Context: an optimization exercise on an open-source flow, tuned for a short achievable clock period and few clock cycles. The choices shown serve that exercise and are no tape-out recipe. The RTL was checked by simulation tests, not by an equivalence proof against the original design. Not every run is shown, and edits may drop behaviour that the tests do not exercise.

## design/flow/flow/run.sh

```bash
#!/bin/bash
# Standard ORFS layout through standard.sh (its synthesis script,
# the design's constraints), with a tighter setup target for the timing
# repair steps (SETUP_SLACK_MARGIN=8) so that the layout is optimised well
# beyond the 10 ns clock. Make's output goes to flow_make.log; ORFS writes
# each tool's log under orfs/logs/.
set -euo pipefail
bash standard.sh SETUP_SLACK_MARGIN=8 finish > flow_make.log 2>&1
```

## design/flow/standard.sh

```bash
#!/bin/bash
# synth_recipe.tcl (not shown) runs the flow's synth.tcl, then flattens the netlist and writes it again
# the make line also repeats each setting of config.mk as NAME=value (left out here)
make -C /OpenROAD-flow-scripts/flow DESIGN_CONFIG=/design/flow/config.mk WORK_HOME=/design/flow/orfs CLKGATE_MAP_FILE= SYNTH_SCRIPT=/design/flow/synth_recipe.tcl "${@:-finish}"
```

## design/flow/constraint.sdc

```tcl
create_clock -name core_clock -period 10.0 [get_ports {clk}]
set_input_delay 2.0000 -clock core_clock [delete_from_list [all_inputs] [get_ports {clk}]]
set_output_delay 2.0000 -clock core_clock [all_outputs]
set_load 0.01 [all_outputs]
```

## design/flow/config.mk

```make
export PLATFORM = sky130hd
export DESIGN_NAME = CPU
export DESIGN_NICKNAME = CPU
export VERILOG_FILES = /design/flow/design.v
export SDC_FILE = /design/flow/constraint.sdc
export NUM_CORES = 8
export LEC_CHECK = 0
export CAP_MARGIN = 20
export CORE_MARGIN = 2
export CORE_UTILIZATION = 45
export SLEW_MARGIN = 20
export SYNTH_HIERARCHICAL = 1
```

## design/flow/design.v

```verilog
module CPU
  ( input             clk
  , input             rst
  , output     [15:0] addr
  , input      [ 7:0] data_in
  , output     [ 7:0] data_out
  , output            rd_enable
  , output            wr_enable
  , input      [7:0]  int_pending
  , output     [7:0]  int_clear
  );
  localparam U_RD    = 0;     
  localparam U_WR    = 1;     
  localparam U_FB    = 2;     
  localparam U_PF    = 3;     
  localparam U_FNB   = 4;     
  localparam A_PC    = 5;
  localparam A_HL    = 6;
  localparam A_BC    = 7;
  localparam A_DE    = 8;
  localparam A_SP    = 9;
  localparam A_SPM1  = 10;
  localparam A_FFC   = 11;
  localparam A_FFZ   = 12;
  localparam A_WZ    = 13;
  localparam A_PC1   = 14;    
  localparam D_A     = 15;
  localparam D_B     = 16;
  localparam D_C     = 17;
  localparam D_D     = 18;
  localparam D_E     = 19;
  localparam D_H     = 20;
  localparam D_L     = 21;
  localparam D_F     = 22;
  localparam D_Z     = 23;
  localparam D_PCH   = 24;
  localparam D_PCL   = 25;
  localparam D_SPL   = 26;
  localparam D_SPH   = 27;
  localparam I_Z     = 28;
  localparam I_W     = 29;
  localparam I_A     = 30;
  localparam I_B     = 31;
  localparam I_C     = 32;
  localparam I_D     = 33;
  localparam I_E     = 34;
  localparam I_H     = 35;
  localparam I_L     = 36;
  localparam I_F     = 37;
  localparam I_SPL   = 38;
  localparam I_SPH   = 39;
  localparam I_ZINC  = 40;
  localparam I_ZDEC  = 41;
  localparam I_ZRES  = 42;
  localparam I_ZSET  = 43;
  localparam I_ZROT  = 44;
  localparam I_ZDAA  = 45;    
  localparam I_NB    = 46;    
  localparam P_INC   = 47;
  localparam P_DZ    = 48;
  localparam P_WZ    = 49;
  localparam P_RST   = 50;
  localparam P_INT   = 51;
  localparam P_JR    = 52;
  localparam P_HL1   = 53;
  localparam P_JRC   = 54;    
  localparam P_DZC   = 55;    
  localparam S_INC   = 56;
  localparam S_DEC   = 57;
  localparam S_INCC  = 58;    
  localparam H_INC   = 59;
  localparam H_DEC   = 60;
  localparam WZ_INC  = 61;
  localparam IME_SET = 62;
  localparam IME_CLR = 63;
  localparam U_TAIL  = 64;    
  localparam U_DISP0 = 65;
  localparam U_DISP1 = 66;
  localparam U_DISP2 = 67;
  localparam U_ACK   = 68;
  localparam U_WAIT  = 69;
  localparam U_HANG  = 70;
  localparam U_BOOT  = 71;
  localparam U_STEP  = 72;    
  localparam U_CBRD  = 73;    
  localparam U_BND   = 74;    
  localparam U_JPHL  = 75;    
  localparam P_HL0   = 76;    
  localparam U_DISPX = 77;    
  localparam UW      = 78;
  reg [15:0] pc;       
  reg [15:0] sp;
  reg [15:0] spm1;     
  reg [7:0]  a, b, c, d, e, h, l;
  reg        zf, nf, hf, cf;
  reg        ime;
  reg [UW-1:0] u;      
  reg        bub;      
  reg [7:0]  ir;       
  reg        cb;
  reg [2:0]  t;        
  reg [7:0]  nb;       
  reg        nbv;
  reg [7:0]  z, w;     
  reg        tc;       
  reg        irq_r;    
  reg [7:0]  opb;      
  reg [15:0] addr_r;
  reg [7:0]  dout_r;
  reg        rd_r, wr_r;
  reg [7:0]  iclr;
  assign addr      = addr_r;
  assign data_out  = dout_r;
  assign rd_enable = rd_r;
  assign wr_enable = wr_r;
  assign int_clear = iclr;
  wire [15:0] bc = {b, c};
  wire [15:0] de = {d, e};
  wire [15:0] hl = {h, l};
  wire [15:0] wz = {w, z};
  function [16:0] add16;         
    input [15:0] x;
    input [15:0] y;
    input        ci;
    reg   [15:0] g, p, gg, pp, gn, pn;
    integer i, k;
    begin
      g = x & y;
      p = x ^ y;
      gg = g;
      pp = p;
      gg[0] = g[0] | (p[0] & ci);
      for (k = 1; k < 16; k = k * 2) begin
        gn = gg;
        pn = pp;
        for (i = k; i < 16; i = i + 1) begin
          gn[i] = gg[i] | (pp[i] & gg[i-k]);
          pn[i] = pp[i] & pp[i-k];
        end
        gg = gn;
        pp = pn;
      end
      add16 = {gg[15], p ^ {gg[14:0], ci}};
    end
  endfunction
  function [9:0] add8;           
    input [7:0] x;
    input [7:0] y;
    input       ci;
    reg   [7:0] g, p, gg, pp, gn, pn;
    integer i, k;
    begin
      g = x & y;
      p = x ^ y;
      gg = g;
      pp = p;
      gg[0] = g[0] | (p[0] & ci);
      for (k = 1; k < 8; k = k * 2) begin
        gn = gg;
        pn = pp;
        for (i = k; i < 8; i = i + 1) begin
          gn[i] = gg[i] | (pp[i] & gg[i-k]);
          pn[i] = pp[i] & pp[i-k];
        end
        gg = gn;
        pp = pn;
      end
      add8 = {gg[7], gg[3], p ^ {gg[6:0], ci}};
    end
  endfunction
  function [15:0] inc16;
    input [15:0] x;
    integer i;
    begin
      for (i = 0; i < 16; i = i + 1)
        inc16[i] = x[i] ^ ((x & ((16'd1 << i) - 16'd1)) == ((16'd1 << i) - 16'd1));
    end
  endfunction
  function [15:0] dec16;
    input [15:0] x;
    integer i;
    begin
      for (i = 0; i < 16; i = i + 1)
        dec16[i] = x[i] ^ ((x & ((16'd1 << i) - 16'd1)) == 16'd0);
    end
  endfunction
  function [7:0] inc8;
    input [7:0] x;
    integer i;
    begin
      for (i = 0; i < 8; i = i + 1)
        inc8[i] = x[i] ^ ((x & ((8'd1 << i) - 8'd1)) == ((8'd1 << i) - 8'd1));
    end
  endfunction
  function [7:0] dec8;
    input [7:0] x;
    integer i;
    begin
      for (i = 0; i < 8; i = i + 1)
        dec8[i] = x[i] ^ ((x & ((8'd1 << i) - 8'd1)) == 8'd0);
    end
  endfunction
  function [UW-1:0] ucode;
    input [7:0] op;
    input       cbf;
    input [2:0] st;
    input       cnd;
    reg   [UW-1:0] m;
    reg   [2:0] y;
    reg   [2:0] zz;
    reg   [1:0] p;
    begin
      m  = {UW{1'b0}};
      y  = op[5:3];
      zz = op[2:0];
      p  = op[5:4];
      if (cbf) begin
        if (zz != 3'd6) m[U_BND] = 1'b1;
        else if (op[7:6] == 2'b01) begin
          if (st == 3'd0) begin m[U_RD] = 1; m[A_HL] = 1; m[I_Z] = 1; end
          else m[U_BND] = 1;
        end else begin
          case (st)
            3'd0: begin
              m[U_RD] = 1; m[A_HL] = 1;
              case (op[7:6])
                2'b00: m[I_ZROT] = 1;
                2'b10: m[I_ZRES] = 1;
                default: m[I_ZSET] = 1;
              endcase
            end
            3'd1: begin m[U_WR] = 1; m[A_HL] = 1; m[D_Z] = 1; end
            default: m[U_BND] = 1;
          endcase
        end
      end else begin
        casez (op)
          8'b00??0001: begin
            case (st)
              3'd0: begin
                m[U_RD] = 1; m[A_PC] = 1; m[P_INC] = 1;
                case (p)
                  2'd0: m[I_C] = 1;
                  2'd1: m[I_E] = 1;
                  2'd2: m[I_L] = 1;
                  default: m[I_SPL] = 1;
                endcase
              end
              3'd1: begin
                m[U_RD] = 1; m[A_PC] = 1; m[P_INC] = 1;
                case (p)
                  2'd0: m[I_B] = 1;
                  2'd1: m[I_D] = 1;
                  2'd2: m[I_H] = 1;
                  default: m[I_SPH] = 1;
                endcase
              end
              default: m[U_BND] = 1;
            endcase
          end
          8'b000?0010: begin
            if (st == 3'd0) begin
              m[U_WR] = 1; m[D_A] = 1;
              if (op[4]) m[A_DE] = 1; else m[A_BC] = 1;
            end else m[U_BND] = 1;
          end
          8'b001?0010: begin
            if (st == 3'd0) begin
              m[U_WR] = 1; m[D_A] = 1; m[A_HL] = 1;
              if (op[4]) m[H_DEC] = 1; else m[H_INC] = 1;
            end else m[U_BND] = 1;
          end
          8'b000?1010: begin
            if (st == 3'd0) begin
              m[U_RD] = 1; m[I_A] = 1;
              if (op[4]) m[A_DE] = 1; else m[A_BC] = 1;
            end else m[U_BND] = 1;
          end
          8'b001?1010: begin
            if (st == 3'd0) begin
              m[U_RD] = 1; m[I_A] = 1; m[A_HL] = 1;
              if (op[4]) m[H_DEC] = 1; else m[H_INC] = 1;
            end else m[U_BND] = 1;
          end
          8'b0011010?: begin
            case (st)
              3'd0: begin
                m[U_RD] = 1; m[A_HL] = 1;
                if (op[0]) m[I_ZDEC] = 1; else m[I_ZINC] = 1;
              end
              3'd1: begin m[U_WR] = 1; m[A_HL] = 1; m[D_Z] = 1; end
              default: m[U_BND] = 1;
            endcase
          end
          8'b00110110: begin
            case (st)
              3'd0: begin m[U_RD] = 1; m[A_PC] = 1; m[P_INC] = 1; m[I_Z] = 1; end
              3'd1: begin m[U_WR] = 1; m[A_HL] = 1; m[D_Z] = 1; end
              default: m[U_BND] = 1;
            endcase
          end
          8'b00???110: begin
            if (st == 3'd0) begin
              m[U_RD] = 1; m[A_PC] = 1; m[P_INC] = 1;
              case (y)
                3'd0: m[I_B] = 1;
                3'd1: m[I_C] = 1;
                3'd2: m[I_D] = 1;
                3'd3: m[I_E] = 1;
                3'd4: m[I_H] = 1;
                3'd5: m[I_L] = 1;
                default: m[I_A] = 1;
              endcase
            end else m[U_BND] = 1;
          end
          8'b00001000: begin
            case (st)
              3'd0: begin m[U_RD] = 1; m[A_PC] = 1; m[P_INC] = 1; m[I_Z] = 1; end
              3'd1: begin m[U_RD] = 1; m[A_PC] = 1; m[P_INC] = 1; m[I_W] = 1; end
              3'd2: begin m[U_WR] = 1; m[A_WZ] = 1; m[D_SPL] = 1; m[WZ_INC] = 1; end
              3'd3: begin m[U_WR] = 1; m[A_WZ] = 1; m[D_SPH] = 1; end
              default: m[U_BND] = 1;
            endcase
          end
          8'b00011000: begin
            case (st)
              3'd0: begin m[U_RD] = 1; m[A_PC] = 1; m[P_INC] = 1; m[I_Z] = 1; end
              3'd1: m[P_JR] = 1;
              default: m[U_BND] = 1;
            endcase
          end
          8'b001??000: begin
            case (st)
              3'd0: begin m[U_RD] = 1; m[A_PC] = 1; m[P_INC] = 1; m[I_Z] = 1; end
              3'd1: begin m[U_RD] = 1; m[A_PC] = 1; m[I_NB] = 1; m[P_JRC] = 1; end
              default: m[U_BND] = 1;
            endcase
          end
          8'b00100111: begin
            if (st == 3'd0) m[I_ZDAA] = 1;
            else m[U_BND] = 1;
          end
          8'b00000000, 8'b00???011, 8'b00??1001, 8'b00???10?, 8'b00???111: begin
            m[U_BND] = 1;
          end
          8'b01110110: begin
            m[U_WAIT] = 1;
          end
          8'b01110???: begin
            if (st == 3'd0) begin
              m[U_WR] = 1; m[A_HL] = 1;
              case (zz)
                3'd0: m[D_B] = 1;
                3'd1: m[D_C] = 1;
                3'd2: m[D_D] = 1;
                3'd3: m[D_E] = 1;
                3'd4: m[D_H] = 1;
                3'd5: m[D_L] = 1;
                default: m[D_A] = 1;
              endcase
            end else m[U_BND] = 1;
          end
          8'b01???110: begin
            if (st == 3'd0) begin
              m[U_RD] = 1; m[A_HL] = 1;
              case (y)
                3'd0: m[I_B] = 1;
                3'd1: m[I_C] = 1;
                3'd2: m[I_D] = 1;
                3'd3: m[I_E] = 1;
                3'd4: m[I_H] = 1;
                3'd5: m[I_L] = 1;
                default: m[I_A] = 1;
              endcase
            end else m[U_BND] = 1;
          end
          8'b01??????: m[U_BND] = 1;
          8'b10???110: begin
            if (st == 3'd0) begin m[U_RD] = 1; m[A_HL] = 1; m[I_Z] = 1; end
            else m[U_BND] = 1;
          end
          8'b10??????: m[U_BND] = 1;
          8'b110??000: begin
            case (st)
              3'd0: begin m[U_RD] = 1; m[A_SP] = 1; m[I_Z] = 1; m[S_INCC] = 1; end
              3'd1: begin
                if (cnd) begin m[U_RD] = 1; m[A_SP] = 1; m[S_INC] = 1; m[P_DZ] = 1; end
                else m[U_BND] = 1;
              end
              default: m[U_BND] = 1;
            endcase
          end
          8'b11??0001: begin
            case (st)
              3'd0: begin
                m[U_RD] = 1; m[A_SP] = 1; m[S_INC] = 1;
                case (p)
                  2'd0: m[I_C] = 1;
                  2'd1: m[I_E] = 1;
                  2'd2: m[I_L] = 1;
                  default: m[I_F] = 1;
                endcase
              end
              3'd1: begin
                m[U_RD] = 1; m[A_SP] = 1; m[S_INC] = 1;
                case (p)
                  2'd0: m[I_B] = 1;
                  2'd1: m[I_D] = 1;
                  2'd2: m[I_H] = 1;
                  default: m[I_A] = 1;
                endcase
              end
              default: m[U_BND] = 1;
            endcase
          end
          8'b110??010, 8'b11000011: begin
            case (st)
              3'd0: begin m[U_RD] = 1; m[A_PC] = 1; m[P_INC] = 1; m[I_Z] = 1; end
              3'd1: begin
                m[U_RD] = 1; m[A_PC] = 1;
                if (op[0]) m[P_DZ] = 1; else m[P_DZC] = 1;
              end
              default: m[U_BND] = 1;
            endcase
          end
          8'b110??100, 8'b11001101: begin
            case (st)
              3'd0: begin m[U_RD] = 1; m[A_PC] = 1; m[P_INC] = 1; m[I_Z] = 1; end
              3'd1: begin m[U_RD] = 1; m[A_PC] = 1; m[P_INC] = 1; m[I_W] = 1; end
              3'd2: begin
                if (cnd || op[0]) begin
                  m[U_WR] = 1; m[A_SPM1] = 1; m[D_PCH] = 1; m[S_DEC] = 1;
                end else m[U_BND] = 1;
              end
              3'd3: begin m[U_WR] = 1; m[A_SPM1] = 1; m[D_PCL] = 1; m[S_DEC] = 1; m[P_WZ] = 1; end
              default: m[U_BND] = 1;
            endcase
          end
          8'b11??0101: begin
            case (st)
              3'd0: begin
                m[U_WR] = 1; m[A_SPM1] = 1; m[S_DEC] = 1;
                case (p)
                  2'd0: m[D_B] = 1;
                  2'd1: m[D_D] = 1;
                  2'd2: m[D_H] = 1;
                  default: m[D_A] = 1;
                endcase
              end
              3'd1: begin
                m[U_WR] = 1; m[A_SPM1] = 1; m[S_DEC] = 1;
                case (p)
                  2'd0: m[D_C] = 1;
                  2'd1: m[D_E] = 1;
                  2'd2: m[D_L] = 1;
                  default: m[D_F] = 1;
                endcase
              end
              default: m[U_BND] = 1;
            endcase
          end
          8'b11???110, 8'b11101000, 8'b11111000: begin
            if (st == 3'd0) begin m[U_RD] = 1; m[A_PC] = 1; m[P_INC] = 1; m[I_Z] = 1; end
            else m[U_BND] = 1;
          end
          8'b11???111: begin
            case (st)
              3'd0: begin m[U_WR] = 1; m[A_SPM1] = 1; m[D_PCH] = 1; m[S_DEC] = 1; end
              3'd1: begin m[U_WR] = 1; m[A_SPM1] = 1; m[D_PCL] = 1; m[S_DEC] = 1; m[P_RST] = 1; end
              default: m[U_BND] = 1;
            endcase
          end
          8'b110?1001: begin
            case (st)
              3'd0: begin m[U_RD] = 1; m[A_SP] = 1; m[S_INC] = 1; m[I_Z] = 1; end
              3'd1: begin
                m[U_RD] = 1; m[A_SP] = 1; m[S_INC] = 1; m[P_DZ] = 1;
                if (op[4]) m[IME_SET] = 1;
              end
              default: m[U_BND] = 1;
            endcase
          end
          8'b11001011: begin
            m[U_RD] = 1; m[A_PC] = 1; m[P_INC] = 1; m[U_CBRD] = 1;
          end
          8'b111?0000: begin
            case (st)
              3'd0: begin m[U_RD] = 1; m[A_PC] = 1; m[P_INC] = 1; m[I_Z] = 1; end
              3'd1: begin
                m[A_FFZ] = 1;
                if (op[4]) begin m[U_RD] = 1; m[I_A] = 1; end
                else begin m[U_WR] = 1; m[D_A] = 1; end
              end
              default: m[U_BND] = 1;
            endcase
          end
          8'b111?0010: begin
            if (st == 3'd0) begin
              m[A_FFC] = 1;
              if (op[4]) begin m[U_RD] = 1; m[I_A] = 1; end
              else begin m[U_WR] = 1; m[D_A] = 1; end
            end else m[U_BND] = 1;
          end
          8'b111?1001: m[U_BND] = 1;
          8'b1111?011: begin
            if (st == 3'd0) begin
              if (op[3]) m[IME_SET] = 1; else m[IME_CLR] = 1;
            end else m[U_BND] = 1;
          end
          8'b111?1010: begin
            case (st)
              3'd0: begin m[U_RD] = 1; m[A_PC] = 1; m[P_INC] = 1; m[I_Z] = 1; end
              3'd1: begin m[U_RD] = 1; m[A_PC] = 1; m[P_INC] = 1; m[I_W] = 1; end
              3'd2: begin
                m[A_WZ] = 1;
                if (op[4]) begin m[U_RD] = 1; m[I_A] = 1; end
                else begin m[U_WR] = 1; m[D_A] = 1; end
              end
              default: m[U_BND] = 1;
            endcase
          end
          default: m[U_HANG] = 1;
        endcase
      end
      if (!m[U_BND] && !m[U_WAIT] && !m[U_HANG] && !m[U_CBRD]) m[U_STEP] = 1'b1;
      if (m[U_BND] && !cbf && op == 8'he9) m[U_JPHL] = 1'b1;
      ucode = m;
    end
  endfunction
  localparam X_SUB = 0, X_CINC = 1, X_CINNC = 2, X_CIN1 = 3, X_DEC = 4;
  localparam C_ADD = 5, C_AND = 6, C_XOR = 7, C_OR = 8, C_IDU = 9, C_ROT = 10,
             C_RES = 11, C_SET = 12, C_CPL = 13, C_MOV = 14;
  localparam W_A = 15;
  localparam F_ALU = 22, F_INCDEC = 23, F_ROTA = 24, F_CBROT = 25, F_BIT = 26, F_DAA = 27,
             F_CPL = 28, F_SCF = 29, F_CCF = 30, F_ADDHL = 31, F_ADDSP = 32, F_HLID = 33,
             F_CBHL = 34;
  localparam Q_INC16 = 35, Q_DEC16 = 36, Q_BC = 37, Q_DE = 38, Q_HL = 39, Q_SP = 40,
             Q_ADDHL = 41, Q_ADDSP = 42, Q_LDHLSP = 43, Q_LDSPHL = 44;
  localparam T_A = 45;
  localparam TQ_A = 52;
  localparam B_A = 59;
  localparam TW = 66;
  function [2:0] ridx;
    input [2:0] r;
    begin
      case (r)
        3'd0: ridx = 3'd1;
        3'd1: ridx = 3'd2;
        3'd2: ridx = 3'd3;
        3'd3: ridx = 3'd4;
        3'd4: ridx = 3'd5;
        3'd5: ridx = 3'd6;
        default: ridx = 3'd0;
      endcase
    end
  endfunction
  function [TW-1:0] tdec;
    input [7:0] op;
    input       cbf;
    reg   [TW-1:0] m;
    reg   [2:0] y;
    reg   [2:0] zz;
    reg   [1:0] p;
    begin
      m  = {TW{1'b0}};
      y  = op[5:3];
      zz = op[2:0];
      p  = op[5:4];
      if (cbf) begin
        if (zz != 3'd6) begin
          m[B_A + ridx(zz)] = 1'b1;
          if (op[7:6] != 2'b01) m[W_A + ridx(zz)] = 1'b1;
          case (op[7:6])
            2'b00: begin m[C_ROT] = 1; m[F_CBROT] = 1; end
            2'b01: m[F_BIT] = 1;
            2'b10: m[C_RES] = 1;
            default: m[C_SET] = 1;
          endcase
        end else begin
          case (op[7:6])
            2'b00: m[F_CBHL] = 1;
            2'b01: m[F_BIT] = 1;
            default: ;
          endcase
        end
      end else begin
        casez (op)
          8'b10??????, 8'b11???110: begin
            if (op[7:6] == 2'b10 && zz != 3'd6) m[B_A + ridx(zz)] = 1'b1;
            case (y)
              3'd0: begin m[C_ADD] = 1; end
              3'd1: begin m[C_ADD] = 1; m[X_CINC] = 1; end
              3'd2: begin m[C_ADD] = 1; m[X_SUB] = 1; m[X_CIN1] = 1; end
              3'd3: begin m[C_ADD] = 1; m[X_SUB] = 1; m[X_CINNC] = 1; end
              3'd4: m[C_AND] = 1;
              3'd5: m[C_XOR] = 1;
              3'd6: m[C_OR] = 1;
              default: begin m[C_ADD] = 1; m[X_SUB] = 1; m[X_CIN1] = 1; end
            endcase
            if (y != 3'd7) m[W_A] = 1;
            m[F_ALU] = 1;
          end
          8'b0011010?: begin
            m[F_HLID] = 1;
          end
          8'b00???10?: begin
            m[B_A + ridx(y)] = 1'b1;
            m[W_A + ridx(y)] = 1'b1;
            m[C_IDU] = 1; m[F_INCDEC] = 1;
            if (op[0]) m[X_DEC] = 1;
          end
          8'b000??111: begin
            m[B_A] = 1; m[W_A] = 1; m[C_ROT] = 1; m[F_ROTA] = 1;
          end
          8'b00100111: begin m[W_A] = 1; m[C_ADD] = 1; m[F_DAA] = 1; end
          8'b00101111: begin m[W_A] = 1; m[C_CPL] = 1; m[F_CPL] = 1; end
          8'b00110111: m[F_SCF] = 1;
          8'b00111111: m[F_CCF] = 1;
          8'b00??0011, 8'b00??1011: begin
            if (op[3]) m[Q_DEC16] = 1; else m[Q_INC16] = 1;
            case (p)
              2'd0: m[Q_BC] = 1;
              2'd1: m[Q_DE] = 1;
              2'd2: m[Q_HL] = 1;
              default: m[Q_SP] = 1;
            endcase
          end
          8'b00??1001: begin
            m[Q_ADDHL] = 1; m[F_ADDHL] = 1;
            case (p)
              2'd0: m[Q_BC] = 1;
              2'd1: m[Q_DE] = 1;
              2'd2: m[Q_HL] = 1;
              default: m[Q_SP] = 1;
            endcase
          end
          8'b01110110: ;
          8'b01??????: begin
            if (zz != 3'd6 && y != 3'd6) begin
              m[B_A + ridx(zz)] = 1'b1;
              m[W_A + ridx(y)] = 1'b1;
              m[C_MOV] = 1;
            end
          end
          8'b11101000: begin m[Q_ADDSP] = 1; m[F_ADDSP] = 1; end
          8'b11111000: begin m[Q_LDHLSP] = 1; m[F_ADDSP] = 1; end
          8'b11111001: m[Q_LDSPHL] = 1;
          default: ;
        endcase
      end
      if (m[Q_INC16] || m[Q_DEC16]) begin
        if (m[Q_BC]) begin m[TQ_A + 1] = 1; m[TQ_A + 2] = 1; end
        if (m[Q_DE]) begin m[TQ_A + 3] = 1; m[TQ_A + 4] = 1; end
        if (m[Q_HL]) begin m[TQ_A + 5] = 1; m[TQ_A + 6] = 1; end
      end
      if (m[Q_ADDHL] || m[Q_LDHLSP]) begin m[TQ_A + 5] = 1; m[TQ_A + 6] = 1; end
      m[T_A + 6:T_A] = m[W_A + 6:W_A] | m[TQ_A + 6:TQ_A];
      tdec = m;
    end
  endfunction
  reg [TW-1:0] td;      
  wire [UW-1:0] ue   = u & {UW{!bub}};      
  wire          tail = ue[U_TAIL];
  wire          g_pf = ue[U_PF];
  wire          g_fnb = ue[U_FNB];
  wire          pfx  = g_pf | g_fnb;
  wire          disp_pf = ime & irq_r;       
  wire [UW-1:0] dm_ir, dm_nb, nx_ir, nx_nb, fa_ir, fa_nb;
  wire [TW-1:0] td_ir, td_nb;
  wire [2:0]    cl_ir, cl_nb;     
  CPU_act act_i (.x({cb, ir}),   .fa(fa_ir), .cl(cl_ir), .td(td_ir));
  CPU_act act_n (.x({1'b0, nb}), .fa(fa_nb), .cl(cl_nb), .td(td_nb));
  CPU_nxp nxp_i (.x({disp_pf, cb, ir}),   .m(nx_ir));
  CPU_nxp nxp_n (.x({disp_pf, 1'b0, nb}), .m(nx_nb));
  wire [TW-1:0] dtd = g_fnb ? td_nb : td_ir;
  wire opnd = g_fnb ? cl_nb[2] : cl_ir[2];   
  wire cbp  = g_fnb ? cl_nb[1] : cl_ir[1];   
  wire [UW-1:0] sq0, sq1;
  CPU_seq seq (.s({cb, t, ir}), .uc_s0(sq0), .uc_s1(sq1));
  wire [7:0] rhs_x  = opb ^ {8{td[X_SUB]}};
  wire       cin    = td[X_CIN1] | (td[X_CINC] & cf) | (td[X_CINNC] & !cf);
  wire [9:0] sum_x0 = add8(a, rhs_x, 1'b0);
  wire [9:0] sum_x1 = add8(a, rhs_x, 1'b1);
  wire [9:0] sum_x  = cin ? sum_x1 : sum_x0;
  wire [7:0] sum    = sum_x[7:0];
  wire       sum_h  = sum_x[8] ^ td[X_SUB];
  wire       sum_c  = sum_x[9] ^ td[X_SUB];
  wire [7:0] add_p  = a ^ rhs_x;
  wire [7:0] add_k  = a | rhs_x;
  wire       z_add0 = &(add_p ~^ {add_k[6:0], 1'b0});
  wire       z_add1 = &(add_p ~^ {add_k[6:0], 1'b1});
  wire       z_add  = cin ? z_add1 : z_add0;
  wire [7:0] idu_r = td[X_DEC] ? dec8(opb) : inc8(opb);
  wire       z_idu = td[X_DEC] ? (opb == 8'h01) : (opb == 8'hff);
  wire       h_idu = td[X_DEC] ? (opb[3:0] == 4'h0) : (opb[3:0] == 4'hf);
  wire [7:0] src_r = opb;
  wire [2:0] rop = cb ? ir[5:3] : {1'b0, ir[4:3]};
  reg  [7:0] rot_r;
  reg        rot_c;
  always @* begin
    case (rop)
      3'd0: begin rot_r = {src_r[6:0], src_r[7]}; rot_c = src_r[7]; end
      3'd1: begin rot_r = {src_r[0], src_r[7:1]}; rot_c = src_r[0]; end
      3'd2: begin rot_r = {src_r[6:0], cf};       rot_c = src_r[7]; end
      3'd3: begin rot_r = {cf, src_r[7:1]};       rot_c = src_r[0]; end
      3'd4: begin rot_r = {src_r[6:0], 1'b0};     rot_c = src_r[7]; end
      3'd5: begin rot_r = {src_r[7], src_r[7:1]}; rot_c = src_r[0]; end
      3'd6: begin rot_r = {src_r[3:0], src_r[7:4]}; rot_c = 1'b0; end
      default: begin rot_r = {1'b0, src_r[7:1]};  rot_c = src_r[0]; end
    endcase
  end
  wire [7:0] bmask = 8'd1 << ir[5:3];
  wire       bit_z = (src_r & bmask) == 8'h00;
  wire [7:0] res8 = ({8{td[C_ADD]}} & sum)
                  | ({8{td[C_AND]}} & (a & opb))
                  | ({8{td[C_XOR]}} & (a ^ opb))
                  | ({8{td[C_OR]}}  & (a | opb))
                  | ({8{td[C_IDU]}} & idu_r)
                  | ({8{td[C_ROT]}} & rot_r)
                  | ({8{td[C_RES]}} & (src_r & ~bmask))
                  | ({8{td[C_SET]}} & (src_r | bmask))
                  | ({8{td[C_CPL]}} & ~a)
                  | ({8{td[C_MOV]}} & src_r);
  wire       res_z = (td[C_ADD] & z_add)
                   | (td[C_AND] & ((a & opb) == 8'h00))
                   | (td[C_XOR] & (a == opb))
                   | (td[C_OR]  & ((a | opb) == 8'h00))
                   | (td[C_IDU] & z_idu)
                   | (td[C_ROT] & (rot_r == 8'h00));
  wire       z_z   = z == 8'h00;
  reg [7:0] daa_k;
  reg       daa_c;
  always @* begin
    daa_k = 8'h00;
    daa_c = cf;
    if (nf) begin
      if (cf && hf)  daa_k = 8'h9a;
      else if (cf)   daa_k = 8'ha0;
      else if (hf)   daa_k = 8'hfa;
    end else begin
      if (cf || a > 8'h99) begin
        daa_c = 1'b1;
        if (hf || a[3:0] > 4'h9) daa_k = 8'h66;
        else                     daa_k = 8'h60;
      end else if (hf || a[3:0] > 4'h9) begin
        daa_k = 8'h06;
      end
    end
  end
  wire [15:0] q_rr = ({16{td[Q_BC]}} & bc) | ({16{td[Q_DE]}} & de)
                   | ({16{td[Q_HL]}} & hl) | ({16{td[Q_SP]}} & sp);
  wire [15:0] q_id    = td[Q_DEC16] ? dec16(q_rr) : inc16(q_rr);
  wire [16:0] q_addhl = add16(hl, q_rr, 1'b0);
  wire [16:0] q_addlo = add16({4'd0, hl[11:0]}, {4'd0, q_rr[11:0]}, 1'b0);
  wire        q_h12   = q_addlo[12];
  wire [15:0] sext_z  = {{8{z[7]}}, z};
  wire [16:0] q_spe_x = add16(sp, sext_z, 1'b0);
  wire [15:0] q_spe   = q_spe_x[15:0];
  wire [9:0]  q_spe_l = add8(sp[7:0], z, 1'b0);
  function cc;
    input [1:0] sel;
    input       fz, fc;
    begin
      case (sel)
        2'd0: cc = !fz;
        2'd1: cc = fz;
        2'd2: cc = !fc;
        default: cc = fc;
      endcase
    end
  endfunction
  wire cond  = cc(ir[4:3], zf, cf);          
  reg ime_n;
  always @* begin
    ime_n = ime;
    if (ue[IME_SET]) ime_n = 1'b1;
    if (ue[IME_CLR]) ime_n = 1'b0;
    if (ue[U_DISP0]) ime_n = 1'b0;
  end
  wire disp_n = ime_n & irq_r;
  reg [7:0] vec;
  reg [7:0] vbit;
  always @* begin
    vec  = pc[7:0];
    vbit = 8'h00;
    if (int_pending[0])      begin vec = 8'h40; vbit = 8'h01; end
    else if (int_pending[1]) begin vec = 8'h48; vbit = 8'h02; end
    else if (int_pending[2]) begin vec = 8'h50; vbit = 8'h04; end
    else if (int_pending[3]) begin vec = 8'h58; vbit = 8'h08; end
    else if (int_pending[4]) begin vec = 8'h60; vbit = 8'h10; end
  end
  wire [15:0] pc1   = inc16(pc);
  wire [15:0] pc2   = inc16(pc1);
  wire [15:0] hl1   = inc16(hl);
  wire [15:0] hlm1  = dec16(hl);
  wire [15:0] sp1   = inc16(sp);
  wire [15:0] spm2  = dec16(spm1);
  wire [15:0] spd   = dec16(sp);
  wire [9:0]  pc_jrl = add8(pc[7:0], z, 1'b0);
  wire [7:0]  pch_p  = inc8(pc[15:8]);
  wire [7:0]  pch_m  = dec8(pc[15:8]);
  wire [15:0] pc_jr  = {z[7] ? (pc_jrl[9] ? pc[15:8] : pch_m) : (pc_jrl[9] ? pch_p : pc[15:8]),
                        pc_jrl[7:0]};
  wire [15:0] wz1   = inc16(wz);
  wire [UW-1:0] act = ue | ({UW{g_pf}} & fa_ir) | ({UW{g_fnb}} & fa_nb);
  wire jump = ue[P_DZ] | ue[P_WZ] | ue[P_RST] | ue[P_INT] | ue[P_JR] | ue[P_HL1] | ue[P_HL0]
            | (ue[P_JRC] & cond) | (ue[P_DZC] & cond);
  reg [15:0] pc_s;
  always @* begin
    pc_s = pc;
    if (ue[P_INC])      pc_s = pc1;
    if (ue[P_DZC])      pc_s = cond ? {data_in, z} : pc1;
    if (ue[P_DZ])       pc_s = {data_in, z};
    if (ue[P_WZ])       pc_s = wz;
    if (ue[P_RST])      pc_s = {10'd0, ir[5:3], 3'b000};
    if (ue[P_INT])      pc_s = {8'h00, vec};
    if (ue[P_JR])       pc_s = pc_jr;
    if (ue[P_JRC] && cond) pc_s = pc_jr;
    if (ue[P_HL1])      pc_s = hl1;
    if (ue[P_HL0])      pc_s = hl;
  end
  wire [15:0] pc_n = g_pf ? (opnd ? pc1 : pc) : g_fnb ? (opnd ? pc2 : pc1) : pc_s;
  wire nb_ld = (pfx & !opnd) | ue[I_NB];
  wire nb_wr = wr_r & nbv & (addr_r == pc);   
  wire nbv_n = !(jump | ue[U_DISP0] | nb_wr) & (nb_ld | (nbv & !ue[U_FNB]));
  reg [15:0] sp_n, spm1_n;
  reg [15:0] sp_b;      
  always @* begin
    sp_n = sp;
    spm1_n = spd;
    if (ue[S_INC] || (ue[S_INCC] && cond)) begin sp_n = sp1; spm1_n = sp; end
    if (ue[S_DEC])  begin sp_n = spm1; spm1_n = spm2; end
    if (tail && td[Q_SP] && td[Q_INC16]) begin sp_n = sp1; spm1_n = sp; end
    if (tail && td[Q_SP] && td[Q_DEC16]) begin sp_n = spm1; spm1_n = spm2; end
    if (tail && td[Q_ADDSP])  sp_n = q_spe;    
    if (tail && td[Q_LDSPHL]) begin sp_n = hl; spm1_n = hlm1; end
    sp_b = sp_n;
    if (act[I_SPL]) sp_n = {sp_n[15:8], data_in};
    if (act[I_SPH]) sp_n = {data_in, sp[7:0]};
  end
  wire [UW-1:0] u_n;
  wire [7:0]    z_n, opb_n;
  wire          tc_n;
  wire [15:0]   addr_n;
  wire [7:0]    dout_n;
  wire          rd_n, wr_n, hz;
  CPU_nxt nxt
    ( .u(u), .bub(bub), .nx_ir(nx_ir), .nx_nb(nx_nb), .sq0(sq0), .sq1(sq1), .cond(cond)
    , .irq(irq_r), .disp(disp_n), .nbv_n(nbv_n)
    , .tw(td[T_A+6:T_A]), .tq(td[TQ_A+6:TQ_A]), .bsel_ir(td_ir[B_A+6:B_A]), .bsel_nb(td_nb[B_A+6:B_A])
    , .pc_n(pc_s), .pc(pc), .pc1(pc1), .pc2(pc2), .hl(hl), .bc(bc), .de(de), .sp_n(sp_b), .spm1_n(spm1_n)
    , .wza(bub ? wz : (u[WZ_INC] ? wz1 : {data_in, z})), .ffz(bub ? z : data_in)
    , .a(a), .b(b), .c(c), .d(d), .e(e), .h(h), .l(l), .f({zf, nf, hf, cf, 4'h0})
    , .sp(sp)
    , .din(data_in), .z(z), .opb(opb), .res8(res8), .daa_k(daa_k), .wz1lo(wz1[7:0])
    , .rop(ir[5:3]), .cf(cf)
    , .s_z(act[I_Z]), .s_zinc(ue[I_ZINC]), .s_zdec(ue[I_ZDEC]), .s_zres(ue[I_ZRES])
    , .s_zset(ue[I_ZSET]), .s_zrot(ue[I_ZROT]), .s_zdaa(ue[I_ZDAA]), .s_wzinc(ue[WZ_INC])
    , .tail(tail), .wsel(td[W_A+6:W_A])
    , .u_n(u_n), .addr_n(addr_n), .dout_n(dout_n), .rd_n(rd_n), .wr_n(wr_n), .hz(hz)
    , .z_n(z_n), .tc_n(tc_n), .opb_n(opb_n)
    );
  always @(posedge clk) begin
    addr_r <= addr_n;
    dout_r <= dout_n;
    opb    <= opb_n;
    if (nb_ld) nb <= data_in;
    if (rst) begin
      pc <= 16'h0000; sp <= 16'h0000; spm1 <= 16'hffff;
      a <= 8'h00; b <= 8'h00; c <= 8'h00; d <= 8'h00;
      e <= 8'h00; h <= 8'h00; l <= 8'h00;
      zf <= 1'b0; nf <= 1'b0; hf <= 1'b0; cf <= 1'b0;
      ime <= 1'b0;
      u <= {UW{1'b0}};
      u[U_BOOT] <= 1'b1;
      bub <= 1'b0;
      irq_r <= 1'b0;
      nbv <= 1'b0;
      ir <= 8'h00; cb <= 1'b0; t <= 3'd0;
      td <= {TW{1'b0}};
      iclr <= 8'h00;
      rd_r <= 1'b0; wr_r <= 1'b0;
    end else begin
      u     <= u_n;
      bub   <= hz;
      ime   <= ime_n;
      nbv   <= nbv_n;
      irq_r <= |(int_pending & ~iclr & ~(u[U_DISP2] ? vbit : 8'h00));
      iclr  <= u[U_DISP2] ? vbit : 8'h00;
      rd_r  <= rd_n;
      wr_r  <= wr_n;
      if (ue[U_FB]) begin
        ir <= data_in; cb <= 1'b0; t <= 3'd0;
      end else if (pfx) begin
        if (cbp) begin
          ir <= data_in; cb <= 1'b1; t <= 3'd0;
        end else begin
          if (ue[U_FNB]) begin ir <= nb; cb <= 1'b0; end
          t <= opnd ? 3'd1 : 3'd0;
        end
        td <= dtd;
      end else if (ue[U_DISP0]) begin
        ir <= 8'h00; cb <= 1'b0; t <= 3'd0;
        td <= {TW{1'b0}};
      end else if (ue[U_STEP]) begin
        t <= t + 3'd1;
      end
      pc   <= pc_n;
      sp   <= sp_n;
      spm1 <= spm1_n;
      z    <= z_n;
      if (ue[I_ZROT]) tc <= tc_n;
      if (ue[I_ZDAA]) tc <= daa_c;
      if (act[I_W])   w <= data_in;
      if (ue[WZ_INC]) w <= wz1[15:8];
      if (act[I_A]) a <= data_in;
      else if (tail && td[W_A]) a <= res8;
      if (act[I_B]) b <= data_in;
      else if (tail && td[W_A+1]) b <= res8;
      else if (tail && td[Q_BC] && (td[Q_INC16] || td[Q_DEC16])) b <= q_id[15:8];
      if (act[I_C]) c <= data_in;
      else if (tail && td[W_A+2]) c <= res8;
      else if (tail && td[Q_BC] && (td[Q_INC16] || td[Q_DEC16])) c <= q_id[7:0];
      if (act[I_D]) d <= data_in;
      else if (tail && td[W_A+3]) d <= res8;
      else if (tail && td[Q_DE] && (td[Q_INC16] || td[Q_DEC16])) d <= q_id[15:8];
      if (act[I_E]) e <= data_in;
      else if (tail && td[W_A+4]) e <= res8;
      else if (tail && td[Q_DE] && (td[Q_INC16] || td[Q_DEC16])) e <= q_id[7:0];
      if (act[I_H]) h <= data_in;
      else if (ue[H_INC]) h <= hl1[15:8];
      else if (ue[H_DEC]) h <= hlm1[15:8];
      else if (tail && td[W_A+5]) h <= res8;
      else if (tail && td[Q_HL] && (td[Q_INC16] || td[Q_DEC16])) h <= q_id[15:8];
      else if (tail && td[Q_ADDHL]) h <= q_addhl[15:8];
      else if (tail && td[Q_LDHLSP]) h <= q_spe[15:8];
      if (act[I_L]) l <= data_in;
      else if (ue[H_INC]) l <= hl1[7:0];
      else if (ue[H_DEC]) l <= hlm1[7:0];
      else if (tail && td[W_A+6]) l <= res8;
      else if (tail && td[Q_HL] && (td[Q_INC16] || td[Q_DEC16])) l <= q_id[7:0];
      else if (tail && td[Q_ADDHL]) l <= q_addhl[7:0];
      else if (tail && td[Q_LDHLSP]) l <= q_spe[7:0];
      if (act[I_F]) begin
        zf <= data_in[7]; nf <= data_in[6]; hf <= data_in[5]; cf <= data_in[4];
      end else if (tail) begin
        if (td[F_ALU]) begin
          zf <= res_z; nf <= td[X_SUB];
          hf <= td[C_ADD] ? sum_h : td[C_AND];
          cf <= td[C_ADD] & sum_c;
        end
        if (td[F_INCDEC]) begin
          zf <= res_z; nf <= td[X_DEC]; hf <= h_idu;
        end
        if (td[F_ROTA]) begin
          zf <= 1'b0; nf <= 1'b0; hf <= 1'b0; cf <= rot_c;
        end
        if (td[F_CBROT]) begin
          zf <= res_z; nf <= 1'b0; hf <= 1'b0; cf <= rot_c;
        end
        if (td[F_BIT]) begin
          zf <= bit_z; nf <= 1'b0; hf <= 1'b1;
        end
        if (td[F_DAA]) begin
          zf <= res_z; hf <= 1'b0; cf <= tc;
        end
        if (td[F_CPL]) begin nf <= 1'b1; hf <= 1'b1; end
        if (td[F_SCF]) begin nf <= 1'b0; hf <= 1'b0; cf <= 1'b1; end
        if (td[F_CCF]) begin nf <= 1'b0; hf <= 1'b0; cf <= !cf; end
        if (td[F_ADDHL]) begin nf <= 1'b0; hf <= q_h12; cf <= q_addhl[16]; end
        if (td[F_ADDSP]) begin zf <= 1'b0; nf <= 1'b0; hf <= q_spe_l[8]; cf <= q_spe_l[9]; end
        if (td[F_HLID]) begin
          zf <= z_z; nf <= ir[0];
          hf <= ir[0] ? (z[3:0] == 4'hf) : (z[3:0] == 4'h0);
        end
        if (td[F_CBHL]) begin
          zf <= z_z; nf <= 1'b0; hf <= 1'b0; cf <= tc;
        end
      end
    end
  end
endmodule
module CPU_nxt
  ( input  [77:0] u
  , input         bub
  , input  [77:0] nx_ir, nx_nb, sq0, sq1
  , input         cond, irq, disp, nbv_n
  , input  [6:0]  tw         
  , input  [6:0]  tq         
  , input  [6:0]  bsel_ir, bsel_nb   
  , input  [15:0] pc_n, pc, pc1, pc2, hl, bc, de, sp_n, spm1_n, wza
  , input  [7:0]  ffz
  , input  [7:0]  a, b, c, d, e, h, l, f
  , input  [15:0] sp
  , input  [7:0]  din, z, opb, res8, daa_k, wz1lo
  , input  [2:0]  rop
  , input         cf
  , input         s_z, s_zinc, s_zdec, s_zres, s_zset, s_zrot, s_zdaa, s_wzinc
  , input         tail
  , input  [6:0]  wsel
  , output [77:0] u_n
  , output [15:0] addr_n
  , output [7:0]  dout_n
  , output        rd_n, wr_n, hz
  , output [7:0]  z_n
  , output        tc_n
  , output [7:0]  opb_n
  );
  localparam U_RD    = 0;     
  localparam U_WR    = 1;     
  localparam U_FB    = 2;     
  localparam U_PF    = 3;     
  localparam U_FNB   = 4;     
  localparam A_PC    = 5;
  localparam A_HL    = 6;
  localparam A_BC    = 7;
  localparam A_DE    = 8;
  localparam A_SP    = 9;
  localparam A_SPM1  = 10;
  localparam A_FFC   = 11;
  localparam A_FFZ   = 12;
  localparam A_WZ    = 13;
  localparam A_PC1   = 14;    
  localparam D_A     = 15;
  localparam D_B     = 16;
  localparam D_C     = 17;
  localparam D_D     = 18;
  localparam D_E     = 19;
  localparam D_H     = 20;
  localparam D_L     = 21;
  localparam D_F     = 22;
  localparam D_Z     = 23;
  localparam D_PCH   = 24;
  localparam D_PCL   = 25;
  localparam D_SPL   = 26;
  localparam D_SPH   = 27;
  localparam I_Z     = 28;
  localparam I_W     = 29;
  localparam I_A     = 30;
  localparam I_B     = 31;
  localparam I_C     = 32;
  localparam I_D     = 33;
  localparam I_E     = 34;
  localparam I_H     = 35;
  localparam I_L     = 36;
  localparam I_F     = 37;
  localparam I_SPL   = 38;
  localparam I_SPH   = 39;
  localparam I_ZINC  = 40;
  localparam I_ZDEC  = 41;
  localparam I_ZRES  = 42;
  localparam I_ZSET  = 43;
  localparam I_ZROT  = 44;
  localparam I_ZDAA  = 45;    
  localparam I_NB    = 46;    
  localparam P_INC   = 47;
  localparam P_DZ    = 48;
  localparam P_WZ    = 49;
  localparam P_RST   = 50;
  localparam P_INT   = 51;
  localparam P_JR    = 52;
  localparam P_HL1   = 53;
  localparam P_JRC   = 54;    
  localparam P_DZC   = 55;    
  localparam S_INC   = 56;
  localparam S_DEC   = 57;
  localparam S_INCC  = 58;    
  localparam H_INC   = 59;
  localparam H_DEC   = 60;
  localparam WZ_INC  = 61;
  localparam IME_SET = 62;
  localparam IME_CLR = 63;
  localparam U_TAIL  = 64;    
  localparam U_DISP0 = 65;
  localparam U_DISP1 = 66;
  localparam U_DISP2 = 67;
  localparam U_ACK   = 68;
  localparam U_WAIT  = 69;
  localparam U_HANG  = 70;
  localparam U_BOOT  = 71;
  localparam U_STEP  = 72;    
  localparam U_CBRD  = 73;    
  localparam U_BND   = 74;    
  localparam U_JPHL  = 75;    
  localparam P_HL0   = 76;    
  localparam U_DISPX = 77;    
  localparam UW      = 78;
  wire [UW-1:0] ue = u & {UW{!bub}};
  wire          g_pf  = ue[U_PF];
  wire          g_fnb = ue[U_FNB];
  wire          pfx   = g_pf | g_fnb;
  wire [UW-1:0] sq = cond ? sq1 : sq0;
  reg [UW-1:0] m;
  always @* begin
    m = {UW{1'b0}};
    if (ue[U_FB]) begin
      m[U_RD] = 1'b1; m[U_PF] = 1'b1; m[A_PC] = 1'b1;
    end
    if (ue[U_STEP]) m = m | sq;
    if (ue[U_WAIT]) begin
      if (irq) m[U_BND] = 1'b1; else m[U_WAIT] = 1'b1;
    end
    if (ue[U_HANG]) m[U_HANG] = 1'b1;
    if (ue[U_BOOT]) m[U_BND] = 1'b1;
    if (ue[U_DISP0]) m[U_DISPX] = 1'b1;
    if (ue[U_DISPX]) begin
      m[U_WR] = 1; m[A_SPM1] = 1; m[D_PCH] = 1; m[S_DEC] = 1; m[U_DISP1] = 1;
    end
    if (ue[U_DISP1]) begin
      m[U_WR] = 1; m[A_SPM1] = 1; m[D_PCL] = 1; m[S_DEC] = 1; m[P_INT] = 1; m[U_DISP2] = 1;
    end
    if (ue[U_DISP2]) m[U_BND] = 1'b1;
  end
  reg [UW-1:0] r;
  always @* begin
    r = m;
    r[U_BND] = 1'b0; r[U_JPHL] = 1'b0; r[U_CBRD] = 1'b0;
    if (m[U_BND]) begin
      r = {UW{1'b0}};
      if (!ue[U_BOOT] && !ue[U_DISP2] && !ue[U_WAIT]) r[U_TAIL] = 1'b1;
      if (ue[U_DISP2]) begin r[U_TAIL] = 1'b1; r[U_ACK] = 1'b1; end
      if (disp && !ue[U_BOOT] && !ue[U_DISP2]) r[U_DISP0] = 1'b1;
      else if (nbv_n) begin r[U_RD] = 1; r[U_FNB] = 1; r[A_PC1] = 1; end
      else begin r[U_RD] = 1; r[U_FB] = 1; r[A_PC] = 1; r[P_INC] = 1; end
    end
    r = r | ({UW{g_pf}} & nx_ir) | ({UW{g_fnb}} & nx_nb);
  end
  assign u_n = bub ? u : r;
  assign hz = tail & (
              (u_n[A_HL]  & (tw[5] | tw[6]))
            | (u_n[A_BC]  & (tw[1] | tw[2]))
            | (u_n[A_DE]  & (tw[3] | tw[4]))
            | (u_n[A_FFC] &  tw[2])
            | (u_n[D_A]   &  tw[0])
            | (u_n[D_B]   &  tw[1])
            | (u_n[D_C]   &  tw[2])
            | (u_n[D_D]   &  tw[3])
            | (u_n[D_E]   &  tw[4])
            | (u_n[D_H]   &  tw[5])
            | (u_n[D_L]   &  tw[6])
            | (g_fnb & |(bsel_nb & tq)));
  wire [15:0] pcx   = g_pf ? pc1 : pc2;
  wire [15:0] pc_rd = pfx ? pcx : pc_n;
  wire [15:0] pc_f1 = pfx ? pcx : pc1;
  wire [15:0] pc_wr = g_pf ? pc : ((g_fnb | ue[P_INC]) ? pc1 : pc);
  assign addr_n = ({16{u_n[A_PC]}}   & pc_rd)
                | ({16{u_n[A_PC1]}}  & pc_f1)
                | ({16{u_n[A_HL]}}   & hl)
                | ({16{u_n[A_BC]}}   & bc)
                | ({16{u_n[A_DE]}}   & de)
                | ({16{u_n[A_SP]}}   & sp_n)
                | ({16{u_n[A_SPM1]}} & spm1_n)
                | ({16{u_n[A_FFC]}}  & {8'hff, c})
                | ({16{u_n[A_FFZ]}}  & {8'hff, ffz})
                | ({16{u_n[A_WZ]}}   & wza);
  assign dout_n = ({8{u_n[D_A]}}   & a)
                | ({8{u_n[D_B]}}   & b)
                | ({8{u_n[D_C]}}   & c)
                | ({8{u_n[D_D]}}   & d)
                | ({8{u_n[D_E]}}   & e)
                | ({8{u_n[D_H]}}   & h)
                | ({8{u_n[D_L]}}   & l)
                | ({8{u_n[D_F]}}   & f)
                | ({8{u_n[D_Z]}}   & (pfx ? din : z_w))
                | ({8{u_n[D_PCH]}} & pc_wr[15:8])
                | ({8{u_n[D_PCL]}} & pc_wr[7:0])
                | ({8{u_n[D_SPL]}} & sp[7:0])
                | ({8{u_n[D_SPH]}} & sp[15:8]);
  assign rd_n = u_n[U_RD];
  assign wr_n = u_n[U_WR] & !hz;
  wire [7:0] bmask = 8'd1 << rop;
  reg  [7:0] zrot;
  reg        zrot_c;
  always @* begin
    case (rop)
      3'd0: begin zrot = {din[6:0], din[7]}; zrot_c = din[7]; end
      3'd1: begin zrot = {din[0], din[7:1]}; zrot_c = din[0]; end
      3'd2: begin zrot = {din[6:0], cf};     zrot_c = din[7]; end
      3'd3: begin zrot = {cf, din[7:1]};     zrot_c = din[0]; end
      3'd4: begin zrot = {din[6:0], 1'b0};   zrot_c = din[7]; end
      3'd5: begin zrot = {din[7], din[7:1]}; zrot_c = din[0]; end
      3'd6: begin zrot = {din[3:0], din[7:4]}; zrot_c = 1'b0; end
      default: begin zrot = {1'b0, din[7:1]}; zrot_c = din[0]; end
    endcase
  end
  function [7:0] inc8;
    input [7:0] x;
    integer i;
    begin
      for (i = 0; i < 8; i = i + 1)
        inc8[i] = x[i] ^ ((x & ((8'd1 << i) - 8'd1)) == ((8'd1 << i) - 8'd1));
    end
  endfunction
  function [7:0] dec8;
    input [7:0] x;
    integer i;
    begin
      for (i = 0; i < 8; i = i + 1)
        dec8[i] = x[i] ^ ((x & ((8'd1 << i) - 8'd1)) == 8'd0);
    end
  endfunction
  wire s_zhold = !(s_z | s_zinc | s_zdec | s_zres | s_zset | s_zrot | s_zdaa | s_wzinc);
  assign z_n = ({8{s_z}}    & din)
             | ({8{s_zinc}} & inc8(din))
             | ({8{s_zdec}} & dec8(din))
             | ({8{s_zres}} & (din & ~bmask))
             | ({8{s_zset}} & (din | bmask))
             | ({8{s_zrot}} & zrot)
             | ({8{s_zdaa}} & daa_k)
             | ({8{s_wzinc}} & wz1lo)
             | ({8{s_zhold}} & z);
  assign tc_n = zrot_c;
  wire [7:0] z_w = ({8{ue[I_Z]}}   & din)
                 | ({8{s_zinc}} & inc8(din))
                 | ({8{s_zdec}} & dec8(din))
                 | ({8{s_zres}} & (din & ~bmask))
                 | ({8{s_zset}} & (din | bmask))
                 | ({8{s_zrot}} & zrot)
                 | ({8{s_zdaa}} & daa_k)
                 | ({8{s_wzinc}} & wz1lo)
                 | ({8{!(ue[I_Z] | s_zinc | s_zdec | s_zres | s_zset | s_zrot | s_zdaa | s_wzinc)}} & z);
  wire [6:0] wt = wsel & {7{tail}};
  wire [6:0] bs = (bsel_ir & {7{g_pf | bub}}) | (bsel_nb & {7{g_fnb}});
  wire       s_rsel = |bs;
  wire       s_fwd  = |(bs & wt);      
  wire s_ohold = !(s_rsel | s_z | s_zdaa);
  wire [7:0] rsel = ({8{bs[0]}} & a) | ({8{bs[1]}} & b) | ({8{bs[2]}} & c)
                  | ({8{bs[3]}} & d) | ({8{bs[4]}} & e) | ({8{bs[5]}} & h)
                  | ({8{bs[6]}} & l);
  assign opb_n = (s_fwd ? res8 : rsel)
               | ({8{s_z & !s_rsel}}    & din)
               | ({8{s_zdaa}} & daa_k)
               | ({8{s_ohold}} & opb);
endmodule
module CPU_act
  ( input  [8:0] x    
  , output [77:0] fa   
  , output [2:0] cl    
  , output [65:0] td   
  );
  assign fa[0] = 1'b0;
  assign fa[1] = 1'b0;
  assign fa[2] = 1'b0;
  assign fa[3] = 1'b0;
  assign fa[4] = 1'b0;
  assign fa[5] = 1'b0;
  assign fa[6] = 1'b0;
  assign fa[7] = 1'b0;
  assign fa[8] = 1'b0;
  assign fa[9] = 1'b0;
  assign fa[10] = 1'b0;
  assign fa[11] = 1'b0;
  assign fa[12] = 1'b0;
  assign fa[13] = 1'b0;
  assign fa[14] = 1'b0;
  assign fa[15] = 1'b0;
  assign fa[16] = 1'b0;
  assign fa[17] = 1'b0;
  assign fa[18] = 1'b0;
  assign fa[19] = 1'b0;
  assign fa[20] = 1'b0;
  assign fa[21] = 1'b0;
  assign fa[22] = 1'b0;
  assign fa[23] = 1'b0;
  assign fa[24] = 1'b0;
  assign fa[25] = 1'b0;
  assign fa[26] = 1'b0;
  assign fa[27] = 1'b0;
  assign fa[28] = ((x & 9'h1cf) == 9'h8) | ((x & 9'h1e7) == 9'h20) | ((x & 9'h1ff) == 9'h36) | ((x & 9'h1fe) == 9'hc2) | ((x & 9'h1e3) == 9'hc2) | ((x & 9'h1e5) == 9'hc4) | ((x & 9'h1c7) == 9'hc6) | ((x & 9'h1cb) == 9'hca) | ((x & 9'h1fe) == 9'hcc) | ((x & 9'h1e7) == 9'he0);
  assign fa[29] = 1'b0;
  assign fa[30] = ((x & 9'h1ff) == 9'h3e);
  assign fa[31] = ((x & 9'h1ff) == 9'h6);
  assign fa[32] = ((x & 9'h1ff) == 9'h1) | ((x & 9'h1ff) == 9'he);
  assign fa[33] = ((x & 9'h1ff) == 9'h16);
  assign fa[34] = ((x & 9'h1ff) == 9'h11) | ((x & 9'h1ff) == 9'h1e);
  assign fa[35] = ((x & 9'h1ff) == 9'h26);
  assign fa[36] = ((x & 9'h1ff) == 9'h21) | ((x & 9'h1ff) == 9'h2e);
  assign fa[37] = 1'b0;
  assign fa[38] = ((x & 9'h1ff) == 9'h31);
  assign fa[39] = 1'b0;
  assign fa[40] = 1'b0;
  assign fa[41] = 1'b0;
  assign fa[42] = 1'b0;
  assign fa[43] = 1'b0;
  assign fa[44] = 1'b0;
  assign fa[45] = 1'b0;
  assign fa[46] = 1'b0;
  assign fa[47] = 1'b0;
  assign fa[48] = 1'b0;
  assign fa[49] = 1'b0;
  assign fa[50] = 1'b0;
  assign fa[51] = 1'b0;
  assign fa[52] = 1'b0;
  assign fa[53] = 1'b0;
  assign fa[54] = 1'b0;
  assign fa[55] = 1'b0;
  assign fa[56] = 1'b0;
  assign fa[57] = 1'b0;
  assign fa[58] = 1'b0;
  assign fa[59] = 1'b0;
  assign fa[60] = 1'b0;
  assign fa[61] = 1'b0;
  assign fa[62] = 1'b0;
  assign fa[63] = 1'b0;
  assign fa[64] = 1'b0;
  assign fa[65] = 1'b0;
  assign fa[66] = 1'b0;
  assign fa[67] = 1'b0;
  assign fa[68] = 1'b0;
  assign fa[69] = 1'b0;
  assign fa[70] = 1'b0;
  assign fa[71] = 1'b0;
  assign fa[72] = 1'b0;
  assign fa[73] = 1'b0;
  assign fa[74] = 1'b0;
  assign fa[75] = 1'b0;
  assign fa[76] = 1'b0;
  assign fa[77] = 1'b0;
  assign cl[0] = ((x & 9'hbb) == 9'h0) | ((x & 9'ha3) == 9'h3) | ((x & 9'h47) == 9'h3) | ((x & 9'ha6) == 9'h4) | ((x & 9'h96) == 9'h4) | ((x & 9'h89) == 9'h9) | ((x & 9'h8e) == 9'hc) | ((x & 9'h53) == 9'h13) | ((x & 9'h3f) == 9'h39) | ((x & 9'he4) == 9'h40) | ((x & 9'hd4) == 9'h40) | ((x & 9'hd1) == 9'h41) | ((x & 9'hcc) == 9'h48) | ((x & 9'hc4) == 9'h80) | ((x & 9'hc2) == 9'h80) | ((x & 9'hc1) == 9'h81) | ((x & 9'h104) == 9'h100) | ((x & 9'h102) == 9'h100) | ((x & 9'h101) == 9'h101);
  assign cl[1] = ((x & 9'h1ff) == 9'hcb);
  assign cl[2] = ((x & 9'h1cf) == 9'h1) | ((x & 9'h1c7) == 9'h6) | ((x & 9'h1cf) == 9'h8) | ((x & 9'h1e7) == 9'h20) | ((x & 9'h1f6) == 9'hc2) | ((x & 9'h1e3) == 9'hc2) | ((x & 9'h1e5) == 9'hc4) | ((x & 9'h1c7) == 9'hc6) | ((x & 9'h1cb) == 9'hca) | ((x & 9'h1fe) == 9'hcc) | ((x & 9'h1e7) == 9'he0);
  assign td[0] = ((x & 9'h1f0) == 9'h90) | ((x & 9'h1b7) == 9'h96) | ((x & 9'h1d8) == 9'h98) | ((x & 9'h19f) == 9'h9e);
  assign td[1] = ((x & 9'h1f8) == 9'h88) | ((x & 9'h1bf) == 9'h8e);
  assign td[2] = ((x & 9'h1f8) == 9'h98) | ((x & 9'h1bf) == 9'h9e);
  assign td[3] = ((x & 9'h1f8) == 9'h90) | ((x & 9'h1bf) == 9'h96) | ((x & 9'h1f8) == 9'hb8) | ((x & 9'h1bf) == 9'hbe);
  assign td[4] = ((x & 9'h1e7) == 9'h5) | ((x & 9'h1d7) == 9'h5) | ((x & 9'h1cf) == 9'hd);
  assign td[5] = ((x & 9'h1ff) == 9'h27) | ((x & 9'h1e0) == 9'h80) | ((x & 9'h1a7) == 9'h86) | ((x & 9'h1d8) == 9'h98) | ((x & 9'h19f) == 9'h9e);
  assign td[6] = ((x & 9'h1f8) == 9'ha0) | ((x & 9'h1bf) == 9'ha6);
  assign td[7] = ((x & 9'h1f8) == 9'ha8) | ((x & 9'h1bf) == 9'hae);
  assign td[8] = ((x & 9'h1f8) == 9'hb0) | ((x & 9'h1bf) == 9'hb6);
  assign td[9] = ((x & 9'h1e6) == 9'h4) | ((x & 9'h1d6) == 9'h4) | ((x & 9'h1ce) == 9'hc);
  assign td[10] = ((x & 9'he7) == 9'h7) | ((x & 9'h1c4) == 9'h100) | ((x & 9'h1c2) == 9'h100) | ((x & 9'h1c1) == 9'h101);
  assign td[11] = ((x & 9'h1c4) == 9'h180) | ((x & 9'h1c2) == 9'h180) | ((x & 9'h1c1) == 9'h181);
  assign td[12] = ((x & 9'h1c4) == 9'h1c0) | ((x & 9'h1c2) == 9'h1c0) | ((x & 9'h1c1) == 9'h1c1);
  assign td[13] = ((x & 9'h1ff) == 9'h2f);
  assign td[14] = ((x & 9'h1e4) == 9'h40) | ((x & 9'h1e2) == 9'h40) | ((x & 9'h1d4) == 9'h40) | ((x & 9'h1d2) == 9'h40) | ((x & 9'h1e1) == 9'h41) | ((x & 9'h1d1) == 9'h41) | ((x & 9'h1cc) == 9'h48) | ((x & 9'h1ca) == 9'h48) | ((x & 9'h1c9) == 9'h49);
  assign td[15] = ((x & 9'h67) == 9'h7) | ((x & 9'h57) == 9'h7) | ((x & 9'h1be) == 9'h3c) | ((x & 9'h1fc) == 9'h78) | ((x & 9'h1f9) == 9'h79) | ((x & 9'h1e0) == 9'h80) | ((x & 9'h1d0) == 9'h80) | ((x & 9'h1c8) == 9'h80) | ((x & 9'h1a7) == 9'h86) | ((x & 9'h197) == 9'h86) | ((x & 9'h18f) == 9'h86) | ((x & 9'h147) == 9'h107) | ((x & 9'h187) == 9'h187);
  assign td[16] = ((x & 9'h1be) == 9'h4) | ((x & 9'h1fc) == 9'h40) | ((x & 9'h1f9) == 9'h41) | ((x & 9'h147) == 9'h100) | ((x & 9'h187) == 9'h180);
  assign td[17] = ((x & 9'h1be) == 9'hc) | ((x & 9'h1fc) == 9'h48) | ((x & 9'h1f9) == 9'h49) | ((x & 9'h147) == 9'h101) | ((x & 9'h187) == 9'h181);
  assign td[18] = ((x & 9'h1be) == 9'h14) | ((x & 9'h1fc) == 9'h50) | ((x & 9'h1f9) == 9'h51) | ((x & 9'h147) == 9'h102) | ((x & 9'h187) == 9'h182);
  assign td[19] = ((x & 9'h1be) == 9'h1c) | ((x & 9'h1fc) == 9'h58) | ((x & 9'h1f9) == 9'h59) | ((x & 9'h147) == 9'h103) | ((x & 9'h187) == 9'h183);
  assign td[20] = ((x & 9'h1be) == 9'h24) | ((x & 9'h1fc) == 9'h60) | ((x & 9'h1f9) == 9'h61) | ((x & 9'h147) == 9'h104) | ((x & 9'h187) == 9'h184);
  assign td[21] = ((x & 9'h1be) == 9'h2c) | ((x & 9'h1fc) == 9'h68) | ((x & 9'h1f9) == 9'h69) | ((x & 9'h147) == 9'h105) | ((x & 9'h187) == 9'h185);
  assign td[22] = ((x & 9'h1c0) == 9'h80) | ((x & 9'h187) == 9'h86);
  assign td[23] = ((x & 9'h1e6) == 9'h4) | ((x & 9'h1d6) == 9'h4) | ((x & 9'h1ce) == 9'hc);
  assign td[24] = ((x & 9'h1e7) == 9'h7);
  assign td[25] = ((x & 9'h1c4) == 9'h100) | ((x & 9'h1c2) == 9'h100) | ((x & 9'h1c1) == 9'h101);
  assign td[26] = ((x & 9'h1c0) == 9'h140);
  assign td[27] = ((x & 9'h1ff) == 9'h27);
  assign td[28] = ((x & 9'h1ff) == 9'h2f);
  assign td[29] = ((x & 9'h1ff) == 9'h37);
  assign td[30] = ((x & 9'h1ff) == 9'h3f);
  assign td[31] = ((x & 9'h1cf) == 9'h9);
  assign td[32] = ((x & 9'h1ef) == 9'he8);
  assign td[33] = ((x & 9'h1fe) == 9'h34);
  assign td[34] = ((x & 9'h1c7) == 9'h106);
  assign td[35] = ((x & 9'h1cf) == 9'h3);
  assign td[36] = ((x & 9'h1cf) == 9'hb);
  assign td[37] = ((x & 9'h1f7) == 9'h3) | ((x & 9'h1fd) == 9'h9);
  assign td[38] = ((x & 9'h1f7) == 9'h13) | ((x & 9'h1fd) == 9'h19);
  assign td[39] = ((x & 9'h1f7) == 9'h23) | ((x & 9'h1fd) == 9'h29);
  assign td[40] = ((x & 9'h1f7) == 9'h33) | ((x & 9'h1fd) == 9'h39);
  assign td[41] = ((x & 9'h1cf) == 9'h9);
  assign td[42] = ((x & 9'h1ff) == 9'he8);
  assign td[43] = ((x & 9'h1ff) == 9'hf8);
  assign td[44] = ((x & 9'h1ff) == 9'hf9);
  assign td[45] = ((x & 9'h67) == 9'h7) | ((x & 9'h57) == 9'h7) | ((x & 9'h1be) == 9'h3c) | ((x & 9'h1fc) == 9'h78) | ((x & 9'h1f9) == 9'h79) | ((x & 9'h1e0) == 9'h80) | ((x & 9'h1d0) == 9'h80) | ((x & 9'h1c8) == 9'h80) | ((x & 9'h1a7) == 9'h86) | ((x & 9'h197) == 9'h86) | ((x & 9'h18f) == 9'h86) | ((x & 9'h147) == 9'h107) | ((x & 9'h187) == 9'h187);
  assign td[46] = ((x & 9'h1f7) == 9'h3) | ((x & 9'h1be) == 9'h4) | ((x & 9'h1fc) == 9'h40) | ((x & 9'h1f9) == 9'h41) | ((x & 9'h147) == 9'h100) | ((x & 9'h187) == 9'h180);
  assign td[47] = ((x & 9'h1f7) == 9'h3) | ((x & 9'h1be) == 9'hc) | ((x & 9'h1fc) == 9'h48) | ((x & 9'h1f9) == 9'h49) | ((x & 9'h147) == 9'h101) | ((x & 9'h187) == 9'h181);
  assign td[48] = ((x & 9'h1f7) == 9'h13) | ((x & 9'h1be) == 9'h14) | ((x & 9'h1fc) == 9'h50) | ((x & 9'h1f9) == 9'h51) | ((x & 9'h147) == 9'h102) | ((x & 9'h187) == 9'h182);
  assign td[49] = ((x & 9'hf7) == 9'h13) | ((x & 9'h1be) == 9'h1c) | ((x & 9'h1fc) == 9'h58) | ((x & 9'h1f9) == 9'h59) | ((x & 9'h147) == 9'h103) | ((x & 9'h187) == 9'h183);
  assign td[50] = ((x & 9'h1cf) == 9'h9) | ((x & 9'h1f7) == 9'h23) | ((x & 9'h1be) == 9'h24) | ((x & 9'h1fc) == 9'h60) | ((x & 9'h1f9) == 9'h61) | ((x & 9'h1ff) == 9'hf8) | ((x & 9'h147) == 9'h104) | ((x & 9'h187) == 9'h184);
  assign td[51] = ((x & 9'h1cf) == 9'h9) | ((x & 9'h1f7) == 9'h23) | ((x & 9'h1be) == 9'h2c) | ((x & 9'h1fc) == 9'h68) | ((x & 9'h1f9) == 9'h69) | ((x & 9'h1ff) == 9'hf8) | ((x & 9'h147) == 9'h105) | ((x & 9'h187) == 9'h185);
  assign td[52] = 1'b0;
  assign td[53] = ((x & 9'h1f7) == 9'h3);
  assign td[54] = ((x & 9'h1f7) == 9'h3);
  assign td[55] = ((x & 9'h1f7) == 9'h13);
  assign td[56] = ((x & 9'h1f7) == 9'h13);
  assign td[57] = ((x & 9'h1cf) == 9'h9) | ((x & 9'h1f7) == 9'h23) | ((x & 9'h1ff) == 9'hf8);
  assign td[58] = ((x & 9'h1cf) == 9'h9) | ((x & 9'h1f7) == 9'h23) | ((x & 9'h1ff) == 9'hf8);
  assign td[59] = ((x & 9'ha7) == 9'h7) | ((x & 9'h1fe) == 9'h3c) | ((x & 9'hd7) == 9'h47) | ((x & 9'hcf) == 9'h4f) | ((x & 9'hc7) == 9'h87) | ((x & 9'h107) == 9'h107);
  assign td[60] = ((x & 9'h1fe) == 9'h4) | ((x & 9'he7) == 9'h40) | ((x & 9'hd7) == 9'h40) | ((x & 9'hcf) == 9'h48) | ((x & 9'hc7) == 9'h80) | ((x & 9'h107) == 9'h100);
  assign td[61] = ((x & 9'h1fe) == 9'hc) | ((x & 9'he7) == 9'h41) | ((x & 9'hd7) == 9'h41) | ((x & 9'hcf) == 9'h49) | ((x & 9'hc7) == 9'h81) | ((x & 9'h107) == 9'h101);
  assign td[62] = ((x & 9'h1fe) == 9'h14) | ((x & 9'he7) == 9'h42) | ((x & 9'hd7) == 9'h42) | ((x & 9'hcf) == 9'h4a) | ((x & 9'hc7) == 9'h82) | ((x & 9'h107) == 9'h102);
  assign td[63] = ((x & 9'h1fe) == 9'h1c) | ((x & 9'he7) == 9'h43) | ((x & 9'hd7) == 9'h43) | ((x & 9'hcf) == 9'h4b) | ((x & 9'hc7) == 9'h83) | ((x & 9'h107) == 9'h103);
  assign td[64] = ((x & 9'h1fe) == 9'h24) | ((x & 9'he7) == 9'h44) | ((x & 9'hd7) == 9'h44) | ((x & 9'hcf) == 9'h4c) | ((x & 9'hc7) == 9'h84) | ((x & 9'h107) == 9'h104);
  assign td[65] = ((x & 9'h1fe) == 9'h2c) | ((x & 9'he7) == 9'h45) | ((x & 9'hd7) == 9'h45) | ((x & 9'hcf) == 9'h4d) | ((x & 9'hc7) == 9'h85) | ((x & 9'h107) == 9'h105);
endmodule
module CPU_nxp
  ( input  [9:0] x    
  , output [77:0] m
  );
  assign m[0] = ((x & 10'h292) == 10'h0) | ((x & 10'h2a1) == 10'h1) | ((x & 10'h245) == 10'h1) | ((x & 10'h1cf) == 10'h1) | ((x & 10'h2a4) == 10'h4) | ((x & 10'h295) == 10'h4) | ((x & 10'h1dd) == 10'h8) | ((x & 10'h1cf) == 10'ha) | ((x & 10'h251) == 10'h11) | ((x & 10'h1e7) == 10'h20) | ((x & 10'h2a8) == 10'h28) | ((x & 10'h1fa) == 10'h30) | ((x & 10'h2d0) == 10'h40) | ((x & 10'h261) == 10'h40) | ((x & 10'he7) == 10'h46) | ((x & 10'hd7) == 10'h46) | ((x & 10'h24e) == 10'h48) | ((x & 10'hcf) == 10'h4e) | ((x & 10'h2c0) == 10'h80) | ((x & 10'h287) == 10'h86) | ((x & 10'hc7) == 10'h86) | ((x & 10'h1f4) == 10'hc0) | ((x & 10'h1e6) == 10'hc0) | ((x & 10'h1e3) == 10'hc0) | ((x & 10'h1cf) == 10'hc1) | ((x & 10'h1fa) == 10'hc8) | ((x & 10'h1cf) == 10'hca) | ((x & 10'h1dd) == 10'hd0) | ((x & 10'h300) == 10'h100) | ((x & 10'h107) == 10'h106);
  assign m[1] = ((x & 10'h1cf) == 10'h2) | ((x & 10'h1fb) == 10'h32) | ((x & 10'h1fc) == 10'h70) | ((x & 10'h1fa) == 10'h70) | ((x & 10'h17d) == 10'h75) | ((x & 10'h1cd) == 10'hc5) | ((x & 10'h1c7) == 10'hc7) | ((x & 10'h1fd) == 10'he0);
  assign m[2] = ((x & 10'h3e7) == 10'h6) | ((x & 10'h3d7) == 10'h6) | ((x & 10'h3cf) == 10'he) | ((x & 10'h3c7) == 10'hc6) | ((x & 10'h3fe) == 10'he8) | ((x & 10'h3ef) == 10'he8);
  assign m[3] = ((x & 10'h1ff) == 10'hcb);
  assign m[4] = ((x & 10'h2bb) == 10'h0) | ((x & 10'h2a3) == 10'h3) | ((x & 10'h247) == 10'h3) | ((x & 10'h2a6) == 10'h4) | ((x & 10'h296) == 10'h4) | ((x & 10'h289) == 10'h9) | ((x & 10'h28e) == 10'hc) | ((x & 10'h253) == 10'h13) | ((x & 10'h23f) == 10'h39) | ((x & 10'h2e4) == 10'h40) | ((x & 10'h2d4) == 10'h40) | ((x & 10'h2d1) == 10'h41) | ((x & 10'h2cc) == 10'h48) | ((x & 10'h2c4) == 10'h80) | ((x & 10'h2c2) == 10'h80) | ((x & 10'h2c1) == 10'h81) | ((x & 10'h304) == 10'h100) | ((x & 10'h302) == 10'h100) | ((x & 10'h301) == 10'h101);
  assign m[5] = ((x & 10'h1cf) == 10'h1) | ((x & 10'h3e7) == 10'h6) | ((x & 10'h3d7) == 10'h6) | ((x & 10'h1df) == 10'h8) | ((x & 10'h3cf) == 10'he) | ((x & 10'h1e7) == 10'h20) | ((x & 10'h1f6) == 10'hc2) | ((x & 10'h1e7) == 10'hc2) | ((x & 10'h1e7) == 10'hc4) | ((x & 10'h3c7) == 10'hc6) | ((x & 10'h1cf) == 10'hca) | ((x & 10'h1fe) == 10'hcc) | ((x & 10'h3ed) == 10'he8);
  assign m[6] = ((x & 10'h1e7) == 10'h22) | ((x & 10'h1be) == 10'h34) | ((x & 10'h7f) == 10'h36) | ((x & 10'he7) == 10'h46) | ((x & 10'hd7) == 10'h46) | ((x & 10'hcf) == 10'h4e) | ((x & 10'h1fc) == 10'h70) | ((x & 10'h1f9) == 10'h71) | ((x & 10'hc7) == 10'h86) | ((x & 10'h3ff) == 10'he9) | ((x & 10'h107) == 10'h106);
  assign m[7] = ((x & 10'h1f7) == 10'h2);
  assign m[8] = ((x & 10'h1f7) == 10'h12);
  assign m[9] = ((x & 10'h1e6) == 10'hc0) | ((x & 10'h1cf) == 10'hc1);
  assign m[10] = ((x & 10'h1cd) == 10'hc5) | ((x & 10'h1c7) == 10'hc7);
  assign m[11] = ((x & 10'h1ef) == 10'he2);
  assign m[12] = ((x & 10'h1ef) == 10'he0);
  assign m[13] = 1'b0;
  assign m[14] = ((x & 10'h2bb) == 10'h0) | ((x & 10'h2a3) == 10'h3) | ((x & 10'h247) == 10'h3) | ((x & 10'h2a6) == 10'h4) | ((x & 10'h296) == 10'h4) | ((x & 10'h289) == 10'h9) | ((x & 10'h28e) == 10'hc) | ((x & 10'h253) == 10'h13) | ((x & 10'h23f) == 10'h39) | ((x & 10'h2e4) == 10'h40) | ((x & 10'h2d4) == 10'h40) | ((x & 10'h2d1) == 10'h41) | ((x & 10'h2cc) == 10'h48) | ((x & 10'h2c4) == 10'h80) | ((x & 10'h2c2) == 10'h80) | ((x & 10'h2c1) == 10'h81) | ((x & 10'h304) == 10'h100) | ((x & 10'h302) == 10'h100) | ((x & 10'h301) == 10'h101);
  assign m[15] = ((x & 10'h1cf) == 10'h2) | ((x & 10'h1ff) == 10'h77) | ((x & 10'h1fd) == 10'he0) | ((x & 10'h1ff) == 10'hf5);
  assign m[16] = ((x & 10'h1ff) == 10'h70) | ((x & 10'h1ff) == 10'hc5);
  assign m[17] = ((x & 10'h1ff) == 10'h71);
  assign m[18] = ((x & 10'h1ff) == 10'h72) | ((x & 10'h1ff) == 10'hd5);
  assign m[19] = ((x & 10'h1ff) == 10'h73);
  assign m[20] = ((x & 10'h1ff) == 10'h74) | ((x & 10'h1ff) == 10'he5);
  assign m[21] = ((x & 10'h1ff) == 10'h75);
  assign m[22] = 1'b0;
  assign m[23] = ((x & 10'h1ff) == 10'h36);
  assign m[24] = ((x & 10'h1c7) == 10'hc7);
  assign m[25] = 1'b0;
  assign m[26] = 1'b0;
  assign m[27] = 1'b0;
  assign m[28] = ((x & 10'h1c7) == 10'h86) | ((x & 10'h1e7) == 10'hc0) | ((x & 10'h1ee) == 10'hc8) | ((x & 10'h1c7) == 10'h146);
  assign m[29] = ((x & 10'h1ff) == 10'h8) | ((x & 10'h1e7) == 10'hc4) | ((x & 10'h1fe) == 10'hcc) | ((x & 10'h1ef) == 10'hea);
  assign m[30] = ((x & 10'h1cf) == 10'ha) | ((x & 10'h1ff) == 10'h7e) | ((x & 10'h1fd) == 10'hf0);
  assign m[31] = ((x & 10'h1ff) == 10'h1) | ((x & 10'h1ff) == 10'h46);
  assign m[32] = ((x & 10'h1ff) == 10'h4e) | ((x & 10'h1ff) == 10'hc1);
  assign m[33] = ((x & 10'h1ff) == 10'h11) | ((x & 10'h1ff) == 10'h56);
  assign m[34] = ((x & 10'h1ff) == 10'h5e) | ((x & 10'h1ff) == 10'hd1);
  assign m[35] = ((x & 10'h1ff) == 10'h21) | ((x & 10'h1ff) == 10'h66);
  assign m[36] = ((x & 10'h1ff) == 10'h6e) | ((x & 10'h1ff) == 10'he1);
  assign m[37] = ((x & 10'h1ff) == 10'hf1);
  assign m[38] = 1'b0;
  assign m[39] = ((x & 10'h1ff) == 10'h31);
  assign m[40] = ((x & 10'h1ff) == 10'h34);
  assign m[41] = ((x & 10'h1ff) == 10'h35);
  assign m[42] = ((x & 10'h1c7) == 10'h186);
  assign m[43] = ((x & 10'h1c7) == 10'h1c6);
  assign m[44] = ((x & 10'h1c7) == 10'h106);
  assign m[45] = ((x & 10'h1ff) == 10'h27);
  assign m[46] = ((x & 10'h1e7) == 10'h20);
  assign m[47] = ((x & 10'h1cf) == 10'h1) | ((x & 10'h3e7) == 10'h6) | ((x & 10'h3d7) == 10'h6) | ((x & 10'h1ff) == 10'h8) | ((x & 10'h3cf) == 10'he) | ((x & 10'h1e7) == 10'hc4) | ((x & 10'h3c7) == 10'hc6) | ((x & 10'h1fe) == 10'hcc) | ((x & 10'h3ed) == 10'he8) | ((x & 10'h1ef) == 10'hea);
  assign m[48] = ((x & 10'h1ff) == 10'hc3);
  assign m[49] = 1'b0;
  assign m[50] = 1'b0;
  assign m[51] = 1'b0;
  assign m[52] = ((x & 10'h1ff) == 10'h18);
  assign m[53] = ((x & 10'h3ff) == 10'he9);
  assign m[54] = ((x & 10'h1e7) == 10'h20);
  assign m[55] = ((x & 10'h1e7) == 10'hc2);
  assign m[56] = ((x & 10'h1e7) == 10'hc1) | ((x & 10'h1cf) == 10'hc1);
  assign m[57] = ((x & 10'h1cd) == 10'hc5) | ((x & 10'h1c7) == 10'hc7);
  assign m[58] = ((x & 10'h1e7) == 10'hc0);
  assign m[59] = ((x & 10'h1f7) == 10'h22);
  assign m[60] = ((x & 10'h1f7) == 10'h32);
  assign m[61] = 1'b0;
  assign m[62] = ((x & 10'h1ff) == 10'hfb);
  assign m[63] = ((x & 10'h1ff) == 10'hf3);
  assign m[64] = ((x & 10'hbb) == 10'h0) | ((x & 10'h47) == 10'h3) | ((x & 10'h1e4) == 10'h4) | ((x & 10'h1d5) == 10'h4) | ((x & 10'ha6) == 10'h4) | ((x & 10'h96) == 10'h4) | ((x & 10'ha5) == 10'h5) | ((x & 10'h89) == 10'h9) | ((x & 10'h1cc) == 10'hc) | ((x & 10'h8e) == 10'hc) | ((x & 10'h53) == 10'h13) | ((x & 10'he4) == 10'h40) | ((x & 10'hd4) == 10'h40) | ((x & 10'hd1) == 10'h41) | ((x & 10'hcc) == 10'h48) | ((x & 10'hc4) == 10'h80) | ((x & 10'hc2) == 10'h80) | ((x & 10'hc1) == 10'h81) | ((x & 10'hae) == 10'ha8) | ((x & 10'h1c7) == 10'hc6) | ((x & 10'h104) == 10'h100) | ((x & 10'h102) == 10'h100) | ((x & 10'h101) == 10'h101);
  assign m[65] = ((x & 10'h2bb) == 10'h200) | ((x & 10'h247) == 10'h203) | ((x & 10'h3e4) == 10'h204) | ((x & 10'h3d5) == 10'h204) | ((x & 10'h2a6) == 10'h204) | ((x & 10'h296) == 10'h204) | ((x & 10'h2a5) == 10'h205) | ((x & 10'h289) == 10'h209) | ((x & 10'h3cc) == 10'h20c) | ((x & 10'h253) == 10'h213) | ((x & 10'h2e4) == 10'h240) | ((x & 10'h2d4) == 10'h240) | ((x & 10'h2d1) == 10'h241) | ((x & 10'h2cc) == 10'h248) | ((x & 10'h2ca) == 10'h248) | ((x & 10'h2c4) == 10'h280) | ((x & 10'h2c2) == 10'h280) | ((x & 10'h2c1) == 10'h281) | ((x & 10'h2ae) == 10'h2a8) | ((x & 10'h3c7) == 10'h2c6) | ((x & 10'h304) == 10'h300) | ((x & 10'h302) == 10'h300) | ((x & 10'h301) == 10'h301);
  assign m[66] = 1'b0;
  assign m[67] = 1'b0;
  assign m[68] = 1'b0;
  assign m[69] = ((x & 10'h1ff) == 10'h76);
  assign m[70] = ((x & 10'h1ff) == 10'h10) | ((x & 10'h1f7) == 10'hd3) | ((x & 10'h1df) == 10'hdd) | ((x & 10'h1f7) == 10'he3) | ((x & 10'h1e7) == 10'he4) | ((x & 10'h1ee) == 10'hec);
  assign m[71] = 1'b0;
  assign m[72] = ((x & 10'h1cf) == 10'h1) | ((x & 10'h1c7) == 10'h2) | ((x & 10'h1cd) == 10'h8) | ((x & 10'h1e5) == 10'h20) | ((x & 10'h1ff) == 10'h27) | ((x & 10'h1f9) == 10'h30) | ((x & 10'h1ba) == 10'h30) | ((x & 10'he7) == 10'h46) | ((x & 10'hd7) == 10'h46) | ((x & 10'hcf) == 10'h4e) | ((x & 10'h17c) == 10'h70) | ((x & 10'h179) == 10'h71) | ((x & 10'hc7) == 10'h86) | ((x & 10'h1f2) == 10'hc0) | ((x & 10'h1e6) == 10'hc0) | ((x & 10'h1e3) == 10'hc0) | ((x & 10'h1ce) == 10'hc0) | ((x & 10'h1f9) == 10'hc1) | ((x & 10'h1cb) == 10'hc1) | ((x & 10'h1c7) == 10'hc2) | ((x & 10'h1c7) == 10'hc7) | ((x & 10'h1f6) == 10'hf2) | ((x & 10'h107) == 10'h106);
  assign m[73] = 1'b0;
  assign m[74] = 1'b0;
  assign m[75] = 1'b0;
  assign m[76] = ((x & 10'h3ff) == 10'h2e9);
  assign m[77] = 1'b0;
endmodule
module CPU_seq
  ( input  [11:0] s    
  , output [77:0] uc_s0
  , output [77:0] uc_s1
  );
  assign uc_s0[0] = ((s & 12'h392) == 12'h0) | ((s & 12'h125) == 12'h1) | ((s & 12'h327) == 12'h4) | ((s & 12'h30e) == 12'hc) | ((s & 12'h166) == 12'h20) | ((s & 12'h166) == 12'h42) | ((s & 12'h187) == 12'h81) | ((s & 12'h38f) == 12'h8a) | ((s & 12'h1bb) == 12'hb0) | ((s & 12'h136) == 12'h132);
  assign uc_s0[1] = ((s & 12'h1fc) == 12'h34) | ((s & 12'h18d) == 12'h85) | ((s & 12'h187) == 12'h87) | ((s & 12'h1bb) == 12'ha0) | ((s & 12'h3ba) == 12'h108) | ((s & 12'h30f) == 12'h10d) | ((s & 12'h136) == 12'h122) | ((s & 12'h302) == 12'h200) | ((s & 12'h940) == 12'h800) | ((s & 12'h980) == 12'h880);
  assign uc_s0[2] = 1'b0;
  assign uc_s0[3] = 1'b0;
  assign uc_s0[4] = 1'b0;
  assign uc_s0[5] = ((s & 12'h392) == 12'h0) | ((s & 12'h145) == 12'h1) | ((s & 12'h327) == 12'h4) | ((s & 12'h30e) == 12'hc) | ((s & 12'h166) == 12'h20) | ((s & 12'h166) == 12'h42) | ((s & 12'h38f) == 12'h8a);
  assign uc_s0[6] = ((s & 12'h1fc) == 12'h34) | ((s & 12'h940) == 12'h800) | ((s & 12'h980) == 12'h880);
  assign uc_s0[7] = 1'b0;
  assign uc_s0[8] = 1'b0;
  assign uc_s0[9] = ((s & 12'h187) == 12'h81);
  assign uc_s0[10] = ((s & 12'h18d) == 12'h85) | ((s & 12'h187) == 12'h87) | ((s & 12'h30f) == 12'h10d) | ((s & 12'h304) == 12'h204);
  assign uc_s0[11] = 1'b0;
  assign uc_s0[12] = ((s & 12'h1ab) == 12'ha0);
  assign uc_s0[13] = ((s & 12'h3ba) == 12'h108) | ((s & 12'h126) == 12'h122) | ((s & 12'h380) == 12'h200);
  assign uc_s0[14] = 1'b0;
  assign uc_s0[15] = ((s & 12'h1bb) == 12'ha0) | ((s & 12'h136) == 12'h122);
  assign uc_s0[16] = 1'b0;
  assign uc_s0[17] = ((s & 12'h13f) == 12'h5);
  assign uc_s0[18] = 1'b0;
  assign uc_s0[19] = ((s & 12'h137) == 12'h15);
  assign uc_s0[20] = 1'b0;
  assign uc_s0[21] = ((s & 12'h136) == 12'h24);
  assign uc_s0[22] = ((s & 12'h1b6) == 12'hb4);
  assign uc_s0[23] = ((s & 12'h1fc) == 12'h34) | ((s & 12'h940) == 12'h800) | ((s & 12'h980) == 12'h880);
  assign uc_s0[24] = ((s & 12'h30f) == 12'h10d);
  assign uc_s0[25] = ((s & 12'h187) == 12'h87) | ((s & 12'h304) == 12'h204);
  assign uc_s0[26] = ((s & 12'h3ba) == 12'h108);
  assign uc_s0[27] = ((s & 12'h380) == 12'h200);
  assign uc_s0[28] = 1'b0;
  assign uc_s0[29] = ((s & 12'h327) == 12'h4) | ((s & 12'h3ba) == 12'h8) | ((s & 12'h30e) == 12'hc) | ((s & 12'h3af) == 12'haa);
  assign uc_s0[30] = ((s & 12'h1be) == 12'hb0) | ((s & 12'h136) == 12'h132);
  assign uc_s0[31] = ((s & 12'h13f) == 12'h1);
  assign uc_s0[32] = 1'b0;
  assign uc_s0[33] = ((s & 12'h13d) == 12'h11);
  assign uc_s0[34] = 1'b0;
  assign uc_s0[35] = ((s & 12'h135) == 12'h21);
  assign uc_s0[36] = 1'b0;
  assign uc_s0[37] = 1'b0;
  assign uc_s0[38] = 1'b0;
  assign uc_s0[39] = ((s & 12'h175) == 12'h31);
  assign uc_s0[40] = 1'b0;
  assign uc_s0[41] = 1'b0;
  assign uc_s0[42] = 1'b0;
  assign uc_s0[43] = 1'b0;
  assign uc_s0[44] = 1'b0;
  assign uc_s0[45] = 1'b0;
  assign uc_s0[46] = ((s & 12'h167) == 12'h20);
  assign uc_s0[47] = ((s & 12'h3b2) == 12'h0) | ((s & 12'h145) == 12'h1) | ((s & 12'h327) == 12'h4) | ((s & 12'h30e) == 12'hc) | ((s & 12'h3af) == 12'haa);
  assign uc_s0[48] = ((s & 12'h117) == 12'h3) | ((s & 12'h12d) == 12'h9);
  assign uc_s0[49] = ((s & 12'h304) == 12'h204);
  assign uc_s0[50] = ((s & 12'h187) == 12'h87);
  assign uc_s0[51] = 1'b0;
  assign uc_s0[52] = ((s & 12'h1ba) == 12'h18);
  assign uc_s0[53] = 1'b0;
  assign uc_s0[54] = ((s & 12'h167) == 12'h20);
  assign uc_s0[55] = ((s & 12'h1a7) == 12'h82);
  assign uc_s0[56] = ((s & 12'h187) == 12'h81);
  assign uc_s0[57] = ((s & 12'h18d) == 12'h85) | ((s & 12'h187) == 12'h87) | ((s & 12'h30f) == 12'h10d) | ((s & 12'h304) == 12'h204);
  assign uc_s0[58] = 1'b0;
  assign uc_s0[59] = 1'b0;
  assign uc_s0[60] = 1'b0;
  assign uc_s0[61] = ((s & 12'h3ba) == 12'h108);
  assign uc_s0[62] = ((s & 12'h11b) == 12'h19);
  assign uc_s0[63] = 1'b0;
  assign uc_s0[64] = 1'b0;
  assign uc_s0[65] = 1'b0;
  assign uc_s0[66] = 1'b0;
  assign uc_s0[67] = 1'b0;
  assign uc_s0[68] = 1'b0;
  assign uc_s0[69] = 1'b0;
  assign uc_s0[70] = 1'b0;
  assign uc_s0[71] = 1'b0;
  assign uc_s0[72] = ((s & 12'h2b3) == 12'h0) | ((s & 12'h142) == 12'h0) | ((s & 12'h121) == 12'h1) | ((s & 12'h126) == 12'h4) | ((s & 12'h20f) == 12'hd) | ((s & 12'h1fc) == 12'h34) | ((s & 12'h166) == 12'h42) | ((s & 12'h185) == 12'h85) | ((s & 12'h1aa) == 12'ha0) | ((s & 12'h2af) == 12'haa) | ((s & 12'h940) == 12'h800) | ((s & 12'h980) == 12'h880);
  assign uc_s0[73] = 1'b0;
  assign uc_s0[74] = ((s & 12'h892) == 12'h2) | ((s & 12'h86) == 12'h2) | ((s & 12'h8a4) == 12'h4) | ((s & 12'h88c) == 12'hc) | ((s & 12'h2e) == 12'h22) | ((s & 12'h27) == 12'h23) | ((s & 12'hc0) == 12'h40) | ((s & 12'h67) == 12'h40) | ((s & 12'h6a) == 12'h68) | ((s & 12'h887) == 12'h86) | ((s & 12'h108) == 12'h100) | ((s & 12'h105) == 12'h101) | ((s & 12'h106) == 12'h106) | ((s & 12'h112) == 12'h110) | ((s & 12'h1a0) == 12'h120) | ((s & 12'h1a1) == 12'h180) | ((s & 12'h220) == 12'h220) | ((s & 12'h300) == 12'h300);
  assign uc_s0[75] = 1'b0;
  assign uc_s0[76] = 1'b0;
  assign uc_s0[77] = 1'b0;
  assign uc_s1[0] = ((s & 12'h145) == 12'h1) | ((s & 12'h33a) == 12'h8) | ((s & 12'h166) == 12'h20) | ((s & 12'h164) == 12'h40) | ((s & 12'h3a3) == 12'h80) | ((s & 12'h187) == 12'h81) | ((s & 12'h38f) == 12'h8a) | ((s & 12'h19e) == 12'h90) | ((s & 12'h136) == 12'h132);
  assign uc_s1[1] = ((s & 12'h1fc) == 12'h34) | ((s & 12'h18d) == 12'h85) | ((s & 12'h187) == 12'h87) | ((s & 12'h1bb) == 12'ha0) | ((s & 12'h3ba) == 12'h108) | ((s & 12'h30e) == 12'h10c) | ((s & 12'h136) == 12'h122) | ((s & 12'h387) == 12'h184) | ((s & 12'h302) == 12'h200) | ((s & 12'h940) == 12'h800) | ((s & 12'h980) == 12'h880);
  assign uc_s1[2] = 1'b0;
  assign uc_s1[3] = 1'b0;
  assign uc_s1[4] = 1'b0;
  assign uc_s1[5] = ((s & 12'h392) == 12'h0) | ((s & 12'h145) == 12'h1) | ((s & 12'h327) == 12'h4) | ((s & 12'h30e) == 12'hc) | ((s & 12'h166) == 12'h20) | ((s & 12'h166) == 12'h42) | ((s & 12'h38f) == 12'h8a);
  assign uc_s1[6] = ((s & 12'h1fc) == 12'h34) | ((s & 12'h940) == 12'h800) | ((s & 12'h980) == 12'h880);
  assign uc_s1[7] = 1'b0;
  assign uc_s1[8] = 1'b0;
  assign uc_s1[9] = ((s & 12'h166) == 12'h40) | ((s & 12'h187) == 12'h81);
  assign uc_s1[10] = ((s & 12'h18d) == 12'h85) | ((s & 12'h187) == 12'h87) | ((s & 12'h30e) == 12'h10c) | ((s & 12'h387) == 12'h184) | ((s & 12'h304) == 12'h204);
  assign uc_s1[11] = 1'b0;
  assign uc_s1[12] = ((s & 12'h1ab) == 12'ha0);
  assign uc_s1[13] = ((s & 12'h3ba) == 12'h108) | ((s & 12'h126) == 12'h122) | ((s & 12'h380) == 12'h200);
  assign uc_s1[14] = 1'b0;
  assign uc_s1[15] = ((s & 12'h1bb) == 12'ha0) | ((s & 12'h136) == 12'h122);
  assign uc_s1[16] = 1'b0;
  assign uc_s1[17] = ((s & 12'h13f) == 12'h5);
  assign uc_s1[18] = 1'b0;
  assign uc_s1[19] = ((s & 12'h137) == 12'h15);
  assign uc_s1[20] = 1'b0;
  assign uc_s1[21] = ((s & 12'h136) == 12'h24);
  assign uc_s1[22] = ((s & 12'h1b6) == 12'hb4);
  assign uc_s1[23] = ((s & 12'h1fc) == 12'h34) | ((s & 12'h940) == 12'h800) | ((s & 12'h980) == 12'h880);
  assign uc_s1[24] = ((s & 12'h30e) == 12'h10c) | ((s & 12'h387) == 12'h184);
  assign uc_s1[25] = ((s & 12'h187) == 12'h87) | ((s & 12'h304) == 12'h204);
  assign uc_s1[26] = ((s & 12'h3ba) == 12'h108);
  assign uc_s1[27] = ((s & 12'h380) == 12'h200);
  assign uc_s1[28] = 1'b0;
  assign uc_s1[29] = ((s & 12'h327) == 12'h4) | ((s & 12'h3ba) == 12'h8) | ((s & 12'h30e) == 12'hc) | ((s & 12'h3af) == 12'haa);
  assign uc_s1[30] = ((s & 12'h1be) == 12'hb0) | ((s & 12'h136) == 12'h132);
  assign uc_s1[31] = ((s & 12'h13f) == 12'h1);
  assign uc_s1[32] = 1'b0;
  assign uc_s1[33] = ((s & 12'h13d) == 12'h11);
  assign uc_s1[34] = 1'b0;
  assign uc_s1[35] = ((s & 12'h135) == 12'h21);
  assign uc_s1[36] = 1'b0;
  assign uc_s1[37] = 1'b0;
  assign uc_s1[38] = 1'b0;
  assign uc_s1[39] = ((s & 12'h175) == 12'h31);
  assign uc_s1[40] = 1'b0;
  assign uc_s1[41] = 1'b0;
  assign uc_s1[42] = 1'b0;
  assign uc_s1[43] = 1'b0;
  assign uc_s1[44] = 1'b0;
  assign uc_s1[45] = 1'b0;
  assign uc_s1[46] = ((s & 12'h167) == 12'h20);
  assign uc_s1[47] = ((s & 12'h3b2) == 12'h0) | ((s & 12'h145) == 12'h1) | ((s & 12'h327) == 12'h4) | ((s & 12'h30e) == 12'hc) | ((s & 12'h3af) == 12'haa);
  assign uc_s1[48] = ((s & 12'h117) == 12'h3) | ((s & 12'h12d) == 12'h9) | ((s & 12'h167) == 12'h40);
  assign uc_s1[49] = ((s & 12'h304) == 12'h204);
  assign uc_s1[50] = ((s & 12'h187) == 12'h87);
  assign uc_s1[51] = 1'b0;
  assign uc_s1[52] = ((s & 12'h1ba) == 12'h18);
  assign uc_s1[53] = 1'b0;
  assign uc_s1[54] = ((s & 12'h167) == 12'h20);
  assign uc_s1[55] = ((s & 12'h1a7) == 12'h82);
  assign uc_s1[56] = ((s & 12'h166) == 12'h40) | ((s & 12'h187) == 12'h81);
  assign uc_s1[57] = ((s & 12'h18d) == 12'h85) | ((s & 12'h187) == 12'h87) | ((s & 12'h30e) == 12'h10c) | ((s & 12'h387) == 12'h184) | ((s & 12'h304) == 12'h204);
  assign uc_s1[58] = 1'b0;
  assign uc_s1[59] = 1'b0;
  assign uc_s1[60] = 1'b0;
  assign uc_s1[61] = ((s & 12'h3ba) == 12'h108);
  assign uc_s1[62] = ((s & 12'h11b) == 12'h19);
  assign uc_s1[63] = 1'b0;
  assign uc_s1[64] = 1'b0;
  assign uc_s1[65] = 1'b0;
  assign uc_s1[66] = 1'b0;
  assign uc_s1[67] = 1'b0;
  assign uc_s1[68] = 1'b0;
  assign uc_s1[69] = 1'b0;
  assign uc_s1[70] = 1'b0;
  assign uc_s1[71] = 1'b0;
  assign uc_s1[72] = ((s & 12'h2b3) == 12'h0) | ((s & 12'h142) == 12'h0) | ((s & 12'h227) == 12'h4) | ((s & 12'h20e) == 12'hc) | ((s & 12'h1fc) == 12'h34) | ((s & 12'h164) == 12'h40) | ((s & 12'h18a) == 12'h80) | ((s & 12'h185) == 12'h85) | ((s & 12'h2af) == 12'haa) | ((s & 12'h302) == 12'h200) | ((s & 12'h940) == 12'h800) | ((s & 12'h980) == 12'h880);
  assign uc_s1[73] = 1'b0;
  assign uc_s1[74] = ((s & 12'h892) == 12'h2) | ((s & 12'h86) == 12'h2) | ((s & 12'h8a4) == 12'h4) | ((s & 12'h88c) == 12'hc) | ((s & 12'h2e) == 12'h22) | ((s & 12'h27) == 12'h23) | ((s & 12'hc0) == 12'h40) | ((s & 12'h6a) == 12'h68) | ((s & 12'h887) == 12'h86) | ((s & 12'h109) == 12'h101) | ((s & 12'h106) == 12'h106) | ((s & 12'h190) == 12'h110) | ((s & 12'h122) == 12'h120) | ((s & 12'h164) == 12'h140) | ((s & 12'h220) == 12'h220) | ((s & 12'h300) == 12'h300);
  assign uc_s1[75] = 1'b0;
  assign uc_s1[76] = 1'b0;
  assign uc_s1[77] = 1'b0;
endmodule
```

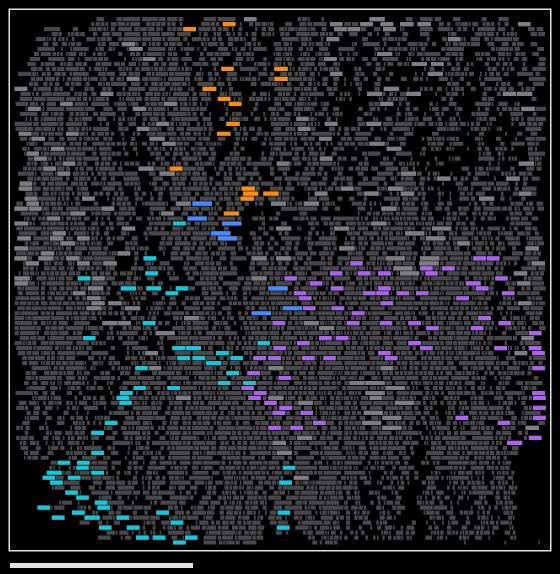
run_1/flops_by_reg.png
The bar under the picture is 100 um long. Other sequential cells in the stronger grey, the rest of the logic in the fainter grey.
colour	netlist name	placed flops
blue	z	8
orange	sp	16
cyan	td	59
purple	u	73
not coloured	163
final core utilization: 70.2%
Seq/total area: 11.8%
register area: 6920 um2

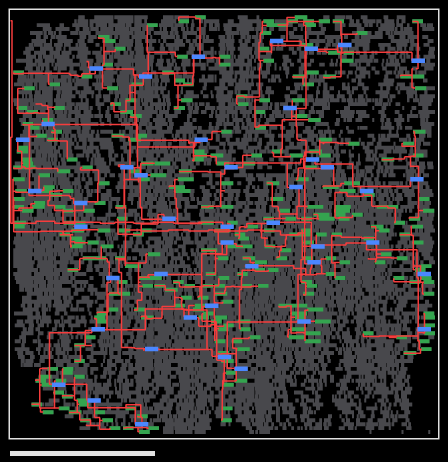
run_1/clk_routes.png
The bar under the picture is 100 um long.
[blue] clock drivers | count: 44
[green] flip-flops | count: 319
[red] clock wires | length: 6450 um
routed clock nets	45
flops lie	all over the die
worst-skew pair later-pin latency: 0.65 ns
skew final: 0.0299 ns

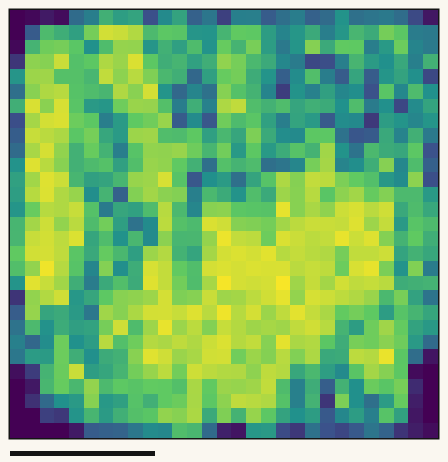
run_1/cell_density.png
The bar under the picture is 100 um long. The die is cut into 29 by 29 equal tiles; dark purple is low, yellow is high, 0 to 100% covered.
mean over tiles	66%
tiles over 75% full	43%
nearly empty tiles	1.7%
fullest tile	99%
core area: 83700 um2
Initial Util: 45.4%

[run 1: worst max-delay path: cells and delay by family, from the launching register on]
| family | cells | cell delay [ns] |
|---|---|---|
| buf+inv | 7 | 1.10 |
| simple gates | 4 | 0.72 |
| flops | 1 | 0.44 |
| compound gates | 5 | 1.57 |
[run 1: cell type report]
cell class	instances	area share [%]
Tap cell	1134	2.42
Clock inverter	11	0.222
Timing Repair inverter	8	0.228
Multi-Input combinational cell	4305	60.5
Inverter	188	1.47
Antenna cell	30	0.128
Clock buffer	69	2.35
Sequential cell	319	11.8
Timing Repair Buffer	1008	20.9
[run 1: layer usage]
layer / vias to the layer above / part of all wire, %
li1: 21033 / -
met1: 25384 / 33
met2: 6077 / 37
met3: 2238 / 18
met4: 40 / 11
met5: - / 0.42
[run 1: placed cells by master (no fill, tap or decap), types with 66 or more instances in the layout]
master      n
a21oi_1   205
a22oi_1   141
buf_12    104
buf_16     73
buf_4     540
buf_6     217
conb_1    122
dfxtp_1   188
ha_1       70
inv_1     143
mux2i_1   106
nand2_1   373
nand3_1    90
nor2_1    419
nor2b_1   115
nor3_1    126
o211ai_1  120
o21a_1     71
o21ai_0   143
o21ai_1    74
xnor2_1    66
[run 1: state kept, by name (all words and copies together) (netlist names), 16 cells and up]
name	cells
u	73
td	59
addr_r	16
pc	16
sp	16
spm1	16
[run 1: stage by stage]
| stage | utilization, % |
|---|---|
| 6_report | 70.2 |
| 5_1_grt | 70.1 |
| 4_1_cts | 65.3 |
| 3_5_place_dp | 46.8 |
| 3_3_place_gp | 46.8 |
| 2_1_floorplan | - |
[run 1: path summary, 6_finish.rpt]
path	start	to	slack, ns
worst min register to register	td[56]	td[56]	0.52
worst min-delay path	td[56]	td[56]	0.52
worst max-delay path	nb[6]	addr_r[4]	6.05
worst max register to register	nb[6]	addr_r[4]	6.05
[run 1: timing repair]
action	4_1_cts	5_1_grt
resized for setup	1667	458
pin swaps	445	330
buffers inserted	570	200
gates cloned	112	6
setup endpoints to repair	375	373
==> flow_summary.json, run 1 <==
{
  "use_met3_pct": 28.7,
  "wl_per_cell_um": 37.8,
  "path_cells": "buf_4, buf_6, buf_6, clkbuf_16, buf_4, nand2_4, nor4_2, buf_4, a21oi_1, nand4_1, a22oi_1, o21ai_2, o41ai_4, buf_12, o22ai_1, or3_1",
  "viasPerCell": 7.74,
  "overflow": 0,
  "dp.cells": 6074,
  "post-route-period-util_pct": 39.5,
  "wl_um": 267000,
  "cts_max_level": 2,
  "grt_pass1_vias": 48351,
  "met1_usage_pct": 67.7,
  "instances_no_fill": 7072,
  "drv_slew": 0,
  "post-place-ws_ns": 4.56,
  "drtIter0Drc": 11980,
  "placed_area_um2": 39200,
  "worst_slew_pin_slew_ns": 1.21,
  "min_path_cells": 2,
  "setup_ws_ns": 6.05,
  "num_rows": 106,
  "gp_congestion": 1.05,
  "grt_pass1_wl_um": 359000,
  "cts_root_buffer": "clkbuf_16",
  "worst_hold_slack_ns": 0.525,
  "fmax_mhz": 253,
  "grt_max_degree": 71,
  "rsz0062_at_grt": "yes",
  "synthesis.area_um2": 38000,
  "crit_path_max_fanout": 16,
  "drv_cap": 0,
  "die_x_um": 295,
  "hold_viol": 0,
  "postSynthCellCount": 5307,
  "cp.arrival_ns": 4.47,
  "numCtsBuffers": 44,
  "avgSynthCellArea_um2": 7.16,
  "endpoint_kind": "flop",
  "cpPeakStageDelay_ns": 0.59,
  "drtAntennaViolNets": 0,
  "top_usage_layer": "met2",
  "layout_min_cycle_time_ns": 3.95,
  "start_kind": "flop",
  "die_area_um2": 86800,
  "portBuffers": 48,
  "cp.required_ns": 10.52,
  "hp-class": "flop to flop",
  "clkSinkCount": 319,
  "fin_area_um2": 58700,
  "multi_input_area_um2": 35500,
  "area_growth_pct": 54.5,
  "antenna_found_initial": 25,
  "cts_hold_buf": 0,
  "io_pins": 52,
  "n_fill_cell": 6216,
  "slew_headroom_pct": 17.2,
  "slowest_stage": "a22oi_1",
  "r2r.worst_path.cells": 16,
  "crit_path_frequent_cell": "buf_4",
  "clock_path_buffers": 3,
  "met2_usage_pct": 76.9,
  "fin_setup_tns_ns": 0,
  "finalSetupViolCount": 0,
  "final_nets": 6014,
  "drc": 0,
  "vias": 54772,
  "dp_hpwl_um": 147000,
  "timing_worst_setup_path_type": "flop to flop",
  "drive_above_1_share_pct": 40.1,
  "track_usage_pct": 56.9,
  "dr.pass1.iters": 17,
  "cts_tree": "done",
  "clk_pin_slew_ns": 0.06,
  "die_h_um": 295,
  "status": "complete, no violations"
}
Testbench counts for the RTL of run 1, summed over its fixed seeds: cycles 1,345,818.
## Run 2: what changed since run 1
--- a/design/flow/design.v
+++ b/design/flow/design.v
@@ -666,16 +666,25 @@
   wire          pfx  = g_pf | g_fnb;
   wire          disp_pf = ime & irq_r;       
-  wire [UW-1:0] dm_ir, dm_nb, nx_ir, nx_nb, fa_ir, fa_nb;
+  reg  [UW-1:0] nx0_ir, nx1_ir, nx0_nb, nx1_nb;
+  reg  [2:0]    cl_ir, cl_nb;
+  wire [UW-1:0] fa_ir, fa_nb;
   wire [TW-1:0] td_ir, td_nb;
-  wire [2:0]    cl_ir, cl_nb;     
-  CPU_act act_i (.x({cb, ir}),   .fa(fa_ir), .cl(cl_ir), .td(td_ir));
-  CPU_act act_n (.x({1'b0, nb}), .fa(fa_nb), .cl(cl_nb), .td(td_nb));
-  CPU_nxp nxp_i (.x({disp_pf, cb, ir}),   .m(nx_ir));
-  CPU_nxp nxp_n (.x({disp_pf, 1'b0, nb}), .m(nx_nb));
+  CPU_act act_i (.x({cb, ir}),   .fa(fa_ir), .cl(), .td(td_ir));
+  CPU_act act_n (.x({1'b0, nb}), .fa(fa_nb), .cl(), .td(td_nb));
+  wire [UW-1:0] nx_ir = disp_pf ? nx1_ir : nx0_ir;
+  wire [UW-1:0] nx_nb = disp_pf ? nx1_nb : nx0_nb;
   wire [TW-1:0] dtd = g_fnb ? td_nb : td_ir;
   wire opnd = g_fnb ? cl_nb[2] : cl_ir[2];   
   wire cbp  = g_fnb ? cl_nb[1] : cl_ir[1];   
-  wire [UW-1:0] sq0, sq1;
-  CPU_seq seq (.s({cb, t, ir}), .uc_s0(sq0), .uc_s1(sq1));
+  wire          cbsel = pfx & cbp;
+  wire [UW-1:0] nx0_d, nx1_d;
+  wire [2:0]    cl_d;
+  CPU_nxp nxp_d (.x({cbsel, data_in}), .m0(nx0_d), .m1(nx1_d), .cl(cl_d));
+  reg  [UW-1:0] sq0, sq1;
+  wire [UW-1:0] sq0_n, sq1_n;
+  wire [7:0]    xop = g_fnb ? nb : ir;
+  wire          xcb = g_fnb ? 1'b0 : cb;
+  CPU_seq seq (.s(pfx ? {xcb, (opnd ? 3'd1 : 3'd0), xop} : {cb, t + 3'd1, ir}),
+               .uc_s0(sq0_n), .uc_s1(sq1_n));
   wire [7:0] rhs_x  = opb ^ {8{td[X_SUB]}};
   wire       cin    = td[X_CIN1] | (td[X_CINC] & cf) | (td[X_CINNC] & !cf);
@@ -779,4 +788,5 @@
   end
   wire disp_n = ime_n & irq_r;
+  reg [7:0] ip_r;
   reg [7:0] vec;
   reg [7:0] vbit;
@@ -784,12 +794,13 @@
     vec  = pc[7:0];
     vbit = 8'h00;
-    if (int_pending[0])      begin vec = 8'h40; vbit = 8'h01; end
-    else if (int_pending[1]) begin vec = 8'h48; vbit = 8'h02; end
-    else if (int_pending[2]) begin vec = 8'h50; vbit = 8'h04; end
-    else if (int_pending[3]) begin vec = 8'h58; vbit = 8'h08; end
-    else if (int_pending[4]) begin vec = 8'h60; vbit = 8'h10; end
+    if (ip_r[0])      begin vec = 8'h40; vbit = 8'h01; end
+    else if (ip_r[1]) begin vec = 8'h48; vbit = 8'h02; end
+    else if (ip_r[2]) begin vec = 8'h50; vbit = 8'h04; end
+    else if (ip_r[3]) begin vec = 8'h58; vbit = 8'h08; end
+    else if (ip_r[4]) begin vec = 8'h60; vbit = 8'h10; end
   end
   wire [15:0] pc1   = inc16(pc);
-  wire [15:0] pc2   = inc16(pc1);
+  wire [15:0] pc2x  = inc16({1'b0, pc[15:1]});
+  wire [15:0] pc2   = {pc2x[14:0], pc[0]};     
   wire [15:0] hl1   = inc16(hl);
   wire [15:0] hlm1  = dec16(hl);
@@ -797,9 +808,12 @@
   wire [15:0] spm2  = dec16(spm1);
   wire [15:0] spd   = dec16(sp);
-  wire [9:0]  pc_jrl = add8(pc[7:0], z, 1'b0);
-  wire [7:0]  pch_p  = inc8(pc[15:8]);
-  wire [7:0]  pch_m  = dec8(pc[15:8]);
-  wire [15:0] pc_jr  = {z[7] ? (pc_jrl[9] ? pc[15:8] : pch_m) : (pc_jrl[9] ? pch_p : pc[15:8]),
-                        pc_jrl[7:0]};
+  wire [15:0] pcx_t  = g_pf ? pc1 : pc2;
+  wire [9:0]  pjr_l  = add8(pcx_t[7:0], data_in, 1'b0);
+  wire [7:0]  pjr_hp = inc8(pcx_t[15:8]);
+  wire [7:0]  pjr_hm = dec8(pcx_t[15:8]);
+  wire [15:0] pjr_n  = {data_in[7] ? (pjr_l[9] ? pcx_t[15:8] : pjr_hm)
+                                   : (pjr_l[9] ? pjr_hp : pcx_t[15:8]), pjr_l[7:0]};
+  reg  [15:0] pjr;
+  wire [15:0] pc_jr = pjr;
   wire [15:0] wz1   = inc16(wz);
   wire [UW-1:0] act = ue | ({UW{g_pf}} & fa_ir) | ({UW{g_fnb}} & fa_nb);
@@ -866,4 +880,14 @@
     opb    <= opb_n;
     if (nb_ld) nb <= data_in;
+    if (pfx) pjr <= pjr_n;
+    if (nb_ld) begin
+      cl_nb <= cl_d; nx0_nb <= nx0_d; nx1_nb <= nx1_d;
+    end
+    if (ue[U_FB] || cbsel) begin
+      cl_ir <= cl_d; nx0_ir <= nx0_d; nx1_ir <= nx1_d;
+    end else if (g_fnb) begin
+      cl_ir <= cl_nb; nx0_ir <= nx0_nb; nx1_ir <= nx1_nb;
+    end
+    if (!bub) begin sq0 <= sq0_n; sq1 <= sq1_n; end
     if (rst) begin
       pc <= 16'h0000; sp <= 16'h0000; spm1 <= 16'hffff;
@@ -876,4 +900,5 @@
       bub <= 1'b0;
       irq_r <= 1'b0;
+      ip_r <= 8'h00;
       nbv <= 1'b0;
       ir <= 8'h00; cb <= 1'b0; t <= 3'd0;
@@ -887,4 +912,5 @@
       nbv   <= nbv_n;
       irq_r <= |(int_pending & ~iclr & ~(u[U_DISP2] ? vbit : 8'h00));
+      ip_r  <= int_pending;
       iclr  <= u[U_DISP2] ? vbit : 8'h00;
       rd_r  <= rd_n;
@@ -1388,85 +1414,168 @@
 endmodule
 module CPU_nxp
-  ( input  [9:0] x    
-  , output [77:0] m
+  ( input  [8:0] x    
+  , output [77:0] m0
+  , output [77:0] m1
+  , output [2:0] cl
   );
-  assign m[0] = ((x & 10'h292) == 10'h0) | ((x & 10'h2a1) == 10'h1) | ((x & 10'h245) == 10'h1) | ((x & 10'h1cf) == 10'h1) | ((x & 10'h2a4) == 10'h4) | ((x & 10'h295) == 10'h4) | ((x & 10'h1dd) == 10'h8) | ((x & 10'h1cf) == 10'ha) | ((x & 10'h251) == 10'h11) | ((x & 10'h1e7) == 10'h20) | ((x & 10'h2a8) == 10'h28) | ((x & 10'h1fa) == 10'h30) | ((x & 10'h2d0) == 10'h40) | ((x & 10'h261) == 10'h40) | ((x & 10'he7) == 10'h46) | ((x & 10'hd7) == 10'h46) | ((x & 10'h24e) == 10'h48) | ((x & 10'hcf) == 10'h4e) | ((x & 10'h2c0) == 10'h80) | ((x & 10'h287) == 10'h86) | ((x & 10'hc7) == 10'h86) | ((x & 10'h1f4) == 10'hc0) | ((x & 10'h1e6) == 10'hc0) | ((x & 10'h1e3) == 10'hc0) | ((x & 10'h1cf) == 10'hc1) | ((x & 10'h1fa) == 10'hc8) | ((x & 10'h1cf) == 10'hca) | ((x & 10'h1dd) == 10'hd0) | ((x & 10'h300) == 10'h100) | ((x & 10'h107) == 10'h106);
-  assign m[1] = ((x & 10'h1cf) == 10'h2) | ((x & 10'h1fb) == 10'h32) | ((x & 10'h1fc) == 10'h70) | ((x & 10'h1fa) == 10'h70) | ((x & 10'h17d) == 10'h75) | ((x & 10'h1cd) == 10'hc5) | ((x & 10'h1c7) == 10'hc7) | ((x & 10'h1fd) == 10'he0);
-  assign m[2] = ((x & 10'h3e7) == 10'h6) | ((x & 10'h3d7) == 10'h6) | ((x & 10'h3cf) == 10'he) | ((x & 10'h3c7) == 10'hc6) | ((x & 10'h3fe) == 10'he8) | ((x & 10'h3ef) == 10'he8);
-  assign m[3] = ((x & 10'h1ff) == 10'hcb);
-  assign m[4] = ((x & 10'h2bb) == 10'h0) | ((x & 10'h2a3) == 10'h3) | ((x & 10'h247) == 10'h3) | ((x & 10'h2a6) == 10'h4) | ((x & 10'h296) == 10'h4) | ((x & 10'h289) == 10'h9) | ((x & 10'h28e) == 10'hc) | ((x & 10'h253) == 10'h13) | ((x & 10'h23f) == 10'h39) | ((x & 10'h2e4) == 10'h40) | ((x & 10'h2d4) == 10'h40) | ((x & 10'h2d1) == 10'h41) | ((x & 10'h2cc) == 10'h48) | ((x & 10'h2c4) == 10'h80) | ((x & 10'h2c2) == 10'h80) | ((x & 10'h2c1) == 10'h81) | ((x & 10'h304) == 10'h100) | ((x & 10'h302) == 10'h100) | ((x & 10'h301) == 10'h101);
-  assign m[5] = ((x & 10'h1cf) == 10'h1) | ((x & 10'h3e7) == 10'h6) | ((x & 10'h3d7) == 10'h6) | ((x & 10'h1df) == 10'h8) | ((x & 10'h3cf) == 10'he) | ((x & 10'h1e7) == 10'h20) | ((x & 10'h1f6) == 10'hc2) | ((x & 10'h1e7) == 10'hc2) | ((x & 10'h1e7) == 10'hc4) | ((x & 10'h3c7) == 10'hc6) | ((x & 10'h1cf) == 10'hca) | ((x & 10'h1fe) == 10'hcc) | ((x & 10'h3ed) == 10'he8);
-  assign m[6] = ((x & 10'h1e7) == 10'h22) | ((x & 10'h1be) == 10'h34) | ((x & 10'h7f) == 10'h36) | ((x & 10'he7) == 10'h46) | ((x & 10'hd7) == 10'h46) | ((x & 10'hcf) == 10'h4e) | ((x & 10'h1fc) == 10'h70) | ((x & 10'h1f9) == 10'h71) | ((x & 10'hc7) == 10'h86) | ((x & 10'h3ff) == 10'he9) | ((x & 10'h107) == 10'h106);
-  assign m[7] = ((x & 10'h1f7) == 10'h2);
-  assign m[8] = ((x & 10'h1f7) == 10'h12);
-  assign m[9] = ((x & 10'h1e6) == 10'hc0) | ((x & 10'h1cf) == 10'hc1);
-  assign m[10] = ((x & 10'h1cd) == 10'hc5) | ((x & 10'h1c7) == 10'hc7);
-  assign m[11] = ((x & 10'h1ef) == 10'he2);
-  assign m[12] = ((x & 10'h1ef) == 10'he0);
-  assign m[13] = 1'b0;
-  assign m[14] = ((x & 10'h2bb) == 10'h0) | ((x & 10'h2a3) == 10'h3) | ((x & 10'h247) == 10'h3) | ((x & 10'h2a6) == 10'h4) | ((x & 10'h296) == 10'h4) | ((x & 10'h289) == 10'h9) | ((x & 10'h28e) == 10'hc) | ((x & 10'h253) == 10'h13) | ((x & 10'h23f) == 10'h39) | ((x & 10'h2e4) == 10'h40) | ((x & 10'h2d4) == 10'h40) | ((x & 10'h2d1) == 10'h41) | ((x & 10'h2cc) == 10'h48) | ((x & 10'h2c4) == 10'h80) | ((x & 10'h2c2) == 10'h80) | ((x & 10'h2c1) == 10'h81) | ((x & 10'h304) == 10'h100) | ((x & 10'h302) == 10'h100) | ((x & 10'h301) == 10'h101);
-  assign m[15] = ((x & 10'h1cf) == 10'h2) | ((x & 10'h1ff) == 10'h77) | ((x & 10'h1fd) == 10'he0) | ((x & 10'h1ff) == 10'hf5);
-  assign m[16] = ((x & 10'h1ff) == 10'h70) | ((x & 10'h1ff) == 10'hc5);
-  assign m[17] = ((x & 10'h1ff) == 10'h71);
-  assign m[18] = ((x & 10'h1ff) == 10'h72) | ((x & 10'h1ff) == 10'hd5);
-  assign m[19] = ((x & 10'h1ff) == 10'h73);
-  assign m[20] = ((x & 10'h1ff) == 10'h74) | ((x & 10'h1ff) == 10'he5);
-  assign m[21] = ((x & 10'h1ff) == 10'h75);
-  assign m[22] = 1'b0;
-  assign m[23] = ((x & 10'h1ff) == 10'h36);
-  assign m[24] = ((x & 10'h1c7) == 10'hc7);
-  assign m[25] = 1'b0;
-  assign m[26] = 1'b0;
-  assign m[27] = 1'b0;
-  assign m[28] = ((x & 10'h1c7) == 10'h86) | ((x & 10'h1e7) == 10'hc0) | ((x & 10'h1ee) == 10'hc8) | ((x & 10'h1c7) == 10'h146);
-  assign m[29] = ((x & 10'h1ff) == 10'h8) | ((x & 10'h1e7) == 10'hc4) | ((x & 10'h1fe) == 10'hcc) | ((x & 10'h1ef) == 10'hea);
-  assign m[30] = ((x & 10'h1cf) == 10'ha) | ((x & 10'h1ff) == 10'h7e) | ((x & 10'h1fd) == 10'hf0);
-  assign m[31] = ((x & 10'h1ff) == 10'h1) | ((x & 10'h1ff) == 10'h46);
-  assign m[32] = ((x & 10'h1ff) == 10'h4e) | ((x & 10'h1ff) == 10'hc1);
-  assign m[33] = ((x & 10'h1ff) == 10'h11) | ((x & 10'h1ff) == 10'h56);
-  assign m[34] = ((x & 10'h1ff) == 10'h5e) | ((x & 10'h1ff) == 10'hd1);
-  assign m[35] = ((x & 10'h1ff) == 10'h21) | ((x & 10'h1ff) == 10'h66);
-  assign m[36] = ((x & 10'h1ff) == 10'h6e) | ((x & 10'h1ff) == 10'he1);
-  assign m[37] = ((x & 10'h1ff) == 10'hf1);
-  assign m[38] = 1'b0;
-  assign m[39] = ((x & 10'h1ff) == 10'h31);
-  assign m[40] = ((x & 10'h1ff) == 10'h34);
-  assign m[41] = ((x & 10'h1ff) == 10'h35);
-  assign m[42] = ((x & 10'h1c7) == 10'h186);
-  assign m[43] = ((x & 10'h1c7) == 10'h1c6);
-  assign m[44] = ((x & 10'h1c7) == 10'h106);
-  assign m[45] = ((x & 10'h1ff) == 10'h27);
-  assign m[46] = ((x & 10'h1e7) == 10'h20);
-  assign m[47] = ((x & 10'h1cf) == 10'h1) | ((x & 10'h3e7) == 10'h6) | ((x & 10'h3d7) == 10'h6) | ((x & 10'h1ff) == 10'h8) | ((x & 10'h3cf) == 10'he) | ((x & 10'h1e7) == 10'hc4) | ((x & 10'h3c7) == 10'hc6) | ((x & 10'h1fe) == 10'hcc) | ((x & 10'h3ed) == 10'he8) | ((x & 10'h1ef) == 10'hea);
-  assign m[48] = ((x & 10'h1ff) == 10'hc3);
-  assign m[49] = 1'b0;
-  assign m[50] = 1'b0;
-  assign m[51] = 1'b0;
-  assign m[52] = ((x & 10'h1ff) == 10'h18);
-  assign m[53] = ((x & 10'h3ff) == 10'he9);
-  assign m[54] = ((x & 10'h1e7) == 10'h20);
-  assign m[55] = ((x & 10'h1e7) == 10'hc2);
-  assign m[56] = ((x & 10'h1e7) == 10'hc1) | ((x & 10'h1cf) == 10'hc1);
-  assign m[57] = ((x & 10'h1cd) == 10'hc5) | ((x & 10'h1c7) == 10'hc7);
-  assign m[58] = ((x & 10'h1e7) == 10'hc0);
-  assign m[59] = ((x & 10'h1f7) == 10'h22);
-  assign m[60] = ((x & 10'h1f7) == 10'h32);
-  assign m[61] = 1'b0;
-  assign m[62] = ((x & 10'h1ff) == 10'hfb);
-  assign m[63] = ((x & 10'h1ff) == 10'hf3);
-  assign m[64] = ((x & 10'hbb) == 10'h0) | ((x & 10'h47) == 10'h3) | ((x & 10'h1e4) == 10'h4) | ((x & 10'h1d5) == 10'h4) | ((x & 10'ha6) == 10'h4) | ((x & 10'h96) == 10'h4) | ((x & 10'ha5) == 10'h5) | ((x & 10'h89) == 10'h9) | ((x & 10'h1cc) == 10'hc) | ((x & 10'h8e) == 10'hc) | ((x & 10'h53) == 10'h13) | ((x & 10'he4) == 10'h40) | ((x & 10'hd4) == 10'h40) | ((x & 10'hd1) == 10'h41) | ((x & 10'hcc) == 10'h48) | ((x & 10'hc4) == 10'h80) | ((x & 10'hc2) == 10'h80) | ((x & 10'hc1) == 10'h81) | ((x & 10'hae) == 10'ha8) | ((x & 10'h1c7) == 10'hc6) | ((x & 10'h104) == 10'h100) | ((x & 10'h102) == 10'h100) | ((x & 10'h101) == 10'h101);
-  assign m[65] = ((x & 10'h2bb) == 10'h200) | ((x & 10'h247) == 10'h203) | ((x & 10'h3e4) == 10'h204) | ((x & 10'h3d5) == 10'h204) | ((x & 10'h2a6) == 10'h204) | ((x & 10'h296) == 10'h204) | ((x & 10'h2a5) == 10'h205) | ((x & 10'h289) == 10'h209) | ((x & 10'h3cc) == 10'h20c) | ((x & 10'h253) == 10'h213) | ((x & 10'h2e4) == 10'h240) | ((x & 10'h2d4) == 10'h240) | ((x & 10'h2d1) == 10'h241) | ((x & 10'h2cc) == 10'h248) | ((x & 10'h2ca) == 10'h248) | ((x & 10'h2c4) == 10'h280) | ((x & 10'h2c2) == 10'h280) | ((x & 10'h2c1) == 10'h281) | ((x & 10'h2ae) == 10'h2a8) | ((x & 10'h3c7) == 10'h2c6) | ((x & 10'h304) == 10'h300) | ((x & 10'h302) == 10'h300) | ((x & 10'h301) == 10'h301);
-  assign m[66] = 1'b0;
-  assign m[67] = 1'b0;
-  assign m[68] = 1'b0;
-  assign m[69] = ((x & 10'h1ff) == 10'h76);
-  assign m[70] = ((x & 10'h1ff) == 10'h10) | ((x & 10'h1f7) == 10'hd3) | ((x & 10'h1df) == 10'hdd) | ((x & 10'h1f7) == 10'he3) | ((x & 10'h1e7) == 10'he4) | ((x & 10'h1ee) == 10'hec);
-  assign m[71] = 1'b0;
-  assign m[72] = ((x & 10'h1cf) == 10'h1) | ((x & 10'h1c7) == 10'h2) | ((x & 10'h1cd) == 10'h8) | ((x & 10'h1e5) == 10'h20) | ((x & 10'h1ff) == 10'h27) | ((x & 10'h1f9) == 10'h30) | ((x & 10'h1ba) == 10'h30) | ((x & 10'he7) == 10'h46) | ((x & 10'hd7) == 10'h46) | ((x & 10'hcf) == 10'h4e) | ((x & 10'h17c) == 10'h70) | ((x & 10'h179) == 10'h71) | ((x & 10'hc7) == 10'h86) | ((x & 10'h1f2) == 10'hc0) | ((x & 10'h1e6) == 10'hc0) | ((x & 10'h1e3) == 10'hc0) | ((x & 10'h1ce) == 10'hc0) | ((x & 10'h1f9) == 10'hc1) | ((x & 10'h1cb) == 10'hc1) | ((x & 10'h1c7) == 10'hc2) | ((x & 10'h1c7) == 10'hc7) | ((x & 10'h1f6) == 10'hf2) | ((x & 10'h107) == 10'h106);
-  assign m[73] = 1'b0;
-  assign m[74] = 1'b0;
-  assign m[75] = 1'b0;
-  assign m[76] = ((x & 10'h3ff) == 10'h2e9);
-  assign m[77] = 1'b0;
+  assign m0[0] = ((x & 9'h92) == 9'h0) | ((x & 9'ha1) == 9'h1) | ((x & 9'h45) == 9'h1) | ((x & 9'h35) == 9'h1) | ((x & 9'h17) == 9'h1) | ((x & 9'ha4) == 9'h4) | ((x & 9'h17) == 9'h6) | ((x & 9'h3a) == 9'h8) | ((x & 9'h8a) == 9'ha) | ((x & 9'hb) == 9'ha) | ((x & 9'h51) == 9'h11) | ((x & 9'h62) == 9'h20) | ((x & 9'ha8) == 9'h28) | ((x & 9'hd0) == 9'h40) | ((x & 9'h61) == 9'h40) | ((x & 9'h4e) == 9'h48) | ((x & 9'hc0) == 9'h80) | ((x & 9'h96) == 9'h90) | ((x & 9'h93) == 9'h92) | ((x & 9'h100) == 9'h100);
+  assign m0[1] = ((x & 9'h1cf) == 9'h2) | ((x & 9'h1fb) == 9'h32) | ((x & 9'h1fc) == 9'h70) | ((x & 9'h1fa) == 9'h70) | ((x & 9'h1f9) == 9'h71) | ((x & 9'h1cd) == 9'hc5) | ((x & 9'h1c7) == 9'hc7) | ((x & 9'h1fd) == 9'he0);
+  assign m0[2] = ((x & 9'h1e7) == 9'h6) | ((x & 9'h1d7) == 9'h6) | ((x & 9'h1cf) == 9'he) | ((x & 9'h1c7) == 9'hc6) | ((x & 9'h1fe) == 9'he8) | ((x & 9'h1ef) == 9'he8);
+  assign m0[3] = ((x & 9'h1ff) == 9'hcb);
+  assign m0[4] = ((x & 9'hbb) == 9'h0) | ((x & 9'ha3) == 9'h3) | ((x & 9'h47) == 9'h3) | ((x & 9'ha6) == 9'h4) | ((x & 9'h96) == 9'h4) | ((x & 9'h89) == 9'h9) | ((x & 9'h8e) == 9'hc) | ((x & 9'h53) == 9'h13) | ((x & 9'h3f) == 9'h39) | ((x & 9'he4) == 9'h40) | ((x & 9'hd4) == 9'h40) | ((x & 9'hd1) == 9'h41) | ((x & 9'hcc) == 9'h48) | ((x & 9'hc4) == 9'h80) | ((x & 9'hc2) == 9'h80) | ((x & 9'hc1) == 9'h81) | ((x & 9'h104) == 9'h100) | ((x & 9'h102) == 9'h100) | ((x & 9'h101) == 9'h101);
+  assign m0[5] = ((x & 9'h1cf) == 9'h1) | ((x & 9'h1e7) == 9'h6) | ((x & 9'h1d7) == 9'h6) | ((x & 9'h1df) == 9'h8) | ((x & 9'h1cf) == 9'he) | ((x & 9'h1e7) == 9'h20) | ((x & 9'h1f6) == 9'hc2) | ((x & 9'h1e3) == 9'hc2) | ((x & 9'h1e5) == 9'hc4) | ((x & 9'h1c7) == 9'hc6) | ((x & 9'h1fe) == 9'hcc) | ((x & 9'h1ed) == 9'he8);
+  assign m0[6] = ((x & 9'h1e7) == 9'h22) | ((x & 9'h1be) == 9'h34) | ((x & 9'h7f) == 9'h36) | ((x & 9'he7) == 9'h46) | ((x & 9'hd7) == 9'h46) | ((x & 9'hcf) == 9'h4e) | ((x & 9'h1fc) == 9'h70) | ((x & 9'h1f9) == 9'h71) | ((x & 9'hc7) == 9'h86) | ((x & 9'h1ff) == 9'he9) | ((x & 9'h107) == 9'h106);
+  assign m0[7] = ((x & 9'h1f7) == 9'h2);
+  assign m0[8] = ((x & 9'h1f7) == 9'h12);
+  assign m0[9] = ((x & 9'h1e6) == 9'hc0) | ((x & 9'h1cf) == 9'hc1);
+  assign m0[10] = ((x & 9'h1cd) == 9'hc5) | ((x & 9'h1c7) == 9'hc7);
+  assign m0[11] = ((x & 9'h1ef) == 9'he2);
+  assign m0[12] = ((x & 9'h1ef) == 9'he0);
+  assign m0[13] = 1'b0;
+  assign m0[14] = ((x & 9'hbb) == 9'h0) | ((x & 9'ha3) == 9'h3) | ((x & 9'h47) == 9'h3) | ((x & 9'ha6) == 9'h4) | ((x & 9'h96) == 9'h4) | ((x & 9'h89) == 9'h9) | ((x & 9'h8e) == 9'hc) | ((x & 9'h53) == 9'h13) | ((x & 9'h3f) == 9'h39) | ((x & 9'he4) == 9'h40) | ((x & 9'hd4) == 9'h40) | ((x & 9'hd1) == 9'h41) | ((x & 9'hcc) == 9'h48) | ((x & 9'hc4) == 9'h80) | ((x & 9'hc2) == 9'h80) | ((x & 9'hc1) == 9'h81) | ((x & 9'h104) == 9'h100) | ((x & 9'h102) == 9'h100) | ((x & 9'h101) == 9'h101);
+  assign m0[15] = ((x & 9'h1cf) == 9'h2) | ((x & 9'h1ff) == 9'h77) | ((x & 9'h1fd) == 9'he0) | ((x & 9'h1ff) == 9'hf5);
+  assign m0[16] = ((x & 9'h1ff) == 9'h70) | ((x & 9'h1ff) == 9'hc5);
+  assign m0[17] = ((x & 9'h1ff) == 9'h71);
+  assign m0[18] = ((x & 9'h1ff) == 9'h72) | ((x & 9'h1ff) == 9'hd5);
+  assign m0[19] = ((x & 9'h1ff) == 9'h73);
+  assign m0[20] = ((x & 9'h1ff) == 9'h74) | ((x & 9'h1ff) == 9'he5);
+  assign m0[21] = ((x & 9'h1ff) == 9'h75);
+  assign m0[22] = 1'b0;
+  assign m0[23] = ((x & 9'h1ff) == 9'h36);
+  assign m0[24] = ((x & 9'h1c7) == 9'hc7);
+  assign m0[25] = 1'b0;
+  assign m0[26] = 1'b0;
+  assign m0[27] = 1'b0;
+  assign m0[28] = ((x & 9'h1c7) == 9'h86) | ((x & 9'h1e7) == 9'hc0) | ((x & 9'h1ee) == 9'hc8) | ((x & 9'h1c7) == 9'h146);
+  assign m0[29] = ((x & 9'h1ff) == 9'h8) | ((x & 9'h1e7) == 9'hc4) | ((x & 9'h1fe) == 9'hcc) | ((x & 9'h1ef) == 9'hea);
+  assign m0[30] = ((x & 9'h1cf) == 9'ha) | ((x & 9'h1ff) == 9'h7e) | ((x & 9'h1fd) == 9'hf0);
+  assign m0[31] = ((x & 9'h1ff) == 9'h1) | ((x & 9'h1ff) == 9'h46);
+  assign m0[32] = ((x & 9'h1ff) == 9'h4e) | ((x & 9'h1ff) == 9'hc1);
+  assign m0[33] = ((x & 9'h1ff) == 9'h11) | ((x & 9'h1ff) == 9'h56);
+  assign m0[34] = ((x & 9'h1ff) == 9'h5e) | ((x & 9'h1ff) == 9'hd1);
+  assign m0[35] = ((x & 9'h1ff) == 9'h21) | ((x & 9'h1ff) == 9'h66);
+  assign m0[36] = ((x & 9'h1ff) == 9'h6e) | ((x & 9'h1ff) == 9'he1);
+  assign m0[37] = ((x & 9'h1ff) == 9'hf1);
+  assign m0[38] = 1'b0;
+  assign m0[39] = ((x & 9'h1ff) == 9'h31);
+  assign m0[40] = ((x & 9'h1ff) == 9'h34);
+  assign m0[41] = ((x & 9'h1ff) == 9'h35);
+  assign m0[42] = ((x & 9'h1c7) == 9'h186);
+  assign m0[43] = ((x & 9'h1c7) == 9'h1c6);
+  assign m0[44] = ((x & 9'h1c7) == 9'h106);
+  assign m0[45] = ((x & 9'h1ff) == 9'h27);
+  assign m0[46] = ((x & 9'h1e7) == 9'h20);
+  assign m0[47] = ((x & 9'h1cf) == 9'h1) | ((x & 9'h1e7) == 9'h6) | ((x & 9'h1d7) == 9'h6) | ((x & 9'h1ff) == 9'h8) | ((x & 9'h1cf) == 9'he) | ((x & 9'h1e5) == 9'hc4) | ((x & 9'h1c7) == 9'hc6) | ((x & 9'h1fe) == 9'hcc) | ((x & 9'h1ed) == 9'he8);
+  assign m0[48] = ((x & 9'h1ff) == 9'hc3);
+  assign m0[49] = 1'b0;
+  assign m0[50] = 1'b0;
+  assign m0[51] = 1'b0;
+  assign m0[52] = ((x & 9'h1ff) == 9'h18);
+  assign m0[53] = ((x & 9'h1ff) == 9'he9);
+  assign m0[54] = ((x & 9'h1e7) == 9'h20);
+  assign m0[55] = ((x & 9'h1e7) == 9'hc2);
+  assign m0[56] = ((x & 9'h1e7) == 9'hc1) | ((x & 9'h1cf) == 9'hc1);
+  assign m0[57] = ((x & 9'h1cd) == 9'hc5) | ((x & 9'h1c7) == 9'hc7);
+  assign m0[58] = ((x & 9'h1e7) == 9'hc0);
+  assign m0[59] = ((x & 9'h1f7) == 9'h22);
+  assign m0[60] = ((x & 9'h1f7) == 9'h32);
+  assign m0[61] = 1'b0;
+  assign m0[62] = ((x & 9'h1ff) == 9'hfb);
+  assign m0[63] = ((x & 9'h1ff) == 9'hf3);
+  assign m0[64] = ((x & 9'hbb) == 9'h0) | ((x & 9'h47) == 9'h3) | ((x & 9'h1e4) == 9'h4) | ((x & 9'h1d5) == 9'h4) | ((x & 9'h96) == 9'h4) | ((x & 9'ha5) == 9'h5) | ((x & 9'h89) == 9'h9) | ((x & 9'h1cc) == 9'hc) | ((x & 9'h8e) == 9'hc) | ((x & 9'h53) == 9'h13) | ((x & 9'he4) == 9'h40) | ((x & 9'he2) == 9'h40) | ((x & 9'hd4) == 9'h40) | ((x & 9'hd1) == 9'h41) | ((x & 9'hcc) == 9'h48) | ((x & 9'h6e) == 9'h68) | ((x & 9'hc4) == 9'h80) | ((x & 9'hc2) == 9'h80) | ((x & 9'hc1) == 9'h81) | ((x & 9'h1c7) == 9'hc6) | ((x & 9'h104) == 9'h100) | ((x & 9'h102) == 9'h100) | ((x & 9'h101) == 9'h101);
+  assign m0[65] = 1'b0;
+  assign m0[66] = 1'b0;
+  assign m0[67] = 1'b0;
+  assign m0[68] = 1'b0;
+  assign m0[69] = ((x & 9'h1ff) == 9'h76);
+  assign m0[70] = ((x & 9'h1ff) == 9'h10) | ((x & 9'h1f7) == 9'hd3) | ((x & 9'h1df) == 9'hdd) | ((x & 9'h1f7) == 9'he3) | ((x & 9'h1e7) == 9'he4) | ((x & 9'h1ee) == 9'hec);
+  assign m0[71] = 1'b0;
+  assign m0[72] = ((x & 9'h1cf) == 9'h1) | ((x & 9'h1c7) == 9'h2) | ((x & 9'h1cd) == 9'h8) | ((x & 9'h1e5) == 9'h20) | ((x & 9'h1ff) == 9'h27) | ((x & 9'h1f9) == 9'h30) | ((x & 9'h1ba) == 9'h30) | ((x & 9'he7) == 9'h46) | ((x & 9'hd7) == 9'h46) | ((x & 9'hcf) == 9'h4e) | ((x & 9'h17c) == 9'h70) | ((x & 9'h179) == 9'h71) | ((x & 9'hc7) == 9'h86) | ((x & 9'h1fc) == 9'hc0) | ((x & 9'h1f2) == 9'hc0) | ((x & 9'h1e6) == 9'hc0) | ((x & 9'h1e3) == 9'hc0) | ((x & 9'h1ce) == 9'hc0) | ((x & 9'h1cb) == 9'hc1) | ((x & 9'h1c7) == 9'hc2) | ((x & 9'h1c7) == 9'hc7) | ((x & 9'h1f6) == 9'hf2) | ((x & 9'h107) == 9'h106);
+  assign m0[73] = 1'b0;
+  assign m0[74] = 1'b0;
+  assign m0[75] = 1'b0;
+  assign m0[76] = 1'b0;
+  assign m0[77] = 1'b0;
+  assign m1[0] = ((x & 9'h1cf) == 9'h1) | ((x & 9'h1dd) == 9'h8) | ((x & 9'h1cf) == 9'ha) | ((x & 9'h1e7) == 9'h20) | ((x & 9'h1fa) == 9'h30) | ((x & 9'he7) == 9'h46) | ((x & 9'hd7) == 9'h46) | ((x & 9'hcf) == 9'h4e) | ((x & 9'hc7) == 9'h86) | ((x & 9'h1f4) == 9'hc0) | ((x & 9'h1e6) == 9'hc0) | ((x & 9'h1e3) == 9'hc0) | ((x & 9'h1cf) == 9'hc1) | ((x & 9'h1fa) == 9'hc8) | ((x & 9'h1cf) == 9'hca) | ((x & 9'h1dd) == 9'hd0) | ((x & 9'h107) == 9'h106);
+  assign m1[1] = ((x & 9'h1cf) == 9'h2) | ((x & 9'h1fb) == 9'h32) | ((x & 9'h1fc) == 9'h70) | ((x & 9'h1fa) == 9'h70) | ((x & 9'h1f9) == 9'h71) | ((x & 9'h1cd) == 9'hc5) | ((x & 9'h1c7) == 9'hc7) | ((x & 9'h1fd) == 9'he0);
+  assign m1[2] = 1'b0;
+  assign m1[3] = ((x & 9'h1ff) == 9'hcb);
+  assign m1[4] = 1'b0;
+  assign m1[5] = ((x & 9'h1cf) == 9'h1) | ((x & 9'h1df) == 9'h8) | ((x & 9'h1e7) == 9'h20) | ((x & 9'h1f6) == 9'hc2) | ((x & 9'h1e7) == 9'hc2) | ((x & 9'h1e7) == 9'hc4) | ((x & 9'h1cf) == 9'hca) | ((x & 9'h1fe) == 9'hcc);
+  assign m1[6] = ((x & 9'h1e7) == 9'h22) | ((x & 9'h1be) == 9'h34) | ((x & 9'h7f) == 9'h36) | ((x & 9'he7) == 9'h46) | ((x & 9'hd7) == 9'h46) | ((x & 9'hcf) == 9'h4e) | ((x & 9'h1fc) == 9'h70) | ((x & 9'h1f9) == 9'h71) | ((x & 9'hc7) == 9'h86) | ((x & 9'h107) == 9'h106);
+  assign m1[7] = ((x & 9'h1f7) == 9'h2);
+  assign m1[8] = ((x & 9'h1f7) == 9'h12);
+  assign m1[9] = ((x & 9'h1e6) == 9'hc0) | ((x & 9'h1cf) == 9'hc1);
+  assign m1[10] = ((x & 9'h1cd) == 9'hc5) | ((x & 9'h1c7) == 9'hc7);
+  assign m1[11] = ((x & 9'h1ef) == 9'he2);
+  assign m1[12] = ((x & 9'h1ef) == 9'he0);
+  assign m1[13] = 1'b0;
+  assign m1[14] = 1'b0;
+  assign m1[15] = ((x & 9'h1cf) == 9'h2) | ((x & 9'h1ff) == 9'h77) | ((x & 9'h1fd) == 9'he0) | ((x & 9'h1ff) == 9'hf5);
+  assign m1[16] = ((x & 9'h1ff) == 9'h70) | ((x & 9'h1ff) == 9'hc5);
+  assign m1[17] = ((x & 9'h1ff) == 9'h71);
+  assign m1[18] = ((x & 9'h1ff) == 9'h72) | ((x & 9'h1ff) == 9'hd5);
+  assign m1[19] = ((x & 9'h1ff) == 9'h73);
+  assign m1[20] = ((x & 9'h1ff) == 9'h74) | ((x & 9'h1ff) == 9'he5);
+  assign m1[21] = ((x & 9'h1ff) == 9'h75);
+  assign m1[22] = 1'b0;
+  assign m1[23] = ((x & 9'h1ff) == 9'h36);
+  assign m1[24] = ((x & 9'h1c7) == 9'hc7);
+  assign m1[25] = 1'b0;
+  assign m1[26] = 1'b0;
+  assign m1[27] = 1'b0;
+  assign m1[28] = ((x & 9'h1c7) == 9'h86) | ((x & 9'h1e7) == 9'hc0) | ((x & 9'h1ee) == 9'hc8) | ((x & 9'h1c7) == 9'h146);
+  assign m1[29] = ((x & 9'h1ff) == 9'h8) | ((x & 9'h1e7) == 9'hc4) | ((x & 9'h1fe) == 9'hcc) | ((x & 9'h1ef) == 9'hea);
+  assign m1[30] = ((x & 9'h1cf) == 9'ha) | ((x & 9'h1ff) == 9'h7e) | ((x & 9'h1fd) == 9'hf0);
+  assign m1[31] = ((x & 9'h1ff) == 9'h1) | ((x & 9'h1ff) == 9'h46);
+  assign m1[32] = ((x & 9'h1ff) == 9'h4e) | ((x & 9'h1ff) == 9'hc1);
+  assign m1[33] = ((x & 9'h1ff) == 9'h11) | ((x & 9'h1ff) == 9'h56);
+  assign m1[34] = ((x & 9'h1ff) == 9'h5e) | ((x & 9'h1ff) == 9'hd1);
+  assign m1[35] = ((x & 9'h1ff) == 9'h21) | ((x & 9'h1ff) == 9'h66);
+  assign m1[36] = ((x & 9'h1ff) == 9'h6e) | ((x & 9'h1ff) == 9'he1);
+  assign m1[37] = ((x & 9'h1ff) == 9'hf1);
+  assign m1[38] = 1'b0;
+  assign m1[39] = ((x & 9'h1ff) == 9'h31);
+  assign m1[40] = ((x & 9'h1ff) == 9'h34);
+  assign m1[41] = ((x & 9'h1ff) == 9'h35);
+  assign m1[42] = ((x & 9'h1c7) == 9'h186);
+  assign m1[43] = ((x & 9'h1c7) == 9'h1c6);
+  assign m1[44] = ((x & 9'h1c7) == 9'h106);
+  assign m1[45] = ((x & 9'h1ff) == 9'h27);
+  assign m1[46] = ((x & 9'h1e7) == 9'h20);
+  assign m1[47] = ((x & 9'h1cf) == 9'h1) | ((x & 9'h1ff) == 9'h8) | ((x & 9'h1e7) == 9'hc4) | ((x & 9'h1fe) == 9'hcc) | ((x & 9'h1ef) == 9'hea);
+  assign m1[48] = ((x & 9'h1ff) == 9'hc3);
+  assign m1[49] = 1'b0;
+  assign m1[50] = 1'b0;
+  assign m1[51] = 1'b0;
+  assign m1[52] = ((x & 9'h1ff) == 9'h18);
+  assign m1[53] = 1'b0;
+  assign m1[54] = ((x & 9'h1e7) == 9'h20);
+  assign m1[55] = ((x & 9'h1e7) == 9'hc2);
+  assign m1[56] = ((x & 9'h1e7) == 9'hc1) | ((x & 9'h1cf) == 9'hc1);
+  assign m1[57] = ((x & 9'h1cd) == 9'hc5) | ((x & 9'h1c7) == 9'hc7);
+  assign m1[58] = ((x & 9'h1e7) == 9'hc0);
+  assign m1[59] = ((x & 9'h1f7) == 9'h22);
+  assign m1[60] = ((x & 9'h1f7) == 9'h32);
+  assign m1[61] = 1'b0;
+  assign m1[62] = ((x & 9'h1ff) == 9'hfb);
+  assign m1[63] = ((x & 9'h1ff) == 9'hf3);
+  assign m1[64] = ((x & 9'hbb) == 9'h0) | ((x & 9'h47) == 9'h3) | ((x & 9'h1e4) == 9'h4) | ((x & 9'h1d5) == 9'h4) | ((x & 9'h96) == 9'h4) | ((x & 9'ha5) == 9'h5) | ((x & 9'h89) == 9'h9) | ((x & 9'h1cc) == 9'hc) | ((x & 9'h8e) == 9'hc) | ((x & 9'h53) == 9'h13) | ((x & 9'he4) == 9'h40) | ((x & 9'he2) == 9'h40) | ((x & 9'hd4) == 9'h40) | ((x & 9'hd1) == 9'h41) | ((x & 9'hcc) == 9'h48) | ((x & 9'h6e) == 9'h68) | ((x & 9'hc4) == 9'h80) | ((x & 9'hc2) == 9'h80) | ((x & 9'hc1) == 9'h81) | ((x & 9'h1c7) == 9'hc6) | ((x & 9'h104) == 9'h100) | ((x & 9'h102) == 9'h100) | ((x & 9'h101) == 9'h101);
+  assign m1[65] = ((x & 9'hbb) == 9'h0) | ((x & 9'h47) == 9'h3) | ((x & 9'h1e4) == 9'h4) | ((x & 9'h1d5) == 9'h4) | ((x & 9'h96) == 9'h4) | ((x & 9'ha5) == 9'h5) | ((x & 9'h89) == 9'h9) | ((x & 9'h1cc) == 9'hc) | ((x & 9'h8e) == 9'hc) | ((x & 9'h53) == 9'h13) | ((x & 9'he4) == 9'h40) | ((x & 9'he2) == 9'h40) | ((x & 9'hd4) == 9'h40) | ((x & 9'hd1) == 9'h41) | ((x & 9'hcc) == 9'h48) | ((x & 9'h6e) == 9'h68) | ((x & 9'hc4) == 9'h80) | ((x & 9'hc2) == 9'h80) | ((x & 9'hc1) == 9'h81) | ((x & 9'h1c7) == 9'hc6) | ((x & 9'h104) == 9'h100) | ((x & 9'h102) == 9'h100) | ((x & 9'h101) == 9'h101);
+  assign m1[66] = 1'b0;
+  assign m1[67] = 1'b0;
+  assign m1[68] = 1'b0;
+  assign m1[69] = ((x & 9'h1ff) == 9'h76);
+  assign m1[70] = ((x & 9'h1ff) == 9'h10) | ((x & 9'h1f7) == 9'hd3) | ((x & 9'h1df) == 9'hdd) | ((x & 9'h1f7) == 9'he3) | ((x & 9'h1e7) == 9'he4) | ((x & 9'h1ee) == 9'hec);
+  assign m1[71] = 1'b0;
+  assign m1[72] = ((x & 9'h1cf) == 9'h1) | ((x & 9'h1c7) == 9'h2) | ((x & 9'h1cd) == 9'h8) | ((x & 9'h1e5) == 9'h20) | ((x & 9'h1ff) == 9'h27) | ((x & 9'h1f9) == 9'h30) | ((x & 9'h1ba) == 9'h30) | ((x & 9'he7) == 9'h46) | ((x & 9'hd7) == 9'h46) | ((x & 9'hcf) == 9'h4e) | ((x & 9'h17c) == 9'h70) | ((x & 9'h179) == 9'h71) | ((x & 9'hc7) == 9'h86) | ((x & 9'h1fc) == 9'hc0) | ((x & 9'h1f2) == 9'hc0) | ((x & 9'h1e6) == 9'hc0) | ((x & 9'h1e3) == 9'hc0) | ((x & 9'h1ce) == 9'hc0) | ((x & 9'h1cb) == 9'hc1) | ((x & 9'h1c7) == 9'hc2) | ((x & 9'h1c7) == 9'hc7) | ((x & 9'h1f6) == 9'hf2) | ((x & 9'h107) == 9'h106);
+  assign m1[73] = 1'b0;
+  assign m1[74] = 1'b0;
+  assign m1[75] = 1'b0;
+  assign m1[76] = ((x & 9'h1ff) == 9'he9);
+  assign m1[77] = 1'b0;
+  assign cl[0] = ((x & 9'hbb) == 9'h0) | ((x & 9'ha3) == 9'h3) | ((x & 9'h47) == 9'h3) | ((x & 9'ha6) == 9'h4) | ((x & 9'h96) == 9'h4) | ((x & 9'h89) == 9'h9) | ((x & 9'h8e) == 9'hc) | ((x & 9'h53) == 9'h13) | ((x & 9'h3f) == 9'h39) | ((x & 9'he4) == 9'h40) | ((x & 9'hd4) == 9'h40) | ((x & 9'hd1) == 9'h41) | ((x & 9'hcc) == 9'h48) | ((x & 9'hc4) == 9'h80) | ((x & 9'hc2) == 9'h80) | ((x & 9'hc1) == 9'h81) | ((x & 9'h104) == 9'h100) | ((x & 9'h102) == 9'h100) | ((x & 9'h101) == 9'h101);
+  assign cl[1] = ((x & 9'h1ff) == 9'hcb);
+  assign cl[2] = ((x & 9'h1cf) == 9'h1) | ((x & 9'h1c7) == 9'h6) | ((x & 9'h1cf) == 9'h8) | ((x & 9'h1e7) == 9'h20) | ((x & 9'h1f6) == 9'hc2) | ((x & 9'h1e3) == 9'hc2) | ((x & 9'h1e5) == 9'hc4) | ((x & 9'h1c7) == 9'hc6) | ((x & 9'h1cb) == 9'hca) | ((x & 9'h1fe) == 9'hcc) | ((x & 9'h1e7) == 9'he0);
 endmodule
 module CPU_seq
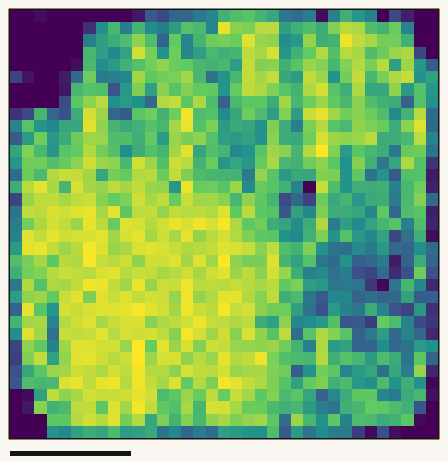
run_2/cell_density.png
The bar under the picture is 100 um long. The die is cut into 35 by 35 equal tiles; dark purple is low, yellow is high, 0 to 100% covered.
nearly empty tiles	5.3%
fullest tile	100%
mean over tiles	66%
final core utilization: 69.2%
Initial Util: 45.2%
core area: 121000 um2

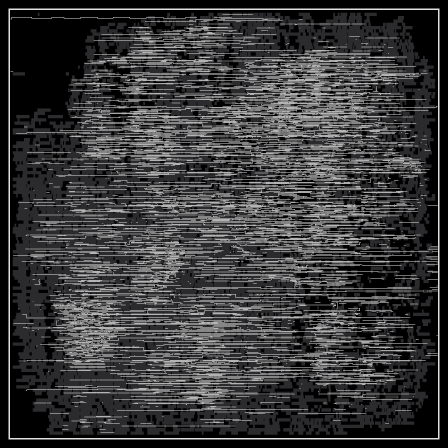
run_2/layer_met3.png
Cells faint in the background.
share of all routed wire	16%
wire length on this layer	49.8 mm
main direction	horizontal
nets with wire on the layer	1605
longest straight run	185 um
met3 usage: 18.8%
Routed WL: 317000 um
DR vias: 61423

==> run 2 against run 1 <==
  * Critical endpoint is now nx1_ir[64]
  * Flip-flop and latch count up 465
  * Critical path depth down 3
  * Clock skew is 0.0098 ns higher
  * Synthesized cell count up 12%
  * Still clean on timing, DRC and antenna
  * Routed wire length grew 19%
  * Sequential share of layout area up 13 points
  * Via count up 12%
==> flow_summary.json, run 2 <==
{
  "final_nets": 7018,
  "drv_slew": 0,
  "dp_hpwl_um": 166000,
  "io_pins": 52,
  "antenna_found_initial": 18,
  "die_x_um": 353,
  "cts_root_buffer": "clkbuf_16",
  "gp_congestion": 1.05,
  "finalSetupViolCount": 0,
  "clock_path_buffers": 3,
  "min-delay-start": "td[57]",
  "timing_worst_setup_path_type": "primary input to flop",
  "setup_ws_ns": 6.23,
  "drv_cap": 0,
  "clkSinkCount": 784,
  "post-place-ws_ns": 4.87,
  "hp-class": "flop to flop",
  "fin_setup_tns_ns": 0,
  "mostFrequentLayoutCells": "buf_4 (610), edfxtp_1 (485), nor2_1 (384)",
  "grt_pass1_vias": 56203,
  "holdPathEnd": "td[57]",
  "cp.required_ns": 10.49,
  "fmax_mhz": 265,
  "grt_pass1_wl_um": 418000,
  "numCtsBuffers": 93,
  "r2r_slack_ns": 6.30,
  "rsz0062_at_grt": "yes",
  "cts_tree": "done",
  "r2r.worst_path.cells": 16,
  "overflow": 0,
  "dr.pass1.iters": 15,
  "track_usage_pct": 46.0,
  "layout_min_cycle_time_ns": 3.77,
  "num_rows": 128,
  "ys_warn_count": 8,
  "synthesis.area_um2": 54900,
  "min_path_cells": 2,
  "final_common_cell": "buf_4",
  "drtAntennaViolNets": 0,
  "slew_headroom_pct": 18.3,
  "cts_max_level": 3,
  "drive_above_1_share_pct": 46.4,
  "drc": 0,
  "cp.arrival_ns": 4.26,
  "clk_latency_ns": 0.76,
  "portBuffers": 48,
  "endpoint_kind": "flop",
  "grt_max_degree": 64,
  "die_area_um2": 125000,
  "drtIter0Drc": 10321,
  "largest_registers": "sq0: 74 flops, sq1: 74 flops",
  "viasPerCell": 7.15,
  "die_h_um": 353,
  "wl_per_cell_um": 36.9,
  "reg2reg_from": "cf",
  "worst_slew_pin_slew_ns": 1.22,
  "clock_skew_ns": 0.0398,
  "status": "complete, no violations",
  "start_kind": "primary input",
  "clk_pin_slew_ns": 0.07,
  "area_growth_pct": 53.1,
  "avgSynthCellArea_um2": 9.19,
  "postSynthCellCount": 5969,
  "crit_path_max_fanout": 6,
  "post-route-period-util_pct": 37.7,
  "r2r-end": "addr_r[10]",
  "hold_viol": 0
}
Testbench counts for the RTL of run 2, summed over its fixed seeds: cycles 1,345,818.
## run 2: through the flow
stage	std cells	hold WS (ns)	cell area, um2
2_1_floorplan	6090	0.465	59500
3_3_place_gp	7183	0.509	57600
3_5_place_dp	7185	0.525	57600
4_1_cts	8276	0.519	78500
5_1_grt	8583	0.545	84000
6_report	8592	0.523	84000
## run 2: area by class of cell
type	instances	area (um2)
repair buffers	1337	17200
inverters	172	772
well taps	1625	2030
diodes	11	27.5
clock buffers	128	2640
multi-input cells	4486	40000
fillers	8481	37400
clock inverters	46	515
flip-flops and latches	784	20800
repair inverters	3	25.0
## run 2: worst max-delay path, stage by stage
cell,delay (ns)
buf_16,0.10
buf_4,0.11
buf_6,0.09
buf_12,0.13
buf_12,0.16
buf_12,0.12
buf_16,0.14
nand2b_4,0.18
nor3_2,0.10
nor4_1,0.44
nand4_1,0.21
buf_6,0.19
mux2_2,0.28
## run 2: how the worst max path moves through the flow
stage                          start    endpoint  slack (ns)  cells past startpoint
final                     data_in[0]  nx1_ir[64]        6.23                     13
after global routing      data_in[0]     pjr[15]        6.24                     11
after CTS                 data_in[0]     pjr[15]        6.23                     11
after detailed placement  data_in[5]  nx0_ir[64]        4.87                      7
after global placement    data_in[5]  nx0_ir[64]        4.87                      7
after floorplan           data_in[0]     pjr[15]        5.75                     10
## run 2: layer usage
layer  track usage, %  up-vias  part of all wire, %
met5                0        -                0.036
met4             32.0       12                   10
met3             18.8     1950                   16
met2             65.6     5598                   40
met1             56.4    29604                   34
li1                 -    24259                    -
## run 2: repair_timing
| item | CTS | global route |
|---|---|---|
| setup buffers | 749 | 283 |
| pin swaps | 515 | 491 |
| setup endpoints to repair | 1045 | 1032 |
| gates resized for setup | 1881 | 595 |
| gates cloned | 168 | 22 |
| hold buffers | 0 | 0 |
| endpoints found under the hold margin | 0 | 0 |
--- run 3: outline of the changes from run 2 ---
design/flow/design.v: 1742 -> 1825 lines; modules unchanged: 0
  CPU: edited, 1008 -> 1088 lines
  CPU_nxt: edited, 252 -> 300 lines
  CPU_act: edited, 154 -> 161 lines
  CPU_nxp: edited, 166 -> 98 lines
  CPU_seq: edited, 162 -> 178 lines
==> module CPU_nxt as of run 3 <==
module CPU_nxt
  ( input  [84:0] u
  , input         bub
  , input  [84:0] nx_ir, nx_nb, sq0, sq1, sqm
  , input         cond, irq, disp, nbv_n
  , input  [6:0]  tw         
  , input  [6:0]  tq         
  , input  [6:0]  bsel_ir, bsel_nb   
  , input  [15:0] pc_n, pc, pc1, pc2, hl, bc, de, sp_n, spm1_n, wza
  , input  [7:0]  ffz
  , input  [7:0]  a, b, c, d, e, h, l, f
  , input  [15:0] sp
  , input  [7:0]  din, z, opb, res8, daa_k, wz1lo
  , input  [2:0]  rop
  , input         cf
  , input         s_z, s_zinc, s_zdec, s_zres, s_zset, s_zrot, s_zdaa, s_wzinc
  , input         tail
  , input  [6:0]  wsel
  , input         o_fb, o_nf, o_rst, o_ret, o_jp, o_hlt   
  , input  [15:0] q16        
  , input  [3:0]  nsx        
  , input         nbret      
  , output [84:0] u_n
  , output [15:0] addr_n
  , output [7:0]  dout_n
  , output        rd_n, wr_n, hz
  , output [7:0]  z_n
  , output        tc_n
  , output [7:0]  opb_n
  );
  localparam U_RD    = 0;     
  localparam U_WR    = 1;     
  localparam U_FB    = 2;     
  localparam U_PF    = 3;     
  localparam U_FNB   = 4;     
  localparam A_PC    = 5;
  localparam A_HL    = 6;
  localparam A_BC    = 7;
  localparam A_DE    = 8;
  localparam A_SP    = 9;
  localparam A_SPM1  = 10;
  localparam A_FFC   = 11;
  localparam A_FFZ   = 12;
  localparam A_WZ    = 13;
  localparam A_PC1   = 14;    
  localparam D_A     = 15;
  localparam D_B     = 16;
  localparam D_C     = 17;
  localparam D_D     = 18;
  localparam D_E     = 19;
  localparam D_H     = 20;
  localparam D_L     = 21;
  localparam D_F     = 22;
  localparam D_Z     = 23;
  localparam D_PCH   = 24;
  localparam D_PCL   = 25;
  localparam D_SPL   = 26;
  localparam D_SPH   = 27;
  localparam I_Z     = 28;
  localparam I_W     = 29;
  localparam I_A     = 30;
  localparam I_B     = 31;
  localparam I_C     = 32;
  localparam I_D     = 33;
  localparam I_E     = 34;
  localparam I_H     = 35;
  localparam I_L     = 36;
  localparam I_F     = 37;
  localparam I_SPL   = 38;
  localparam I_SPH   = 39;
  localparam I_ZINC  = 40;
  localparam I_ZDEC  = 41;
  localparam I_ZRES  = 42;
  localparam I_ZSET  = 43;
  localparam I_ZROT  = 44;
  localparam I_ZDAA  = 45;    
  localparam I_NB    = 46;    
  localparam P_INC   = 47;
  localparam P_DZ    = 48;
  localparam P_WZ    = 49;
  localparam P_RST   = 50;
  localparam P_INT   = 51;
  localparam P_JR    = 52;
  localparam P_HL1   = 53;
  localparam P_JRC   = 54;    
  localparam P_DZC   = 55;    
  localparam S_INC   = 56;
  localparam S_DEC   = 57;
  localparam S_INCC  = 58;    
  localparam H_INC   = 59;
  localparam H_DEC   = 60;
  localparam WZ_INC  = 61;
  localparam IME_SET = 62;
  localparam IME_CLR = 63;
  localparam U_TAIL  = 64;    
  localparam U_DISP0 = 65;
  localparam U_DISP1 = 66;
  localparam U_DISP2 = 67;
  localparam U_ACK   = 68;
  localparam U_WAIT  = 69;
  localparam U_HANG  = 70;
  localparam U_BOOT  = 71;
  localparam U_STEP  = 72;    
  localparam U_CBRD  = 73;    
  localparam U_BND   = 74;    
  localparam U_JPHL  = 75;    
  localparam P_HL0   = 76;    
  localparam U_DISPX = 77;    
  localparam U_FNBX  = 78;    
  localparam K_RST1  = 79;    
  localparam K_RET1  = 80;    
  localparam K_RETI1 = 81;    
  localparam K_RETC1 = 82;    
  localparam K_END   = 83;    
  localparam D_PCX   = 84;    
  localparam UW      = 85;
  wire [UW-1:0] ue = u & {UW{!bub}};
  wire          g_pf  = ue[U_PF];
  wire          g_fnb = ue[U_FNB];
  wire          pfx   = g_pf | g_fnb;
  wire [UW-1:0] sq = (sq0 & ~sqm) | ((cond ? sq1 : sq0) & sqm);
  reg [UW-1:0] m;
  always @* begin
    m = {UW{1'b0}};
    if (ue[U_FB]) begin
      m[U_RD] = 1'b1; m[U_PF] = 1'b1; m[A_PC] = 1'b1;
    end
    if (ue[U_STEP]) m = m | sq;
    if (ue[U_WAIT]) begin
      if (irq) m[U_BND] = 1'b1; else m[U_WAIT] = 1'b1;
    end
    if (ue[U_HANG]) m[U_HANG] = 1'b1;
    if (ue[U_BOOT]) m[U_BND] = 1'b1;
    if (ue[U_DISP0]) m[U_DISPX] = 1'b1;
    if (ue[U_DISPX]) begin
      m[U_WR] = 1; m[A_SPM1] = 1; m[D_PCH] = 1; m[S_DEC] = 1; m[U_DISP1] = 1;
    end
    if (ue[U_DISP1]) begin
      m[U_WR] = 1; m[A_SPM1] = 1; m[D_PCL] = 1; m[S_DEC] = 1; m[P_INT] = 1; m[U_DISP2] = 1;
    end
    if (ue[U_DISP2]) m[U_BND] = 1'b1;
    if (ue[K_RST1]) begin
      m[U_WR] = 1; m[A_SPM1] = 1; m[D_PCL] = 1; m[S_DEC] = 1; m[P_RST] = 1; m[K_END] = 1;
    end
    if (ue[K_RET1] | ue[K_RETI1] | (ue[K_RETC1] & cond)) begin
      m[U_RD] = 1; m[A_SP] = 1; m[S_INC] = 1; m[P_DZ] = 1; m[K_END] = 1;
    end
    if (ue[K_RETI1]) m[IME_SET] = 1'b1;
    if (ue[K_END] | (ue[K_RETC1] & !cond)) m[U_BND] = 1'b1;
  end
  reg [UW-1:0] r;
  always @* begin
    r = m;
    r[U_BND] = 1'b0; r[U_JPHL] = 1'b0; r[U_CBRD] = 1'b0;
    if (m[U_BND]) begin
      r = {UW{1'b0}};
      if (!ue[U_BOOT] && !ue[U_DISP2] && !ue[U_WAIT] && !ue[K_END] && !ue[K_RETC1])
        r[U_TAIL] = 1'b1;
      if (ue[U_DISP2]) begin r[U_TAIL] = 1'b1; r[U_ACK] = 1'b1; end
      if (disp && !ue[U_BOOT] && !ue[U_DISP2]) r[U_DISP0] = 1'b1;
      else if (nbv_n) begin
        if (nsx[3]) begin
          r[U_WR] = 1; r[A_SPM1] = 1; r[D_PCX] = 1; r[S_DEC] = 1; r[K_RST1] = 1;
          r[U_FNBX] = 1; r[P_INC] = 1;
        end else if (nsx[2]) begin
          r[U_RD] = 1; r[A_SP] = 1; r[I_Z] = 1; r[S_INC] = 1;
          if (nbret) r[K_RETI1] = 1; else r[K_RET1] = 1;
          r[U_FNBX] = 1; r[P_INC] = 1;
        end else if (nsx[1]) begin
          r[U_FB] = 1; r[U_RD] = 1; r[A_HL] = 1; r[P_HL1] = 1;
        end else if (nsx[0]) begin
          r[U_WAIT] = 1; r[U_FNBX] = 1; r[P_INC] = 1;
        end else begin
          r[U_RD] = 1; r[U_FNB] = 1; r[A_PC1] = 1;
        end
      end
      else begin r[U_RD] = 1; r[U_FB] = 1; r[A_PC] = 1; r[P_INC] = 1; end
    end
    r = r | ({UW{g_pf}} & nx_ir) | ({UW{g_fnb}} & nx_nb);
  end
  assign u_n = bub ? u : r;
  assign hz = tail & (
              (u_n[A_HL]  & (tq[5] | tq[6]))
            | (u_n[A_BC]  & (tq[1] | tq[2]))
            | (u_n[A_DE]  & (tq[3] | tq[4]))
            | (u_n[A_FFC] &  tq[2])
            | (u_n[D_B]   &  tq[1])
            | (u_n[D_C]   &  tq[2])
            | (u_n[D_D]   &  tq[3])
            | (u_n[D_E]   &  tq[4])
            | (u_n[D_H]   &  tq[5])
            | (u_n[D_L]   &  tq[6]));
  wire [6:0] wq = wsel & {7{tail}};
  wire [7:0] ka = wq[0] ? res8 : a;
  wire [7:0] kb = wq[1] ? res8 : b;
  wire [7:0] kc = wq[2] ? res8 : c;
  wire [7:0] kd = wq[3] ? res8 : d;
  wire [7:0] ke = wq[4] ? res8 : e;
  wire [7:0] kh = wq[5] ? res8 : h;
  wire [7:0] kl = wq[6] ? res8 : l;
  wire [15:0] pcx   = g_pf ? pc1 : pc2;
  wire [15:0] pc_f0 = pfx ? pcx : pc1;
  wire [15:0] oa    = ({16{o_rst}} & spm1_n) | ({16{o_ret}} & sp_n) | ({16{o_jp}} & {kh, kl});
  wire [15:0] pc_rd = o_fb ? oa : (pfx ? pcx : pc_n);
  wire [15:0] pc_f1 = o_nf ? oa : pc_f0;
  wire [15:0] pc_wr = g_pf ? pc : ((g_fnb | ue[P_INC]) ? pc1 : pc);
  assign addr_n = ({16{u_n[A_PC]}}   & pc_rd)
                | ({16{u_n[A_PC1]}}  & pc_f1)
                | ({16{u_n[A_HL]}}   & {kh, kl})
                | ({16{u_n[A_BC]}}   & {kb, kc})
                | ({16{u_n[A_DE]}}   & {kd, ke})
                | ({16{u_n[A_SP]}}   & sp_n)
                | ({16{u_n[A_SPM1]}} & spm1_n)
                | ({16{u_n[A_FFC]}}  & {8'hff, kc})
                | ({16{u_n[A_FFZ]}}  & {8'hff, ffz})
                | ({16{u_n[A_WZ]}}   & wza);
  assign dout_n = ({8{u_n[D_A]}}   & ka)
                | ({8{u_n[D_B]}}   & kb)
                | ({8{u_n[D_C]}}   & kc)
                | ({8{u_n[D_D]}}   & kd)
                | ({8{u_n[D_E]}}   & ke)
                | ({8{u_n[D_H]}}   & kh)
                | ({8{u_n[D_L]}}   & kl)
                | ({8{u_n[D_F]}}   & f)
                | ({8{u_n[D_Z]}}   & (pfx ? din : z_w))
                | ({8{u_n[D_PCH]}} & pc_wr[15:8])
                | ({8{u_n[D_PCL]}} & pc_wr[7:0])
                | ({8{u_n[D_SPL]}} & sp[7:0])
                | ({8{u_n[D_SPH]}} & sp[15:8])
                | ({8{u_n[D_PCX]}} & pc_f0[15:8])
                | ({8{o_rst}} & (pfx ? pc_f0[15:8] : pc_n[15:8]));
  assign rd_n = u_n[U_RD] & !(o_rst | o_hlt);
  assign wr_n = (u_n[U_WR] | o_rst) & !hz;
  wire [7:0] bmask = 8'd1 << rop;
  reg  [7:0] zrot;
  reg        zrot_c;
  always @* begin
    case (rop)
      3'd0: begin zrot = {din[6:0], din[7]}; zrot_c = din[7]; end
      3'd1: begin zrot = {din[0], din[7:1]}; zrot_c = din[0]; end
      3'd2: begin zrot = {din[6:0], cf};     zrot_c = din[7]; end
      3'd3: begin zrot = {cf, din[7:1]};     zrot_c = din[0]; end
      3'd4: begin zrot = {din[6:0], 1'b0};   zrot_c = din[7]; end
      3'd5: begin zrot = {din[7], din[7:1]}; zrot_c = din[0]; end
      3'd6: begin zrot = {din[3:0], din[7:4]}; zrot_c = 1'b0; end
      default: begin zrot = {1'b0, din[7:1]}; zrot_c = din[0]; end
    endcase
  end
  function [7:0] inc8;
    input [7:0] x;
    integer i;
    begin
      for (i = 0; i < 8; i = i + 1)
        inc8[i] = x[i] ^ ((x & ((8'd1 << i) - 8'd1)) == ((8'd1 << i) - 8'd1));
    end
  endfunction
  function [7:0] dec8;
    input [7:0] x;
    integer i;
    begin
      for (i = 0; i < 8; i = i + 1)
        dec8[i] = x[i] ^ ((x & ((8'd1 << i) - 8'd1)) == 8'd0);
    end
  endfunction
  wire s_zhold = !(s_z | s_zinc | s_zdec | s_zres | s_zset | s_zrot | s_zdaa | s_wzinc);
  assign z_n = ({8{s_z}}    & din)
             | ({8{s_zinc}} & inc8(din))
             | ({8{s_zdec}} & dec8(din))
             | ({8{s_zres}} & (din & ~bmask))
             | ({8{s_zset}} & (din | bmask))
             | ({8{s_zrot}} & zrot)
             | ({8{s_zdaa}} & daa_k)
             | ({8{s_wzinc}} & wz1lo)
             | ({8{s_zhold}} & z);
  assign tc_n = zrot_c;
  wire [7:0] z_w = ({8{ue[I_Z]}}   & din)
                 | ({8{s_zinc}} & inc8(din))
                 | ({8{s_zdec}} & dec8(din))
                 | ({8{s_zres}} & (din & ~bmask))
                 | ({8{s_zset}} & (din | bmask))
                 | ({8{s_zrot}} & zrot)
                 | ({8{s_zdaa}} & daa_k)
                 | ({8{s_wzinc}} & wz1lo)
                 | ({8{!(ue[I_Z] | s_zinc | s_zdec | s_zres | s_zset | s_zrot | s_zdaa | s_wzinc)}} & z);
  wire [6:0] wt = wsel & {7{tail}};
  wire [6:0] bs = (bsel_ir & {7{g_pf | bub}}) | (bsel_nb & {7{g_fnb}});
  wire       s_rsel = |bs;
  wire       s_fwd  = |(bs & wt);      
  wire [6:0] qt     = tq & {7{tail}};
  wire       s_q    = |(bs & qt);      
  wire       s_qh   = |(bs & qt & 7'b0101010);    
  wire s_ohold = !(s_rsel | s_z | s_zdaa);
  wire [7:0] rsel = ({8{bs[0]}} & a) | ({8{bs[1]}} & b) | ({8{bs[2]}} & c)
                  | ({8{bs[3]}} & d) | ({8{bs[4]}} & e) | ({8{bs[5]}} & h)
                  | ({8{bs[6]}} & l);
  assign opb_n = (s_q ? (s_qh ? q16[15:8] : q16[7:0]) : (s_fwd ? res8 : rsel))
               | ({8{s_z & !s_rsel}}    & din)
               | ({8{s_zdaa}} & daa_k)
               | ({8{s_ohold}} & opb);
endmodule
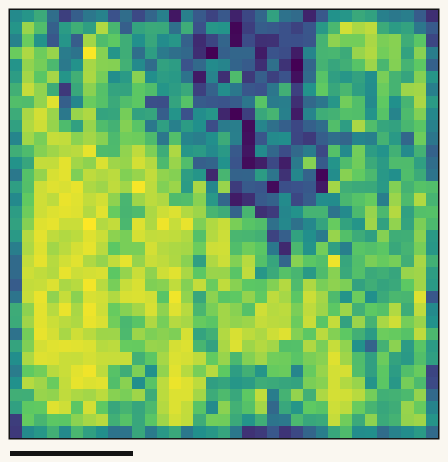
run_3/cell_density.png
The bar under the picture is 100 um long. The die is cut into 35 by 35 equal tiles; dark purple is low, yellow is high, 0 to 100% covered.
densest ninth of the die	west
mean over tiles	66%
emptiest ninth of the die	north
fullest tile	100%
Initial Util: 45.2%
final core utilization: 69.1%
core area: 118000 um2

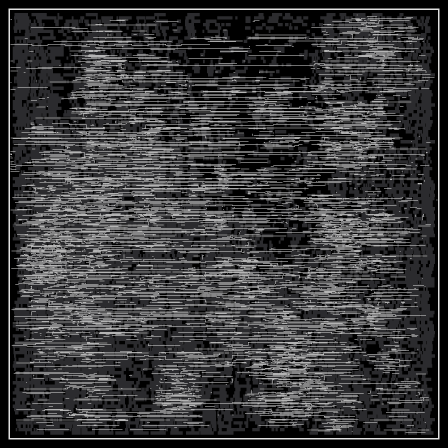
run_3/layer_met3.png
Cells faint in the background.
main direction	horizontal
longest straight run	242 um
share of all routed wire	15%
DR vias: 63822
met3 usage: 17.4%
Routed WL: 336000 um

==> run 3 against run 2 <==
  * Fmax is 5.0% lower
  * Still clean
  * Non-clock buffer count down 20
  * Worst setup slack worse by 0.20 ns
  * Critical path depth grew 2
  * Via count up 3.9%
  * Flip-flop and latch count is 110 lower
  * Sequential share of layout area shrank 3.4 points
  * Worst hold slack worse by 0.026 ns
  * Die area down 3.0%
  * Clock-buffer cell count is 12 lower
  * Synthesized cell count up 10%
  * Register-to-register slack lost 0.27 ns
==> flow_summary.json, run 3 <==
{
  "min-delay-start": "ip_r[1]",
  "dp_hpwl_um": 192000,
  "reg2reg_from": "ime",
  "drc": 0,
  "finalSetupViolCount": 0,
  "n_fill_cell": 8504,
  "die_area_um2": 121000,
  "clock_path_buffers": 3,
  "largest_registers": "sq0: 81 flops, sq1: 81 flops",
  "crit_path_max_fanout": 56,
  "critPathTopFamily": "compound AO/OA/AOI/OAI gates",
  "instances_no_fill": 9056,
  "mostFrequentLayoutCells": "nand2_1 (672), buf_4 (639), nor2_1 (488)",
  "overflow": 0,
  "drv_slew": 0,
  "gp_congestion": 1.05,
  "io_pins": 52,
  "drtIter0Drc": 11015,
  "clk_pin_slew_ns": 0.06,
  "hold_viol": 0,
  "ys_warn_count": 8,
  "cp.required_ns": 10.60,
  "endpoint_kind": "flop",
  "slew_headroom_pct": 20.2,
  "clkSinkCount": 674,
  "status": "complete, no violations",
  "path_buf_inv": 3,
  "numCtsBuffers": 82,
  "num_rows": 126,
  "drtAntennaViolNets": 0,
  "viasPerCell": 7.05,
  "fin_area_um2": 81200,
  "grt_pass1_vias": 57100,
  "timing_worst_setup_path_type": "flop to flop",
  "final_nets": 7578,
  "portBuffers": 48,
  "placed_area_um2": 54500,
  "cts_tree": "done",
  "drive_above_1_share_pct": 40.6,
  "track_usage_pct": 51.1,
  "grt_pass1_wl_um": 442000,
  "final_common_cell": "nand2_1",
  "dp.cells": 7788,
  "antenna_found_initial": 29,
  "cts_root_buffer": "clkbuf_16",
  "dr.pass1.iters": 12,
  "area_growth_pct": 52.7,
  "slowest_stage": "dfxtp_1",
  "die_x_um": 348,
  "grt_max_degree": 78,
  "avgSynthCellArea_um2": 8.08,
  "die_h_um": 348,
  "start_kind": "flop",
  "layout_min_cycle_time_ns": 3.97,
  "hp-class": "flop to flop",
  "post-route-period-util_pct": 39.7,
  "wl_per_cell_um": 37.1,
  "cpPeakStageDelay_ns": 0.43,
  "worst_slew_pin_slew_ns": 1.20,
  "synthesis.area_um2": 53200,
  "fmax_mhz": 252,
  "path_cells": "nor2b_1, o21ai_1, o21bai_4, buf_12, and2_1, a221o_1, o21ai_0, o31ai_4, buf_6, buf_12, o21ai_1, nand3_1, o31a_1, o21ba_1, nor2b_1",
  "cts_max_level": 3
}
Testbench counts for the RTL of run 3, summed over its fixed seeds: cycles 1,280,117.
run 3: worst paths after layout:
path | end | slack (ns) | cells after the start
hold / removal | iclr[1] | 0.50 | 1
setup / recovery | wr_r | 6.03 | 15
hold reg to reg | iclr[1] | 0.50 | 1
setup reg to reg | wr_r | 6.03 | 15
run 3: stage by stage:
step	setup slack [ns]	hold WS (ns)	utilization [%]
after global placement	4.31	0.467	46.3
after global routing	6.00	0.510	69.1
after CTS	6.18	0.481	63.2
final	6.03	0.497	69.1
after detailed placement	4.31	0.470	46.4
after floorplan	5.65	0.458	-
run 3: layout make-up:
| cell class | instances | area [um2] | area share (%) |
|---|---|---|---|
| antenna | 15 | 37.5 | 0.0462 |
| clock buffer | 116 | 2320 | 2.86 |
| clock inverter | 35 | 492 | 0.605 |
| inverter | 185 | 827 | 1.02 |
| multi-input combinational | 5174 | 41800 | 51.4 |
| sequential | 674 | 17400 | 21.4 |
| tap | 1536 | 1920 | 2.37 |
| timing repair buffer | 1317 | 16400 | 20.2 |
| timing repair inverter | 4 | 33.8 | 0.0416 |
run 3: per-layer routing:
metal  track usage (%)  vias up  share of wire (%)
met4              40.7       28                 11
li1                  -    25408                  -
met5             0.640        -              0.071
met1              62.0    30335                 34
met3              17.4     2115                 15
met2              73.5     5936                 40
run 3: what timing repair did:
item,4_1_cts,5_1_grt
gates cloned,121,17
pin swaps,511,585
hold endpoints to repair,0,0
gates resized for setup,2191,888
endpoints found under the setup margin,893,856
setup buffers,657,307
## Run 4: what changed since run 3
--- a/design/flow/design.v
+++ b/design/flow/design.v
@@ -95,5 +95,6 @@
   localparam K_END   = 83;    
   localparam D_PCX   = 84;    
-  localparam UW      = 85;
+  localparam U_RPL   = 85;    
+  localparam UW      = 86;
   reg [15:0] pc;       
   reg [15:0] sp;
@@ -103,5 +104,5 @@
   reg        ime;
   reg [UW-1:0] u;      
-  reg        bub;      
+  reg [UW-1:0] ur;     
   reg [7:0]  ir;       
   reg        cb;
@@ -663,5 +664,5 @@
   endfunction
   reg [TW-1:0] td;      
-  wire [UW-1:0] ue   = u & {UW{!bub}};      
+  wire [UW-1:0] ue   = u;                   
   wire          tail = ue[U_TAIL];
   wire          g_pf = ue[U_PF];
@@ -874,7 +875,7 @@
     if (tail && td[Q_SP] && td[Q_INC16]) begin sp_n = sp1; spm1_n = sp; end
     if (tail && td[Q_SP] && td[Q_DEC16]) begin sp_n = spm1; spm1_n = spm2; end
-    if (tail && td[Q_ADDSP])  sp_n = q_spe;    
     if (tail && td[Q_LDSPHL]) begin sp_n = hl; spm1_n = hlm1; end
     sp_b = sp_n;
+    if (tail && td[Q_ADDSP])  sp_n = q_spe;    
     if (act[I_SPL]) sp_n = {sp_n[15:8], data_in};
     if (act[I_SPH]) sp_n = {data_in, sp[7:0]};
@@ -893,5 +894,5 @@
               & !(tail & (td[TQ_A+5] | td[TQ_A+6]));
   wire fbr_rst = fb_sp & s_rst;
-  wire fbr_ret = fb_ok & (s_ret | s_retc);
+  wire fbr_ret = fb_sp & (s_ret | s_retc);
   wire fbr_jp  = fb_hl & s_jphl;
   wire nfr_rst = nx_sp & s_rst;
@@ -935,9 +936,9 @@
   wire          rd_n, wr_n, hz;
   CPU_nxt nxt
-    ( .u(u), .bub(bub), .nx_ir(nx_ir), .nx_nb(nx_nb), .sq0(sq0), .sq1(sq1), .sqm(sqm), .cond(cond)
+    ( .u(u), .ur(ur), .nx_ir(nx_ir), .nx_nb(nx_nb), .sq0(sq0), .sq1(sq1), .sqm(sqm), .cond(cond)
     , .irq(irq_r), .disp(disp_n), .nbv_n(nbv_n)
     , .tw(td[T_A+6:T_A]), .tq(td[TQ_A+6:TQ_A]), .bsel_ir(td_ir[B_A+6:B_A]), .bsel_nb(td_nb[B_A+6:B_A])
     , .pc_n(pc_s), .pc(pc), .pc1(pc1), .pc2(pc2), .hl(hl), .bc(bc), .de(de), .sp_n(sp_b), .spm1_n(spm1_n)
-    , .wza(bub ? wz : (u[WZ_INC] ? wz1 : {data_in, z})), .ffz(bub ? z : data_in)
+    , .wza(u[U_RPL] ? wz : (u[WZ_INC] ? wz1 : {data_in, z})), .ffz(u[U_RPL] ? z : data_in)
     , .a(a), .b(b), .c(c), .d(d), .e(e), .h(h), .l(l), .f({zf, nf, hf, cf, 4'h0})
     , .sp(sp)
@@ -966,5 +967,6 @@
       cl_ir <= cl_nb; nx0_ir <= nx0_nb;
     end
-    if (!bub) begin sq0 <= sq0_n; sq1 <= sq1_n; end
+    if (!u[U_RPL]) begin sq0 <= sq0_n; sq1 <= sq1_n; end
+    ur <= (u_n & ~uclr) | uset;
     if (rst) begin
       pc <= 16'h0000; sp <= 16'h0000; spm1 <= 16'hffff;
@@ -975,5 +977,4 @@
       u <= {UW{1'b0}};
       u[U_BOOT] <= 1'b1;
-      bub <= 1'b0;
       irq_r <= 1'b0;
       ip_r <= 8'h00;
@@ -984,6 +985,8 @@
       rd_r <= 1'b0; wr_r <= 1'b0;
     end else begin
-      u     <= (u_n & ~uclr) | uset;
-      bub   <= hz;
+      if (hz) begin
+        u <= {UW{1'b0}}; u[U_RPL] <= 1'b1;
+      end else
+        u <= (u_n & ~uclr) | uset;
       ime   <= ime_n;
       nbv   <= nbv_n;
@@ -1088,7 +1091,7 @@
 endmodule
 module CPU_nxt
-  ( input  [84:0] u
-  , input         bub
-  , input  [84:0] nx_ir, nx_nb, sq0, sq1, sqm
+  ( input  [85:0] u
+  , input  [85:0] ur
+  , input  [85:0] nx_ir, nx_nb, sq0, sq1, sqm
   , input         cond, irq, disp, nbv_n
   , input  [6:0]  tw         
@@ -1109,5 +1112,5 @@
   , input  [3:0]  nsx        
   , input         nbret      
-  , output [84:0] u_n
+  , output [85:0] u_n
   , output [15:0] addr_n
   , output [7:0]  dout_n
@@ -1202,6 +1205,7 @@
   localparam K_END   = 83;    
   localparam D_PCX   = 84;    
-  localparam UW      = 85;
-  wire [UW-1:0] ue = u & {UW{!bub}};
+  localparam U_RPL   = 85;    
+  localparam UW      = 86;
+  wire [UW-1:0] ue = u;
   wire          g_pf  = ue[U_PF];
   wire          g_fnb = ue[U_FNB];
@@ -1236,4 +1240,5 @@
     if (ue[K_RETI1]) m[IME_SET] = 1'b1;
     if (ue[K_END] | (ue[K_RETC1] & !cond)) m[U_BND] = 1'b1;
+    if (ue[U_RPL]) m = m | ur;
   end
   reg [UW-1:0] r;
@@ -1267,16 +1272,16 @@
     r = r | ({UW{g_pf}} & nx_ir) | ({UW{g_fnb}} & nx_nb);
   end
-  assign u_n = bub ? u : r;
-  assign hz = tail & (
-              (u_n[A_HL]  & (tq[5] | tq[6]))
-            | (u_n[A_BC]  & (tq[1] | tq[2]))
-            | (u_n[A_DE]  & (tq[3] | tq[4]))
-            | (u_n[A_FFC] &  tq[2])
-            | (u_n[D_B]   &  tq[1])
-            | (u_n[D_C]   &  tq[2])
-            | (u_n[D_D]   &  tq[3])
-            | (u_n[D_E]   &  tq[4])
-            | (u_n[D_H]   &  tq[5])
-            | (u_n[D_L]   &  tq[6]));
+  assign u_n = r;
+  assign hz = tail & g_fnb & (
+              (nx_nb[A_HL]  & (tq[5] | tq[6]))
+            | (nx_nb[A_BC]  & (tq[1] | tq[2]))
+            | (nx_nb[A_DE]  & (tq[3] | tq[4]))
+            | (nx_nb[A_FFC] &  tq[2])
+            | (nx_nb[D_B]   &  tq[1])
+            | (nx_nb[D_C]   &  tq[2])
+            | (nx_nb[D_D]   &  tq[3])
+            | (nx_nb[D_E]   &  tq[4])
+            | (nx_nb[D_H]   &  tq[5])
+            | (nx_nb[D_L]   &  tq[6]));
   wire [6:0] wq = wsel & {7{tail}};
   wire [7:0] ka = wq[0] ? res8 : a;
@@ -1372,5 +1377,5 @@
                  | ({8{!(ue[I_Z] | s_zinc | s_zdec | s_zres | s_zset | s_zrot | s_zdaa | s_wzinc)}} & z);
   wire [6:0] wt = wsel & {7{tail}};
-  wire [6:0] bs = (bsel_ir & {7{g_pf | bub}}) | (bsel_nb & {7{g_fnb}});
+  wire [6:0] bs = (bsel_ir & {7{g_pf | ue[U_RPL]}}) | (bsel_nb & {7{g_fnb}});
   wire       s_rsel = |bs;
   wire       s_fwd  = |(bs & wt);      
@@ -1389,5 +1394,5 @@
 module CPU_act
   ( input  [8:0] x    
-  , output [84:0] fa   
+  , output [85:0] fa   
   , output [2:0] cl    
   , output [65:0] td   
@@ -1478,4 +1483,5 @@
   assign fa[83] = 1'b0;
   assign fa[84] = 1'b0;
+  assign fa[85] = 1'b0;
   assign cl[0] = ((x & 9'hbb) == 9'h0) | ((x & 9'ha3) == 9'h3) | ((x & 9'h47) == 9'h3) | ((x & 9'ha6) == 9'h4) | ((x & 9'h96) == 9'h4) | ((x & 9'h89) == 9'h9) | ((x & 9'h8e) == 9'hc) | ((x & 9'h53) == 9'h13) | ((x & 9'h3d) == 9'h39) | ((x & 9'he4) == 9'h40) | ((x & 9'hd4) == 9'h40) | ((x & 9'hd1) == 9'h41) | ((x & 9'hcc) == 9'h48) | ((x & 9'hc4) == 9'h80) | ((x & 9'hc2) == 9'h80) | ((x & 9'hc1) == 9'h81) | ((x & 9'hb7) == 9'hb3) | ((x & 9'h104) == 9'h100) | ((x & 9'h102) == 9'h100) | ((x & 9'h101) == 9'h101);
   assign cl[1] = ((x & 9'h1ff) == 9'hcb);
@@ -1550,5 +1556,5 @@
 module CPU_nxp
   ( input  [8:0] x    
-  , output [84:0] m0
+  , output [85:0] m0
   , output [6:0] cl    
   );
@@ -1638,4 +1644,5 @@
   assign m0[83] = 1'b0;
   assign m0[84] = 1'b0;
+  assign m0[85] = 1'b0;
   assign cl[0] = ((x & 9'hbb) == 9'h0) | ((x & 9'ha3) == 9'h3) | ((x & 9'h47) == 9'h3) | ((x & 9'ha6) == 9'h4) | ((x & 9'h96) == 9'h4) | ((x & 9'h89) == 9'h9) | ((x & 9'h8e) == 9'hc) | ((x & 9'h53) == 9'h13) | ((x & 9'h3d) == 9'h39) | ((x & 9'he4) == 9'h40) | ((x & 9'hd4) == 9'h40) | ((x & 9'hd1) == 9'h41) | ((x & 9'hcc) == 9'h48) | ((x & 9'hc4) == 9'h80) | ((x & 9'hc2) == 9'h80) | ((x & 9'hc1) == 9'h81) | ((x & 9'hb7) == 9'hb3) | ((x & 9'h104) == 9'h100) | ((x & 9'h102) == 9'h100) | ((x & 9'h101) == 9'h101);
   assign cl[1] = ((x & 9'h1ff) == 9'hcb);
@@ -1648,9 +1655,9 @@
 module CPU_seq
   ( input  [11:0] s    
-  , output [84:0] uc_s0
-  , output [84:0] uc_s1
-  , output [84:0] dmask    
+  , output [85:0] uc_s0
+  , output [85:0] uc_s1
+  , output [85:0] dmask    
   );
-  assign dmask = 85'h5000301000001000603;
+  assign dmask = 86'h5000301000001000603;
   assign uc_s0[0] = ((s & 12'h392) == 12'h0) | ((s & 12'h125) == 12'h1) | ((s & 12'h327) == 12'h4) | ((s & 12'h30e) == 12'hc) | ((s & 12'h166) == 12'h20) | ((s & 12'h166) == 12'h42) | ((s & 12'h34e) == 12'h4a) | ((s & 12'h185) == 12'h81) | ((s & 12'h1bb) == 12'hb0) | ((s & 12'h136) == 12'h132);
   assign uc_s0[1] = ((s & 12'h1fc) == 12'h34) | ((s & 12'h18d) == 12'h85) | ((s & 12'h187) == 12'h87) | ((s & 12'h1bb) == 12'ha0) | ((s & 12'h3ba) == 12'h108) | ((s & 12'h30f) == 12'h10d) | ((s & 12'h136) == 12'h122) | ((s & 12'h302) == 12'h200) | ((s & 12'h940) == 12'h800) | ((s & 12'h980) == 12'h880);
@@ -1738,4 +1745,5 @@
   assign uc_s0[83] = 1'b0;
   assign uc_s0[84] = 1'b0;
+  assign uc_s0[85] = 1'b0;
   assign uc_s1[0] = ((s & 12'h145) == 12'h1) | ((s & 12'h33a) == 12'h8) | ((s & 12'h166) == 12'h20) | ((s & 12'h164) == 12'h40) | ((s & 12'h34e) == 12'h4a) | ((s & 12'h3a3) == 12'h80) | ((s & 12'h185) == 12'h81) | ((s & 12'h19e) == 12'h90) | ((s & 12'h136) == 12'h132);
   assign uc_s1[1] = ((s & 12'h1fc) == 12'h34) | ((s & 12'h18d) == 12'h85) | ((s & 12'h187) == 12'h87) | ((s & 12'h1bb) == 12'ha0) | ((s & 12'h3ba) == 12'h108) | ((s & 12'h30e) == 12'h10c) | ((s & 12'h136) == 12'h122) | ((s & 12'h387) == 12'h184) | ((s & 12'h302) == 12'h200) | ((s & 12'h940) == 12'h800) | ((s & 12'h980) == 12'h880);
@@ -1823,3 +1831,4 @@
   assign uc_s1[83] = 1'b0;
   assign uc_s1[84] = 1'b0;
+  assign uc_s1[85] = 1'b0;
 endmodule
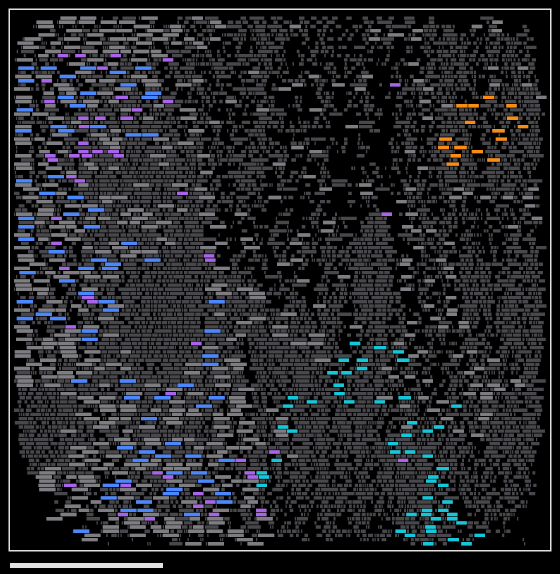
run_4/flops_by_reg.png
The bar under the picture is 100 um long. Other sequential cells in the stronger grey, the rest of the logic in the fainter grey.
colour	netlist name	placed flops
blue	nx0_ir	82
orange	sp	16
cyan	td	54
purple	u	55
Seq/total area: 22.7%
register area: 18700 um2
final core utilization: 68.8%

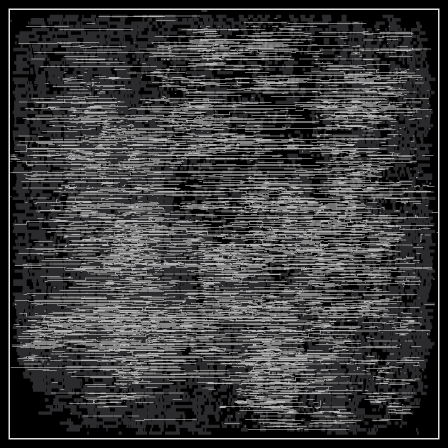
run_4/layer_met3.png
Cells faint in the background.
share of all routed wire	16%
main direction	horizontal
wire length on this layer	53.2 mm
longest straight run	146 um
Routed WL: 337000 um
DR vias: 64212
met3 usage: 21.4%

==> run 4 against run 3 <==
  * Sequential share of layout area up 1.3 points
  * First-iteration DRC count up 5.7%
==> flow_summary.json, run 4 <==
{
  "status": "complete, no violations",
  "instances_no_fill": 9053,
  "crit_start": "u[64]",
  "crit_path_max_fanout": 26,
  "cts_hold_buf": 0,
  "cp.arrival_ns": 4.48,
  "postSynthCellCount": 6431,
  "fmax_mhz": 259,
  "avgSynthCellArea_um2": 8.48,
  "layout_min_cycle_time_ns": 3.87,
  "drv_slew": 0,
  "drv_cap": 0,
  "clk_pin_slew_ns": 0.07,
  "portBuffers": 48,
  "r2r_slack_ns": 6.13,
  "die_area_um2": 124000,
  "drtAntennaViolNets": 0,
  "grt_pass1_wl_um": 448000,
  "synthesis.area_um2": 54500,
  "area_growth_pct": 51.6,
  "fp.coreArea_um2": 120000,
  "worst_slew_pin_slew_ns": 1.17,
  "antenna_found_initial": 30,
  "reg2reg_from": "u[64]",
  "start_util_pct": 45.4,
  "drive_above_1_share_pct": 42.0,
  "clock_path_buffers": 3,
  "ys_warn_count": 8,
  "rsz0062_at_grt": "yes",
  "min-delay-start": "sp[7]",
  "fin_setup_tns_ns": 0,
  "slew_headroom_pct": 22.3,
  "grt_max_degree": 73,
  "cts_max_level": 3,
  "cts_tree": "done",
  "r2r.worst_path.cells": 10,
  "mostFrequentLayoutCells": "buf_4 (672), nand2_1 (456), nor2_1 (398)",
  "clock_skew_ns": 0.0523,
  "finalSetupViolCount": 0,
  "final_nets": 7481,
  "clkSinkCount": 736,
  "cts_root_buffer": "clkbuf_16",
  "wl_per_cell_um": 37.3,
  "io_pins": 52,
  "die_h_um": 352,
  "dp.cells": 7703,
  "viasPerCell": 7.09,
  "die_x_um": 352,
  "overflow": 0,
  "grt_pass1_vias": 58384,
  "drc": 0,
  "dp_hpwl_um": 183000,
  "endpoint_kind": "flop",
  "cp.required_ns": 10.62,
  "hold_viol": 0,
  "timing_worst_setup_path_type": "flop to flop",
  "final_common_cell": "buf_4",
  "hp-class": "flop to flop",
  "track_usage_pct": 50.3,
  "numCtsBuffers": 88,
  "drtIter0Drc": 11644,
  "worst_hold_slack_ns": 0.488,
  "r2r-end": "addr_r[12]",
  "clk_latency_ns": 0.76,
  "gp_congestion": 1.05,
  "start_kind": "flop",
  "dr.pass1.iters": 13,
  "post-route-period-util_pct": 38.7,
  "endpoint": "addr_r[12]",
  "num_rows": 127
}
Testbench counts for the RTL of run 4, summed over its fixed seeds: cycles 1,280,129.
run 4: worst max-delay path: stages, from the launching register on:
cell and delay, ns:
dfxtp_2 0.33, buf_4 0.33, nand2_2 0.45, and2_1 0.38, o21ai_2 0.50, inv_1 0.21
buf_6 0.26, a222oi_1 0.51, a21oi_1 0.16, a2111oi_2 0.42, nand3_1 0.12
run 4: how the worst min path moves through the flow:
stage          cells past startpoint     to  slack, ns
6_report                           1  sp[7]       0.49
5_1_grt                            1  sp[7]       0.50
4_1_cts                            1    ime       0.46
3_5_place_dp                       1    ime       0.47
3_3_place_gp                       1    ime       0.46
2_1_floorplan                      1    ime       0.40
run 4: stage by stage:
| stage | util (%) | setup WS (ns) | cell area (um2) |
|---|---|---|---|
| 2_1_floorplan | - | 6.07 | 58900 |
| 3_3_place_gp | 47.5 | 4.51 | 57100 |
| 3_5_place_dp | 47.6 | 4.52 | 57100 |
| 4_1_cts | 64.3 | 6.35 | 77200 |
| 5_1_grt | 68.8 | 6.19 | 82600 |
| 6_report | 68.8 | 6.13 | 82700 |
run 4: repair_timing:
action,CTS,global route
setup endpoints to repair,969,917
resized for setup,1939,639
pin swaps,478,386
cloned,130,10
buffers inserted,745,275
run 4: cell type report:
type / count / area [um2]
Antenna cell: 25 / 62.6
Clock buffer: 133 / 2610
Clock inverter: 31 / 408
Fill cell: 8719 / 37500
Inverter: 201 / 925
Multi-Input combinational cell: 4972 / 41500
Sequential cell: 736 / 18700
Tap cell: 1612 / 2020
Timing Repair Buffer: 1341 / 16300
Timing Repair inverter: 2 / 38.8
run 4: routing by layer:
| layer | vias up | share of wire [%] | track usage (%) |
|---|---|---|---|
| met2 | 5968 | 39 | 70.6 |
| met4 | 30 | 12 | 43.2 |
| met1 | 30574 | 33 | 58.6 |
| met5 | - | 0.13 | 1.04 |
| met3 | 2276 | 16 | 21.4 |
| li1 | 25364 | - | - |
## Run 5: what changed since run 4
--- a/design/flow/design.v
+++ b/design/flow/design.v
@@ -713,5 +713,5 @@
   CPU_seq seq (.s(pfx ? {xcb, (opnd ? 3'd1 : 3'd0), xop} : {cb, t + 3'd1, ir}),
                .uc_s0(sq0_n), .uc_s1(sq1_n), .dmask(sqm));
-  wire [7:0] rhs_x  = opb ^ {8{td[X_SUB]}};
+  wire [7:0] rhs_x  = opb;    
   wire       cin    = td[X_CIN1] | (td[X_CINC] & cf) | (td[X_CINNC] & !cf);
   wire [9:0] sum_x0 = add8(a, rhs_x, 1'b0);
@@ -881,9 +881,4 @@
     if (act[I_SPH]) sp_n = {data_in, sp[7:0]};
   end
-  wire s_rst  = data_in[7:6] == 2'b11 && data_in[2:0] == 3'b111;
-  wire s_ret  = {data_in[7:5], data_in[3:0]} == 7'b1101001;
-  wire s_retc = {data_in[7:5], data_in[2:0]} == 6'b110000;
-  wire s_jphl = data_in == 8'he9;
-  wire s_halt = data_in == 8'h76;
   wire fb_ok  = ue[U_FB];
   wire fb_sp  = fb_ok & !(tail & td[Q_ADDSP]);
@@ -893,18 +888,13 @@
   wire nx_hl  = nx_fnb & !(g_fnb ? cl_nb[4] : cl_ir[4])
               & !(tail & (td[TQ_A+5] | td[TQ_A+6]));
-  wire fbr_rst = fb_sp & s_rst;
-  wire fbr_ret = fb_sp & (s_ret | s_retc);
-  wire fbr_jp  = fb_hl & s_jphl;
-  wire nfr_rst = nx_sp & s_rst;
-  wire nfr_ret = nx_sp & s_ret;
-  wire nfr_jp  = nx_hl & s_jphl;
-  wire o_fb  = fbr_rst | fbr_ret | fbr_jp;      
-  wire o_nf  = nfr_rst | nfr_ret | nfr_jp;      
-  wire o_rst = fbr_rst | nfr_rst;
-  wire o_ret = fbr_ret | nfr_ret;
-  wire o_jp  = fbr_jp | nfr_jp;
-  wire o_hlt = (fb_ok | nx_fnb) & s_halt;
-  wire o_nx  = nfr_rst | nfr_ret | (nx_fnb & s_halt);   
-  wire ovr   = o_rst | o_ret | o_jp | o_hlt;
+  wire s_rst, s_ret, s_retc, s_jphl, s_halt;
+  wire o_fb, o_nf, o_rst, o_ret, o_jp, o_hlt, o_nx, ovr, nfr_jp;
+  CPU_spc spc
+    ( .d(data_in), .fb_ok(fb_ok), .fb_sp(fb_sp), .fb_hl(fb_hl)
+    , .nx_fnb(nx_fnb), .nx_sp(nx_sp), .nx_hl(nx_hl)
+    , .s_rst(s_rst), .s_ret(s_ret), .s_retc(s_retc), .s_jphl(s_jphl), .s_halt(s_halt)
+    , .o_fb(o_fb), .o_nf(o_nf), .o_rst(o_rst), .o_ret(o_ret), .o_jp(o_jp), .o_hlt(o_hlt)
+    , .o_nx(o_nx), .ovr(ovr), .nfr_jp(nfr_jp)
+    );
   reg  [3:0] nbs;       
   wire       nbs_ok = nbv & !ue[I_NB];
@@ -950,4 +940,5 @@
     , .q16(q16), .nsx(nsx), .nbret(nb[4]), .o_fb(o_fb), .o_nf(o_nf), .o_rst(o_rst), .o_ret(o_ret), .o_jp(o_jp), .o_hlt(o_hlt)
     , .u_n(u_n), .addr_n(addr_n), .dout_n(dout_n), .rd_n(rd_n), .wr_n(wr_n), .hz(hz)
+    , .osub(pfx ? dtd[X_SUB] : td[X_SUB])
     , .z_n(z_n), .tc_n(tc_n), .opb_n(opb_n)
     );
@@ -1118,4 +1109,5 @@
   , output [7:0]  z_n
   , output        tc_n
+  , input         osub       
   , output [7:0]  opb_n
   );
@@ -1387,8 +1379,35 @@
                   | ({8{bs[3]}} & d) | ({8{bs[4]}} & e) | ({8{bs[5]}} & h)
                   | ({8{bs[6]}} & l);
-  assign opb_n = (s_q ? (s_qh ? q16[15:8] : q16[7:0]) : (s_fwd ? res8 : rsel))
-               | ({8{s_z & !s_rsel}}    & din)
-               | ({8{s_zdaa}} & daa_k)
-               | ({8{s_ohold}} & opb);
+  wire [7:0] opb_v = (s_q ? (s_qh ? q16[15:8] : q16[7:0]) : (s_fwd ? res8 : rsel))
+                   | ({8{s_z & !s_rsel}}    & din)
+                   | ({8{s_zdaa}} & daa_k);
+  assign opb_n = s_ohold ? opb : (opb_v ^ {8{osub}});
+endmodule
+module CPU_spc
+  ( input  [7:0] d
+  , input        fb_ok, fb_sp, fb_hl       
+  , input        nx_fnb, nx_sp, nx_hl      
+  , output       s_rst, s_ret, s_retc, s_jphl, s_halt
+  , output       o_fb, o_nf, o_rst, o_ret, o_jp, o_hlt, o_nx, ovr, nfr_jp
+  );
+  assign s_rst  = d[7:6] == 2'b11 && d[2:0] == 3'b111;
+  assign s_ret  = {d[7:5], d[3:0]} == 7'b1101001;
+  assign s_retc = {d[7:5], d[2:0]} == 6'b110000;
+  assign s_jphl = d == 8'he9;
+  assign s_halt = d == 8'h76;
+  wire fbr_rst = fb_sp & s_rst;
+  wire fbr_ret = fb_sp & (s_ret | s_retc);
+  wire fbr_jp  = fb_hl & s_jphl;
+  wire nfr_rst = nx_sp & s_rst;
+  wire nfr_ret = nx_sp & s_ret;
+  assign nfr_jp = nx_hl & s_jphl;
+  assign o_fb  = fbr_rst | fbr_ret | fbr_jp;      
+  assign o_nf  = nfr_rst | nfr_ret | nfr_jp;      
+  assign o_rst = fbr_rst | nfr_rst;
+  assign o_ret = fbr_ret | nfr_ret;
+  assign o_jp  = fbr_jp | nfr_jp;
+  assign o_hlt = (fb_ok | nx_fnb) & s_halt;
+  assign o_nx  = nfr_rst | nfr_ret | (nx_fnb & s_halt);   
+  assign ovr   = o_rst | o_ret | o_jp | o_hlt;
 endmodule
 module CPU_act
--- a/design/flow/config.mk
+++ b/design/flow/config.mk
@@ -8,5 +8,5 @@
 export CAP_MARGIN = 20
 export CORE_MARGIN = 2
-export CORE_UTILIZATION = 45
+export CORE_UTILIZATION = 40
 export SLEW_MARGIN = 20
 export SYNTH_HIERARCHICAL = 1
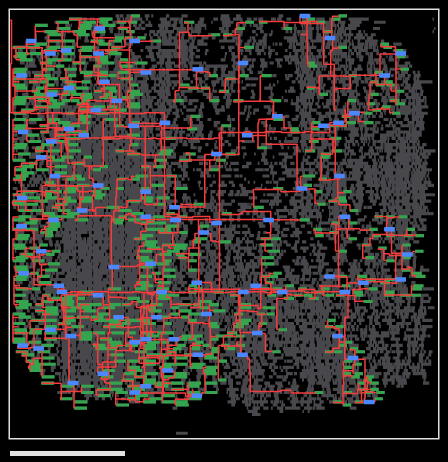
run_5/clk_routes.png
The bar under the picture is 100 um long.
[blue] clock drivers | count: 88
[red] clock wires | length: 11800 um
[green] flip-flops | count: 736
flops lie	all over the die
skew final: 0.0750 ns

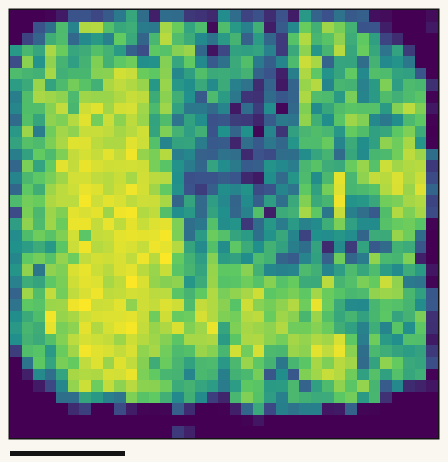
run_5/cell_density.png
The bar under the picture is 100 um long. The die is cut into 37 by 37 equal tiles; dark purple is low, yellow is high, 0 to 100% covered.
tiles over 75% full	36%
nearly empty tiles	9.9%
fullest tile	100%
mean over tiles	58%
densest ninth of the die	west
Initial Util: 40.3%
final core utilization: 61.2%

==> run 5 against run 4 <==
  * Final cell count is 0.40% higher
  * Cell area is 1.1% lower
  * Critical path depth is 2 higher
  * Still clean
  * Synthesized area decreased by 1.2%
  * Routed wire length down 1.1%
  * Clock skew rose by 0.023 ns
  * Critical endpoint is now addr_r[1]
  * Worst setup slack better by 0.12 ns
  * Non-clock buffer count is 46 lower
==> flow_summary.json, run 5 <==
{
  "status": "complete, no violations",
  "finalSetupViolCount": 0,
  "grt_pass1_vias": 55985,
  "cts_tree": "done",
  "crit_start": "u[4]",
  "path_cells": "buf_12, buf_16, buf_16, a211oi_1, nor3_1, nor4b_1, nand2_1, o21ai_1, o221a_4, clkinv_2, a221oi_1, nand4_1",
  "fin_area_um2": 81700,
  "rsz0062_at_grt": "yes",
  "ys_warn_count": 8,
  "critPathTopFamily": "compound AO/OA/AOI/OAI gates",
  "track_usage_pct": 43.5,
  "drv_slew": 0,
  "cts_root_buffer": "clkbuf_16",
  "final_common_cell": "buf_4",
  "use_met3_pct": 14.4,
  "dr.pass1.iters": 11,
  "reg2reg_from": "u[4]",
  "final_nets": 7353,
  "timing_worst_setup_path_type": "flop to flop",
  "die_h_um": 371,
  "min_path_cells": 2,
  "post-route-period-util_pct": 37.5,
  "num_rows": 134,
  "clkSinkCount": 736,
  "cts_max_level": 3,
  "r2r-end": "addr_r[1]",
  "met1_usage_pct": 53.3,
  "antenna_found_initial": 24,
  "holdPathEnd": "iclr[2]",
  "portBuffers": 48,
  "gp_congestion": 1.03,
  "placed_area_um2": 57000,
  "cp.required_ns": 10.55,
  "wl_um": 334000,
  "avgSynthCellArea_um2": 8.46,
  "r2r.worst_path.cells": 12,
  "crit_path_frequent_cell": "buf_16",
  "die_area_um2": 138000,
  "slew_headroom_pct": 13.0,
  "vias": 63324,
  "io_pins": 52,
  "area_growth_pct": 51.7,
  "drv_cap": 0,
  "cp.arrival_ns": 4.29,
  "wl_per_cell_um": 36.7,
  "fin_setup_tns_ns": 0,
  "mostFrequentLayoutCells": "buf_4 (660), nand2_1 (463), nor2_1 (408)",
  "overflow": 0,
  "endpoint_kind": "flop",
  "worst_hold_slack_ns": 0.515,
  "grt_max_degree": 56,
  "postSynthCellCount": 6370,
  "die_x_um": 371,
  "path_buf_inv": 4,
  "start_kind": "flop",
  "cpPeakStageDelay_ns": 0.52,
  "drtAntennaViolNets": 0,
  "r2r_slack_ns": 6.25,
  "drtIter0Drc": 11355,
  "met2_usage_pct": 62.8,
  "worst_slew_pin_slew_ns": 1.29,
  "crit_path_max_fanout": 16,
  "clk_latency_ns": 0.77,
  "fmax_mhz": 267,
  "hp-class": "flop to flop",
  "drc": 0,
  "slowest_stage": "nor4b_1",
  "grt_pass1_wl_um": 428000,
  "fp.coreArea_um2": 134000,
  "top_usage_layer": "met2",
  "drive_above_1_share_pct": 42.9,
  "layout_min_cycle_time_ns": 3.75,
  "min-delay-start": "ip_r[2]",
  "numCtsBuffers": 88,
  "dp_hpwl_um": 184000,
  "clk_pin_slew_ns": 0.07,
  "hold_viol": 0,
  "viasPerCell": 6.97,
  "clock_path_buffers": 3,
  "synthesis.area_um2": 53900
}
Testbench counts for the RTL of run 5, summed over its fixed seeds: cycles 1,280,129.
-- run 5: worst register-to-register path: cells and delay by family (launching register included) --
family / cells / cell delay (ns)
buffers and inverters: 4 / 0.70
DFF: 1 / 0.40
and+or+nand+nor: 4 / 1.02
AOI/OAI and AO/OA: 4 / 1.40
-- run 5: how the worst max path moves through the flow --
stage,endpoint,cells after the start
2_1_floorplan,dout_r[5],11
3_3_place_gp,addr_r[5],12
3_5_place_dp,addr_r[10],10
4_1_cts,addr_r[13],13
5_1_grt,addr_r[1],12
6_report,addr_r[1],12
-- run 5: metrics by stage --
stage | util (%) | setup slack, ns | instances
after global routing | 61.1 | 6.20 | 9073
final | 61.2 | 6.25 | 9089
after CTS | 56.0 | 6.38 | 8674
after detailed placement | 42.6 | 4.65 | 7795
after floorplan | - | 6.37 | 6583
after global placement | 42.6 | 4.32 | 7794
-- run 5: layout make-up --
cell class / instances / area (um2)
antenna: 18 / 45.0
clock buffer: 120 / 2480
clock inverter: 46 / 646
fill: 10450 / 51900
inverter: 197 / 918
multi-input combinational: 4907 / 40800
sequential: 736 / 18800
tap: 1768 / 2210
timing repair buffer: 1295 / 15800
timing repair inverter: 2 / 46.3
-- run 5: timing repair --
item                                   in CTS  in global routing
gates resized for setup                  1783                728
pin swaps                                 472                507
buffers inserted                          596                368
setup endpoints to repair                 986                820
endpoints found under the hold margin       0                  0
hold buffers                                0                  0
cloned                                    117                 29
-- run 5: per-layer routing --
metal  share of wire, %  wire length (um)
met1                 34            113000
met2                 40            132000
met3                 15             49800
met4                 11             38000
met5              0.051               170
## Run 6: what changed since run 5
--- a/design/flow/config.mk
+++ b/design/flow/config.mk
@@ -8,5 +8,5 @@
 export CAP_MARGIN = 20
 export CORE_MARGIN = 2
-export CORE_UTILIZATION = 40
+export CORE_UTILIZATION = 35
 export SLEW_MARGIN = 20
 export SYNTH_HIERARCHICAL = 1
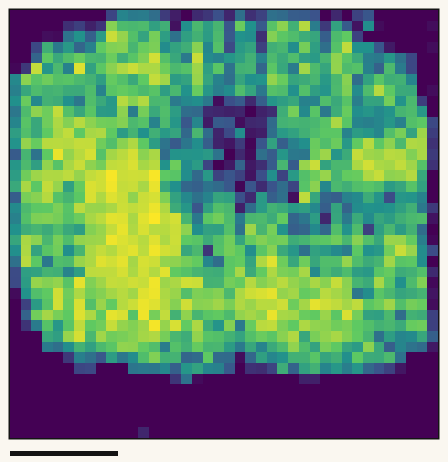
run_6/cell_density.png
The bar under the picture is 100 um long. The die is cut into 40 by 40 equal tiles; dark purple is low, yellow is high, 0 to 100% covered.
densest ninth of the die	west
mean over tiles	50%
fullest tile	100%
emptiest ninth of the die	south-west
final core utilization: 52.9%
Initial Util: 35.3%
core area: 152000 um2

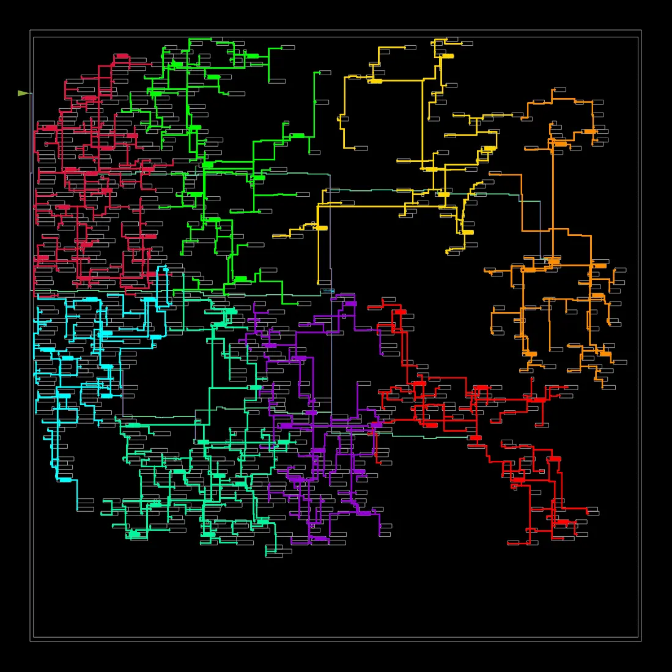
run_6/clock_tree.png
CTS sink count: 736
H-tree depth: 3
Seq cells: 736

==> run 6 against run 5 <==
  * Fmax is 1.7% lower
  * Utilization is 8.3 points lower
  * Routed wire length is 3.7% lower
  * Cell area is 1.4% lower
  * Non-clock buffer count is 67 lower
  * Critical endpoint is now addr_r[13]
==> flow_summary.json, run 6 <==
{
  "min-delay-start": "u[63]",
  "track_usage_pct": 37.8,
  "start_kind": "flop",
  "final_nets": 7292,
  "fmax_mhz": 262,
  "endpoint_kind": "flop",
  "wl_um": 321000,
  "fin_setup_tns_ns": 0,
  "dr.pass1.iters": 8,
  "dp_hpwl_um": 186000,
  "r2r_slack_ns": 6.19,
  "hold_viol": 0,
  "drtAntennaViolNets": 0,
  "r2r-end": "addr_r[13]",
  "drv_cap": 0,
  "synthesis.area_um2": 53900,
  "clk_latency_ns": 0.78,
  "cp.required_ns": 10.65,
  "rsz0062_at_grt": "yes",
  "drv_slew": 0,
  "drive_above_1_share_pct": 42.3,
  "min_path_cells": 1,
  "portBuffers": 48,
  "grt_pass1_wl_um": 430000,
  "r2r.worst_path.cells": 17,
  "drc": 0,
  "gp_congestion": 1.02,
  "slew_headroom_pct": 29.7,
  "timing_worst_setup_path_type": "flop to flop",
  "avgSynthCellArea_um2": 8.46,
  "vias": 61792,
  "worst_hold_slack_ns": 0.504,
  "finalSetupViolCount": 0,
  "cp.arrival_ns": 4.47,
  "setup_ws_ns": 6.19,
  "ys_warn_count": 8,
  "antenna_found_initial": 27,
  "cts_tree": "done",
  "n_fill_cell": 13073,
  "area_growth_pct": 49.6,
  "grt_max_degree": 58,
  "layout_min_cycle_time_ns": 3.81,
  "post-place-ws_ns": 4.75,
  "final_common_cell": "buf_4",
  "numCtsBuffers": 85,
  "wl_per_cell_um": 34.6,
  "reg2reg_from": "sp[0]",
  "post-route-period-util_pct": 38.1,
  "status": "complete, no violations",
  "postSynthCellCount": 6370,
  "viasPerCell": 6.66,
  "mostFrequentLayoutCells": "buf_4 (611), nand2_1 (477), nor2_1 (410)",
  "clock_skew_ns": 0.0584,
  "worst_slew_pin_slew_ns": 1.04,
  "crit_start": "sp[0]",
  "grt_pass1_vias": 56444,
  "die_h_um": 396,
  "clk_pin_slew_ns": 0.07,
  "holdPathEnd": "ime",
  "drtIter0Drc": 10341,
  "io_pins": 52,
  "clock_path_buffers": 3,
  "cts_root_buffer": "clkbuf_16",
  "overflow": 0,
  "crit_path_max_fanout": 4,
  "num_rows": 143,
  "hp-class": "flop to flop",
  "die_x_um": 396,
  "die_area_um2": 157000
}
[run 6: worst max path at each step]
stage	endpoint	slack (ns)	cells after the start
after floorplan	dout_r[5]	6.37	11
after global placement	addr_r[7]	4.80	11
after detailed placement	addr_r[2]	4.75	12
after CTS	addr_r[4]	6.39	13
after global routing	addr_r[13]	6.13	13
final	addr_r[13]	6.19	17
[run 6: layout make-up]
type / instances / area (um2) / area share [%]
diodes: 7 / 17.5 / 0.0217
clock buffers: 119 / 2420 / 3.00
clock inverters: 40 / 526 / 0.652
inverters: 197 / 905 / 1.12
multi-input cells: 4913 / 40600 / 50.3
flip-flops and latches: 736 / 18800 / 23.3
well taps: 2030 / 2540 / 3.15
repair buffers: 1228 / 14800 / 18.3
repair inverters: 5 / 98.8 / 0.123
[run 6: per-stage QoR]
stage | area, um2 | std cells | utilization, %
floorplan | 58300 | 6583 | -
global placement | 57300 | 8066 | 37.6
detailed placement | 57300 | 8066 | 37.6
CTS | 75900 | 9040 | 49.8
global route | 80600 | 9270 | 52.9
finish | 80600 | 9275 | 52.9
[run 6: critical path, cell delays in order (launching register included)]
cell and delay [ns]:
dfxtp_4 0.37, inv_4 0.06, ha_4 0.13, or3b_4 0.41, nor4b_4 0.37, o2111ai_4 0.19, or3_4 0.47, buf_4 0.16
buf_6 0.11, buf_6 0.11, nor3_2 0.09, nor2_1 0.07, a311oi_2 0.26, o22a_4 0.26, a222oi_1 0.14, buf_4 0.16
a211o_1 0.29, nand4_1 0.09
[run 6: per-layer routing]
metal	GRT usage, %	part of all wire, %
met1	46.9	35
met2	54.1	40
met3	13.7	15
met4	26.8	10
met5	0	0.064
[run 6: what timing repair did]
action / CTS / global route
pin swaps: 487 / 424
buffers inserted: 712 / 207
hold buffers: 0 / 0
cloned: 103 / 21
gates resized for setup: 1868 / 579
endpoints found under the setup margin: 979 / 741
## Run 7: what changed since run 6
--- a/design/flow/design.v
+++ b/design/flow/design.v
@@ -937,5 +937,5 @@
     , .s_z(act[I_Z]), .s_zinc(ue[I_ZINC]), .s_zdec(ue[I_ZDEC]), .s_zres(ue[I_ZRES])
     , .s_zset(ue[I_ZSET]), .s_zrot(ue[I_ZROT]), .s_zdaa(ue[I_ZDAA]), .s_wzinc(ue[WZ_INC])
-    , .tail(tail), .wsel(td[W_A+6:W_A])
+    , .tail(tail), .wsel(wqr), .tqt(qwr)
     , .q16(q16), .nsx(nsx), .nbret(nb[4]), .o_fb(o_fb), .o_nf(o_nf), .o_rst(o_rst), .o_ret(o_ret), .o_jp(o_jp), .o_hlt(o_hlt)
     , .u_n(u_n), .addr_n(addr_n), .dout_n(dout_n), .rd_n(rd_n), .wr_n(wr_n), .hz(hz)
@@ -943,4 +943,14 @@
     , .z_n(z_n), .tc_n(tc_n), .opb_n(opb_n)
     );
+  wire [UW-1:0] u_nx = hz ? {{(UW-U_RPL-1){1'b0}}, 1'b1, {U_RPL{1'b0}}} : ((u_n & ~uclr) | uset);
+  reg  [TW-1:0] td_n;
+  always @* begin
+    td_n = td;
+    if (ue[U_FB]) td_n = td;
+    else if (ue[U_FNBX]) td_n = {TW{1'b0}};
+    else if (pfx) td_n = dtd;
+    else if (ue[U_DISP0]) td_n = {TW{1'b0}};
+  end
+  reg  [6:0]    wqr, qwr;    
   always @(posedge clk) begin
     addr_r <= addr_n;
@@ -973,11 +983,11 @@
       ir <= 8'h00; cb <= 1'b0; t <= 3'd0;
       td <= {TW{1'b0}};
+      wqr <= 7'd0; qwr <= 7'd0;
       iclr <= 8'h00;
       rd_r <= 1'b0; wr_r <= 1'b0;
     end else begin
-      if (hz) begin
-        u <= {UW{1'b0}}; u[U_RPL] <= 1'b1;
-      end else
-        u <= (u_n & ~uclr) | uset;
+      u     <= u_nx;
+      wqr   <= td_n[W_A+6:W_A] & {7{u_nx[U_TAIL]}};
+      qwr   <= td_n[TQ_A+6:TQ_A] & {7{u_nx[U_TAIL]}};
       ime   <= ime_n;
       nbv   <= nbv_n;
@@ -1098,5 +1108,6 @@
   , input         s_z, s_zinc, s_zdec, s_zres, s_zset, s_zrot, s_zdaa, s_wzinc
   , input         tail
-  , input  [6:0]  wsel
+  , input  [6:0]  wsel       
+  , input  [6:0]  tqt        
   , input         o_fb, o_nf, o_rst, o_ret, o_jp, o_hlt   
   , input  [15:0] q16        
@@ -1276,5 +1287,5 @@
             | (nx_nb[D_H]   &  tq[5])
             | (nx_nb[D_L]   &  tq[6]));
-  wire [6:0] wq = wsel & {7{tail}};
+  wire [6:0] wq = wsel;
   wire [7:0] ka = wq[0] ? res8 : a;
   wire [7:0] kb = wq[1] ? res8 : b;
@@ -1368,9 +1379,9 @@
                  | ({8{s_wzinc}} & wz1lo)
                  | ({8{!(ue[I_Z] | s_zinc | s_zdec | s_zres | s_zset | s_zrot | s_zdaa | s_wzinc)}} & z);
-  wire [6:0] wt = wsel & {7{tail}};
+  wire [6:0] wt = wsel;
   wire [6:0] bs = (bsel_ir & {7{g_pf | ue[U_RPL]}}) | (bsel_nb & {7{g_fnb}});
   wire       s_rsel = |bs;
   wire       s_fwd  = |(bs & wt);      
-  wire [6:0] qt     = tq & {7{tail}};
+  wire [6:0] qt     = tqt;
   wire       s_q    = |(bs & qt);      
   wire       s_qh   = |(bs & qt & 7'b0101010);    
--- a/design/flow/config.mk
+++ b/design/flow/config.mk
@@ -8,5 +8,5 @@
 export CAP_MARGIN = 20
 export CORE_MARGIN = 2
-export CORE_UTILIZATION = 35
+export CORE_UTILIZATION = 40
 export SLEW_MARGIN = 20
 export SYNTH_HIERARCHICAL = 1
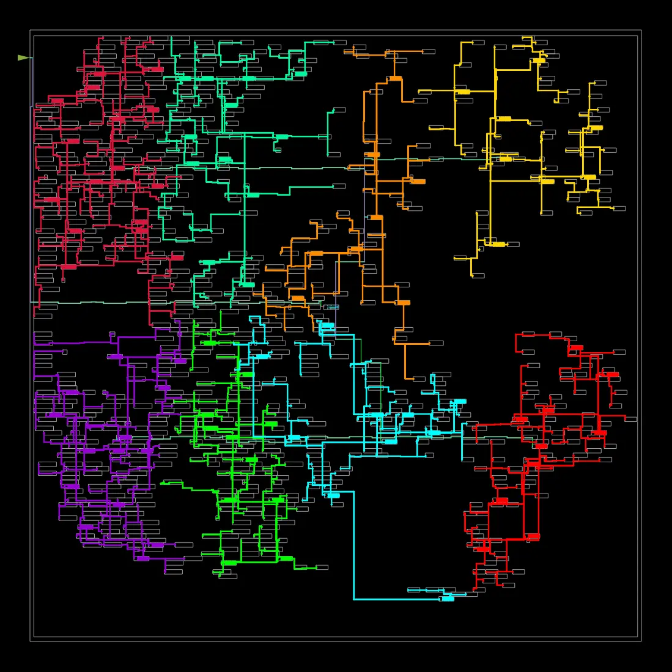
run_7/clock_tree.png
CTS sink count: 750
Clock Tree Root: clkbuf_16
Seq cells: 750

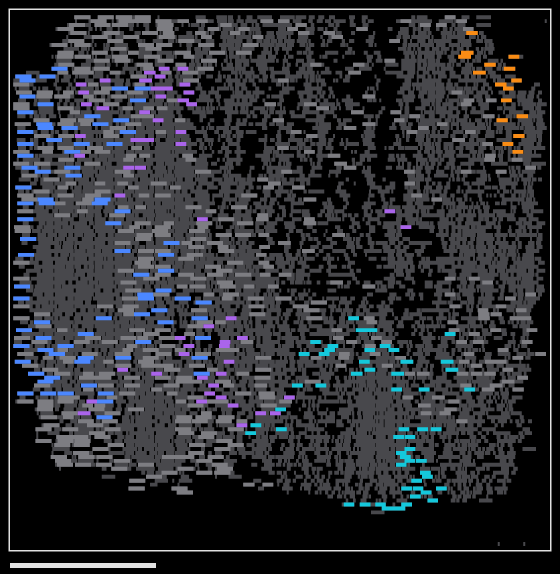
run_7/flops_by_reg.png
The bar under the picture is 100 um long. Other sequential cells in the stronger grey, the rest of the logic in the fainter grey.
colour	netlist name	placed flops
cyan	td	54
blue	nx0_ir	82
purple	u	55
orange	sp	16
not coloured	543
Seq/total area: 23.8%
register area: 19000 um2
final core utilization: 59.7%

==> run 7 against run 6 <==
  * Still clean
  * Final cell count fell by 3.8%
  * Routed wire length rose by 0.55%
  * Non-clock buffer count fell by 51
  * Largest cell class unchanged
==> flow_summary.json, run 7 <==
{
  "met1_usage_pct": 52.0,
  "synthesis.area_um2": 53800,
  "final_nets": 7191,
  "r2r-end": "opb[7]",
  "drive_above_1_share_pct": 41.0,
  "drc": 0,
  "status": "complete, no violations",
  "min_path_cells": 2,
  "wl_per_cell_um": 36.2,
  "fmax_mhz": 246,
  "cts_max_level": 3,
  "r2r.worst_path.cells": 15,
  "grt_max_degree": 77,
  "num_rows": 134,
  "holdPathEnd": "t[1]",
  "clock_path_buffers": 3,
  "antenna_found_initial": 22,
  "post-route-period-util_pct": 40.7,
  "portBuffers": 48,
  "multi_input_area_um2": 39800,
  "endpoint_kind": "flop",
  "placed_area_um2": 56600,
  "start_util_pct": 40.3,
  "instances_no_fill": 8923,
  "start_kind": "flop",
  "met2_usage_pct": 61.3,
  "fin_area_um2": 79700,
  "gp_congestion": 1.06,
  "overflow": 0,
  "fin_setup_tns_ns": 0,
  "worst_hold_slack_ns": 0.498,
  "clk_latency_ns": 0.77,
  "dr.pass1.iters": 15,
  "numCtsBuffers": 90,
  "use_met3_pct": 16.7,
  "cts_hold_buf": 0,
  "drtIter0Drc": 11366,
  "rsz0062_at_grt": "yes",
  "clk_pin_slew_ns": 0.06,
  "track_usage_pct": 43.1,
  "dp_hpwl_um": 180000,
  "viasPerCell": 6.99,
  "dp.cells": 7709,
  "ys_warn_count": 8,
  "cts_tree": "done",
  "crit_path_max_fanout": 3,
  "r2r_slack_ns": 5.93,
  "die_h_um": 371,
  "drv_slew": 0,
  "finalSetupViolCount": 0,
  "hold_viol": 0,
  "wl_um": 323000,
  "n_fill_cell": 10714,
  "fp.coreArea_um2": 133000,
  "io_pins": 52,
  "layout_min_cycle_time_ns": 4.07,
  "timing_worst_setup_path_type": "flop to flop",
  "top_usage_layer": "met2",
  "vias": 62371,
  "drv_cap": 0,
  "die_x_um": 371,
  "cp.arrival_ns": 4.74,
  "slew_headroom_pct": 15.9,
  "grt_pass1_vias": 55896,
  "die_area_um2": 137000,
  "clock_skew_ns": 0.0744,
  "final_common_cell": "buf_4",
  "mostFrequentLayoutCells": "buf_4 (544), nand2_1 (438), nor2_1 (395)",
  "min-delay-start": "t[1]",
  "postSynthCellCount": 6305,
  "hp-class": "flop to flop",
  "area_growth_pct": 48.1,
  "reg2reg_from": "z[1]",
  "avgSynthCellArea_um2": 8.53,
  "worst_slew_pin_slew_ns": 1.25,
  "drtAntennaViolNets": 0,
  "cp.required_ns": 10.67,
  "grt_pass1_wl_um": 426000
}
Testbench counts for the RTL of run 7, summed over its fixed seeds: cycles 1,280,129.
[run 7: final cells by class]
type,instances,share of cell area (%)
Antenna cell,13,0.0408
Clock buffer,118,3.23
Clock inverter,50,0.757
Inverter,176,1.07
Multi-Input combinational cell,4870,49.9
Sequential cell,750,23.8
Tap cell,1768,2.78
Timing Repair Buffer,1177,18.3
Timing Repair inverter,1,0.0110
[run 7: critical path: stages (launching register included)]
cell and delay [ns]:
edfxtp_1 0.58, buf_6 0.21, ha_4 0.22, a211oi_4 0.24, o21bai_4 0.13, o31a_1 0.31, a221o_1 0.43, a41oi_2 0.18
mux2i_2 0.33, nor3_1 0.07, a21oi_1 0.16, o21ai_1 0.09, mux2_4 0.34, a211oi_4 0.25, mux2i_1 0.27, o21a_1 0.16
[run 7: worst max path at each step]
stage,cells past startpoint,end,startpoint
floorplan,10,dout_r[6],data_in[0]
global placement,10,addr_r[9],data_in[2]
detailed placement,10,addr_r[9],data_in[2]
CTS,15,opb[7],z[1]
global route,15,opb[7],z[1]
finish,15,opb[7],z[1]
[run 7: what timing repair did]
item,in CTS,in global routing
setup buffers,591,303
pin swaps,367,372
endpoints found under the setup margin,1029,852
cloned,121,17
gates resized for setup,1640,670
[run 7: stage by stage]
| step | setup WS (ns) | util, % |
|---|---|---|
| after floorplan | 6.18 | - |
| after global placement | 4.77 | 42.4 |
| after detailed placement | 4.76 | 42.4 |
| after CTS | 5.97 | 55.4 |
| after global routing | 5.95 | 59.7 |
| final | 5.93 | 59.7 |
[run 7: metal layers]
| metal | wire (um) | up-vias |
|---|---|---|
| li1 | - | 24577 |
| met1 | 110000 | 29761 |
| met2 | 128000 | 5924 |
| met3 | 49100 | 2085 |
| met4 | 35100 | 24 |
| met5 | 234 | - |
## Run 8: what changed since run 7
--- a/design/flow/config.mk
+++ b/design/flow/config.mk
@@ -8,5 +8,5 @@
 export CAP_MARGIN = 20
 export CORE_MARGIN = 2
-export CORE_UTILIZATION = 40
+export CORE_UTILIZATION = 35
 export SLEW_MARGIN = 20
 export SYNTH_HIERARCHICAL = 1
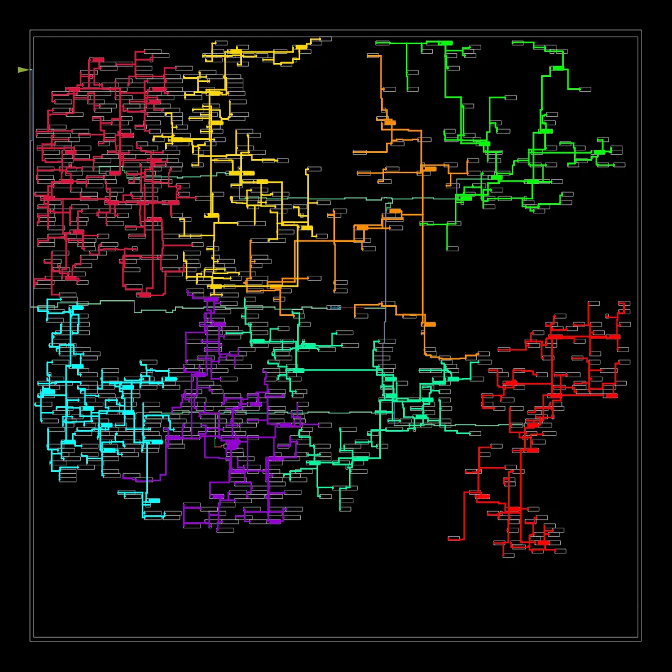
run_8/clock_tree.png
CTS buffer count: 86

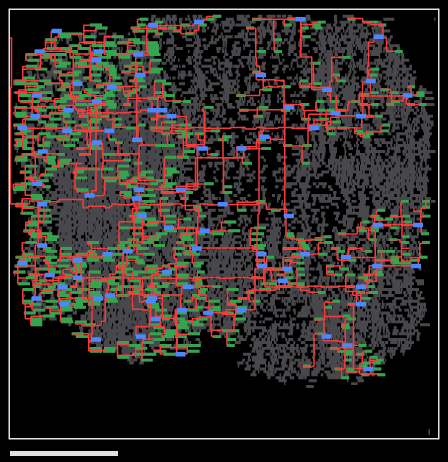
run_8/clk_routes.png
The bar under the picture is 100 um long.
[blue] clock drivers | count: 86
[green] flip-flops | count: 750
[red] clock wires | length: 11600 um
routed clock nets	87
worst-skew pair later-pin latency: 0.78 ns
skew final: 0.0743 ns

==> run 8 against run 7 <==
  * Still clean on timing, DRC and antenna
  * Synthesized area is the same
  * Routed wire length is essentially flat
  * Via count shrank 0.64%
  * Final cell count grew 3.8%
  * Flip-flop and latch count is the same
  * Global-route usage shrank 5.3 points
  * Non-clock buffer count grew 82
  * Cell area grew 2.0%
==> flow_summary.json, run 8 <==
{
  "status": "complete, no violations",
  "cts_tree": "done",
  "viasPerCell": 6.69,
  "worst_slew_pin_slew_ns": 1.15,
  "endpoint_kind": "flop",
  "worstSetupPathDepth": 16,
  "path_cells": "buf_12, buf_16, buf_12, buf_16, buf_12, buf_8, buf_6, buf_8, buf_12, nor2_4, nand2_2, nor4_4, a31oi_2, buf_4, o211ai_1, mux2_4",
  "hold_viol": 0,
  "path_buf_inv": 10,
  "dp.cells": 7977,
  "post-route-period-util_pct": 38.4,
  "grt_pass1_vias": 56179,
  "ys_warn_count": 8,
  "cts_max_level": 3,
  "reg2reg_from": "sp[3]",
  "start_util_pct": 35.3,
  "drtIter0Drc": 10184,
  "final_util_pct": 53.4,
  "wl_um": 323000,
  "crit_path_max_fanout": 4,
  "postSynthCellCount": 6305,
  "endpoint": "nx0_ir[5]",
  "cpPeakStageDelay_ns": 0.42,
  "fin_setup_tns_ns": 0,
  "fmax_mhz": 261,
  "layout_min_cycle_time_ns": 3.84,
  "drc": 0,
  "track_usage_pct": 37.8,
  "portBuffers": 48,
  "drtAntennaViolNets": 0,
  "dr.pass1.iters": 17,
  "r2r.worst_path.cells": 14,
  "die_h_um": 396,
  "critPathTopFamily": "buffers and inverters",
  "area_growth_pct": 51.1,
  "die_x_um": 396,
  "cp.required_ns": 10.66,
  "grt_pass1_wl_um": 429000,
  "cts_hold_buf": 0,
  "die_area_um2": 157000,
  "r2r-end": "opb[7]",
  "r2r_slack_ns": 6.18,
  "top_layer_used": "met5",
  "drive_above_1_share_pct": 42.0,
  "avgSynthCellArea_um2": 8.53,
  "start_kind": "primary input",
  "vias": 61973,
  "fp.coreArea_um2": 152000,
  "wl_per_cell_um": 34.9,
  "synthesis.area_um2": 53800,
  "route.layer.met1.wl_um": 113000,
  "final_nets": 7264,
  "grt_max_degree": 101,
  "dp_hpwl_um": 181000,
  "hp-class": "flop to flop",
  "finalSetupViolCount": 0,
  "instances_no_fill": 9260,
  "crit_start": "data_in[7]",
  "crit_path_frequent_cell": "buf_12",
  "cts_root_buffer": "clkbuf_16",
  "drv_slew": 0,
  "met2_length_um": 128000,
  "drv_cap": 0,
  "num_rows": 143,
  "overflow": 0,
  "rsz0062_at_grt": "yes",
  "wl_met3_um": 47900,
  "clk_pin_slew_ns": 0.07,
  "io_pins": 52,
  "clock_path_buffers": 3,
  "slowest_stage": "nor4_4",
  "mostFrequentLayoutCells": "buf_4 (617), nand2_1 (437), nor2_1 (417)",
  "clkSinkCount": 750,
  "n_fill_cell": 12799,
  "final_common_cell": "buf_4",
  "cp.arrival_ns": 4.49,
  "antenna_found_initial": 23,
  "timing_worst_setup_path_type": "primary input to flop",
  "slew_headroom_pct": 23.3,
  "gp_congestion": 1.04
}
==> run 8: per-stage QoR <==
step	instance area, um2	setup slack (ns)	hold WS [ns]
2_1_floorplan	58100	6.18	0.420
5_1_grt	81300	6.14	0.538
4_1_cts	75200	6.23	0.485
6_report	81300	6.16	0.510
3_5_place_dp	57000	4.76	0.473
3_3_place_gp	57000	4.86	0.463
==> run 8: cell type report <==
type | count | area [um2] | share of cell area [%]
repair inverters | 5 | 97.6 | 0.120
well taps | 2030 | 2540 | 3.12
repair buffers | 1259 | 15500 | 19.0
multi-input cells | 4861 | 40400 | 49.6
inverters | 176 | 872 | 1.07
clock inverters | 41 | 448 | 0.551
diodes | 19 | 47.5 | 0.0585
flip-flops and latches | 750 | 19000 | 23.4
clock buffers | 119 | 2430 | 2.99
==> run 8: how the worst min path moves through the flow <==
| stage | start | to | slack, ns | cells after the start |
|---|---|---|---|---|
| 6_report | td[41] | td[41] | 0.51 | 2 |
| 4_1_cts | t[1] | t[1] | 0.48 | 2 |
| 3_3_place_gp | t[1] | t[1] | 0.46 | 2 |
| 3_5_place_dp | t[1] | t[1] | 0.47 | 2 |
| 5_1_grt | t[1] | t[1] | 0.54 | 2 |
| 2_1_floorplan | u[63] | ime | 0.42 | 1 |
==> run 8: worst reg2reg max path, cell delays in order, from the launching register on <==
cell      delay [ns]
dfxtp_2         0.66
ha_4            0.31
o21ai_0         0.07
o21bai_1        0.12
o31a_1          0.39
a221o_1         0.40
a41oi_2         0.23
mux2i_4         0.33
nor3_1          0.09
a21oi_1         0.14
o21ai_1         0.10
mux2_4          0.33
a211oi_4        0.26
mux2i_1         0.22
o21a_1          0.15
==> run 8: layer usage <==
| metal | vias to the layer above | GRT usage (%) |
|---|---|---|
| met5 | - | 0 |
| met4 | 16 | 27.7 |
| met3 | 1847 | 13.4 |
| met2 | 5561 | 53.9 |
| met1 | 29808 | 46.9 |
| li1 | 24741 | - |
==> run 8: what timing repair did <==
action                                  4_1_cts  5_1_grt
gates cloned                                115       19
setup buffers                               666      304
resized for setup                          1842      635
hold endpoints to repair                      0        0
pin swaps                                   500      475
endpoints found under the setup margin     1035      939

## separate check: timing with driven ports
How much do the figures lean on ideal ports? The routed layouts below were timed once more, with nothing changed but the port constraints.
Step 1, drivers: a clkbuf_16 drives clk and a buf_2 each remaining input, both assumed.
Step 2 times the ports against the registers' clock, not the clock port: input delays grow and output delays shrink by t, the midpoint of the rising clock arrivals with the driver on.
Slacks: ideal / step 1 / step 2; pairs: ideal / step 1.
run | shift t [ns] | setup slack, ns | worst setup path after step 2 | latest minus earliest clock arrival (ns) | worst data-port slew with drivers (ns)
run 1 | 0.714 | 6.047 / 6.047 / 5.886 | input to register | 0.030 / 0.031 | 0.20
run 2 | 0.821 | 6.226 / 6.017 / 5.196 | input to register | 0.041 / 0.040 | 0.50
run 3 | 0.796 | 6.027 / 6.027 / 5.314 | input to register | 0.111 / 0.111 | 0.48
run 4 | 0.812 | 6.133 / 6.133 / 5.327 | input to register | 0.053 / 0.053 | 0.32
run 5 | 0.821 | 6.255 / 6.109 / 5.289 | input to register | 0.075 / 0.075 | 0.52
run 6 | 0.822 | 6.189 / 6.189 / 5.637 | input to register | 0.062 / 0.062 | 0.46
run 7 | 0.820 | 5.930 / 5.930 / 5.347 | input to register | 0.075 / 0.074 | 0.28
run 8 | 0.825 | 6.164 / 6.177 / 5.375 | input to register | 0.075 / 0.074 | 0.29
After both steps every run listed still meets setup and hold. The setup slack of run 2, which loses most, moves by -0.209 ns with the drivers and by -1.030 ns with both steps.
